This is an optimization exercise on Yosys and OpenROAD, whose aim is small area and a short achievable clock period, not a production implementation. Function was checked by simulation only, so behaviour that the tests miss may differ from the original. Not every run is shown, and edits may drop behaviour that the tests do not exercise.

==> run_1/routed.png <==
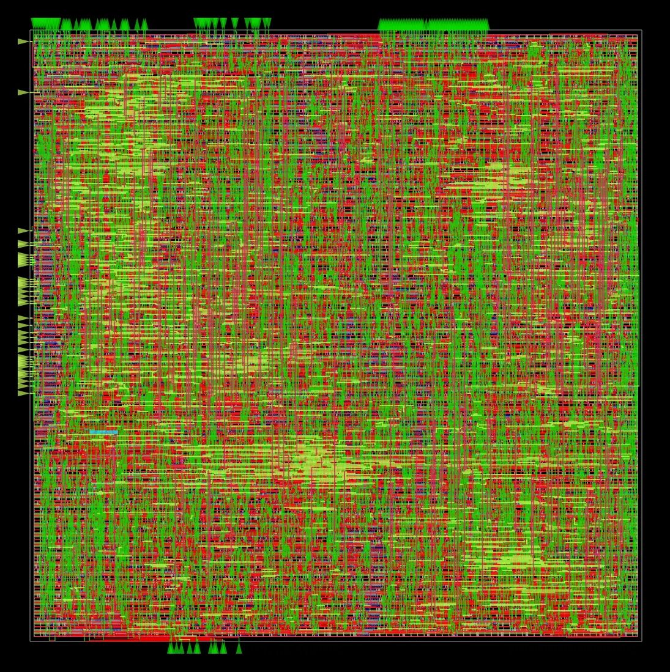
==> run_1/m4.png <==
Drawn at 1.5 px/um.
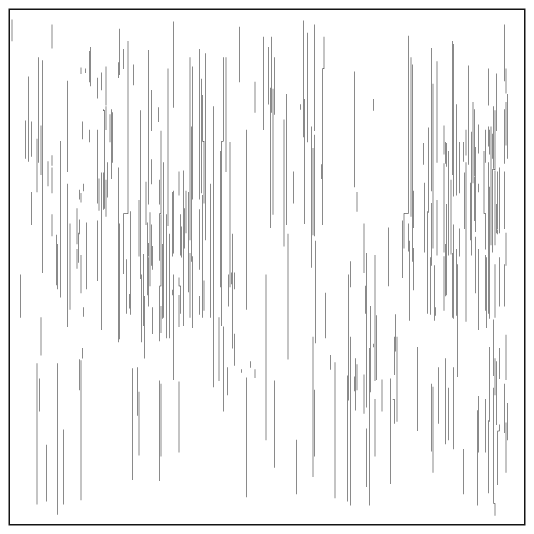
==> run_1/route_heat.png <==
Drawn at 1 px/um. The die is cut into 34 by 34 equal tiles; black is low, pale yellow is high, scaled to the fullest tile. Values are wire area over tile area, all layers added.
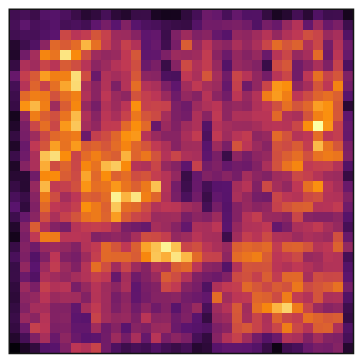
--- config.mk ---
export PLATFORM = sky130hd
export DESIGN_NAME = mult_div_pipe
export DESIGN_NICKNAME = mult_div_pipe
export VERILOG_FILES = /design/flow/design.v
export SDC_FILE = /design/flow/constraint.sdc
export NUM_CORES = 4
export LEC_CHECK = 0
export ABC_AREA = 1
export CAP_MARGIN = 20
export CORE_MARGIN = 2
export CORE_UTILIZATION = 55
export SLEW_MARGIN = 20
--- constraint.sdc ---
create_clock -name core_clock -period 115.0 [get_ports {clk}]
set_input_delay 23.0000 -clock core_clock [delete_from_list [all_inputs] [get_ports {clk}]]
set_output_delay 23.0000 -clock core_clock [all_outputs]
set_load 0.01 [all_outputs]
--- design.v ---
package PARAMS_pkg;
    parameter INSTR_SIZE = 32;
    parameter ADDR_SIZE = 32;
    parameter WD_SIZE = 32;
    parameter INSTR_REG_SIZE = 5;
    parameter OPCODE_SIZE = 7;
    parameter FUNCT3_SIZE = 3;
    parameter FUNCT7_SIZE = 7;
    parameter IMM_I_SIZE = 12;
    parameter OPCODE_OP = 7'b0110011;  
    parameter OPCODE_IM = 7'b0010011;
    parameter OPCODE_LD = 7'b0000011;
    parameter OPCODE_ST = 7'b0100011;
    parameter OPCODE_BR = 7'b1100011;
    parameter OPCODE_JM = 7'b1101111;
    parameter F7_ADD = 7'b0;
    parameter F7_SUB = 7'b0100000;
    parameter F7_MULDIV = 7'b0000001;
    parameter F3_ADD = 3'b0;
    parameter F3_SUB = 3'b0;
    parameter F3_MUL = 3'b0;
    parameter F3_MULH = 3'b001;
    parameter F3_MULHSU = 3'b010;
    parameter F3_MULHU = 3'b011;
    parameter F3_DIV = 3'b100;
    parameter F3_DIVU = 3'b101;
    parameter F3_REM = 3'b110;
    parameter F3_REMU = 3'b111;
    parameter F3_LDB = 3'b0;
    parameter F3_LDW = 3'b010;
    parameter F3_STB = 3'b0;
    parameter F3_STW = 3'b010;
    parameter F3_BEQ = 3'b0;
    parameter F3_BNE = 3'b001;
    parameter F3_BLT = 3'b100;
    parameter F3_BGE = 3'b101;
    parameter F3_BLTU = 3'b110;
    parameter F3_BGEU = 3'b111;
    parameter MEM_ACCESS_BYTE = 3'b000;
    parameter MEM_ACCESS_HALF = 3'b001;
    parameter MEM_ACCESS_WORD = 3'b010;
    parameter RD = 1'b0;
    parameter WR = 1'b1;
    parameter BOOT_ADDR = 32'h00001000;
    parameter EXCEP_ADDR = 32'h00002000;
    parameter NOP_INSTR = { {{WD_SIZE-7}{1'b0}}, OPCODE_IM};  
    parameter CACHE_LINE_SIZE = 64;  
    parameter CACHE_NUM_LINES = 4;
endpackage
`timescale 1ns/1ps
module div_chain #(
    parameter integer K0 = 0,
    parameter integer K1 = 8
) (
    input  logic [(K0 > 0 ? K0 : 1)-1:0] r_i,
    input  logic [31:0] n_i,             
    input  logic [31:0] d_i,             
    output logic [K1-1:0] r_o,           
    output logic [K1-K0-1:0] q_o         
);
    logic [K1:K0][31:0] rr;
    if (K0 > 0) begin : g_rin
        assign rr[K0] = {{(32-K0){1'b0}}, r_i[K0-1:0]};
    end else begin : g_rzero
        assign rr[K0] = 32'b0;
    end
    for (genvar k = K0; k < K1; k++) begin : st
        localparam integer W = k + 1;
        logic [W-1:0] x;
        logic [W:0] diff;
        logic hnz, q;
        if (k == 0) begin : g_x0
            assign x = n_i[31];
        end else begin : g_xn
            assign x = {rr[k][k-1:0], n_i[31-k]};
        end
        assign diff = {1'b0, x} - {1'b0, d_i[W-1:0]};
        if (W < 32) begin : g_hi
            assign hnz = |d_i[31:W];
            assign rr[k+1][31:W] = '0;
        end else begin : g_nohi
            assign hnz = 1'b0;
        end
        assign q = ~diff[W] & ~hnz;
        assign rr[k+1][W-1:0] = q ? diff[W-1:0] : x;
        assign q_o[K1-1-k] = q;
    end
    assign r_o = rr[K1][K1-1:0];
endmodule
module md_rows #(
    parameter integer K0 = 12,
    parameter integer K1 = 22
) (
    input  logic div,                    
    input  logic [31:0] f_i,             
    input  logic [31:0] b_i,             
    input  logic [31:0] d_i,             
    input  logic [31:0] e_i,             
    input  logic k_i,                    
    output logic [31:0] f_o,             
    output logic [K1-K0-1:0] qs_o,       
    output logic [K1-K0-1:0] uc_o,       
    output logic [31:0] e_o,             
    output logic k_o
);
    logic [K1:K0][31:0] ff, ee;
    logic [K1:K0] kk;
    assign ff[K0] = f_i;
    assign ee[K0] = e_i;
    assign kk[K0] = k_i;
    for (genvar k = K0; k < K1; k++) begin : st
        localparam integer W = k + 1;
        logic [W-1:0] x, s, o;
        logic c, nhz, y, sel;
        assign y = b_i[31-k];
        if (k == 0) begin : g_x0
            assign x = y & div;
        end else begin : g_xn
            assign x = {ff[k][k-1:0], y & div};
        end
        assign o = ~d_i[W-1:0];
        logic [W+1:0] sum;
        assign sum = {1'b0, x, div} + {1'b0, o, div};
        assign s = sum[W:1];
        assign c = sum[W+1];
        if (W < 32) begin : g_hi
            assign nhz = div & ~|d_i[31:W];
        end else begin : g_nohi
            assign nhz = div;
        end
        assign sel = (c & nhz) | (~div & y);
        assign ff[k+1][W-1:0] = sel ? s : x;
        if (W < 32) begin : g_ff
            assign ff[k+1][31:W] = '0;
        end
        assign qs_o[K1-1-k] = div ? sel : ee[k][31];
        logic [32:W] kc;
        assign kc[W] = kk[k];
        for (genvar i = W; i < 32; i++) begin : ext
            assign {kc[i+1], ee[k+1][i]} = {1'b0, ee[k][i-1]} + {1'b0, ~d_i[i] & y} + {1'b0, kc[i]};
        end
        assign ee[k+1][W-1:0] = '0;
        assign uc_o[K1-1-k] = kc[32];
        assign kk[k+1] = c & y;
    end
    assign f_o = ff[K1];
    assign e_o = ee[K1];
    assign k_o = kk[K1];
endmodule
module cond_neg (
    input  logic [31:0] x,
    input  logic n,
    input  logic c,
    output logic [31:0] y
);
    logic [6*32-1:0] a;        
    assign a[31:0] = {~x[30:0], 1'b1};
    for (genvar l = 0; l < 5; l++) begin : lv
        for (genvar j = 0; j < 32; j++) begin : b
            if (j >= (1 << l)) begin : c2
                assign a[(l+1)*32+j] = a[l*32+j] & a[l*32+j-(1<<l)];
            end else begin : c1
                assign a[(l+1)*32+j] = a[l*32+j];
            end
        end
    end
    assign y = n ? (~x ^ ({32{c}} & a[5*32 +: 32])) : x;
endmodule
module booth_small (
    input  logic [32:0] x,
    input  logic [13:0] y,
    output logic [44:0] p
);
    logic [14:0] ys;
    assign ys = {{1{y[13]}}, y};
    logic [33:0] xs, x2;
    assign xs = {x[32], x};
    assign x2 = {x, 1'b0};
    logic one0, two0, neg0;
    assign one0 = ys[0] ^ 1'b0;
    assign two0 = (ys[1] & ~ys[0] & ~1'b0) | (~ys[1] & ys[0] & 1'b0);
    assign neg0 = ys[1];
    logic [33:0] pp0;
    assign pp0 = (({34{one0}} & xs) | ({34{two0}} & x2)) ^ {34{neg0}};
    logic one1, two1, neg1;
    assign one1 = ys[2] ^ ys[1];
    assign two1 = (ys[3] & ~ys[2] & ~ys[1]) | (~ys[3] & ys[2] & ys[1]);
    assign neg1 = ys[3];
    logic [33:0] pp1;
    assign pp1 = (({34{one1}} & xs) | ({34{two1}} & x2)) ^ {34{neg1}};
    logic one2, two2, neg2;
    assign one2 = ys[4] ^ ys[3];
    assign two2 = (ys[5] & ~ys[4] & ~ys[3]) | (~ys[5] & ys[4] & ys[3]);
    assign neg2 = ys[5];
    logic [33:0] pp2;
    assign pp2 = (({34{one2}} & xs) | ({34{two2}} & x2)) ^ {34{neg2}};
    logic one3, two3, neg3;
    assign one3 = ys[6] ^ ys[5];
    assign two3 = (ys[7] & ~ys[6] & ~ys[5]) | (~ys[7] & ys[6] & ys[5]);
    assign neg3 = ys[7];
    logic [33:0] pp3;
    assign pp3 = (({34{one3}} & xs) | ({34{two3}} & x2)) ^ {34{neg3}};
    logic one4, two4, neg4;
    assign one4 = ys[8] ^ ys[7];
    assign two4 = (ys[9] & ~ys[8] & ~ys[7]) | (~ys[9] & ys[8] & ys[7]);
    assign neg4 = ys[9];
    logic [33:0] pp4;
    assign pp4 = (({34{one4}} & xs) | ({34{two4}} & x2)) ^ {34{neg4}};
    logic one5, two5, neg5;
    assign one5 = ys[10] ^ ys[9];
    assign two5 = (ys[11] & ~ys[10] & ~ys[9]) | (~ys[11] & ys[10] & ys[9]);
    assign neg5 = ys[11];
    logic [33:0] pp5;
    assign pp5 = (({34{one5}} & xs) | ({34{two5}} & x2)) ^ {34{neg5}};
    logic one6, two6, neg6;
    assign one6 = ys[12] ^ ys[11];
    assign two6 = (ys[13] & ~ys[12] & ~ys[11]) | (~ys[13] & ys[12] & ys[11]);
    assign neg6 = ys[13];
    logic [33:0] pp6;
    assign pp6 = (({34{one6}} & xs) | ({34{two6}} & x2)) ^ {34{neg6}};
    logic t1, t2, t3, t4, t5, t6, t7, t8, t9, t10, t11, t12, t13, t14, t15, t16;
    logic t17, t18, t19, t20, t21, t22, t23, t24, t25, t26, t27, t28, t29, t30, t31, t32;
    logic t33, t34, t35, t36, t37, t38, t39, t40, t41, t42, t43, t44, t45, t46, t47, t48;
    logic t49, t50, t51, t52, t53, t54, t55, t56, t57, t58, t59, t60, t61, t62, t63, t64;
    logic t65, t66, t67, t68, t69, t70, t71, t72, t73, t74, t75, t76, t77, t78, t79, t80;
    logic t81, t82, t83, t84, t85, t86, t87, t88, t89, t90, t91, t92, t93, t94, t95, t96;
    logic t97, t98, t99, t100, t101, t102, t103, t104, t105, t106, t107, t108, t109, t110, t111, t112;
    logic t113, t114, t115, t116, t117, t118, t119, t120, t121, t122, t123, t124, t125, t126, t127, t128;
    logic t129, t130, t131, t132, t133, t134, t135, t136, t137, t138, t139, t140, t141, t142, t143, t144;
    logic t145, t146, t147, t148, t149, t150, t151, t152, t153, t154, t155, t156, t157, t158, t159, t160;
    logic t161, t162, t163, t164, t165, t166, t167, t168, t169, t170, t171, t172, t173, t174, t175, t176;
    logic t177, t178, t179, t180, t181, t182, t183, t184, t185, t186, t187, t188, t189, t190, t191, t192;
    logic t193, t194, t195, t196, t197, t198, t199, t200, t201, t202, t203, t204, t205, t206, t207, t208;
    logic t209, t210, t211, t212, t213, t214, t215, t216, t217, t218, t219, t220, t221, t222, t223, t224;
    logic t225, t226, t227, t228, t229, t230, t231, t232, t233, t234, t235, t236, t237, t238, t239, t240;
    logic t241, t242, t243, t244, t245, t246, t247, t248, t249, t250, t251, t252, t253, t254, t255, t256;
    logic t257, t258, t259, t260, t261, t262, t263, t264, t265, t266, t267, t268, t269, t270, t271, t272;
    logic t273, t274, t275, t276, t277, t278, t279, t280, t281, t282, t283, t284, t285, t286, t287, t288;
    logic t289, t290, t291, t292, t293, t294, t295, t296, t297, t298, t299, t300, t301, t302, t303, t304;
    logic t305, t306, t307, t308, t309, t310, t311, t312, t313, t314, t315, t316, t317, t318, t319, t320;
    logic t321, t322, t323, t324, t325, t326, t327, t328, t329, t330, t331, t332, t333, t334, t335, t336;
    logic t337, t338, t339, t340, t341, t342, t343, t344, t345, t346, t347, t348, t349, t350, t351, t352;
    logic t353, t354, t355, t356, t357, t358, t359, t360, t361, t362, t363, t364, t365, t366, t367, t368;
    logic t369, t370, t371, t372, t373, t374, t375, t376, t377, t378, t379, t380, t381, t382, t383, t384;
    logic t385, t386, t387, t388, t389, t390, t391, t392, t393, t394, t395, t396;
    assign {t2, t1} = {1'b0, pp0[10]} + {1'b0, pp1[8]};
    assign {t4, t3} = {1'b0, pp0[11]} + {1'b0, pp1[9]};
    assign {t6, t5} = {1'b0, pp0[12]} + {1'b0, pp1[10]} + {1'b0, pp2[8]};
    assign {t8, t7} = {1'b0, pp3[6]} + {1'b0, pp4[4]};
    assign {t10, t9} = {1'b0, pp0[13]} + {1'b0, pp1[11]} + {1'b0, pp2[9]};
    assign {t12, t11} = {1'b0, pp3[7]} + {1'b0, pp4[5]};
    assign {t14, t13} = {1'b0, pp0[14]} + {1'b0, pp1[12]} + {1'b0, pp2[10]};
    assign {t16, t15} = {1'b0, pp3[8]} + {1'b0, pp4[6]};
    assign {t18, t17} = {1'b0, pp0[15]} + {1'b0, pp1[13]} + {1'b0, pp2[11]};
    assign {t20, t19} = {1'b0, pp3[9]} + {1'b0, pp4[7]};
    assign {t22, t21} = {1'b0, pp0[16]} + {1'b0, pp1[14]} + {1'b0, pp2[12]};
    assign {t24, t23} = {1'b0, pp3[10]} + {1'b0, pp4[8]};
    assign {t26, t25} = {1'b0, pp0[17]} + {1'b0, pp1[15]} + {1'b0, pp2[13]};
    assign {t28, t27} = {1'b0, pp3[11]} + {1'b0, pp4[9]};
    assign {t30, t29} = {1'b0, pp0[18]} + {1'b0, pp1[16]} + {1'b0, pp2[14]};
    assign {t32, t31} = {1'b0, pp3[12]} + {1'b0, pp4[10]};
    assign {t34, t33} = {1'b0, pp0[19]} + {1'b0, pp1[17]} + {1'b0, pp2[15]};
    assign {t36, t35} = {1'b0, pp3[13]} + {1'b0, pp4[11]};
    assign {t38, t37} = {1'b0, pp0[20]} + {1'b0, pp1[18]} + {1'b0, pp2[16]};
    assign {t40, t39} = {1'b0, pp3[14]} + {1'b0, pp4[12]};
    assign {t42, t41} = {1'b0, pp0[21]} + {1'b0, pp1[19]} + {1'b0, pp2[17]};
    assign {t44, t43} = {1'b0, pp3[15]} + {1'b0, pp4[13]};
    assign {t46, t45} = {1'b0, pp0[22]} + {1'b0, pp1[20]} + {1'b0, pp2[18]};
    assign {t48, t47} = {1'b0, pp3[16]} + {1'b0, pp4[14]};
    assign {t50, t49} = {1'b0, pp0[23]} + {1'b0, pp1[21]} + {1'b0, pp2[19]};
    assign {t52, t51} = {1'b0, pp3[17]} + {1'b0, pp4[15]};
    assign {t54, t53} = {1'b0, pp0[24]} + {1'b0, pp1[22]} + {1'b0, pp2[20]};
    assign {t56, t55} = {1'b0, pp3[18]} + {1'b0, pp4[16]};
    assign {t58, t57} = {1'b0, pp0[25]} + {1'b0, pp1[23]} + {1'b0, pp2[21]};
    assign {t60, t59} = {1'b0, pp3[19]} + {1'b0, pp4[17]};
    assign {t62, t61} = {1'b0, pp0[26]} + {1'b0, pp1[24]} + {1'b0, pp2[22]};
    assign {t64, t63} = {1'b0, pp3[20]} + {1'b0, pp4[18]};
    assign {t66, t65} = {1'b0, pp0[27]} + {1'b0, pp1[25]} + {1'b0, pp2[23]};
    assign {t68, t67} = {1'b0, pp3[21]} + {1'b0, pp4[19]};
    assign {t70, t69} = {1'b0, pp0[28]} + {1'b0, pp1[26]} + {1'b0, pp2[24]};
    assign {t72, t71} = {1'b0, pp3[22]} + {1'b0, pp4[20]};
    assign {t74, t73} = {1'b0, pp0[29]} + {1'b0, pp1[27]} + {1'b0, pp2[25]};
    assign {t76, t75} = {1'b0, pp3[23]} + {1'b0, pp4[21]};
    assign {t78, t77} = {1'b0, pp0[30]} + {1'b0, pp1[28]} + {1'b0, pp2[26]};
    assign {t80, t79} = {1'b0, pp3[24]} + {1'b0, pp4[22]};
    assign {t82, t81} = {1'b0, pp0[31]} + {1'b0, pp1[29]} + {1'b0, pp2[27]};
    assign {t84, t83} = {1'b0, pp3[25]} + {1'b0, pp4[23]};
    assign {t86, t85} = {1'b0, pp0[32]} + {1'b0, pp1[30]} + {1'b0, pp2[28]};
    assign {t88, t87} = {1'b0, pp3[26]} + {1'b0, pp4[24]};
    assign {t90, t89} = {1'b0, ~pp0[33]} + {1'b0, pp1[31]} + {1'b0, pp2[29]};
    assign {t92, t91} = {1'b0, pp3[27]} + {1'b0, pp4[25]} + {1'b0, pp5[23]};
    assign {t94, t93} = {1'b0, pp1[32]} + {1'b0, pp2[30]} + {1'b0, pp3[28]};
    assign {t96, t95} = {1'b0, pp4[26]} + {1'b0, pp5[24]};
    assign {t98, t97} = {1'b0, ~pp1[33]} + {1'b0, pp2[31]} + {1'b0, pp3[29]};
    assign {t100, t99} = {1'b0, pp2[32]} + {1'b0, pp3[30]};
    assign {t102, t101} = {1'b0, pp0[6]} + {1'b0, pp1[4]};
    assign {t104, t103} = {1'b0, pp0[7]} + {1'b0, pp1[5]};
    assign {t106, t105} = {1'b0, pp0[8]} + {1'b0, pp1[6]} + {1'b0, pp2[4]};
    assign {t108, t107} = {1'b0, pp3[2]} + {1'b0, pp4[0]};
    assign {t110, t109} = {1'b0, pp0[9]} + {1'b0, pp1[7]} + {1'b0, pp2[5]};
    assign {t112, t111} = {1'b0, pp3[3]} + {1'b0, pp4[1]};
    assign {t114, t113} = {1'b0, t1} + {1'b0, pp2[6]} + {1'b0, pp3[4]};
    assign {t116, t115} = {1'b0, pp4[2]} + {1'b0, pp5[0]} + {1'b0, neg5};
    assign {t118, t117} = {1'b0, t3} + {1'b0, pp2[7]} + {1'b0, pp3[5]};
    assign {t120, t119} = {1'b0, pp4[3]} + {1'b0, pp5[1]} + {1'b0, t2};
    assign {t122, t121} = {1'b0, t5} + {1'b0, t7} + {1'b0, pp5[2]};
    assign {t124, t123} = {1'b0, pp6[0]} + {1'b0, neg6} + {1'b0, t4};
    assign {t126, t125} = {1'b0, t9} + {1'b0, t11} + {1'b0, pp5[3]};
    assign {t128, t127} = {1'b0, pp6[1]} + {1'b0, t6} + {1'b0, t8};
    assign {t130, t129} = {1'b0, t13} + {1'b0, t15} + {1'b0, pp5[4]};
    assign {t132, t131} = {1'b0, pp6[2]} + {1'b0, t10} + {1'b0, t12};
    assign {t134, t133} = {1'b0, t17} + {1'b0, t19} + {1'b0, pp5[5]};
    assign {t136, t135} = {1'b0, pp6[3]} + {1'b0, t14} + {1'b0, t16};
    assign {t138, t137} = {1'b0, t21} + {1'b0, t23} + {1'b0, pp5[6]};
    assign {t140, t139} = {1'b0, pp6[4]} + {1'b0, t18} + {1'b0, t20};
    assign {t142, t141} = {1'b0, t25} + {1'b0, t27} + {1'b0, pp5[7]};
    assign {t144, t143} = {1'b0, pp6[5]} + {1'b0, t22} + {1'b0, t24};
    assign {t146, t145} = {1'b0, t29} + {1'b0, t31} + {1'b0, pp5[8]};
    assign {t148, t147} = {1'b0, pp6[6]} + {1'b0, t26} + {1'b0, t28};
    assign {t150, t149} = {1'b0, t33} + {1'b0, t35} + {1'b0, pp5[9]};
    assign {t152, t151} = {1'b0, pp6[7]} + {1'b0, t30} + {1'b0, t32};
    assign {t154, t153} = {1'b0, t37} + {1'b0, t39} + {1'b0, pp5[10]};
    assign {t156, t155} = {1'b0, pp6[8]} + {1'b0, t34} + {1'b0, t36};
    assign {t158, t157} = {1'b0, t41} + {1'b0, t43} + {1'b0, pp5[11]};
    assign {t160, t159} = {1'b0, pp6[9]} + {1'b0, t38} + {1'b0, t40};
    assign {t162, t161} = {1'b0, t45} + {1'b0, t47} + {1'b0, pp5[12]};
    assign {t164, t163} = {1'b0, pp6[10]} + {1'b0, t42} + {1'b0, t44};
    assign {t166, t165} = {1'b0, t49} + {1'b0, t51} + {1'b0, pp5[13]};
    assign {t168, t167} = {1'b0, pp6[11]} + {1'b0, t46} + {1'b0, t48};
    assign {t170, t169} = {1'b0, t53} + {1'b0, t55} + {1'b0, pp5[14]};
    assign {t172, t171} = {1'b0, pp6[12]} + {1'b0, t50} + {1'b0, t52};
    assign {t174, t173} = {1'b0, t57} + {1'b0, t59} + {1'b0, pp5[15]};
    assign {t176, t175} = {1'b0, pp6[13]} + {1'b0, t54} + {1'b0, t56};
    assign {t178, t177} = {1'b0, t61} + {1'b0, t63} + {1'b0, pp5[16]};
    assign {t180, t179} = {1'b0, pp6[14]} + {1'b0, t58} + {1'b0, t60};
    assign {t182, t181} = {1'b0, t65} + {1'b0, t67} + {1'b0, pp5[17]};
    assign {t184, t183} = {1'b0, pp6[15]} + {1'b0, t62} + {1'b0, t64};
    assign {t186, t185} = {1'b0, t69} + {1'b0, t71} + {1'b0, pp5[18]};
    assign {t188, t187} = {1'b0, pp6[16]} + {1'b0, t66} + {1'b0, t68};
    assign {t190, t189} = {1'b0, t73} + {1'b0, t75} + {1'b0, pp5[19]};
    assign {t192, t191} = {1'b0, pp6[17]} + {1'b0, t70} + {1'b0, t72};
    assign {t194, t193} = {1'b0, t77} + {1'b0, t79} + {1'b0, pp5[20]};
    assign {t196, t195} = {1'b0, pp6[18]} + {1'b0, t74} + {1'b0, t76};
    assign {t198, t197} = {1'b0, t81} + {1'b0, t83} + {1'b0, pp5[21]};
    assign {t200, t199} = {1'b0, pp6[19]} + {1'b0, t78} + {1'b0, t80};
    assign {t202, t201} = {1'b0, t85} + {1'b0, t87} + {1'b0, pp5[22]};
    assign {t204, t203} = {1'b0, pp6[20]} + {1'b0, t82} + {1'b0, t84};
    assign {t206, t205} = {1'b0, t89} + {1'b0, t91} + {1'b0, pp6[21]};
    assign {t208, t207} = {1'b0, 1'b1} + {1'b0, t86} + {1'b0, t88};
    assign {t210, t209} = {1'b0, t93} + {1'b0, t95} + {1'b0, pp6[22]};
    assign {t212, t211} = {1'b0, 1'b1} + {1'b0, t90} + {1'b0, t92};
    assign {t214, t213} = {1'b0, t97} + {1'b0, pp4[27]} + {1'b0, pp5[25]};
    assign {t216, t215} = {1'b0, pp6[23]} + {1'b0, t94} + {1'b0, t96};
    assign {t218, t217} = {1'b0, t99} + {1'b0, pp4[28]} + {1'b0, pp5[26]};
    assign {t220, t219} = {1'b0, pp6[24]} + {1'b0, 1'b1} + {1'b0, t98};
    assign {t222, t221} = {1'b0, ~pp2[33]} + {1'b0, pp3[31]} + {1'b0, pp4[29]};
    assign {t224, t223} = {1'b0, pp5[27]} + {1'b0, pp6[25]} + {1'b0, t100};
    assign {t226, t225} = {1'b0, pp3[32]} + {1'b0, pp4[30]} + {1'b0, pp5[28]};
    assign {t228, t227} = {1'b0, pp6[26]} + {1'b0, 1'b1};
    assign {t230, t229} = {1'b0, ~pp3[33]} + {1'b0, pp4[31]} + {1'b0, pp5[29]};
    assign {t232, t231} = {1'b0, pp4[32]} + {1'b0, pp5[30]};
    assign {t234, t233} = {1'b0, pp0[4]} + {1'b0, pp1[2]};
    assign {t236, t235} = {1'b0, pp0[5]} + {1'b0, pp1[3]};
    assign {t238, t237} = {1'b0, t101} + {1'b0, pp2[2]} + {1'b0, pp3[0]};
    assign {t240, t239} = {1'b0, t103} + {1'b0, pp2[3]} + {1'b0, pp3[1]};
    assign {t242, t241} = {1'b0, t105} + {1'b0, t107} + {1'b0, neg4};
    assign {t244, t243} = {1'b0, t109} + {1'b0, t111} + {1'b0, t106};
    assign {t246, t245} = {1'b0, t113} + {1'b0, t115} + {1'b0, t110};
    assign {t248, t247} = {1'b0, t117} + {1'b0, t119} + {1'b0, t114};
    assign {t250, t249} = {1'b0, t121} + {1'b0, t123} + {1'b0, t118};
    assign {t252, t251} = {1'b0, t125} + {1'b0, t127} + {1'b0, t122};
    assign {t254, t253} = {1'b0, t129} + {1'b0, t131} + {1'b0, t126};
    assign {t256, t255} = {1'b0, t133} + {1'b0, t135} + {1'b0, t130};
    assign {t258, t257} = {1'b0, t137} + {1'b0, t139} + {1'b0, t134};
    assign {t260, t259} = {1'b0, t141} + {1'b0, t143} + {1'b0, t138};
    assign {t262, t261} = {1'b0, t145} + {1'b0, t147} + {1'b0, t142};
    assign {t264, t263} = {1'b0, t149} + {1'b0, t151} + {1'b0, t146};
    assign {t266, t265} = {1'b0, t153} + {1'b0, t155} + {1'b0, t150};
    assign {t268, t267} = {1'b0, t157} + {1'b0, t159} + {1'b0, t154};
    assign {t270, t269} = {1'b0, t161} + {1'b0, t163} + {1'b0, t158};
    assign {t272, t271} = {1'b0, t165} + {1'b0, t167} + {1'b0, t162};
    assign {t274, t273} = {1'b0, t169} + {1'b0, t171} + {1'b0, t166};
    assign {t276, t275} = {1'b0, t173} + {1'b0, t175} + {1'b0, t170};
    assign {t278, t277} = {1'b0, t177} + {1'b0, t179} + {1'b0, t174};
    assign {t280, t279} = {1'b0, t181} + {1'b0, t183} + {1'b0, t178};
    assign {t282, t281} = {1'b0, t185} + {1'b0, t187} + {1'b0, t182};
    assign {t284, t283} = {1'b0, t189} + {1'b0, t191} + {1'b0, t186};
    assign {t286, t285} = {1'b0, t193} + {1'b0, t195} + {1'b0, t190};
    assign {t288, t287} = {1'b0, t197} + {1'b0, t199} + {1'b0, t194};
    assign {t290, t289} = {1'b0, t201} + {1'b0, t203} + {1'b0, t198};
    assign {t292, t291} = {1'b0, t205} + {1'b0, t207} + {1'b0, t202};
    assign {t294, t293} = {1'b0, t209} + {1'b0, t211} + {1'b0, t206};
    assign {t296, t295} = {1'b0, t213} + {1'b0, t215} + {1'b0, t210};
    assign {t298, t297} = {1'b0, t217} + {1'b0, t219} + {1'b0, t214};
    assign {t300, t299} = {1'b0, t221} + {1'b0, t223} + {1'b0, t218};
    assign {t302, t301} = {1'b0, t225} + {1'b0, t227} + {1'b0, t222};
    assign {t304, t303} = {1'b0, t229} + {1'b0, pp6[27]} + {1'b0, t226};
    assign {t306, t305} = {1'b0, t231} + {1'b0, pp6[28]} + {1'b0, 1'b1};
    assign {t308, t307} = {1'b0, ~pp4[33]} + {1'b0, pp5[31]} + {1'b0, pp6[29]};
    assign {t310, t309} = {1'b0, pp5[32]} + {1'b0, pp6[30]};
    assign {t312, t311} = {1'b0, pp0[2]} + {1'b0, pp1[0]};
    assign {t314, t313} = {1'b0, pp0[3]} + {1'b0, pp1[1]};
    assign {t316, t315} = {1'b0, t233} + {1'b0, pp2[0]} + {1'b0, neg2};
    assign {t318, t317} = {1'b0, t235} + {1'b0, pp2[1]} + {1'b0, t234};
    assign {t320, t319} = {1'b0, t237} + {1'b0, neg3} + {1'b0, t236};
    assign {t322, t321} = {1'b0, t239} + {1'b0, t102} + {1'b0, t238};
    assign {t324, t323} = {1'b0, t241} + {1'b0, t104} + {1'b0, t240};
    assign {t326, t325} = {1'b0, t243} + {1'b0, t108} + {1'b0, t242};
    assign {t328, t327} = {1'b0, t245} + {1'b0, t112} + {1'b0, t244};
    assign {t330, t329} = {1'b0, t247} + {1'b0, t116} + {1'b0, t246};
    assign {t332, t331} = {1'b0, t249} + {1'b0, t120} + {1'b0, t248};
    assign {t334, t333} = {1'b0, t251} + {1'b0, t124} + {1'b0, t250};
    assign {t336, t335} = {1'b0, t253} + {1'b0, t128} + {1'b0, t252};
    assign {t338, t337} = {1'b0, t255} + {1'b0, t132} + {1'b0, t254};
    assign {t340, t339} = {1'b0, t257} + {1'b0, t136} + {1'b0, t256};
    assign {t342, t341} = {1'b0, t259} + {1'b0, t140} + {1'b0, t258};
    assign {t344, t343} = {1'b0, t261} + {1'b0, t144} + {1'b0, t260};
    assign {t346, t345} = {1'b0, t263} + {1'b0, t148} + {1'b0, t262};
    assign {t348, t347} = {1'b0, t265} + {1'b0, t152} + {1'b0, t264};
    assign {t350, t349} = {1'b0, t267} + {1'b0, t156} + {1'b0, t266};
    assign {t352, t351} = {1'b0, t269} + {1'b0, t160} + {1'b0, t268};
    assign {t354, t353} = {1'b0, t271} + {1'b0, t164} + {1'b0, t270};
    assign {t356, t355} = {1'b0, t273} + {1'b0, t168} + {1'b0, t272};
    assign {t358, t357} = {1'b0, t275} + {1'b0, t172} + {1'b0, t274};
    assign {t360, t359} = {1'b0, t277} + {1'b0, t176} + {1'b0, t276};
    assign {t362, t361} = {1'b0, t279} + {1'b0, t180} + {1'b0, t278};
    assign {t364, t363} = {1'b0, t281} + {1'b0, t184} + {1'b0, t280};
    assign {t366, t365} = {1'b0, t283} + {1'b0, t188} + {1'b0, t282};
    assign {t368, t367} = {1'b0, t285} + {1'b0, t192} + {1'b0, t284};
    assign {t370, t369} = {1'b0, t287} + {1'b0, t196} + {1'b0, t286};
    assign {t372, t371} = {1'b0, t289} + {1'b0, t200} + {1'b0, t288};
    assign {t374, t373} = {1'b0, t291} + {1'b0, t204} + {1'b0, t290};
    assign {t376, t375} = {1'b0, t293} + {1'b0, t208} + {1'b0, t292};
    assign {t378, t377} = {1'b0, t295} + {1'b0, t212} + {1'b0, t294};
    assign {t380, t379} = {1'b0, t297} + {1'b0, t216} + {1'b0, t296};
    assign {t382, t381} = {1'b0, t299} + {1'b0, t220} + {1'b0, t298};
    assign {t384, t383} = {1'b0, t301} + {1'b0, t224} + {1'b0, t300};
    assign {t386, t385} = {1'b0, t303} + {1'b0, t228} + {1'b0, t302};
    assign {t388, t387} = {1'b0, t305} + {1'b0, t230} + {1'b0, t304};
    assign {t390, t389} = {1'b0, t307} + {1'b0, t232} + {1'b0, t306};
    assign {t392, t391} = {1'b0, t309} + {1'b0, 1'b1} + {1'b0, t308};
    assign {t394, t393} = {1'b0, ~pp5[33]} + {1'b0, pp6[31]} + {1'b0, t310};
    assign {t396, t395} = {1'b0, pp6[32]} + {1'b0, 1'b1};
    logic [44:0] sa, sb;
    assign sa[0] = pp0[0];
    assign sb[0] = neg0;
    assign sa[1] = pp0[1];
    assign sb[1] = 1'b0;
    assign sa[2] = t311;
    assign sb[2] = neg1;
    assign sa[3] = t313;
    assign sb[3] = t312;
    assign sa[4] = t315;
    assign sb[4] = t314;
    assign sa[5] = t317;
    assign sb[5] = t316;
    assign sa[6] = t319;
    assign sb[6] = t318;
    assign sa[7] = t321;
    assign sb[7] = t320;
    assign sa[8] = t323;
    assign sb[8] = t322;
    assign sa[9] = t325;
    assign sb[9] = t324;
    assign sa[10] = t327;
    assign sb[10] = t326;
    assign sa[11] = t329;
    assign sb[11] = t328;
    assign sa[12] = t331;
    assign sb[12] = t330;
    assign sa[13] = t333;
    assign sb[13] = t332;
    assign sa[14] = t335;
    assign sb[14] = t334;
    assign sa[15] = t337;
    assign sb[15] = t336;
    assign sa[16] = t339;
    assign sb[16] = t338;
    assign sa[17] = t341;
    assign sb[17] = t340;
    assign sa[18] = t343;
    assign sb[18] = t342;
    assign sa[19] = t345;
    assign sb[19] = t344;
    assign sa[20] = t347;
    assign sb[20] = t346;
    assign sa[21] = t349;
    assign sb[21] = t348;
    assign sa[22] = t351;
    assign sb[22] = t350;
    assign sa[23] = t353;
    assign sb[23] = t352;
    assign sa[24] = t355;
    assign sb[24] = t354;
    assign sa[25] = t357;
    assign sb[25] = t356;
    assign sa[26] = t359;
    assign sb[26] = t358;
    assign sa[27] = t361;
    assign sb[27] = t360;
    assign sa[28] = t363;
    assign sb[28] = t362;
    assign sa[29] = t365;
    assign sb[29] = t364;
    assign sa[30] = t367;
    assign sb[30] = t366;
    assign sa[31] = t369;
    assign sb[31] = t368;
    assign sa[32] = t371;
    assign sb[32] = t370;
    assign sa[33] = t373;
    assign sb[33] = t372;
    assign sa[34] = t375;
    assign sb[34] = t374;
    assign sa[35] = t377;
    assign sb[35] = t376;
    assign sa[36] = t379;
    assign sb[36] = t378;
    assign sa[37] = t381;
    assign sb[37] = t380;
    assign sa[38] = t383;
    assign sb[38] = t382;
    assign sa[39] = t385;
    assign sb[39] = t384;
    assign sa[40] = t387;
    assign sb[40] = t386;
    assign sa[41] = t389;
    assign sb[41] = t388;
    assign sa[42] = t391;
    assign sb[42] = t390;
    assign sa[43] = t393;
    assign sb[43] = t392;
    assign sa[44] = t395;
    assign sb[44] = t394;
    assign p = sa + sb;
endmodule
`timescale 1ns/1ps
import PARAMS_pkg::*;
module mult_div_pipe (
    input clk,
    input reset_n,
    input logic op_i,
    input logic [FUNCT7_SIZE-1:0] funct7_i,
    input logic [FUNCT3_SIZE-1:0] funct3_i,
    input logic [WD_SIZE-1:0] op1_data_i,
    input logic [WD_SIZE-1:0] op2_data_i,
    input logic [INSTR_REG_SIZE-1:0] rd_i,
    input logic ctrl_reg_write_i,
    output logic [INSTR_REG_SIZE-1:0] rd_m0_o,
    output logic [INSTR_REG_SIZE-1:0] rd_m1_o,
    output logic [INSTR_REG_SIZE-1:0] rd_m2_o,
    output logic [INSTR_REG_SIZE-1:0] rd_m3_o,
    output logic [WD_SIZE-1:0] bypass_ml_data_o,
    output logic bypass_ctrl_reg_write_ml_o,
    output logic [INSTR_REG_SIZE-1:0] rd_o,
    output logic ctrl_reg_write_o,
    output logic valid_result_o,
    output logic [WD_SIZE-1:0] result_o
);
localparam integer K1 = 13;    
localparam integer K2 = 22;    
logic sa_i, sb_i;
assign sa_i = funct3_i[2] ? ~funct3_i[0] : (funct3_i[1] ^ funct3_i[0]);
assign sb_i = funct3_i[2] ? ~funct3_i[0] : (funct3_i[1:0] == 2'b01);
logic v0, w0, na0, nb0;
logic [4:0] rd0;
logic [2:0] f0;
logic [31:0] a0, b0;
always_ff @(posedge clk) begin
    a0 <= op1_data_i;
    b0 <= op2_data_i;
    f0 <= funct3_i;
    na0 <= sa_i & op1_data_i[31];
    nb0 <= sb_i & op2_data_i[31];
    if (!reset_n) begin
        v0 <= 1'b0;
        w0 <= 1'b0;
        rd0 <= 5'b0;
    end else begin
        v0 <= op_i && (funct7_i == F7_MULDIV) && ctrl_reg_write_i;
        w0 <= ctrl_reg_write_i;
        rd0 <= ctrl_reg_write_i ? rd_i : 5'b0;
    end
end
logic [31:0] ua0, ub0;
cond_neg nga (.x (a0), .n (na0), .c (1'b1), .y (ua0));
cond_neg ngb (.x (b0), .n (nb0), .c (1'b1), .y (ub0));
logic [31+K1:0] ph;
booth_small bm (.x ({1'b0, ua0}), .y ({1'b0, ub0[31:32-K1]}), .p (ph));
logic [K1-1:0] r1_d, q1_d;
div_chain #(.K0(0), .K1(K1)) dc1 (
    .r_i (1'b0), .n_i (ua0), .d_i (ub0), .r_o (r1_d), .q_o (q1_d)
);
logic bz, neg;
assign bz = (ub0 == 32'b0);
assign neg = ~f0[2] ? (na0 ^ nb0) : f0[1] ? na0 : (na0 ^ nb0) & ~bz;
logic v1, w1, div1, neg1, low1;
logic [4:0] rd1;
logic [K1-1:0] r1, q1;
logic [31:K1] e1;
logic [31-K1:0] n1;
logic [31:0] d1;
always_ff @(posedge clk) begin
    r1 <= f0[2] ? r1_d : ph[K1-1:0];
    q1 <= f0[2] ? q1_d : ph[31+K1:32];
    e1 <= ph[31:K1];
    n1 <= f0[2] ? ua0[31-K1:0] : ub0[31-K1:0];
    d1 <= f0[2] ? ub0 : ~ua0;
    div1 <= f0[2];
    neg1 <= neg;
    low1 <= f0[2] ? f0[1] : (f0[1:0] == 2'b00);
    if (!reset_n) begin
        v1 <= 1'b0;
        w1 <= 1'b0;
        rd1 <= 5'b0;
    end else begin
        v1 <= v0;
        w1 <= w0;
        rd1 <= rd0;
    end
end
logic [31:0] f2_d, e2_d;
logic [K2-K1-1:0] qs2_d, uc2_d;
logic k2_d;
md_rows #(.K0(K1), .K1(K2)) mr2 (
    .div (div1), .f_i ({{(32-K1){1'b0}}, r1}), .b_i ({{K1{1'b0}}, n1}), .d_i (d1),
    .e_i ({e1, {K1{1'b0}}}), .k_i (1'b0),
    .f_o (f2_d), .qs_o (qs2_d), .uc_o (uc2_d), .e_o (e2_d), .k_o (k2_d)
);
logic v2, w2, div2, neg2, low2, k2;
logic [4:0] rd2;
logic [K2-1:0] f2, qs2;
logic [K2-K1-1:0] uc2;
logic [31:K2] e2;
logic [31-K2:0] n2;
logic [31:0] d2;
always_ff @(posedge clk) begin
    f2 <= f2_d[K2-1:0];
    qs2 <= {q1, qs2_d};
    uc2 <= uc2_d;
    e2 <= e2_d[31:K2];
    k2 <= k2_d;
    n2 <= n1[31-K2:0];
    d2 <= d1;
    div2 <= div1;
    neg2 <= neg1;
    low2 <= low1;
    if (!reset_n) begin
        v2 <= 1'b0;
        w2 <= 1'b0;
        rd2 <= 5'b0;
    end else begin
        v2 <= v1;
        w2 <= w1;
        rd2 <= rd1;
    end
end
logic [31:0] f3_d, e3_d;
logic [31-K2:0] qs3_d, uc3_d;
logic k3_d;
md_rows #(.K0(K2), .K1(32)) mr3 (
    .div (div2), .f_i ({{(32-K2){1'b0}}, f2}), .b_i ({{K2{1'b0}}, n2}), .d_i (d2),
    .e_i ({e2, {K2{1'b0}}}), .k_i (k2),
    .f_o (f3_d), .qs_o (qs3_d), .uc_o (uc3_d), .e_o (e3_d), .k_o (k3_d)
);
logic [31:0] qs3, hi3, ures, res3_d;
assign qs3 = {qs2, qs3_d};
assign hi3 = qs3 + {{K1{1'b0}}, uc2, uc3_d} + {31'b0, k3_d};
assign ures = low2 ? f3_d : div2 ? qs3 : hi3;
logic cin;
assign cin = neg2 & (div2 | (f3_d == 32'b0));
cond_neg ngr (.x (ures), .n (neg2), .c (cin), .y (res3_d));
logic v3, w3, v4, w4;
logic [4:0] rd3, rd4;
logic [31:0] res3, res4;
always_ff @(posedge clk) begin
    res3 <= res3_d;
    res4 <= res3;
    if (!reset_n) begin
        v3 <= 1'b0;
        w3 <= 1'b0;
        rd3 <= 5'b0;
        v4 <= 1'b0;
        w4 <= 1'b0;
        rd4 <= 5'b0;
    end else begin
        v3 <= v2;
        w3 <= w2;
        rd3 <= rd2;
        v4 <= v3;
        w4 <= w3;
        rd4 <= rd3;
    end
end
assign rd_m0_o = rd0;
assign rd_m1_o = rd1;
assign rd_m2_o = rd2;
assign rd_m3_o = rd3;
assign bypass_ml_data_o = res3;
assign bypass_ctrl_reg_write_ml_o = w3;
assign rd_o = rd4;
assign ctrl_reg_write_o = w4;
assign valid_result_o = v4;
assign result_o = res4;
endmodule
--- flow/run.sh ---
#!/bin/bash
# The standard layout, with two changes to how it is made:
# - repair_timing is asked to leave a setup margin, so that it shortens the
#   register-to-register paths well below the clock period;
# - the port buffers are buf_4 cells instead of the delay buffers that
#   buffer_ports picks by default.
# The clock period, the I/O delays and every other constraint are unchanged;
# every port still gets its own buffer.
set -euo pipefail
export SETUP_SLACK_MARGIN=89
export BUFFER_PORTS_ARGS="-buffer_cell sky130_fd_sc_hd__buf_4"
bash standard.sh > standard_flow.log 2>&1
--- standard.sh ---
#!/bin/bash
# synth_recipe.tcl (not shown) runs the flow's synth.tcl, then flattens the netlist and writes it again
# the make line also repeats each setting of config.mk as NAME=value (left out here)
make -C /OpenROAD-flow-scripts/flow DESIGN_CONFIG=/design/flow/config.mk WORK_HOME=/design/flow/orfs CLKGATE_MAP_FILE= SYNTH_SCRIPT=/design/flow/synth_recipe.tcl "${@:-finish}"
==> results.py, run 1 <==
metrics = {
    "run_status": {
        "status": "no timing/DRC/antenna violations",
    },
    "floorplan": {
        "num_rows": 124,
        "die-width_um": 342.7,
        "start_util": 0.5534,
        "die-area_mm2": 0.1175,
        "tapCellCount": 1512,
        "io_pins": 175,
    },
    "grt": {
        "gr-usage-met3": 0.06643,
        "grt-ovfl-total": 0,
        "antenna_found_initial": 6,
        "grt_busiest_layer": "met2",
        "grt_pass1_wl_um": 350800,
        "grt_util_met2": 0.6140,
        "grt_pass1_vias": 61591,
        "use_met1": 0.4866,
    },
    "logic_synthesis": {
        "syn_inst": 9489,
        "synthAdderAreaFrac": 0.2402,
        "yosysWarnings": 1,
        "syn_area_per_cell_um2": 6.651,
        "ys_async_sr_fraction": 0,
        "yosysMostFrequentCell": "nand2_1",
        "yosys.area.top_type_share": 0.1395,
        "ys_ff_latch": 376,
        "synth_compound_area_frac": 0.1486,
        "synthMuxAreaShare": 0.0001784,
        "syn-num-nets": 10570,
        "synth_simple_gate_area_frac": 0.2947,
        "synthXorXnorAreaFrac": 0.09693,
        "ys.flop_type": "dfxtp_1",
        "synth.distinct_cells": 78,
        "ys_top_cells_by_count": "nand2_1 (2346), inv_1 (1311), nor2_1 (668), ha_1 (642), a21oi_1 (613)",
        "synth_top_area_cell": "nand2_1",
        "synth_area_mm2": 0.06311,
        "ys_seq_area_frac": 0.1193,
    },
    "critical_path": {
        "critical-path-top-delay-family": "compound AO/OA/AOI/OAI gates",
        "cp-start-kind": "register",
        "end_kind": "register",
        "critPathKind": "register to register",
        "r2r_slack_ps": 90370,
        "crit_required_ps": 115460,
        "cp.arrival_ps": 25090,
        "r2r_end": "e2[31]$_DFF_P_",
        "startpoint": "d1[2]$_DFF_P_",
        "crit_buf_inv": 19,
        "path_common_cell": "nand2_1",
        "worstRegToRegCells": 160,
        "slowest_stage": "fa_1",
        "crit_cells": 160,
        "critPathMaxStageDelay_ps": 470,
        "cp_max_fo": 15,
    },
    "sta": {
        "tightest_slew_ps": 1121,
        "max_freq_ghz": 0.04060,
        "fin_ws_ps": 90370,
        "setup_violations": 0,
        "whs_ps": 321.9,
        "hold_viol": 0,
        "finalSetupTns_ps": 0,
        "worst_clock_skew_ps": 35.55,
        "rsz0062_at_grt": "no",
        "max-slew-margin-rel": 0.2500,
        "post-route-period-util": 0.2142,
    },
    "layout": {
        "dominant_cells": "multi-input gates",
        "areaGrowthSynthToFinish_pct": 11.04,
        "fin_util": 0.6145,
        "final_common_cell": "nand2_1",
        "fillers": 11077,
        "buf_share": 0.04612,
        "nClkBuffers": 49,
        "multi_input_area_share": 0.7216,
        "clk_share": 0.01994,
        "ff_latch_area_mm2": 0.007553,
        "multi_input_cells": 7509,
        "nNonClkInverters": 1369,
        "seq_share": 0.1078,
        "multi_input_area_mm2": 0.05057,
        "fin_nets": 10779,
        "seq_cells": 376,
        "buffers_excl_clock": 401,
        "antenna_cells": 2,
    },
    "place": {
        "gp_congestion": 1.021,
        "dpl_cell_area_mm2": 0.06563,
        "io_buffers": 174,
        "hpwlAfterDp_um": 183300,
        "place_inst": 10988,
    },
    "route": {
        "ant_nets": 0,
        "first_iter_violations": 5962,
        "drc": 0,
        "wl_met2_um": 103500,
        "firstDrtPassIters": 6,
    },
    "min_path": {
        "hold_depth": 0,
        "min_to": "qs2[9]$_DFF_P_",
        "min_from": "q1[0]$_DFF_P_",
        "hold_path_class": "register to register",
    },
    "cts": {
        "cts_num_sinks": 376,
        "ctsResizeCount": 117,
        "cts_setup_buffers": 63,
        "path_clk_slew_ps": 70,
        "cts_buffers": 41,
        "cts_root_buffer": "clkbuf_16",
        "clockBufferDepth": 3,
        "htreeDepth": 2,
    },
    "flow_run": {
        "drv_cap": 0,
    },
}
## Picture notes: routed.png
top sig layer: met5
Total Wirelength: 233200 um
met3 WL: 19360 um

## Picture notes: m4.png
nets with wire on the layer	236
wire length on this layer	14900 um
main direction	vertical
share of all routed wire	6.4%
longest straight run	187 um
DR vias: 65.22k

## Picture notes: route_heat.png
nearly empty tiles	0.10%
densest ninth of the die	middle left
mean over tiles	0.34
fullest tile	0.76
tiles over half the peak	35%
per-cell routed wire length: 20.74 um
GRT Total Usage: 0.3813

==> run_1/m2.png <==
Drawn at 1 px/um. Cells faint in the background.
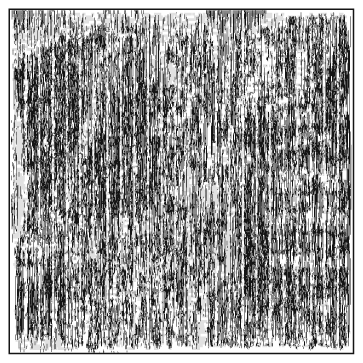

==> run 2, diff against run 1 <==
--- a/flow/run.sh
+++ b/flow/run.sh
@@ -7,6 +7,6 @@
 # The clock period, the I/O delays and every other constraint are unchanged;
 # every port still gets its own buffer.
 set -euo pipefail
-export SETUP_SLACK_MARGIN=89
+export SETUP_SLACK_MARGIN=90
 export BUFFER_PORTS_ARGS="-buffer_cell sky130_fd_sc_hd__buf_4"
 bash standard.sh > standard_flow.log 2>&1
--- a/config.mk
+++ b/config.mk
@@ -9,4 +9,5 @@
 export CAP_MARGIN = 20
 export CORE_MARGIN = 2
 export CORE_UTILIZATION = 55
+export GPL_ROUTABILITY_DRIVEN = 0
 export SLEW_MARGIN = 20
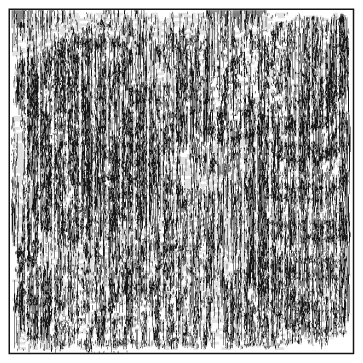
(run_2/m2.png)
Drawn at 1 px/um. Cells faint in the background.
wire length on this layer	102 mm
share of all routed wire	44%
longest straight run	131 um
GR Layer Usage met2: 0.6045
DR vias: 65.15k

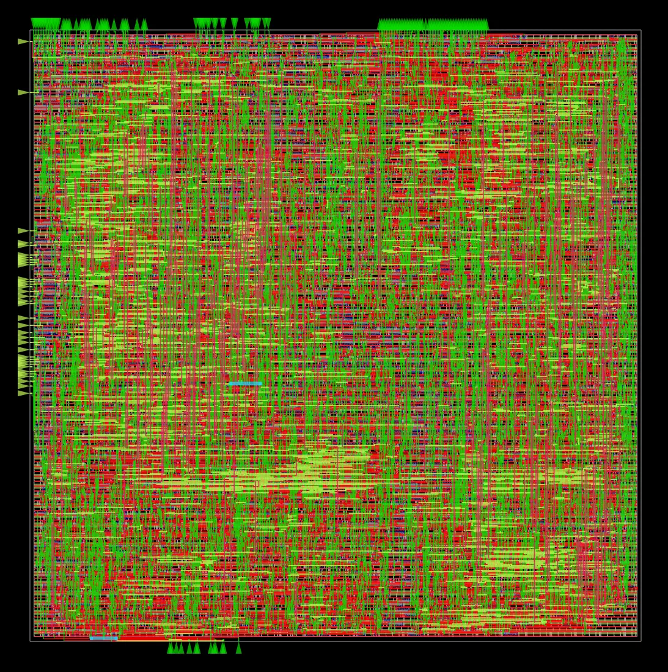
(run_2/routed.png)
GRT Total Usage: 0.3800
met2 WL post-DR: 101800 um
Routed met1 length: 94580 um
Total Wirelength: 232000 um
per-cell routed wire length: 20.62 um

==> run 2 against run 1 <==
Still clean. Clock-buffer cell count rose by 3. Register-to-register slack improved by 840 ps. First-iteration DRC count fell by 8.0%. Fmax rose by 1.7%.
==> results.py, run 2 <==
metrics = {
    "layout": {
        "seq_cells": 376,
        "ff_latch_area_mm2": 0.007557,
        "clk_share": 0.01993,
        "buf_share": 0.04636,
        "final_common_cell": "nand2_1",
        "nNonClkInverters": 1369,
        "nClkBuffers": 52,
        "antenna_cells": 3,
        "multi_input_cells": 7513,
        "fin_nets": 10788,
        "multi_input_area_share": 0.7226,
        "areaGrowthSynthToFinish_pct": 11.91,
        "buffers_excl_clock": 405,
        "fillers": 11045,
    },
    "logic_synthesis": {
        "synth_compound_area_frac": 0.1486,
        "synth_top_area_cell": "nand2_1",
        "ys_top_cells_by_count": "nand2_1 (2346), inv_1 (1311), nor2_1 (668), ha_1 (642), a21oi_1 (613)",
        "synthAdderAreaFrac": 0.2402,
        "ys_ff_latch": 376,
        "synthMuxAreaShare": 0.0001784,
        "ys_async_sr_fraction": 0,
        "synth_simple_gate_area_frac": 0.2947,
        "yosysWarnings": 1,
        "syn_area_per_cell_um2": 6.651,
        "yosysMostFrequentCell": "nand2_1",
        "synthXorXnorAreaFrac": 0.09693,
    },
    "sta": {
        "fin_ws_ps": 90780,
        "max_freq_ghz": 0.04129,
        "tightest_slew_ps": 1108,
        "max-slew-margin-rel": 0.2606,
        "setup_violations": 0,
        "post-route-period-util": 0.2106,
        "rsz0062_at_grt": "yes",
        "hold_viol": 0,
        "finalSetupTns_ps": 0,
    },
    "critical_path": {
        "r2r_slack_ps": 91210,
        "critPathMaxStageDelay_ps": 440,
        "cp_max_fo": 2,
        "startpoint": "res3[28]$_DFF_P_",
        "end_kind": "primary output",
        "r2r_end": "e2[31]$_DFF_P_",
        "crit_buf_inv": 1,
        "worstRegToRegCells": 159,
        "critPathKind": "register to primary output",
        "slowest_stage": "dfxtp_1",
    },
    "route": {
        "first_iter_violations": 5485,
        "ant_nets": 0,
    },
    "cts": {
        "cts_num_sinks": 376,
        "cts_root_buffer": "clkbuf_16",
        "clockBufferDepth": 3,
        "ctsResizeCount": 171,
        "path_clk_slew_ps": 60,
        "cts_setup_buffers": 65,
        "htreeDepth": 2,
        "cts_buffers": 42,
    },
    "place": {
        "io_buffers": 174,
        "dpl_cell_area_mm2": 0.06572,
        "hpwlAfterDp_um": 181700,
        "place_inst": 11000,
    },
    "flow_run": {
        "drv_cap": 0,
    },
    "grt": {
        "gr-usage-met3": 0.06815,
        "grt-ovfl-total": 0,
        "grt_busiest_layer": "met2",
        "grt_pass1_vias": 61465,
        "use_met1": 0.4840,
    },
    "run_status": {
        "status": "no timing/DRC/antenna violations",
    },
    "floorplan": {
        "start_util": 0.5534,
        "io_pins": 175,
        "die-area_mm2": 0.1175,
        "die-width_um": 342.7,
    },
    "min_path": {
        "hold_path_class": "register to register",
        "min_to": "n2[9]$_DFF_P_",
        "min_from": "n1[9]$_DFF_P_",
    },
}
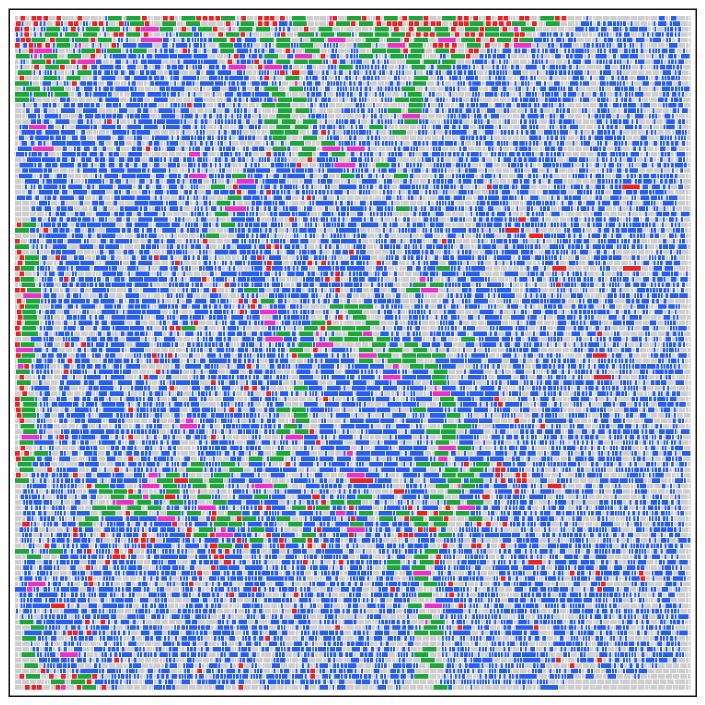
(run_2/class_map.png)
Drawn at 2 px/um. Fill, decap, tap and diode cells in grey.
colour	class	cells
magenta	clock drivers and dummy loads	76
green	registers	376
blue	remaining logic cells	8882
red	remaining buffers and delay cells	405
Core Region: 0.1140 mm^2
row count: 124
Finished Cell Area: 0.07063 mm^2
Core Util, Final: 0.6193

==> run_2/m4.png <==
Drawn at 1.5 px/um.
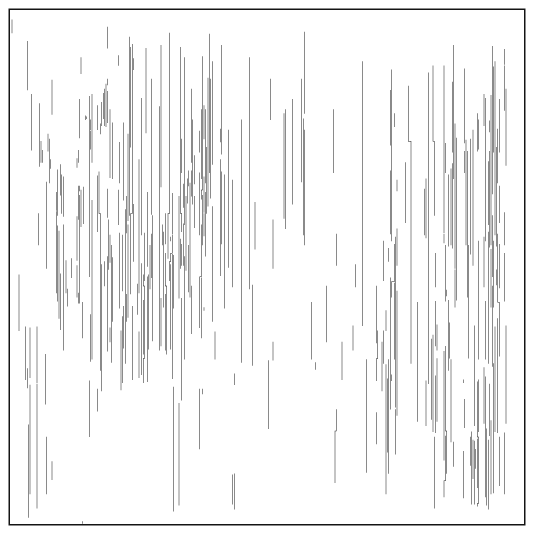

==> run 3, diff against run 2 <==
--- a/design.v
+++ b/design.v
@@ -166,6 +166,36 @@
     end
     assign y = n ? (~x ^ ({32{c}} & a[5*32 +: 32])) : x;
 endmodule
+module sk_add #(
+    parameter integer W = 8
+) (
+    input  logic [W-1:0] x,
+    input  logic [W-1:0] y,
+    input  logic ci,
+    output logic [W-1:0] s,
+    output logic co
+);
+    localparam integer N = W + 1;            
+    localparam integer L = (N <= 2) ? 1 : (N <= 4) ? 2 : (N <= 8) ? 3 : (N <= 16) ? 4 :
+                           (N <= 32) ? 5 : (N <= 64) ? 6 : 7;
+    logic [(L+1)*N-1:0] g, p;                
+    assign g[N-1:0] = {x & y, ci};
+    assign p[N-1:0] = {x ^ y, 1'b0};
+    for (genvar l = 0; l < L; l++) begin : lv
+        for (genvar j = 0; j < N; j++) begin : b
+            if (((j >> l) & 1) == 1) begin : c
+                localparam integer K = ((j >> l) << l) - 1;
+                assign g[(l+1)*N+j] = g[l*N+j] | (p[l*N+j] & g[l*N+K]);
+                assign p[(l+1)*N+j] = p[l*N+j] & p[l*N+K];
+            end else begin : n
+                assign g[(l+1)*N+j] = g[l*N+j];
+                assign p[(l+1)*N+j] = p[l*N+j];
+            end
+        end
+    end
+    assign s = p[W:1] ^ g[L*N +: W];
+    assign co = g[L*N+W];
+endmodule
 module booth_small (
     input  logic [32:0] x,
     input  logic [13:0] y,
@@ -532,7 +562,8 @@
     assign sb[43] = t392;
     assign sa[44] = t395;
     assign sb[44] = t394;
-    assign p = sa + sb;
+    logic co;
+    sk_add #(.W(45)) fin (.x (sa), .y (sb), .ci (1'b0), .s (p), .co (co));
 endmodule
 `timescale 1ns/1ps
 import PARAMS_pkg::*;
--- a/config.mk
+++ b/config.mk
@@ -9,5 +9,4 @@
 export CAP_MARGIN = 20
 export CORE_MARGIN = 2
 export CORE_UTILIZATION = 55
-export GPL_ROUTABILITY_DRIVEN = 0
 export SLEW_MARGIN = 20
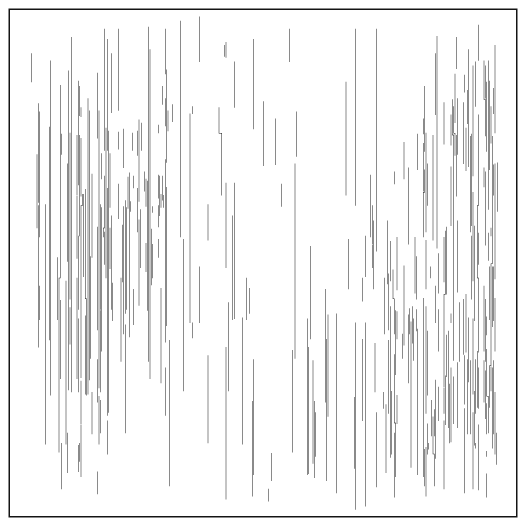
(run_3/m4.png)
Drawn at 1.5 px/um.
share of all routed wire	7.5%
longest straight run	237 um
main direction	vertical
nets with wire on the layer	239
wire length on this layer	16700 um
DR vias: 63.66k
Total Wirelength: 221900 um

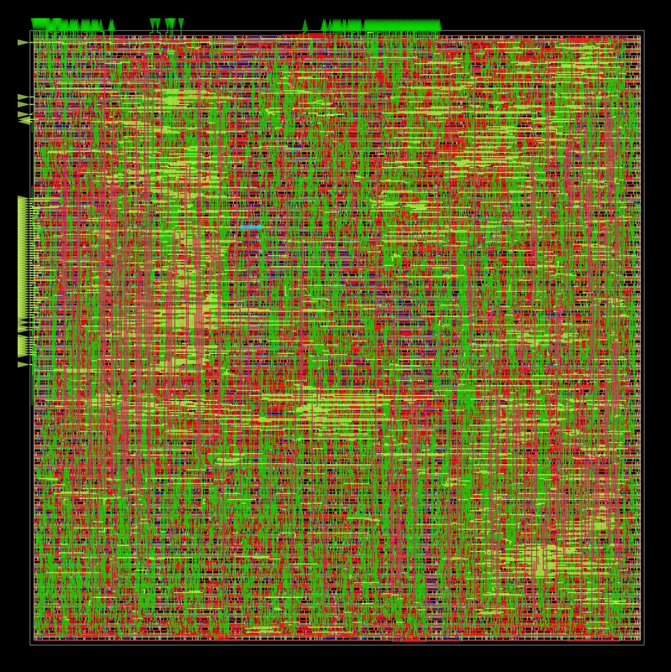
(run_3/routed.png)
met3 WL: 16990 um
Routed met1 length: 86040 um
per-cell routed wire length: 20.00 um
met2 WL post-DR: 102100 um
GRT Total Usage: 0.3727

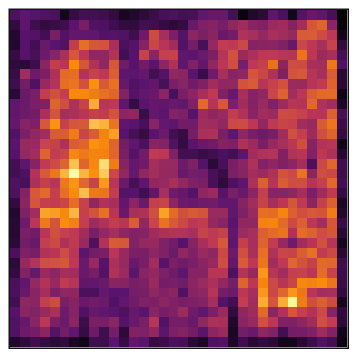
(run_3/route_heat.png)
Drawn at 1 px/um. The die is cut into 34 by 34 equal tiles; black is low, pale yellow is high, scaled to the fullest tile. Values are wire area over tile area, all layers added.
mean over tiles	0.33
densest ninth of the die	middle left
nearly empty tiles	0.20%
tiles over half the peak	27%
fullest tile	0.84

==> run 3 against run 2 <==
Synthesized cell count down 1.9%. Wire length down 4.4%. Area after synthesis down 3.1%. Design area down 0.78%. Clock-buffer cell count down 6. Critical path type unchanged.
==> results.py, run 3 <==
metrics = {
    "cts": {
        "cts_num_sinks": 376,
        "cts_root_buffer": "clkbuf_16",
        "cts_buffers": 39,
        "cts_setup_buffers": 87,
        "path_clk_slew_ps": 70,
        "ctsResizeCount": 234,
        "clk_latency_ps": 610,
        "clockBufferDepth": 3,
        "htreeDepth": 2,
    },
    "grt": {
        "grt_util_met2": 0.6226,
        "grt_pass1_vias": 60185,
        "use_met1": 0.4451,
        "gr-usage-met3": 0.05977,
        "grt-ovfl-total": 0,
        "grt_busiest_layer": "met2",
    },
    "logic_synthesis": {
        "syn_area_per_cell_um2": 6.570,
        "synthXorXnorAreaFrac": 0.1001,
        "ys_async_sr_fraction": 0,
        "synth_compound_area_frac": 0.1487,
        "synthMuxAreaShare": 0.0003480,
        "synthAdderAreaFrac": 0.2495,
        "yosysMostFrequentCell": "nand2_1",
        "yosysWarnings": 1,
        "ys_top_cells_by_count": "nand2_1 (2350), inv_1 (1345), ha_1 (643), nor2_1 (623), nand3_1 (616)",
        "synth_simple_gate_area_frac": 0.2756,
        "synth_top_area_cell": "nand2_1",
        "ys.flop_type": "dfxtp_1",
        "ys_ff_latch": 376,
        "ys_seq_area_frac": 0.1231,
    },
    "layout": {
        "final_common_cell": "nand2_1",
        "fillers": 10505,
        "fin_util": 0.6340,
        "fin_cells": 11092,
        "areaGrowthSynthToFinish_pct": 14.63,
        "clk_share": 0.01962,
        "multi_input_cells": 7302,
        "antenna_cells": 2,
        "multi_input_area_share": 0.7112,
        "nNonClkInverters": 1387,
        "nClkBuffers": 46,
        "seq_cells": 376,
        "fin_nets": 10659,
        "final_area_mm2": 0.07007,
        "buf_share": 0.05710,
        "multi_input_area_mm2": 0.04983,
        "dominant_cells": "multi-input gates",
        "ff_latch_area_mm2": 0.007553,
        "buffers_excl_clock": 467,
    },
    "place": {
        "hpwlAfterDp_um": 172000,
        "io_buffers": 174,
        "place_inst": 10782,
        "dpl_cell_area_mm2": 0.06384,
        "gp_congestion": 1.038,
    },
    "critical_path": {
        "critPathKind": "register to primary output",
        "r2r_slack_ps": 91190,
        "worstReg2RegStart": "b0[0]$_DFF_P_",
        "critPathMaxStageDelay_ps": 460,
        "path_cells": "buf_4",
        "crit_cells": 1,
        "cp.arrival_ps": 1250,
        "worstRegToRegCells": 164,
        "r2r_end": "r1[5]$_DFF_P_",
        "crit_buf_inv": 1,
        "slowest_stage": "dfxtp_1",
        "startpoint": "res3[4]$_DFF_P_",
        "cp_max_fo": 2,
        "end_kind": "primary output",
    },
    "sta": {
        "max_freq_ghz": 0.04124,
        "rsz0062_at_grt": "yes",
        "finalSetupTns_ps": 0,
        "post-route-min-period_ps": 24250,
        "setup_violations": 0,
        "post-route-period-util": 0.2108,
        "tightest_slew_ps": 1233,
        "fin_ws_ps": 90750,
        "max-slew-margin-rel": 0.1774,
        "hold_viol": 0,
    },
    "floorplan": {
        "die-area_mm2": 0.1138,
        "start_util": 0.5531,
        "io_pins": 175,
        "num_rows": 122,
        "core_area_mm2": 0.1105,
        "die-width_um": 337.4,
    },
    "min_path": {
        "hold_path_class": "register to register",
        "min_to": "qs2[12]$_DFF_P_",
        "min_from": "q1[3]$_DFF_P_",
    },
    "route": {
        "ant_nets": 0,
        "first_iter_violations": 5570,
        "via_per_inst": 5.739,
    },
    "run_status": {
        "status": "no timing/DRC/antenna violations",
    },
    "flow_run": {
        "drv_cap": 0,
    },
}
==> run_3/m2.png <==
Drawn at 1 px/um. Cells faint in the background.
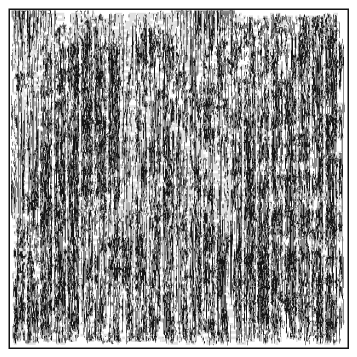

==> run 4, diff against run 3 <==
--- a/config.mk
+++ b/config.mk
@@ -9,4 +9,6 @@
 export CAP_MARGIN = 20
 export CORE_MARGIN = 2
 export CORE_UTILIZATION = 55
+export GPL_ROUTABILITY_DRIVEN = 0
+export PLACE_DENSITY = 0.7
 export SLEW_MARGIN = 20
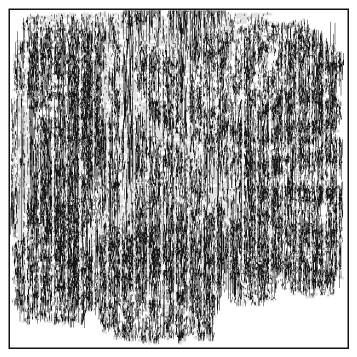
(run_4/m2.png)
Drawn at 1 px/um. Cells faint in the background.
wire length on this layer	94.9 mm
longest straight run	151 um
nets with wire on the layer	8932
main direction	vertical
share of all routed wire	44%
Total Wirelength: 214100 um
GR Layer Usage met2: 0.5845
DR vias: 64.64k

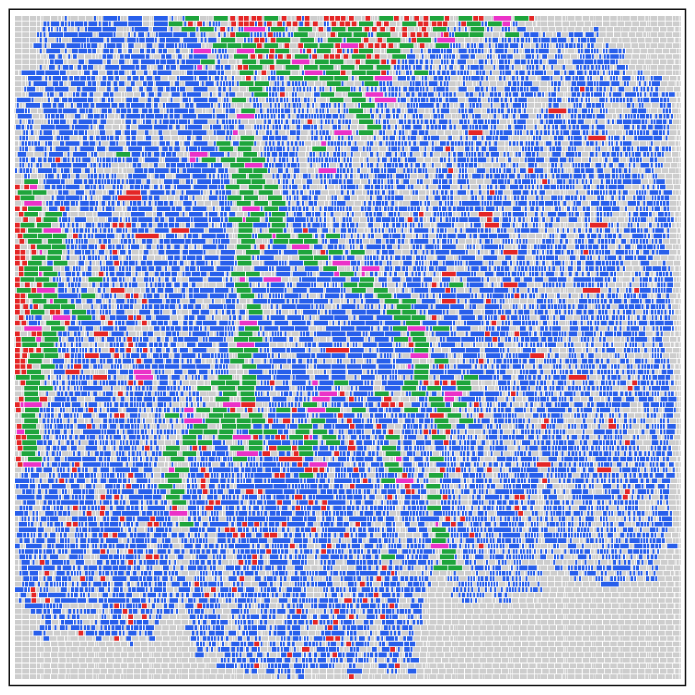
(run_4/class_map.png)
Drawn at 2 px/um. Fill, decap, tap and diode cells in grey.
colour	class	cells
blue	remaining logic cells	8688
magenta	clock drivers and dummy loads	74
red	remaining buffers and delay cells	457
green	registers	376
Finished Cell Area: 0.06977 mm^2
Seq area share: 0.1083
row count: 122

==> run 4 against run 3 <==
Via count is 1.5% higher. Flip-flop and latch count stayed put. Die area stayed put. Worst setup slack better by 100 ps. Clock skew is 19 ps lower. Fmax is 0.42% higher. Non-clock buffer count is 10 lower. Register-to-register slack worse by 330 ps. Design area is 0.43% lower. Largest cell class unchanged.
==> results.py, run 4 <==
metrics = {
    "place": {
        "io_buffers": 174,
        "hpwlAfterDp_um": 163400,
        "dpl_cell_area_mm2": 0.06376,
        "place_inst": 10769,
        "dp_slack_ps": 81340,
    },
    "critical_path": {
        "r2r_end": "e2[31]$_DFF_P_",
        "crit_cells": 160,
        "cp_max_fo": 7,
        "startpoint": "d1[1]$_DFF_P_",
        "cp-start-kind": "register",
        "crit_buf_inv": 17,
        "critPathKind": "register to register",
        "path_common_cell": "nand2_1",
        "endpoint": "e2[31]$_DFF_P_",
        "crit_required_ps": 115450,
        "cp.arrival_ps": 24590,
        "critPathMaxStageDelay_ps": 440,
        "slowest_stage": "fa_1",
        "worstRegToRegCells": 160,
        "critical-path-top-delay-family": "compound AO/OA/AOI/OAI gates",
        "r2r_slack_ps": 90860,
        "end_kind": "register",
        "worstReg2RegStart": "d1[1]$_DFF_P_",
    },
    "logic_synthesis": {
        "ys_async_sr_fraction": 0,
        "synth_simple_gate_area_frac": 0.2756,
        "synth_top_family_by_area": "simple AND/OR/NAND/NOR gates",
        "synth_top_area_cell": "nand2_1",
        "synthAdderAreaFrac": 0.2495,
        "synthXorXnorAreaFrac": 0.1001,
        "ys_seq_area_frac": 0.1231,
        "syn_area_per_cell_um2": 6.570,
        "ys.flop_type": "dfxtp_1",
        "yosysWarnings": 1,
        "yosys.area.top_type_share": 0.1443,
        "synth.area.top_cells": "nand2_1 (14%), ha_1 (13%), dfxtp_1 (12%), fa_1 (12%), inv_1 (8.3%)",
        "ys_top_cells_by_count": "nand2_1 (2350), inv_1 (1345), ha_1 (643), nor2_1 (623), nand3_1 (616)",
        "synth_edf_count": 0,
        "synth_compound_area_frac": 0.1487,
        "ys_ff_latch": 376,
        "synth_area_mm2": 0.06113,
        "syn-num-nets": 10391,
        "synthMuxAreaShare": 0.0003480,
        "syn_inst": 9305,
        "synth.distinct_cells": 73,
        "yosysMostFrequentCell": "nand2_1",
    },
    "grt": {
        "grt_pass1_vias": 60930,
        "gr-usage-met3": 0.05558,
        "grt_pass1_wl_um": 324700,
        "antenna_found_initial": 4,
        "grt_busiest_layer": "met2",
        "grt-ovfl-total": 0,
        "use_met1": 0.4392,
        "grt_start_max_net_pins": 103,
    },
    "cts": {
        "cts_setup_buffers": 111,
        "cts_buffers": 41,
        "clk_latency_ps": 580,
        "cts_num_sinks": 376,
        "holdBufCountCts": 0,
        "htreeDepth": 2,
        "ctsResizeCount": 242,
        "clockBufferDepth": 3,
        "cts_tree": "yes",
        "cts_root_buffer": "clkbuf_16",
        "path_clk_slew_ps": 60,
    },
    "route": {
        "wl_met2_um": 94950,
        "first_iter_violations": 6027,
        "wl_met1_um": 83670,
        "top_layer": "met5",
        "ant_nets": 0,
        "routed-wl-met3_um": 18210,
        "drc": 0,
        "via_per_inst": 5.832,
        "firstDrtPassIters": 7,
    },
    "floorplan": {
        "core_area_mm2": 0.1105,
        "io_pins": 175,
        "die_h_um": 337.4,
        "start_util": 0.5531,
        "die-width_um": 337.4,
        "tapCellCount": 1488,
        "die-area_mm2": 0.1138,
    },
    "run_status": {
        "status": "no timing/DRC/antenna violations",
    },
    "sta": {
        "max_freq_ghz": 0.04142,
        "whs_ps": 328.1,
        "worst_clock_skew_ps": 22.99,
        "post-route-period-util": 0.2099,
        "fin_ws_ps": 90860,
        "setup_violations": 0,
        "post-route-min-period_ps": 24140,
        "rsz0062_at_grt": "no",
        "finalSetupTns_ps": 0,
        "max-slew-margin-rel": 0.2032,
        "hold_viol": 0,
        "drv_slew": 0,
        "tightest_slew_ps": 1194,
    },
    "min_path": {
        "min_from": "q1[3]$_DFF_P_",
        "min_to": "qs2[12]$_DFF_P_",
        "hold_depth": 0,
        "hold_path_class": "register to register",
    },
    "layout": {
        "fin_util": 0.6313,
        "fin_nets": 10650,
        "multi_input_cells": 7301,
        "buffers_excl_clock": 457,
        "areaGrowthSynthToFinish_pct": 14.14,
        "final_cell_mix": "nand2_1 (2293), inv_1 (1298), nor2_1 (599)",
        "fillers": 10227,
        "buf_share": 0.05622,
        "nClkBuffers": 50,
        "multi_input_area_share": 0.7109,
        "clk_share": 0.01960,
        "final_common_cell": "nand2_1",
        "nNonClkInverters": 1387,
        "dominant_cells": "multi-input gates",
        "multi_input_area_mm2": 0.04960,
        "antenna_cells": 0,
        "seq_cells": 376,
        "ff_latch_area_mm2": 0.007557,
        "fin_cells": 11083,
        "drive_above_1_share": 0.1189,
    },
    "flow_run": {
        "drv_cap": 0,
    },
}
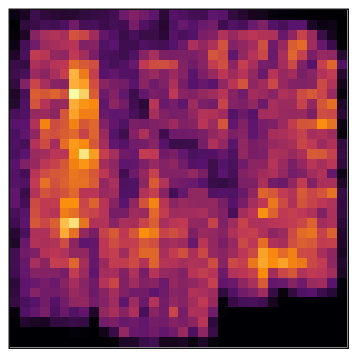
(run_4/route_heat.png)
Drawn at 1 px/um. The die is cut into 34 by 34 equal tiles; black is low, pale yellow is high, scaled to the fullest tile. Values are wire area over tile area, all layers added.
fullest tile	0.93
nearly empty tiles	8.3%
mean over tiles	0.33
densest ninth of the die	middle left
tiles over half the peak	22%
GRT Total Usage: 0.3587
per-cell routed wire length: 19.32 um

==> run_4/m4.png <==
Drawn at 1.5 px/um.
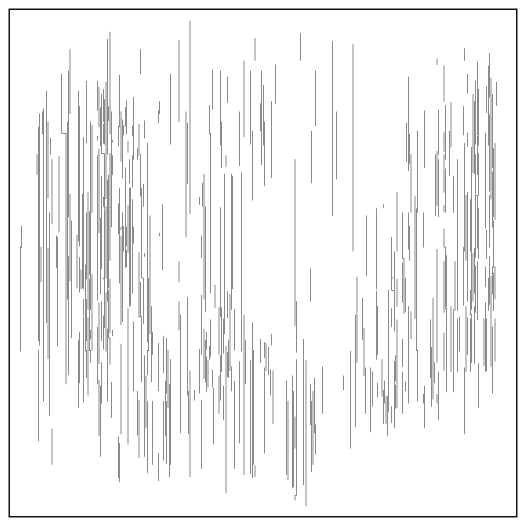

==> run 5, diff against run 4 <==
--- a/config.mk
+++ b/config.mk
@@ -10,5 +10,4 @@
 export CORE_MARGIN = 2
 export CORE_UTILIZATION = 55
 export GPL_ROUTABILITY_DRIVEN = 0
-export PLACE_DENSITY = 0.7
 export SLEW_MARGIN = 20
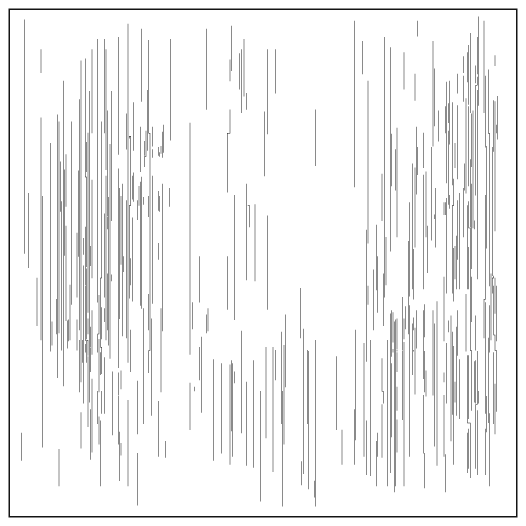
(run_5/m4.png)
Drawn at 1.5 px/um.
wire length on this layer	17500 um
main direction	vertical
Total Wirelength: 218600 um
DR vias: 63.60k

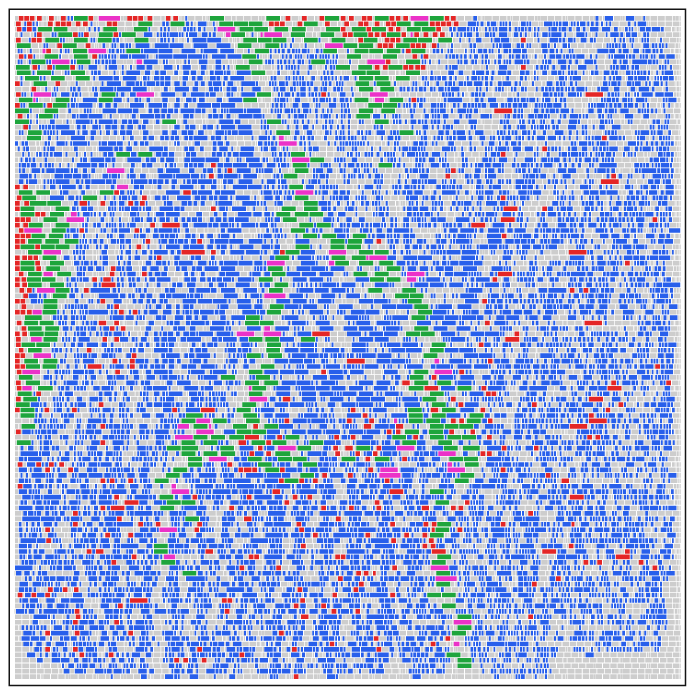
(run_5/class_map.png)
Drawn at 2 px/um. Fill, decap, tap and diode cells in grey.
colour	class	cells
blue	remaining logic cells	8693
magenta	clock drivers and dummy loads	72
green	registers	376
red	remaining buffers and delay cells	480
Finished Cell Area: 0.07004 mm^2
Core Region: 0.1105 mm^2
Core Util, Final: 0.6337

==> run 5 against run 4 <==
Still clean on timing, DRC and antenna. Synthesized cell count is the same. Sequential share of layout area is essentially flat. Critical path type is now register to primary output. Critical endpoint is now bypass_ml_data_o[5]. Largest cell class unchanged.
==> results.py, run 5 <==
metrics = {
    "run_status": {
        "status": "no timing/DRC/antenna violations",
    },
    "layout": {
        "nNonClkInverters": 1392,
        "buffers_excl_clock": 480,
        "multi_input_area_mm2": 0.04961,
        "multi_input_area_share": 0.7084,
        "fillers": 10492,
        "multi_input_cells": 7301,
        "antenna_cells": 2,
        "seq_cells": 376,
        "drive_above_1_share": 0.1216,
        "areaGrowthSynthToFinish_pct": 14.57,
        "fin_cells": 11111,
        "fin_nets": 10677,
        "dominant_cells": "multi-input gates",
        "final_common_cell": "nand2_1",
        "seq_share": 0.1079,
        "final_cell_mix": "nand2_1 (2288), inv_1 (1297), ha_1 (602)",
        "clk_share": 0.01985,
        "ff_latch_area_mm2": 0.007555,
    },
    "route": {
        "wl_met1_um": 85700,
        "first_iter_violations": 5242,
        "top_layer": "met4",
        "wl_per_cell_um": 19.68,
        "ant_nets": 0,
        "firstDrtPassIters": 9,
        "via_per_inst": 5.724,
        "wl_met2_um": 99780,
    },
    "sta": {
        "tightest_slew_ps": 1108,
        "post-route-min-period_ps": 24170,
        "fin_ws_ps": 90830,
        "max-slew-margin-rel": 0.2608,
        "drv_slew": 0,
        "whs_ps": 325.1,
        "setup_violations": 0,
        "hold_viol": 0,
        "max_freq_ghz": 0.04137,
        "finalSetupTns_ps": 0,
    },
    "floorplan": {
        "die-width_um": 337.4,
        "die_h_um": 337.4,
        "tapCellCount": 1488,
        "io_pins": 175,
        "num_rows": 122,
    },
    "critical_path": {
        "worstRegToRegCells": 161,
        "end_kind": "primary output",
        "startpoint": "res3[5]$_DFF_P_",
        "crit_cells": 1,
        "slowest_stage": "dfxtp_1",
        "r2r_end": "e2[31]$_DFF_P_",
        "cp-start-kind": "register",
        "critPathMaxStageDelay_ps": 410,
        "crit_buf_inv": 1,
        "r2r_slack_ps": 91240,
        "critPathKind": "register to primary output",
        "cp.arrival_ps": 1170,
        "critical-path-top-delay-family": "flip-flops",
        "endpoint": "bypass_ml_data_o[5]",
        "cp_max_fo": 2,
        "crit_required_ps": 92000,
    },
    "grt": {
        "grtUsageTotal": 0.3666,
        "antenna_found_initial": 3,
        "gr-usage-met3": 0.05311,
        "grt_pass1_vias": 60152,
        "grt_pass1_wl_um": 328100,
    },
    "logic_synthesis": {
        "synth.distinct_cells": 73,
        "synth.area.top_cells": "nand2_1 (14%), ha_1 (13%), dfxtp_1 (12%), fa_1 (12%), inv_1 (8.3%)",
        "synthAdderAreaFrac": 0.2495,
        "syn_inst": 9305,
        "synth_area_mm2": 0.06113,
        "synthXorXnorAreaFrac": 0.1001,
        "synth_compound_area_frac": 0.1487,
        "syn-num-nets": 10391,
        "synthMuxAreaShare": 0.0003480,
        "syn_area_per_cell_um2": 6.570,
        "synth_edf_count": 0,
        "ys.flop_type": "dfxtp_1",
        "yosysMostFrequentCell": "nand2_1",
        "ys_ff_latch": 376,
        "ys_seq_area_frac": 0.1231,
        "synth_top_area_cell": "nand2_1",
        "synth_top_family_by_area": "simple AND/OR/NAND/NOR gates",
        "yosys.area.top_type_share": 0.1443,
    },
    "cts": {
        "path_clk_slew_ps": 70,
        "clockBufferDepth": 3,
        "holdBufCountCts": 0,
        "cts_tree": "yes",
        "cts_root_buffer": "clkbuf_16",
        "cts_buffers": 40,
        "cts_setup_buffers": 91,
        "ctsResizeCount": 252,
    },
    "place": {
        "hpwlAfterDp_um": 169500,
        "dpl_cell_area_mm2": 0.06382,
        "place_inst": 10779,
    },
    "min_path": {
        "min_from": "q1[0]$_DFF_P_",
        "hold_path_class": "register to register",
        "hold_depth": 0,
        "min_to": "qs2[9]$_DFF_P_",
    },
    "flow_run": {
        "drv_cap": 0,
    },
}
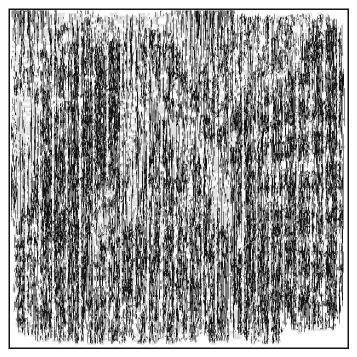
(run_5/m2.png)
Drawn at 1 px/um. Cells faint in the background.
main direction	vertical
share of all routed wire	46%
longest straight run	126 um
nets with wire on the layer	8807
wire length on this layer	99.8 mm
GR Layer Usage met2: 0.6082

==> run_5/routed.png <==
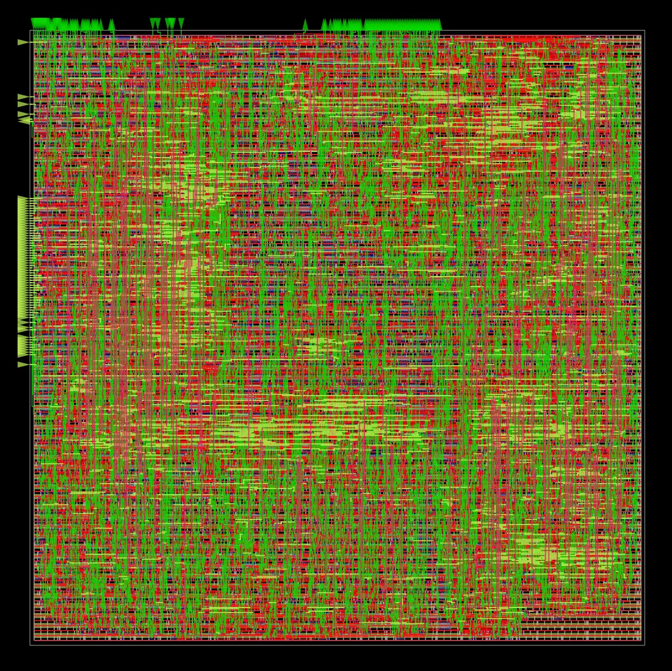

==> run 6, diff against run 5 <==
--- a/config.mk
+++ b/config.mk
@@ -8,6 +8,6 @@
 export ABC_AREA = 1
 export CAP_MARGIN = 20
 export CORE_MARGIN = 2
-export CORE_UTILIZATION = 55
+export CORE_UTILIZATION = 63
 export GPL_ROUTABILITY_DRIVEN = 0
 export SLEW_MARGIN = 20
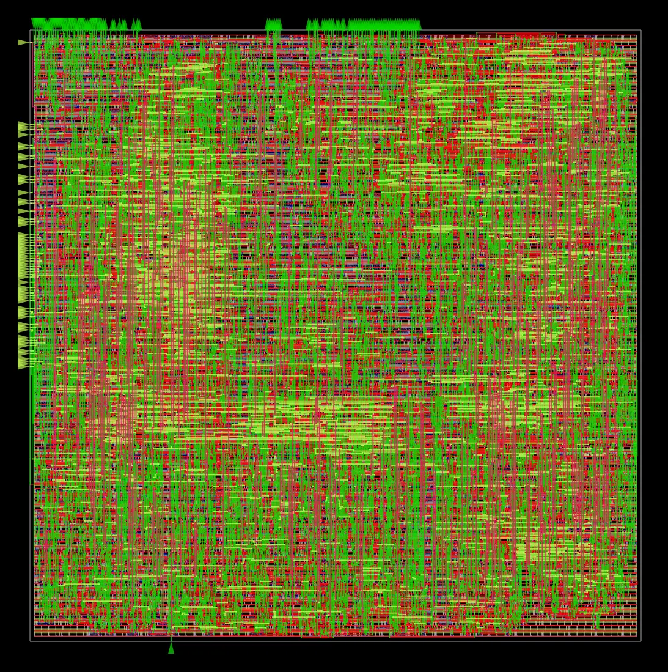
(run_6/routed.png)
met2 WL post-DR: 96900 um
GRT Total Usage: 0.4080

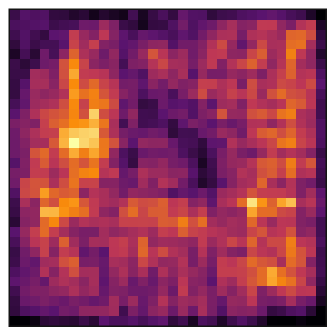
(run_6/route_heat.png)
Drawn at 1 px/um. The die is cut into 32 by 32 equal tiles; black is low, pale yellow is high, scaled to the fullest tile. Values are wire area over tile area, all layers added.
tiles over half the peak	27%
densest ninth of the die	middle left
mean over tiles	0.38
fullest tile	0.95
nearly empty tiles	0.90%
DR vias: 64.73k
per-cell routed wire length: 19.73 um
Total Wirelength: 214300 um

==> run 6 against run 5 <==
Still clean on timing, DRC and antenna. Fmax about the same. Via count is 1.8% higher. Sequential share of layout area is 0.12 points higher. Hold slack got worse by 4.0 ps. Largest cell class unchanged. Highest routed layer unchanged.
==> results.py, run 6 <==
metrics = {
    "grt": {
        "grt_pass1_vias": 60795,
        "antenna_found_initial": 2,
        "grt_pass1_wl_um": 322000,
        "gr-usage-met3": 0.07563,
    },
    "layout": {
        "drive_above_1_share": 0.1179,
        "dominant_cells": "multi-input gates",
        "fin_nets": 10637,
        "final_common_cell": "nand2_1",
        "areaGrowthSynthToFinish_pct": 13.38,
        "final_cell_mix": "nand2_1 (2297), inv_1 (1296), ha_1 (596)",
        "antenna_cells": 2,
        "buffers_excl_clock": 447,
        "fillers": 8380,
        "multi_input_area_mm2": 0.04954,
        "ff_latch_area_mm2": 0.007557,
    },
    "sta": {
        "tightest_slew_ps": 1156,
        "max_freq_ghz": 0.04137,
        "post-route-min-period_ps": 24170,
        "whs_ps": 321.1,
        "finalSetupTns_ps": 0,
        "max-slew-margin-rel": 0.2287,
        "setup_violations": 0,
    },
    "logic_synthesis": {
        "synthAdderAreaFrac": 0.2495,
        "syn_area_per_cell_um2": 6.570,
        "ys_seq_area_frac": 0.1231,
        "ys.flop_type": "dfxtp_1",
        "syn-num-nets": 10391,
        "yosys.area.top_type_share": 0.1443,
        "synth_top_area_cell": "nand2_1",
        "synth_compound_area_frac": 0.1487,
        "ys_ff_latch": 376,
    },
    "critical_path": {
        "r2r_end": "e2[31]$_DFF_P_",
        "cp.arrival_ps": 24660,
        "worstRegToRegCells": 163,
        "r2r_slack_ps": 90830,
        "endpoint": "e2[31]$_DFF_P_",
        "end_kind": "register",
    },
    "place": {
        "place_inst": 10554,
        "dpl_cell_area_mm2": 0.06348,
        "hpwlAfterDp_um": 162600,
    },
    "floorplan": {
        "die-width_um": 315.5,
        "io_pins": 175,
        "tapCellCount": 1276,
    },
    "route": {
        "top_layer": "met4",
        "firstDrtPassIters": 10,
    },
    "min_path": {
        "min_to": "n2[0]$_DFF_P_",
        "hold_depth": 0,
        "min_from": "n1[0]$_DFF_P_",
    },
    "cts": {
        "holdBufCountCts": 0,
        "cts_root_buffer": "clkbuf_16",
        "cts_setup_buffers": 99,
    },
    "run_status": {
        "status": "no timing/DRC/antenna violations",
    },
    "flow_run": {
        "drv_cap": 0,
    },
}
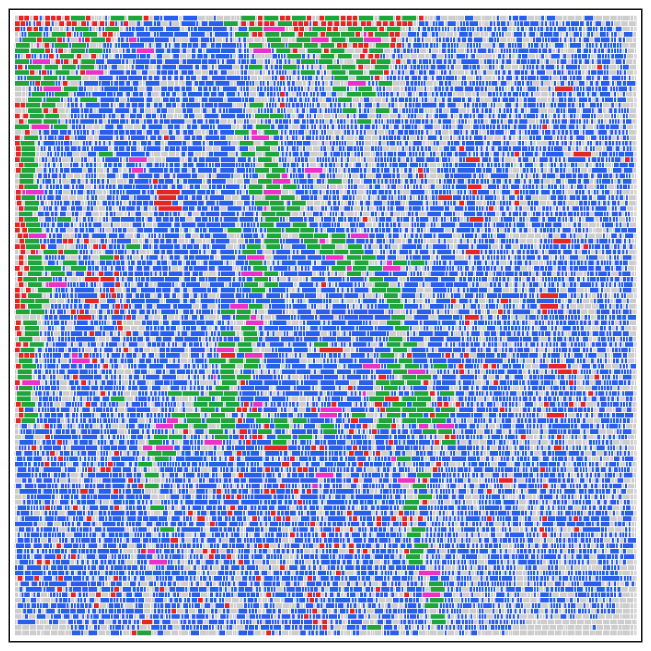
(run_6/class_map.png)
Drawn at 2 px/um. Fill, decap, tap and diode cells in grey.
colour	class	cells
blue	remaining logic cells	8688
magenta	clock drivers and dummy loads	70
red	remaining buffers and delay cells	447
green	registers	376
Seq area share: 0.1090
Finished Cell Area: 0.06931 mm^2
Core Util, Final: 0.7188
row count: 114
Core Region: 0.09642 mm^2

==> run_6/m4.png <==
Drawn at 2 px/um.
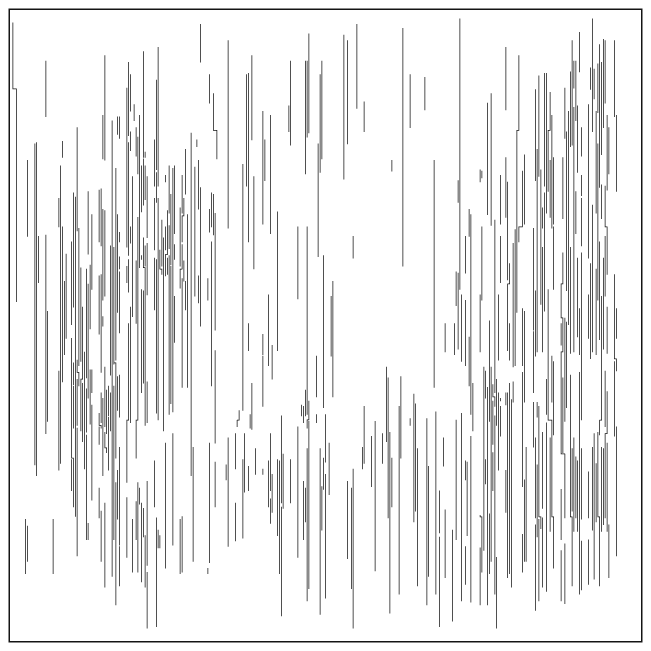

==> run 7, diff against run 6 <==
--- a/config.mk
+++ b/config.mk
@@ -8,6 +8,6 @@
 export ABC_AREA = 1
 export CAP_MARGIN = 20
 export CORE_MARGIN = 2
-export CORE_UTILIZATION = 63
+export CORE_UTILIZATION = 60
 export GPL_ROUTABILITY_DRIVEN = 0
 export SLEW_MARGIN = 20
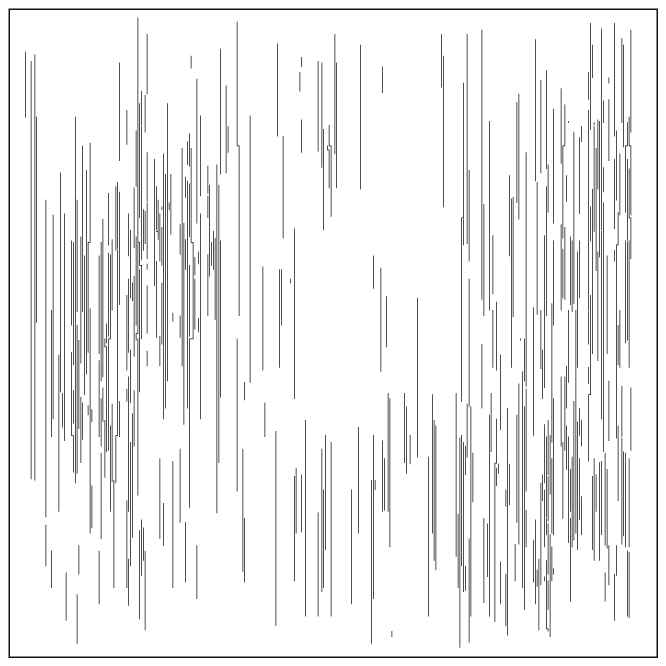
(run_7/m4.png)
Drawn at 2 px/um.
main direction	vertical
longest straight run	213 um
wire length on this layer	18300 um
nets with wire on the layer	297
DR vias: 63.80k
Total Wirelength: 214400 um

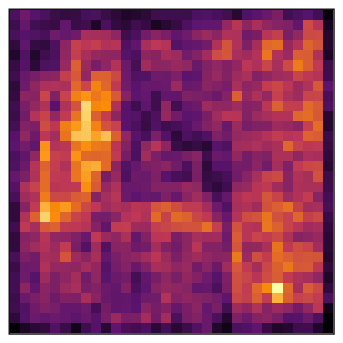
(run_7/route_heat.png)
Drawn at 1 px/um. The die is cut into 32 by 32 equal tiles; black is low, pale yellow is high, scaled to the fullest tile. Values are wire area over tile area, all layers added.
mean over tiles	0.36
tiles over half the peak	23%
densest ninth of the die	middle left
nearly empty tiles	0.40%
GRT Total Usage: 0.3939
per-cell routed wire length: 19.61 um

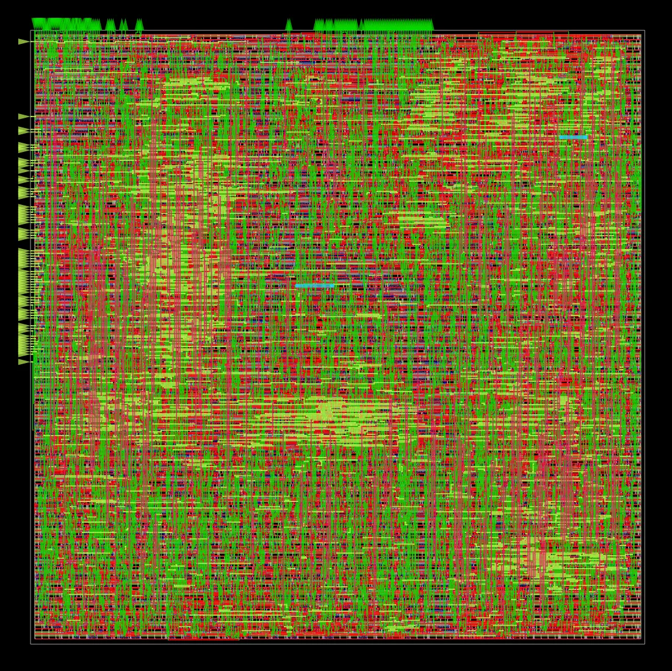
(run_7/routed.png)
Routed met1 length: 81310 um
met3 WL: 18290 um
met2 WL post-DR: 96430 um

==> run 7 against run 6 <==
Still clean on timing, DRC and antenna. First-iteration DRC count fell by 10%. Critical path depth fell by 162. Clock-buffer cell count fell by 4. Global-route usage fell by 1.4 points. Design area fell by 0.56%. Non-clock buffer count fell by 21. Largest cell class unchanged.
==> results.py, run 7 <==
metrics = {
    "critical_path": {
        "crit_required_ps": 92000,
        "critPathMaxStageDelay_ps": 400,
        "r2r_end": "r1[7]$_DFF_P_",
        "slowest_stage": "dfxtp_1",
        "worstReg2RegStart": "b0[0]$_DFF_P_",
        "endpoint": "bypass_ml_data_o[3]",
        "cp.arrival_ps": 1130,
        "worstRegToRegCells": 163,
        "end_kind": "primary output",
        "crit_cells": 1,
        "critPathKind": "register to primary output",
        "r2r_slack_ps": 91160,
    },
    "layout": {
        "drive_above_1_share": 0.1131,
        "fin_nets": 10619,
        "fin_util": 0.6793,
        "final_common_cell": "nand2_1",
        "antenna_cells": 2,
        "final_cell_mix": "nand2_1 (2301), inv_1 (1296), ha_1 (602)",
        "seq_share": 0.1097,
        "buffers_excl_clock": 426,
        "dominant_cells": "multi-input gates",
        "multi_input_area_mm2": 0.04929,
        "fillers": 9218,
        "areaGrowthSynthToFinish_pct": 12.74,
        "final_area_mm2": 0.06892,
        "multi_input_area_share": 0.7152,
        "ff_latch_area_mm2": 0.007559,
    },
    "cts": {
        "cts_root_buffer": "clkbuf_16",
        "holdBufCountCts": 0,
        "htreeDepth": 2,
        "cts_setup_buffers": 79,
        "clk_latency_ps": 610,
        "path_clk_slew_ps": 60,
        "cts_tree": "yes",
    },
    "flow_run": {
        "drv_cap": 0,
    },
    "sta": {
        "tightest_slew_ps": 1238,
        "setup_violations": 0,
        "post-route-min-period_ps": 24130,
        "finalSetupTns_ps": 0,
        "max-slew-margin-rel": 0.1741,
        "max_freq_ghz": 0.04145,
        "whs_ps": 326.2,
    },
    "grt": {
        "grt_start_max_net_pins": 74,
        "grt_pass1_wl_um": 324300,
        "grt_pass1_vias": 60096,
        "gr-usage-met3": 0.07569,
        "grt_busiest_layer": "met2",
        "antenna_found_initial": 4,
    },
    "logic_synthesis": {
        "yosys.area.top_type_share": 0.1443,
        "syn_area_per_cell_um2": 6.570,
        "synth_top_area_cell": "nand2_1",
        "synthMuxAreaShare": 0.0003480,
        "ys_ff_latch": 376,
        "synth_compound_area_frac": 0.1487,
        "synth_area_mm2": 0.06113,
        "ys.flop_type": "dfxtp_1",
        "synthXorXnorAreaFrac": 0.1001,
        "ys_seq_area_frac": 0.1231,
        "synthAdderAreaFrac": 0.2495,
        "synth_top_family_by_area": "simple AND/OR/NAND/NOR gates",
        "synth.area.top_cells": "nand2_1 (14%), ha_1 (13%), dfxtp_1 (12%), fa_1 (12%), inv_1 (8.3%)",
        "syn-num-nets": 10391,
    },
    "place": {
        "place_inst": 10652,
        "hpwlAfterDp_um": 164900,
        "dpl_cell_area_mm2": 0.06362,
    },
    "floorplan": {
        "tapCellCount": 1368,
        "io_pins": 175,
        "core_area_mm2": 0.1014,
        "num_rows": 117,
        "die-width_um": 323.2,
    },
    "min_path": {
        "min_to": "qs2[14]$_DFF_P_",
        "min_from": "q1[5]$_DFF_P_",
        "hold_path_class": "register to register",
        "hold_depth": 0,
    },
    "route": {
        "top_layer": "met5",
        "ant_nets": 0,
        "firstDrtPassIters": 7,
    },
    "run_status": {
        "status": "no timing/DRC/antenna violations",
    },
}
==> run_7/m2.png <==
Drawn at 1 px/um. Cells faint in the background.
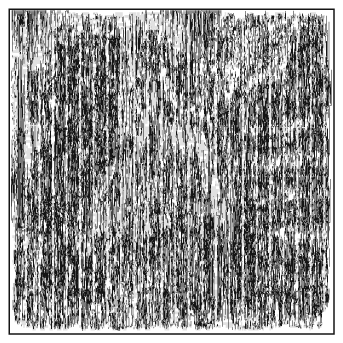

==> run 8, diff against run 7 <==
--- a/design.v
+++ b/design.v
@@ -617,7 +617,7 @@
 cond_neg nga (.x (a0), .n (na0), .c (1'b1), .y (ua0));
 cond_neg ngb (.x (b0), .n (nb0), .c (1'b1), .y (ub0));
 logic [31+K1:0] ph;
-booth_small bm (.x ({1'b0, ua0}), .y ({1'b0, ub0[31:32-K1]}), .p (ph));
+booth_small bm (.x ({1'b0, ub0}), .y ({1'b0, ua0[31:32-K1]}), .p (ph));
 logic [K1-1:0] r1_d, q1_d;
 div_chain #(.K0(0), .K1(K1)) dc1 (
     .r_i (1'b0), .n_i (ua0), .d_i (ub0), .r_o (r1_d), .q_o (q1_d)
@@ -635,8 +635,8 @@
     r1 <= f0[2] ? r1_d : ph[K1-1:0];
     q1 <= f0[2] ? q1_d : ph[31+K1:32];
     e1 <= ph[31:K1];
-    n1 <= f0[2] ? ua0[31-K1:0] : ub0[31-K1:0];
-    d1 <= f0[2] ? ub0 : ~ua0;
+    n1 <= ua0[31-K1:0];
+    d1 <= ub0 ^ {32{~f0[2]}};
     div1 <= f0[2];
     neg1 <= neg;
     low1 <= f0[2] ? f0[1] : (f0[1:0] == 2'b00);
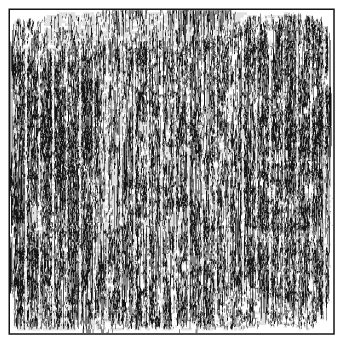
(run_8/m2.png)
Drawn at 1 px/um. Cells faint in the background.
share of all routed wire	45%
wire length on this layer	98.7 mm
nets with wire on the layer	8797
longest straight run	134 um
DR vias: 64.01k
Total Wirelength: 219900 um

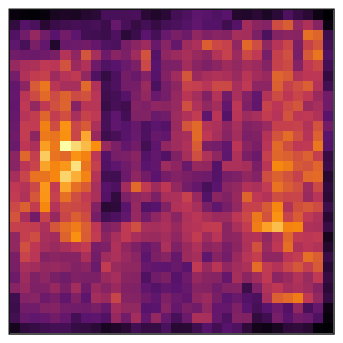
(run_8/route_heat.png)
Drawn at 1 px/um. The die is cut into 32 by 32 equal tiles; black is low, pale yellow is high, scaled to the fullest tile. Values are wire area over tile area, all layers added.
nearly empty tiles	0.60%
mean over tiles	0.37
fullest tile	0.94
densest ninth of the die	middle left
tiles over half the peak	25%
per-cell routed wire length: 20.19 um
GRT Total Usage: 0.4000

==> run 8 against run 7 <==
Critical endpoint is now bypass_ml_data_o[17]. Cell count fell by 0.32%. Global-route usage rose by 0.62 points. Highest routed layer unchanged. Worst setup slack got worse by 100 ps.
==> results.py, run 8 <==
metrics = {
    "logic_synthesis": {
        "synth.area.top_cells": "nand2_1 (14%), ha_1 (13%), dfxtp_1 (12%), fa_1 (12%), inv_1 (7.8%)",
        "yosysMostFrequentCell": "nand2_1",
        "synth_top_area_cell": "nand2_1",
        "synth_top_family_by_area": "simple AND/OR/NAND/NOR gates",
        "synth_compound_area_frac": 0.1473,
        "synthAdderAreaFrac": 0.2484,
        "syn_area_per_cell_um2": 6.639,
        "synthMuxAreaShare": 0.0001637,
        "synth.distinct_cells": 73,
        "ys_ff_latch": 376,
        "synth_simple_gate_area_frac": 0.2784,
        "ys_top_cells_by_count": "nand2_1 (2294), inv_1 (1278), nor2_1 (683), ha_1 (638), a21oi_1 (607)",
        "yosys.area.top_type_share": 0.1408,
        "ys.flop_type": "dfxtp_1",
        "synthXorXnorAreaFrac": 0.1029,
        "synth_area_mm2": 0.06115,
        "ys_seq_area_frac": 0.1231,
        "yosysWarnings": 1,
        "synth_edf_count": 0,
        "syn_inst": 9211,
        "syn-num-nets": 10292,
        "ys_async_sr_fraction": 0,
    },
    "route": {
        "routed-wl-met3_um": 18600,
        "first_iter_violations": 5629,
        "ant_nets": 0,
        "via_per_inst": 5.876,
        "wl_met1_um": 82950,
        "firstDrtPassIters": 6,
        "top_layer": "met5",
        "wl_met2_um": 98740,
        "drc": 0,
    },
    "floorplan": {
        "start_util": 0.6027,
        "num_rows": 117,
        "die-area_mm2": 0.1045,
        "io_pins": 175,
        "tapCellCount": 1368,
        "die_h_um": 323.2,
        "die-width_um": 323.2,
        "core_area_mm2": 0.1014,
    },
    "critical_path": {
        "worstRegToRegCells": 167,
        "slowest_stage": "dfxtp_1",
        "startpoint": "res3[17]$_DFF_P_",
        "r2r_slack_ps": 91000,
        "critPathMaxStageDelay_ps": 460,
        "end_kind": "primary output",
        "critical-path-top-delay-family": "flip-flops",
        "worstReg2RegStart": "nb0$_DFF_P_",
        "cp-start-kind": "register",
        "r2r_end": "q1[0]$_DFF_P_",
        "path_cells": "buf_4",
        "cp.arrival_ps": 1230,
        "crit_required_ps": 92000,
        "critPathKind": "register to primary output",
        "crit_buf_inv": 1,
        "endpoint": "bypass_ml_data_o[17]",
        "cp_max_fo": 2,
        "crit_cells": 1,
    },
    "place": {
        "place_inst": 10607,
        "hpwlAfterDp_um": 166600,
        "dpl_cell_area_mm2": 0.06382,
        "io_buffers": 174,
        "dp_slack_ps": 83000,
    },
    "layout": {
        "areaGrowthSynthToFinish_pct": 14.44,
        "multi_input_area_share": 0.7154,
        "final_cell_mix": "nand2_1 (2221), inv_1 (1241), nor2_1 (645)",
        "seq_cells": 376,
        "dominant_cells": "multi-input gates",
        "clk_share": 0.02099,
        "multi_input_cells": 7277,
        "buffers_excl_clock": 464,
        "final_area_mm2": 0.06998,
        "fin_nets": 10576,
        "multi_input_area_mm2": 0.05006,
        "fin_util": 0.6898,
        "ff_latch_area_mm2": 0.007548,
        "nClkBuffers": 60,
        "antenna_cells": 4,
        "final_common_cell": "nand2_1",
        "fillers": 9098,
        "drive_above_1_share": 0.1338,
        "seq_share": 0.1079,
        "buf_share": 0.05630,
        "nNonClkInverters": 1332,
        "fin_cells": 10895,
    },
    "run_status": {
        "status": "no timing/DRC/antenna violations",
    },
    "grt": {
        "grt_start_max_net_pins": 49,
        "gr-usage-met3": 0.07325,
        "grt_pass1_vias": 60361,
        "grt_busiest_layer": "met2",
        "grt-ovfl-total": 0,
        "antenna_found_initial": 2,
        "grt_util_met2": 0.6505,
        "use_met1": 0.4705,
        "grt_pass1_wl_um": 327500,
    },
    "cts": {
        "holdBufCountCts": 0,
        "ctsResizeCount": 210,
        "path_clk_slew_ps": 60,
        "cts_tree": "yes",
        "cts_setup_buffers": 65,
        "cts_root_buffer": "clkbuf_16",
        "cts_num_sinks": 376,
        "htreeDepth": 2,
        "clockBufferDepth": 3,
        "clk_latency_ps": 630,
        "cts_buffers": 44,
    },
    "sta": {
        "finalSetupTns_ps": 0,
        "rsz0062_at_grt": "yes",
        "post-route-period-util": 0.2107,
        "whs_ps": 319.2,
        "tightest_slew_ps": 1072,
        "hold_viol": 0,
        "drv_slew": 0,
        "setup_violations": 0,
        "post-route-min-period_ps": 24230,
        "max_freq_ghz": 0.04127,
        "max-slew-margin-rel": 0.2776,
        "fin_ws_ps": 90770,
        "worst_clock_skew_ps": 45.42,
    },
    "flow_run": {
        "drv_cap": 0,
    },
    "min_path": {
        "hold_depth": 0,
        "min_from": "n1[9]$_DFF_P_",
        "hold_path_class": "register to register",
        "min_to": "n2[9]$_DFF_P_",
    },
}
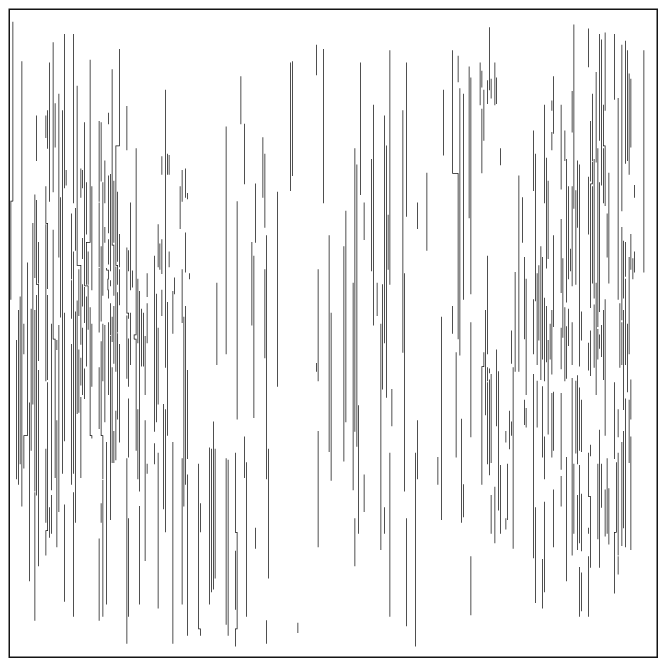
(run_8/m4.png)
Drawn at 2 px/um.
share of all routed wire	8.9%
main direction	vertical
nets with wire on the layer	305
longest straight run	222 um
wire length on this layer	19600 um

==> run_8/class_map.png <==
Drawn at 2 px/um. Fill, decap, tap and diode cells in grey.
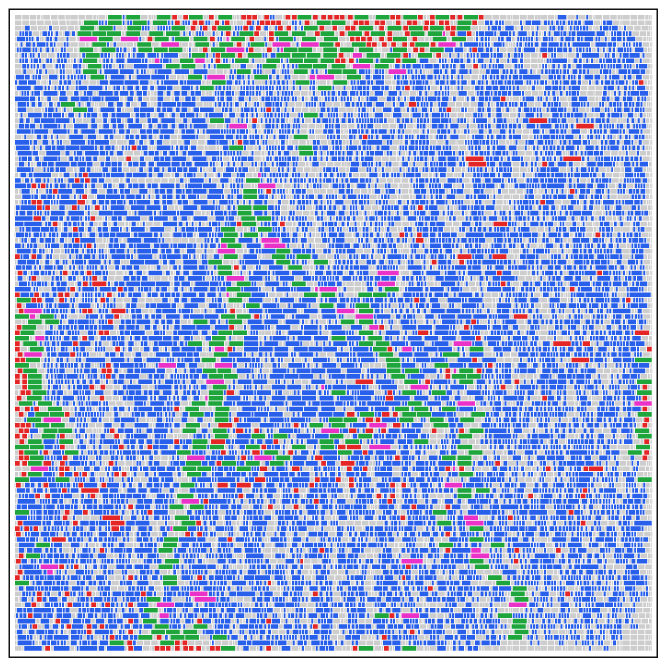

==> run 9, diff against run 8 <==
--- a/design.v
+++ b/design.v
@@ -67,22 +67,22 @@
     for (genvar k = K0; k < K1; k++) begin : st
         localparam integer W = k + 1;
         logic [W-1:0] x;
-        logic [W:0] diff;
-        logic hnz, q;
+        logic [W-1:0] diff;
+        logic nb, hnz, q;
         if (k == 0) begin : g_x0
             assign x = n_i[31];
         end else begin : g_xn
             assign x = {rr[k][k-1:0], n_i[31-k]};
         end
-        assign diff = {1'b0, x} - {1'b0, d_i[W-1:0]};
+        sk_add #(.W(W)) sub (.x (x), .y (~d_i[W-1:0]), .ci (1'b1), .s (diff), .co (nb));
         if (W < 32) begin : g_hi
             assign hnz = |d_i[31:W];
             assign rr[k+1][31:W] = '0;
         end else begin : g_nohi
             assign hnz = 1'b0;
         end
-        assign q = ~diff[W] & ~hnz;
-        assign rr[k+1][W-1:0] = q ? diff[W-1:0] : x;
+        assign q = nb & ~hnz;
+        assign rr[k+1][W-1:0] = q ? diff : x;
         assign q_o[K1-1-k] = q;
     end
     assign r_o = rr[K1][K1-1:0];
@@ -119,10 +119,7 @@
             assign x = {ff[k][k-1:0], y & div};
         end
         assign o = ~d_i[W-1:0];
-        logic [W+1:0] sum;
-        assign sum = {1'b0, x, div} + {1'b0, o, div};
-        assign s = sum[W:1];
-        assign c = sum[W+1];
+        sk_add #(.W(W)) add (.x (x), .y (o), .ci (div), .s (s), .co (c));
         if (W < 32) begin : g_hi
             assign nhz = div & ~|d_i[31:W];
         end else begin : g_nohi
@@ -147,25 +144,6 @@
     assign e_o = ee[K1];
     assign k_o = kk[K1];
 endmodule
-module cond_neg (
-    input  logic [31:0] x,
-    input  logic n,
-    input  logic c,
-    output logic [31:0] y
-);
-    logic [6*32-1:0] a;        
-    assign a[31:0] = {~x[30:0], 1'b1};
-    for (genvar l = 0; l < 5; l++) begin : lv
-        for (genvar j = 0; j < 32; j++) begin : b
-            if (j >= (1 << l)) begin : c2
-                assign a[(l+1)*32+j] = a[l*32+j] & a[l*32+j-(1<<l)];
-            end else begin : c1
-                assign a[(l+1)*32+j] = a[l*32+j];
-            end
-        end
-    end
-    assign y = n ? (~x ^ ({32{c}} & a[5*32 +: 32])) : x;
-endmodule
 module sk_add #(
     parameter integer W = 8
 ) (
@@ -196,6 +174,25 @@
     assign s = p[W:1] ^ g[L*N +: W];
     assign co = g[L*N+W];
 endmodule
+module cond_neg (
+    input  logic [31:0] x,
+    input  logic n,
+    input  logic c,
+    output logic [31:0] y
+);
+    logic [6*32-1:0] a;        
+    assign a[31:0] = {~x[30:0], 1'b1};
+    for (genvar l = 0; l < 5; l++) begin : lv
+        for (genvar j = 0; j < 32; j++) begin : b
+            if (((j >> l) & 1) == 1) begin : c2
+                assign a[(l+1)*32+j] = a[l*32+j] & a[l*32+((j >> l) << l)-1];
+            end else begin : c1
+                assign a[(l+1)*32+j] = a[l*32+j];
+            end
+        end
+    end
+    assign y = n ? (~x ^ ({32{c}} & a[5*32 +: 32])) : x;
+endmodule
 module booth_small (
     input  logic [32:0] x,
     input  logic [13:0] y,
@@ -589,11 +586,8 @@
     output logic [WD_SIZE-1:0] result_o
 );
 localparam integer K1 = 13;    
-localparam integer K2 = 22;    
-logic sa_i, sb_i;
-assign sa_i = funct3_i[2] ? ~funct3_i[0] : (funct3_i[1] ^ funct3_i[0]);
-assign sb_i = funct3_i[2] ? ~funct3_i[0] : (funct3_i[1:0] == 2'b01);
-logic v0, w0, na0, nb0;
+localparam integer K2 = 21;    
+logic v0, w0;
 logic [4:0] rd0;
 logic [2:0] f0;
 logic [31:0] a0, b0;
@@ -601,8 +595,6 @@
     a0 <= op1_data_i;
     b0 <= op2_data_i;
     f0 <= funct3_i;
-    na0 <= sa_i & op1_data_i[31];
-    nb0 <= sb_i & op2_data_i[31];
     if (!reset_n) begin
         v0 <= 1'b0;
         w0 <= 1'b0;
@@ -613,11 +605,16 @@
         rd0 <= ctrl_reg_write_i ? rd_i : 5'b0;
     end
 end
+logic sa0, sb0, na0, nb0;
+assign sa0 = f0[2] ? ~f0[0] : (f0[1] ^ f0[0]);
+assign sb0 = f0[2] ? ~f0[0] : (f0[1:0] == 2'b01);
+assign na0 = sa0 & a0[31];
+assign nb0 = sb0 & b0[31];
 logic [31:0] ua0, ub0;
 cond_neg nga (.x (a0), .n (na0), .c (1'b1), .y (ua0));
 cond_neg ngb (.x (b0), .n (nb0), .c (1'b1), .y (ub0));
 logic [31+K1:0] ph;
-booth_small bm (.x ({1'b0, ub0}), .y ({1'b0, ua0[31:32-K1]}), .p (ph));
+booth_small bm (.x ({1'b0, ua0}), .y ({1'b0, ub0[31:32-K1]}), .p (ph));
 logic [K1-1:0] r1_d, q1_d;
 div_chain #(.K0(0), .K1(K1)) dc1 (
     .r_i (1'b0), .n_i (ua0), .d_i (ub0), .r_o (r1_d), .q_o (q1_d)
@@ -635,8 +632,8 @@
     r1 <= f0[2] ? r1_d : ph[K1-1:0];
     q1 <= f0[2] ? q1_d : ph[31+K1:32];
     e1 <= ph[31:K1];
-    n1 <= ua0[31-K1:0];
-    d1 <= ub0 ^ {32{~f0[2]}};
+    n1 <= f0[2] ? ua0[31-K1:0] : ub0[31-K1:0];
+    d1 <= f0[2] ? ub0 : ~ua0;
     div1 <= f0[2];
     neg1 <= neg;
     low1 <= f0[2] ? f0[1] : (f0[1:0] == 2'b00);
@@ -696,7 +693,8 @@
 );
 logic [31:0] qs3, hi3, ures, res3_d;
 assign qs3 = {qs2, qs3_d};
-assign hi3 = qs3 + {{K1{1'b0}}, uc2, uc3_d} + {31'b0, k3_d};
+logic hco;
+sk_add #(.W(32)) hadd (.x (qs3), .y ({{K1{1'b0}}, uc2, uc3_d}), .ci (k3_d), .s (hi3), .co (hco));
 assign ures = low2 ? f3_d : div2 ? qs3 : hi3;
 logic cin;
 assign cin = neg2 & (div2 | (f3_d == 32'b0));
==> flow/run.sh (replaced) <==
#!/bin/bash
# The standard layout, with repair_timing asked to leave a setup margin so
# that it shortens the register-to-register paths below the clock period.
# The clock period, the I/O delays and every other constraint are unchanged.
set -euo pipefail
export SETUP_SLACK_MARGIN=90
bash standard.sh > standard_flow.log 2>&1
--- a/config.mk
+++ b/config.mk
@@ -8,6 +8,5 @@
 export ABC_AREA = 1
 export CAP_MARGIN = 20
 export CORE_MARGIN = 2
-export CORE_UTILIZATION = 60
-export GPL_ROUTABILITY_DRIVEN = 0
+export CORE_UTILIZATION = 55
 export SLEW_MARGIN = 20
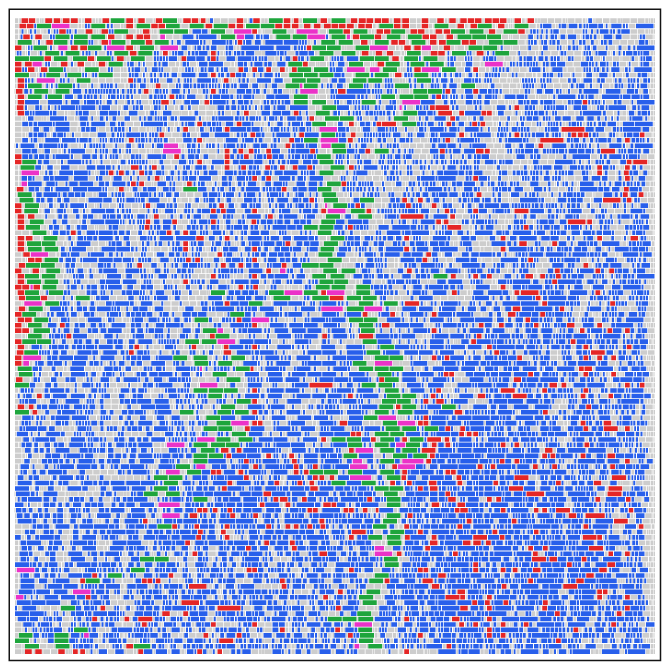
(run_9/class_map.png)
Drawn at 2 px/um. Fill, decap, tap and diode cells in grey.
colour	class	cells
green	registers	373
magenta	clock drivers and dummy loads	72
red	remaining buffers and delay cells	749
blue	remaining logic cells	7508
Core Region: 0.1019 mm^2
Core Util, Final: 0.7076
Finished Cell Area: 0.07210 mm^2

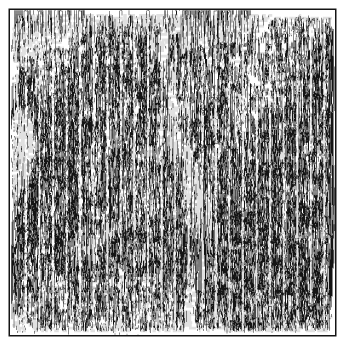
(run_9/m2.png)
Drawn at 1 px/um. Cells faint in the background.
nets with wire on the layer	8338
share of all routed wire	47%
Total Wirelength: 210600 um
GR Layer Usage met2: 0.6247
DR vias: 58.09k

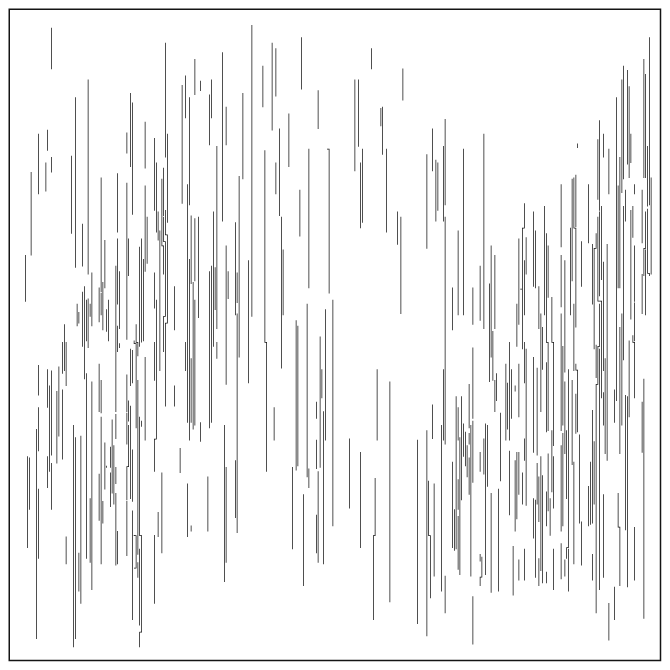
(run_9/m4.png)
Drawn at 2 px/um.
main direction	vertical
longest straight run	152 um
nets with wire on the layer	285

==> run 9 against run 8 <==
Still clean on timing, DRC and antenna. Design area rose by 3.0%. First-iteration DRC count fell by 18%. Via count fell by 9.3%. Global-route usage fell by 3.1 points. Cell count fell by 7.5%. Hold slack improved by 6.2 ps. Synthesized cell count fell by 12%. Critical path type unchanged.
==> results.py, run 9 <==
metrics = {
    "min_path": {
        "min_to": "neg2$_DFF_P_",
        "hold_depth": 0,
    },
    "logic_synthesis": {
        "syn-num-nets": 9259,
        "synth_top_area_cell": "fa_1",
        "syn_inst": 8096,
        "synthMuxAreaShare": 0.0003755,
        "syn_area_per_cell_um2": 6.996,
        "yosys.area.top_type_share": 0.1605,
        "ys_async_sr_fraction": 0,
        "synth_compound_area_frac": 0.1095,
        "synthXorXnorAreaFrac": 0.07886,
        "synthAdderAreaFrac": 0.2988,
        "ys_seq_area_frac": 0.1318,
        "synth_simple_gate_area_frac": 0.2770,
    },
    "layout": {
        "clk_share": 0.01973,
        "buf_share": 0.09590,
        "buffers_excl_clock": 749,
        "ff_latch_area_mm2": 0.007496,
        "fin_cells": 10074,
        "multi_input_cells": 6238,
        "final_common_cell": "nand2_1",
        "drive_above_1_share": 0.2299,
        "final_cell_mix": "nand2_1 (1660), inv_1 (1131), nand3_1 (585)",
    },
    "flow_run": {
        "drv_cap": 0,
    },
    "cts": {
        "ctsResizeCount": 481,
        "path_clk_slew_ps": 70,
        "htreeDepth": 2,
        "cts_num_sinks": 373,
        "clk_latency_ps": 620,
        "cts_tree": "yes",
    },
    "grt": {
        "antenna_found_initial": 7,
        "grt_pass1_vias": 55029,
        "grt-ovfl-total": 0,
        "grt_pass1_wl_um": 306700,
        "grtUsageTotal": 0.3691,
    },
    "critical_path": {
        "cp.arrival_ps": 1550,
        "cp_max_fo": 2,
        "critPathMaxStageDelay_ps": 560,
        "startpoint": "res3[3]$_DFF_P_",
        "slowest_stage": "clkdlybuf4s50_1",
        "end_kind": "primary output",
        "crit_buf_inv": 1,
        "crit_required_ps": 92000,
    },
    "sta": {
        "finalSetupTns_ps": 0,
        "fin_ws_ps": 90450,
        "post-route-min-period_ps": 24550,
        "rsz0062_at_grt": "no",
        "max_freq_ghz": 0.04074,
    },
    "route": {
        "wl_per_cell_um": 20.91,
        "ant_nets": 0,
        "top_layer": "met5",
        "routed-wl-met3_um": 15370,
        "wl_met1_um": 81130,
    },
    "run_status": {
        "status": "no timing/DRC/antenna violations",
    },
    "floorplan": {
        "die-width_um": 324.9,
        "die-area_mm2": 0.1056,
        "tapCellCount": 1368,
    },
    "place": {
        "dp_slack_ps": 82310,
    },
}
==> run_9/routed.png <==
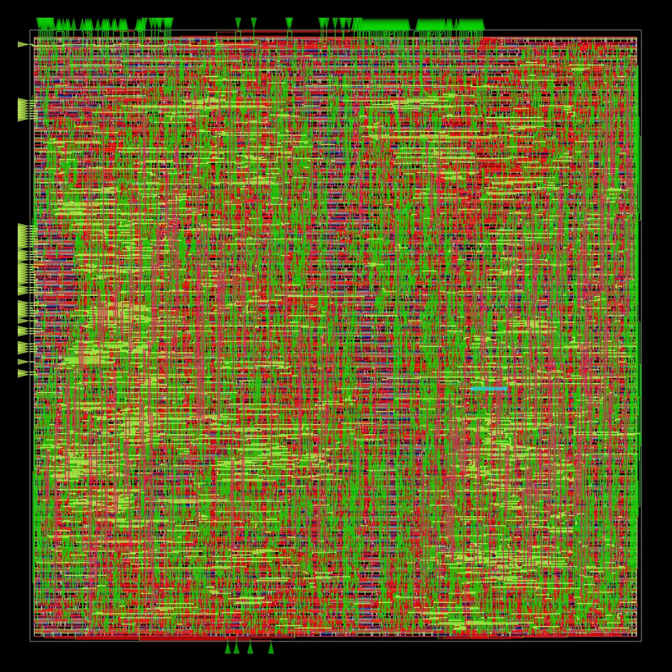

--- run 10: outline of the changes from run 9 ---
design.v: 734 -> 1036 lines; modules unchanged: 0
  div_chain: edited, 39 -> 39 lines
  cond_neg: edited, 19 -> 19 lines
  booth_mul: new, 771 lines
  mult_div_pipe: edited, 168 -> 155 lines
  removed: md_rows, sk_add, booth_small
==> module cond_neg as of run 10 <==
module cond_neg (
    input  logic [31:0] x,
    input  logic n,
    input  logic c,
    output logic [31:0] y
);
    logic [6*32-1:0] a;        
    assign a[31:0] = {~x[30:0], 1'b1};
    for (genvar l = 0; l < 5; l++) begin : lv
        for (genvar j = 0; j < 32; j++) begin : b
            if (j >= (1 << l)) begin : c2
                assign a[(l+1)*32+j] = a[l*32+j] & a[l*32+j-(1<<l)];
            end else begin : c1
                assign a[(l+1)*32+j] = a[l*32+j];
            end
        end
    end
    assign y = n ? (~x ^ ({32{c}} & a[5*32 +: 32])) : x;
endmodule
==> module div_chain as of run 10 <==
module div_chain #(
    parameter integer K0 = 0,
    parameter integer K1 = 8
) (
    input  logic [(K0 > 0 ? K0 : 1)-1:0] r_i,
    input  logic [31:0] n_i,             
    input  logic [31:0] d_i,             
    output logic [K1-1:0] r_o,           
    output logic [K1-K0-1:0] q_o         
);
    logic [K1:K0][31:0] rr;
    if (K0 > 0) begin : g_rin
        assign rr[K0] = {{(32-K0){1'b0}}, r_i[K0-1:0]};
    end else begin : g_rzero
        assign rr[K0] = 32'b0;
    end
    for (genvar k = K0; k < K1; k++) begin : st
        localparam integer W = k + 1;
        logic [W-1:0] x;
        logic [W:0] diff;
        logic hnz, q;
        if (k == 0) begin : g_x0
            assign x = n_i[31];
        end else begin : g_xn
            assign x = {rr[k][k-1:0], n_i[31-k]};
        end
        assign diff = {1'b0, x} - {1'b0, d_i[W-1:0]};
        if (W < 32) begin : g_hi
            assign hnz = |d_i[31:W];
            assign rr[k+1][31:W] = '0;
        end else begin : g_nohi
            assign hnz = 1'b0;
        end
        assign q = ~diff[W] & ~hnz;
        assign rr[k+1][W-1:0] = q ? diff[W-1:0] : x;
        assign q_o[K1-1-k] = q;
    end
    assign r_o = rr[K1][K1-1:0];
endmodule
==> module mult_div_pipe as of run 10 <==
module mult_div_pipe (
    input clk,
    input reset_n,
    input logic op_i,
    input logic [FUNCT7_SIZE-1:0] funct7_i,
    input logic [FUNCT3_SIZE-1:0] funct3_i,
    input logic [WD_SIZE-1:0] op1_data_i,
    input logic [WD_SIZE-1:0] op2_data_i,
    input logic [INSTR_REG_SIZE-1:0] rd_i,
    input logic ctrl_reg_write_i,
    output logic [INSTR_REG_SIZE-1:0] rd_m0_o,
    output logic [INSTR_REG_SIZE-1:0] rd_m1_o,
    output logic [INSTR_REG_SIZE-1:0] rd_m2_o,
    output logic [INSTR_REG_SIZE-1:0] rd_m3_o,
    output logic [WD_SIZE-1:0] bypass_ml_data_o,
    output logic bypass_ctrl_reg_write_ml_o,
    output logic [INSTR_REG_SIZE-1:0] rd_o,
    output logic ctrl_reg_write_o,
    output logic valid_result_o,
    output logic [WD_SIZE-1:0] result_o
);
localparam integer K1 = 12;    
localparam integer K2 = 22;    
logic v0, w0;
logic [4:0] rd0;
logic [2:0] f0;
logic [31:0] a0, b0;
always_ff @(posedge clk) begin
    a0 <= op1_data_i;
    b0 <= op2_data_i;
    f0 <= funct3_i;
    if (!reset_n) begin
        v0 <= 1'b0;
        w0 <= 1'b0;
        rd0 <= 5'b0;
    end else begin
        v0 <= op_i && (funct7_i == F7_MULDIV) && ctrl_reg_write_i;
        w0 <= ctrl_reg_write_i;
        rd0 <= ctrl_reg_write_i ? rd_i : 5'b0;
    end
end
logic sa0, sb0, na0, nb0;
assign sa0 = f0[2] ? ~f0[0] : (f0[1] ^ f0[0]);
assign sb0 = f0[2] ? ~f0[0] : (f0[1:0] == 2'b01);
assign na0 = sa0 & a0[31];
assign nb0 = sb0 & b0[31];
logic [31:0] ua0, ub0;
cond_neg nga (.x (a0), .n (na0), .c (1'b1), .y (ua0));
cond_neg ngb (.x (b0), .n (nb0), .c (1'b1), .y (ub0));
logic [63:0] prod;
booth_mul bm (.x ({1'b0, ua0}), .y ({1'b0, ub0}), .p (prod));
logic [31:0] mulres;
assign mulres = (f0[1:0] == 2'b00) ? prod[31:0] : prod[63:32];
logic bz, neg, cin;
assign bz = (ub0 == 32'b0);
assign neg = ~f0[2] ? (na0 ^ nb0) : f0[1] ? na0 : (na0 ^ nb0) & ~bz;
assign cin = neg & (f0[2] | (f0[1:0] == 2'b00) | (prod[31:0] == 32'b0));
logic [K1-1:0] r1_d, q1_d;
div_chain #(.K0(0), .K1(K1)) dc1 (
    .r_i (1'b0), .n_i (ua0), .d_i (ub0), .r_o (r1_d), .q_o (q1_d)
);
logic v1, w1, neg1, cin1, rem1, mul1;
logic [4:0] rd1;
logic [K1-1:0] r1, q1;
logic [31-K1:0] n1;
logic [31:0] d1;
always_ff @(posedge clk) begin
    r1 <= r1_d;
    q1 <= q1_d;
    n1 <= ua0[31-K1:0];
    d1 <= f0[2] ? ub0 : mulres;
    neg1 <= neg;
    cin1 <= cin;
    rem1 <= f0[1];
    mul1 <= ~f0[2];
    if (!reset_n) begin
        v1 <= 1'b0;
        w1 <= 1'b0;
        rd1 <= 5'b0;
    end else begin
        v1 <= v0;
        w1 <= w0;
        rd1 <= rd0;
    end
end
logic [K2-1:0] r2_d;
logic [K2-K1-1:0] q2_d;
div_chain #(.K0(K1), .K1(K2)) dc2 (
    .r_i (r1), .n_i ({q1, n1}), .d_i (d1), .r_o (r2_d), .q_o (q2_d)
);
logic v2, w2, neg2, cin2, rem2, mul2;
logic [4:0] rd2;
logic [K2-1:0] r2, q2;
logic [31-K2:0] n2;
logic [31:0] d2;
always_ff @(posedge clk) begin
    r2 <= r2_d;
    q2 <= {q1, q2_d};
    n2 <= n1[31-K2:0];
    d2 <= d1;
    neg2 <= neg1;
    cin2 <= cin1;
    rem2 <= rem1;
    mul2 <= mul1;
    if (!reset_n) begin
        v2 <= 1'b0;
        w2 <= 1'b0;
        rd2 <= 5'b0;
    end else begin
        v2 <= v1;
        w2 <= w1;
        rd2 <= rd1;
    end
end
logic [31:0] r3_d;
logic [31-K2:0] q3_d;
div_chain #(.K0(K2), .K1(32)) dc3 (
    .r_i (r2), .n_i ({q2, n2}), .d_i (d2), .r_o (r3_d), .q_o (q3_d)
);
logic [31:0] ures, res3_d;
assign ures = mul2 ? d2 : rem2 ? r3_d : {q2, q3_d};
cond_neg ngr (.x (ures), .n (neg2), .c (cin2), .y (res3_d));
logic v3, w3, v4, w4;
logic [4:0] rd3, rd4;
logic [31:0] res3, res4;
always_ff @(posedge clk) begin
    res3 <= res3_d;
    res4 <= res3;
    if (!reset_n) begin
        v3 <= 1'b0;
        w3 <= 1'b0;
        rd3 <= 5'b0;
        v4 <= 1'b0;
        w4 <= 1'b0;
        rd4 <= 5'b0;
    end else begin
        v3 <= v2;
        w3 <= w2;
        rd3 <= rd2;
        v4 <= v3;
        w4 <= w3;
        rd4 <= rd3;
    end
end
assign rd_m0_o = rd0;
assign rd_m1_o = rd1;
assign rd_m2_o = rd2;
assign rd_m3_o = rd3;
assign bypass_ml_data_o = res3;
assign bypass_ctrl_reg_write_ml_o = w3;
assign rd_o = rd4;
assign ctrl_reg_write_o = w4;
assign valid_result_o = v4;
assign result_o = res4;
endmodule
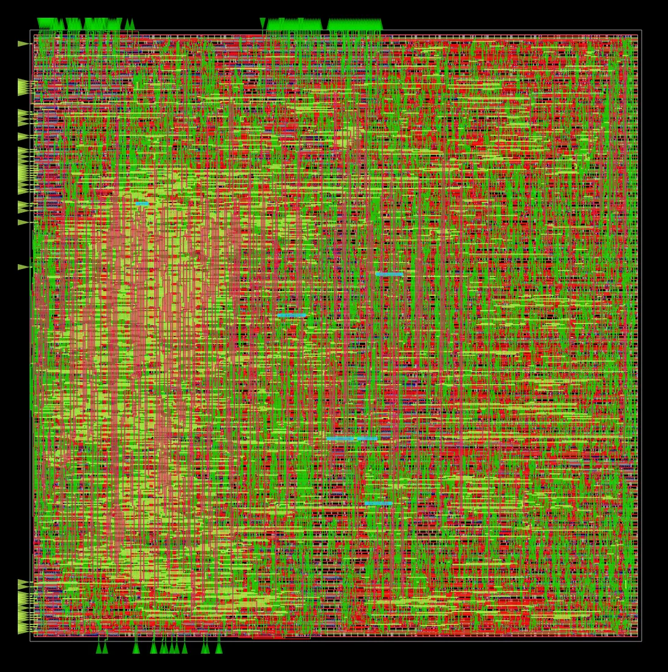
(run_10/routed.png)
Total Wirelength: 267800 um
GRT Total Usage: 0.4121
met2 WL post-DR: 114100 um
Routed met1 length: 101700 um

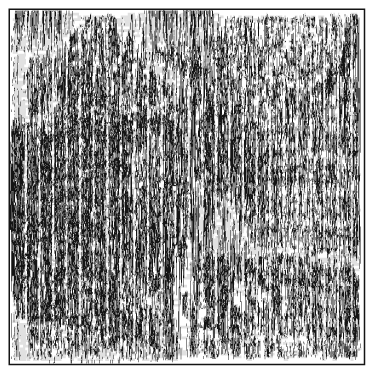
(run_10/m2.png)
Drawn at 1 px/um. Cells faint in the background.
nets with wire on the layer	9320
longest straight run	103 um
share of all routed wire	43%
GR Layer Usage met2: 0.6424
DR vias: 70.39k

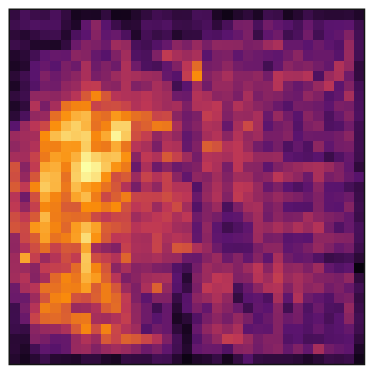
(run_10/route_heat.png)
Drawn at 1 px/um. The die is cut into 35 by 35 equal tiles; black is low, pale yellow is high, scaled to the fullest tile. Values are wire area over tile area, all layers added.
mean over tiles	0.38
densest ninth of the die	middle left
fullest tile	0.99
tiles over half the peak	21%
per-cell routed wire length: 22.94 um

==> run 10 against run 9 <==
Still clean on timing, DRC and antenna. First-iteration DRC count rose by 49%. Clock-buffer cell count fell by 9. Cell count rose by 16%. Fmax barely moved. Area after synthesis rose by 19%. Global-route usage rose by 4.3 points. Clock skew fell by 18 ps. Non-clock buffer count fell by 326. Hold slack got worse by 15 ps. Critical path depth did not move. Critical path type unchanged.
==> results.py, run 10 <==
metrics = {
    "logic_synthesis": {
        "synth_edf_count": 0,
        "yosysWarnings": 1,
        "synth.area.top_cells": "fa_1 (15%), ha_1 (13%), nand2_1 (12%), xor2_1 (11%), dfxtp_1 (10%)",
        "synth_top_family_by_area": "adder cells",
        "ys_seq_area_frac": 0.09998,
        "syn_inst": 9898,
        "yosysMostFrequentCell": "nand2_1",
        "synthAdderAreaFrac": 0.2719,
        "synth.distinct_cells": 64,
        "syn_area_per_cell_um2": 6.797,
        "ys_async_sr_fraction": 0,
        "synth_area_mm2": 0.06728,
        "synthMuxAreaShare": 0.0005021,
        "synth_top_area_cell": "fa_1",
        "synthXorXnorAreaFrac": 0.1341,
        "ys_ff_latch": 336,
        "yosys.area.top_type_share": 0.1452,
        "ys_top_cells_by_count": "nand2_1 (2222), inv_1 (1356), xor2_1 (834), ha_1 (681), a21oi_1 (655)",
        "synth_simple_gate_area_frac": 0.2333,
        "synth_compound_area_frac": 0.1608,
        "ys.flop_type": "dfxtp_1",
        "syn-num-nets": 11150,
    },
    "sta": {
        "whs_ps": 310.5,
        "max_freq_ghz": 0.04077,
        "finalSetupTns_ps": 0,
        "drv_slew": 0,
        "tightest_slew_ps": 1240,
        "rsz0062_at_grt": "no",
        "fin_ws_ps": 90470,
        "worst_clock_skew_ps": 34.97,
        "setup_violations": 0,
        "post-route-period-util": 0.2133,
        "post-route-min-period_ps": 24530,
        "hold_viol": 0,
        "max-slew-margin-rel": 0.1706,
    },
    "critical_path": {
        "slowest_stage": "clkdlybuf4s50_1",
        "endpoint": "bypass_ml_data_o[11]",
        "cp-start-kind": "register",
        "end_kind": "primary output",
        "crit_cells": 1,
        "r2r_slack_ps": 91400,
        "cp.arrival_ps": 1530,
        "critPathMaxStageDelay_ps": 570,
        "crit_required_ps": 92000,
        "critPathKind": "register to primary output",
        "worstReg2RegStart": "d1[3]$_DFF_P_",
        "startpoint": "res3[11]$_DFF_P_",
        "critical-path-top-delay-family": "buffers and inverters",
        "cp_max_fo": 2,
        "path_cells": "clkdlybuf4s50_1",
        "r2r_end": "r2[20]$_DFF_P_",
        "crit_buf_inv": 1,
        "worstRegToRegCells": 169,
    },
    "layout": {
        "fin_util": 0.6126,
        "ff_latch_area_mm2": 0.006730,
        "fin_nets": 11267,
        "nNonClkInverters": 1405,
        "dominant_cells": "multi-input gates",
        "multi_input_area_share": 0.7389,
        "final_common_cell": "nand2_1",
        "fin_cells": 11673,
        "final_area_mm2": 0.07446,
        "multi_input_cells": 7810,
        "seq_share": 0.09038,
        "fillers": 11664,
        "buffers_excl_clock": 423,
        "buf_share": 0.05201,
        "final_cell_mix": "nand2_1 (2192), inv_1 (1311), xor2_1 (828)",
        "clk_share": 0.01801,
        "areaGrowthSynthToFinish_pct": 10.68,
        "multi_input_area_mm2": 0.05502,
        "seq_cells": 336,
        "drive_above_1_share": 0.07139,
        "nClkBuffers": 46,
        "antenna_cells": 4,
    },
    "grt": {
        "antenna_found_initial": 11,
        "use_met1": 0.4961,
        "grt_busiest_layer": "met2",
        "grt-ovfl-total": 0,
        "gr-usage-met3": 0.1084,
        "grt_start_max_net_pins": 48,
        "grt_pass1_vias": 68331,
        "grt_pass1_wl_um": 399900,
    },
    "cts": {
        "htreeDepth": 2,
        "cts_tree": "yes",
        "clockBufferDepth": 3,
        "ctsResizeCount": 117,
        "cts_num_sinks": 336,
        "cts_setup_buffers": 44,
        "cts_buffers": 39,
        "path_clk_slew_ps": 60,
        "holdBufCountCts": 0,
        "clk_latency_ps": 610,
        "cts_root_buffer": "clkbuf_16",
    },
    "min_path": {
        "min_from": "q1[4]$_DFF_P_",
        "hold_path_class": "register to register",
        "min_to": "q2[14]$_DFF_P_",
        "hold_depth": 0,
    },
    "route": {
        "routed-wl-met3_um": 29260,
        "ant_nets": 0,
        "firstDrtPassIters": 9,
        "first_iter_violations": 6902,
        "drc": 0,
        "top_layer": "met5",
        "via_per_inst": 6.030,
    },
    "floorplan": {
        "die_h_um": 353.7,
        "core_area_mm2": 0.1216,
        "die-area_mm2": 0.1251,
        "die-width_um": 353.7,
        "io_pins": 175,
        "num_rows": 128,
        "tapCellCount": 1625,
        "start_util": 0.5535,
    },
    "place": {
        "dpl_cell_area_mm2": 0.07071,
        "gp_congestion": 1.016,
        "hpwlAfterDp_um": 195700,
        "dp_slack_ps": 83710,
        "io_buffers": 174,
        "place_inst": 11461,
    },
    "run_status": {
        "status": "no timing/DRC/antenna violations",
    },
    "flow_run": {
        "drv_cap": 0,
    },
}
==> run_10/class_map.png <==
Drawn at 2 px/um. Fill, decap, tap and diode cells in grey.
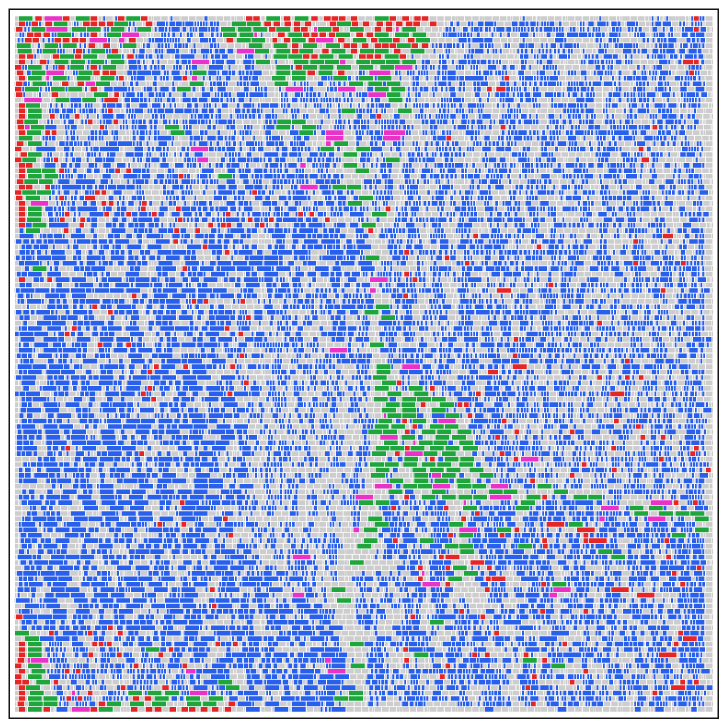

==> run 11, diff against run 10 <==
--- a/design.v
+++ b/design.v
@@ -902,13 +902,23 @@
 );
 localparam integer K1 = 12;    
 localparam integer K2 = 22;    
-logic v0, w0;
+logic sa_i, sb_i, na_i, nb_i;
+assign sa_i = funct3_i[2] ? ~funct3_i[0] : (funct3_i[1] ^ funct3_i[0]);
+assign sb_i = funct3_i[2] ? ~funct3_i[0] : (funct3_i[1:0] == 2'b01);
+assign na_i = sa_i & op1_data_i[31];
+assign nb_i = sb_i & op2_data_i[31];
+logic v0, w0, na0, nb0;
 logic [4:0] rd0;
 logic [2:0] f0;
-logic [31:0] a0, b0;
+logic [31:0] ua0, ub0;
+logic [31:0] ua_i, ub_i;
+cond_neg nga (.x (op1_data_i), .n (na_i), .c (1'b1), .y (ua_i));
+cond_neg ngb (.x (op2_data_i), .n (nb_i), .c (1'b1), .y (ub_i));
 always_ff @(posedge clk) begin
-    a0 <= op1_data_i;
-    b0 <= op2_data_i;
+    ua0 <= ua_i;
+    ub0 <= ub_i;
+    na0 <= na_i;
+    nb0 <= nb_i;
     f0 <= funct3_i;
     if (!reset_n) begin
         v0 <= 1'b0;
@@ -920,14 +930,6 @@
         rd0 <= ctrl_reg_write_i ? rd_i : 5'b0;
     end
 end
-logic sa0, sb0, na0, nb0;
-assign sa0 = f0[2] ? ~f0[0] : (f0[1] ^ f0[0]);
-assign sb0 = f0[2] ? ~f0[0] : (f0[1:0] == 2'b01);
-assign na0 = sa0 & a0[31];
-assign nb0 = sb0 & b0[31];
-logic [31:0] ua0, ub0;
-cond_neg nga (.x (a0), .n (na0), .c (1'b1), .y (ua0));
-cond_neg ngb (.x (b0), .n (nb0), .c (1'b1), .y (ub0));
 logic [63:0] prod;
 booth_mul bm (.x ({1'b0, ua0}), .y ({1'b0, ub0}), .p (prod));
 logic [31:0] mulres;
@@ -998,15 +1000,17 @@
 div_chain #(.K0(K2), .K1(32)) dc3 (
     .r_i (r2), .n_i ({q2, n2}), .d_i (d2), .r_o (r3_d), .q_o (q3_d)
 );
-logic [31:0] ures, res3_d;
-assign ures = mul2 ? d2 : rem2 ? r3_d : {q2, q3_d};
-cond_neg ngr (.x (ures), .n (neg2), .c (cin2), .y (res3_d));
-logic v3, w3, v4, w4;
+logic [31:0] res3_d;
+assign res3_d = mul2 ? d2 : rem2 ? r3_d : {q2, q3_d};
+logic v3, w3, v4, w4, neg3, cin3;
 logic [4:0] rd3, rd4;
-logic [31:0] res3, res4;
+logic [31:0] res3, res4, sres;
+cond_neg ngr (.x (res3), .n (neg3), .c (cin3), .y (sres));
 always_ff @(posedge clk) begin
     res3 <= res3_d;
-    res4 <= res3;
+    neg3 <= neg2;
+    cin3 <= cin2;
+    res4 <= sres;
     if (!reset_n) begin
         v3 <= 1'b0;
         w3 <= 1'b0;
@@ -1027,7 +1031,7 @@
 assign rd_m1_o = rd1;
 assign rd_m2_o = rd2;
 assign rd_m3_o = rd3;
-assign bypass_ml_data_o = res3;
+assign bypass_ml_data_o = sres;
 assign bypass_ctrl_reg_write_ml_o = w3;
 assign rd_o = rd4;
 assign ctrl_reg_write_o = w4;
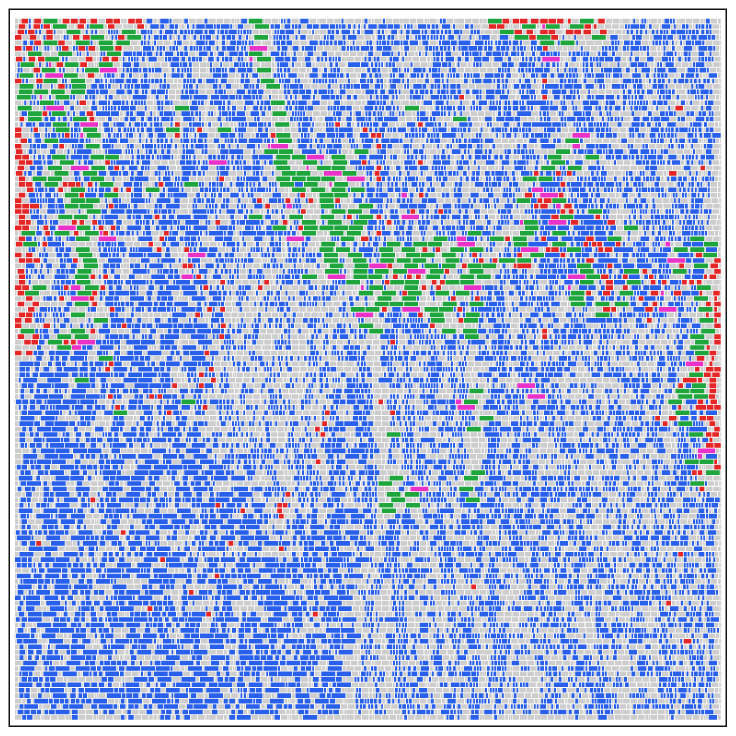
(run_11/class_map.png)
Drawn at 2 px/um. Fill, decap, tap and diode cells in grey.
colour	class	cells
green	registers	340
magenta	clock drivers and dummy loads	64
red	remaining buffers and delay cells	413
blue	remaining logic cells	9293
Core Util, Final: 0.6060
row count: 129
Core Region: 0.1240 mm^2
Finished Cell Area: 0.07512 mm^2

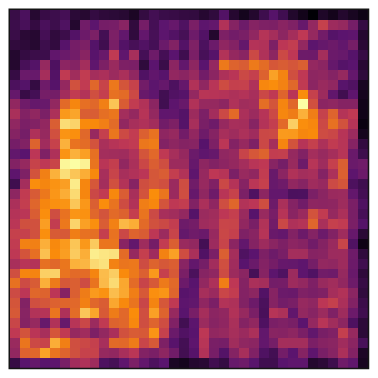
(run_11/route_heat.png)
Drawn at 1 px/um. The die is cut into 36 by 36 equal tiles; black is low, pale yellow is high, scaled to the fullest tile. Values are wire area over tile area, all layers added.
nearly empty tiles	0.10%
tiles over half the peak	34%
mean over tiles	0.40
fullest tile	0.90
DR vias: 71.99k
GRT Total Usage: 0.4290
per-cell routed wire length: 24.05 um

==> run 11 against run 10 <==
Still clean. Sequential share of layout area about the same. Fmax down 5.6%. Worst setup slack worse by 1500 ps. Die area up 2.3%. First-iteration DRC count up 11%. Area after synthesis up 2.3%. Critical path depth up 16. Largest cell class unchanged. Highest routed layer is now met4.
==> results.py, run 11 <==
metrics = {
    "layout": {
        "areaGrowthSynthToFinish_pct": 9.122,
        "fillers": 11929,
        "fin_nets": 11336,
        "multi_input_area_mm2": 0.05596,
        "clk_share": 0.01556,
        "dominant_cells": "multi-input gates",
        "multi_input_area_share": 0.7449,
        "drive_above_1_share": 0.08081,
        "nNonClkInverters": 1440,
        "buf_share": 0.04793,
        "seq_cells": 340,
        "ff_latch_area_mm2": 0.006817,
        "multi_input_cells": 7853,
        "buffers_excl_clock": 413,
    },
    "grt": {
        "grt_pass1_wl_um": 416100,
        "grt_busiest_layer": "met2",
        "gr-usage-met3": 0.1206,
        "grt_start_max_net_pins": 53,
        "grt-ovfl-total": 0,
        "grt_util_met2": 0.6576,
        "grt_pass1_vias": 69694,
    },
    "sta": {
        "post-route-period-util": 0.2260,
        "rsz0062_at_grt": "yes",
        "tightest_slew_ps": 1108,
        "max_freq_ghz": 0.03848,
        "setup_violations": 0,
        "hold_viol": 0,
        "max-slew-margin-rel": 0.2616,
    },
    "min_path": {
        "min_from": "n1[1]$_DFF_P_",
        "hold_path_class": "register to register",
        "min_to": "n2[1]$_DFF_P_",
        "hold_depth": 0,
    },
    "logic_synthesis": {
        "ys_top_cells_by_count": "nand2_1 (2041), inv_1 (1388), xor2_1 (825), a21oi_1 (695), ha_1 (679)",
        "synth_simple_gate_area_frac": 0.2263,
        "syn-num-nets": 11251,
        "synthAdderAreaFrac": 0.2653,
        "ys_seq_area_frac": 0.09887,
        "ys.flop_type": "dfxtp_1",
        "synthXorXnorAreaFrac": 0.1305,
        "synth.area.top_cells": "fa_1 (14%), ha_1 (12%), nand2_1 (11%), xor2_1 (10%), dfxtp_1 (9.9%)",
        "syn_inst": 10001,
        "synth.distinct_cells": 76,
        "synth_top_family_by_area": "adder cells",
        "syn_area_per_cell_um2": 6.884,
        "synthMuxAreaShare": 0.0003271,
    },
    "cts": {
        "holdBufCountCts": 0,
        "htreeDepth": 2,
        "cts_setup_buffers": 45,
        "cts_num_sinks": 340,
        "clockBufferDepth": 3,
        "path_clk_slew_ps": 60,
        "cts_tree": "yes",
    },
    "critical_path": {
        "cp_max_fo": 3,
        "path_cells": "nor2_4 > buf_4 > buf_6 > buf_6 > buf_6 > buf_6 > buf_6 > nand4_1 > nor2_2 > inv_2 > nor2_4 > nand3_4 > buf_4 > o21ai_4 > xor2_1 > buf_4 > clkdlybuf4s15_2",
        "critPathKind": "register to primary output",
        "worstReg2RegStart": "d2[26]$_DFF_P_",
        "critPathMaxStageDelay_ps": 330,
        "r2r_end": "res3[14]$_DFF_P_",
        "cp.arrival_ps": 2990,
        "r2r_slack_ps": 91680,
        "startpoint": "res3[0]$_DFF_P_",
    },
    "run_status": {
        "status": "no timing/DRC/antenna violations",
    },
    "floorplan": {
        "die-width_um": 357.8,
        "start_util": 0.5554,
        "tapCellCount": 1637,
    },
    "route": {
        "first_iter_violations": 7648,
        "wl_met2_um": 119200,
        "firstDrtPassIters": 8,
    },
    "place": {
        "dp_slack_ps": 88280,
        "gp_congestion": 1.061,
        "dpl_cell_area_mm2": 0.07220,
    },
}
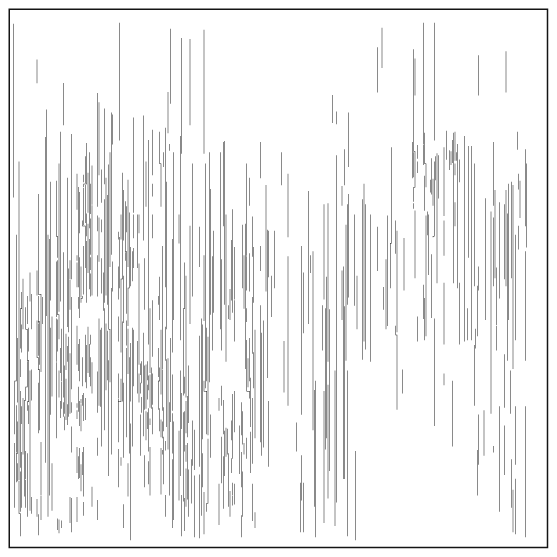
(run_11/m4.png)
Drawn at 1.5 px/um.
nets with wire on the layer	315
longest straight run	231 um
share of all routed wire	8.1%
wire length on this layer	23.0 mm
Total Wirelength: 282700 um


==> screenshots <==
Signal routing as the flow saved it.
(a)
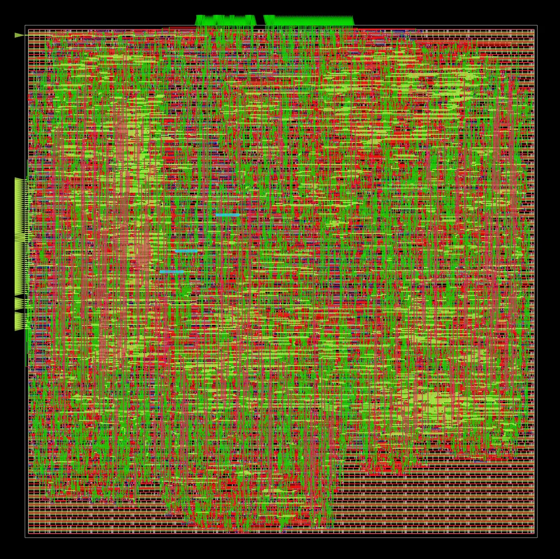
(b)
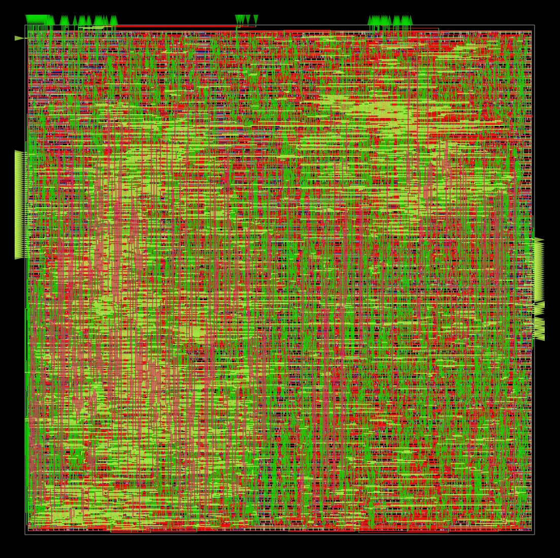
(c)
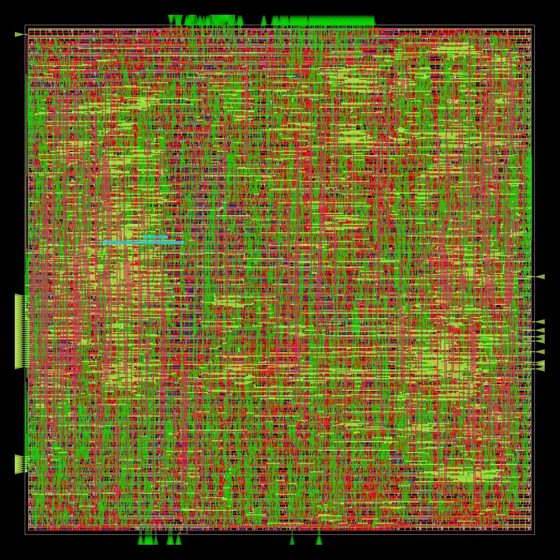
(c) is run 8.
(b) is run 11.
(a) is run 4.


==> gallery <==
Routed metal per tile.
image #1
Drawn at 1 px/um. The die is cut into 32 by 32 equal tiles; black is low, pale yellow is high, scaled to the fullest tile. Values are wire area over tile area, all layers added.
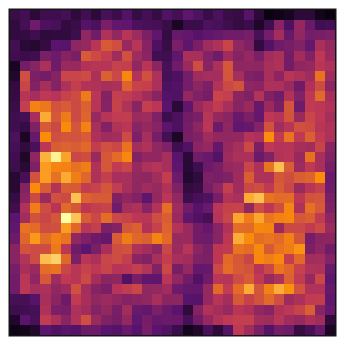
image #2
Drawn at 1 px/um. The die is cut into 34 by 34 equal tiles; black is low, pale yellow is high, scaled to the fullest tile. Values are wire area over tile area, all layers added.
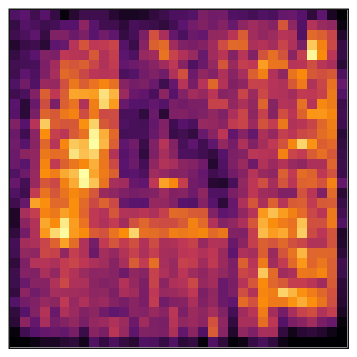
image #3
Drawn at 1 px/um. The die is cut into 34 by 34 equal tiles; black is low, pale yellow is high, scaled to the fullest tile. Values are wire area over tile area, all layers added.
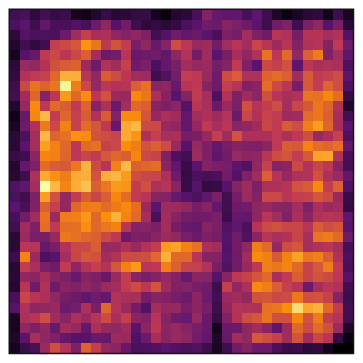
For run 5, see image #2.
For run 9, see image #1.
For run 2, see image #3.

afterwards: timing with drivers on the ports:
The flow's constraints put no driver on any port. The routed layouts listed below were extracted and timed again, unchanged, in two steps.
Step 1 assumes that a clkbuf_16 drives the clock port and a buf_2 every other input.
Step 2, shift: input delay + t, output delay - t, t = (earliest + latest rising clock arrival at the registers) / 2. This alone moves slack from input paths to output paths.
a / b / c = ideal / step 1 / step 2; a / b = the first two.
| run | shift t [ns] | setup WS [ns] | latest minus earliest clock arrival (ns) | worst slew at a driven data input, ns | pins driven straight from the clock port |
|---|---|---|---|---|---|
| run 1 | 0.674 | 90.370 / 90.370 / 90.370 | 0.039 / 0.039 | 0.11 | 1 |
| run 2 | 0.683 | 90.778 / 90.703 / 91.007 | 0.037 / 0.037 | 0.11 | 1 |
| run 3 | 0.656 | 90.754 / 90.686 / 90.910 | 0.043 / 0.042 | 0.05 | 1 |
| run 4 | 0.637 | 90.857 / 90.801 / 90.857 | 0.028 / 0.029 | 0.05 | 1 |
| run 5 | 0.655 | 90.826 / 90.754 / 90.857 | 0.049 / 0.049 | 0.05 | 1 |
| run 6 | 0.659 | 90.826 / 90.762 / 90.826 | 0.030 / 0.030 | 0.06 | 1 |
| run 7 | 0.652 | 90.872 / 90.803 / 90.859 | 0.046 / 0.046 | 0.06 | 1 |
| run 8 | 0.685 | 90.767 / 90.693 / 90.357 | 0.045 / 0.045 | 0.06 | 1 |
| run 9 | 0.667 | 90.454 / 90.383 / 90.040 | 0.053 / 0.054 | 0.11 | 1 |
| run 10 | 0.667 | 90.472 / 90.396 / 90.078 | 0.036 / 0.036 | 0.06 | 1 |
| run 11 | 0.672 | 89.009 / 88.929 / 89.514 | 0.034 / 0.034 | 0.16 | 1 |
After both steps every run listed still meets setup and hold. For run 9, which loses most, drivers alone change the setup slack by -0.071 ns; drivers and shift together by -0.414 ns.
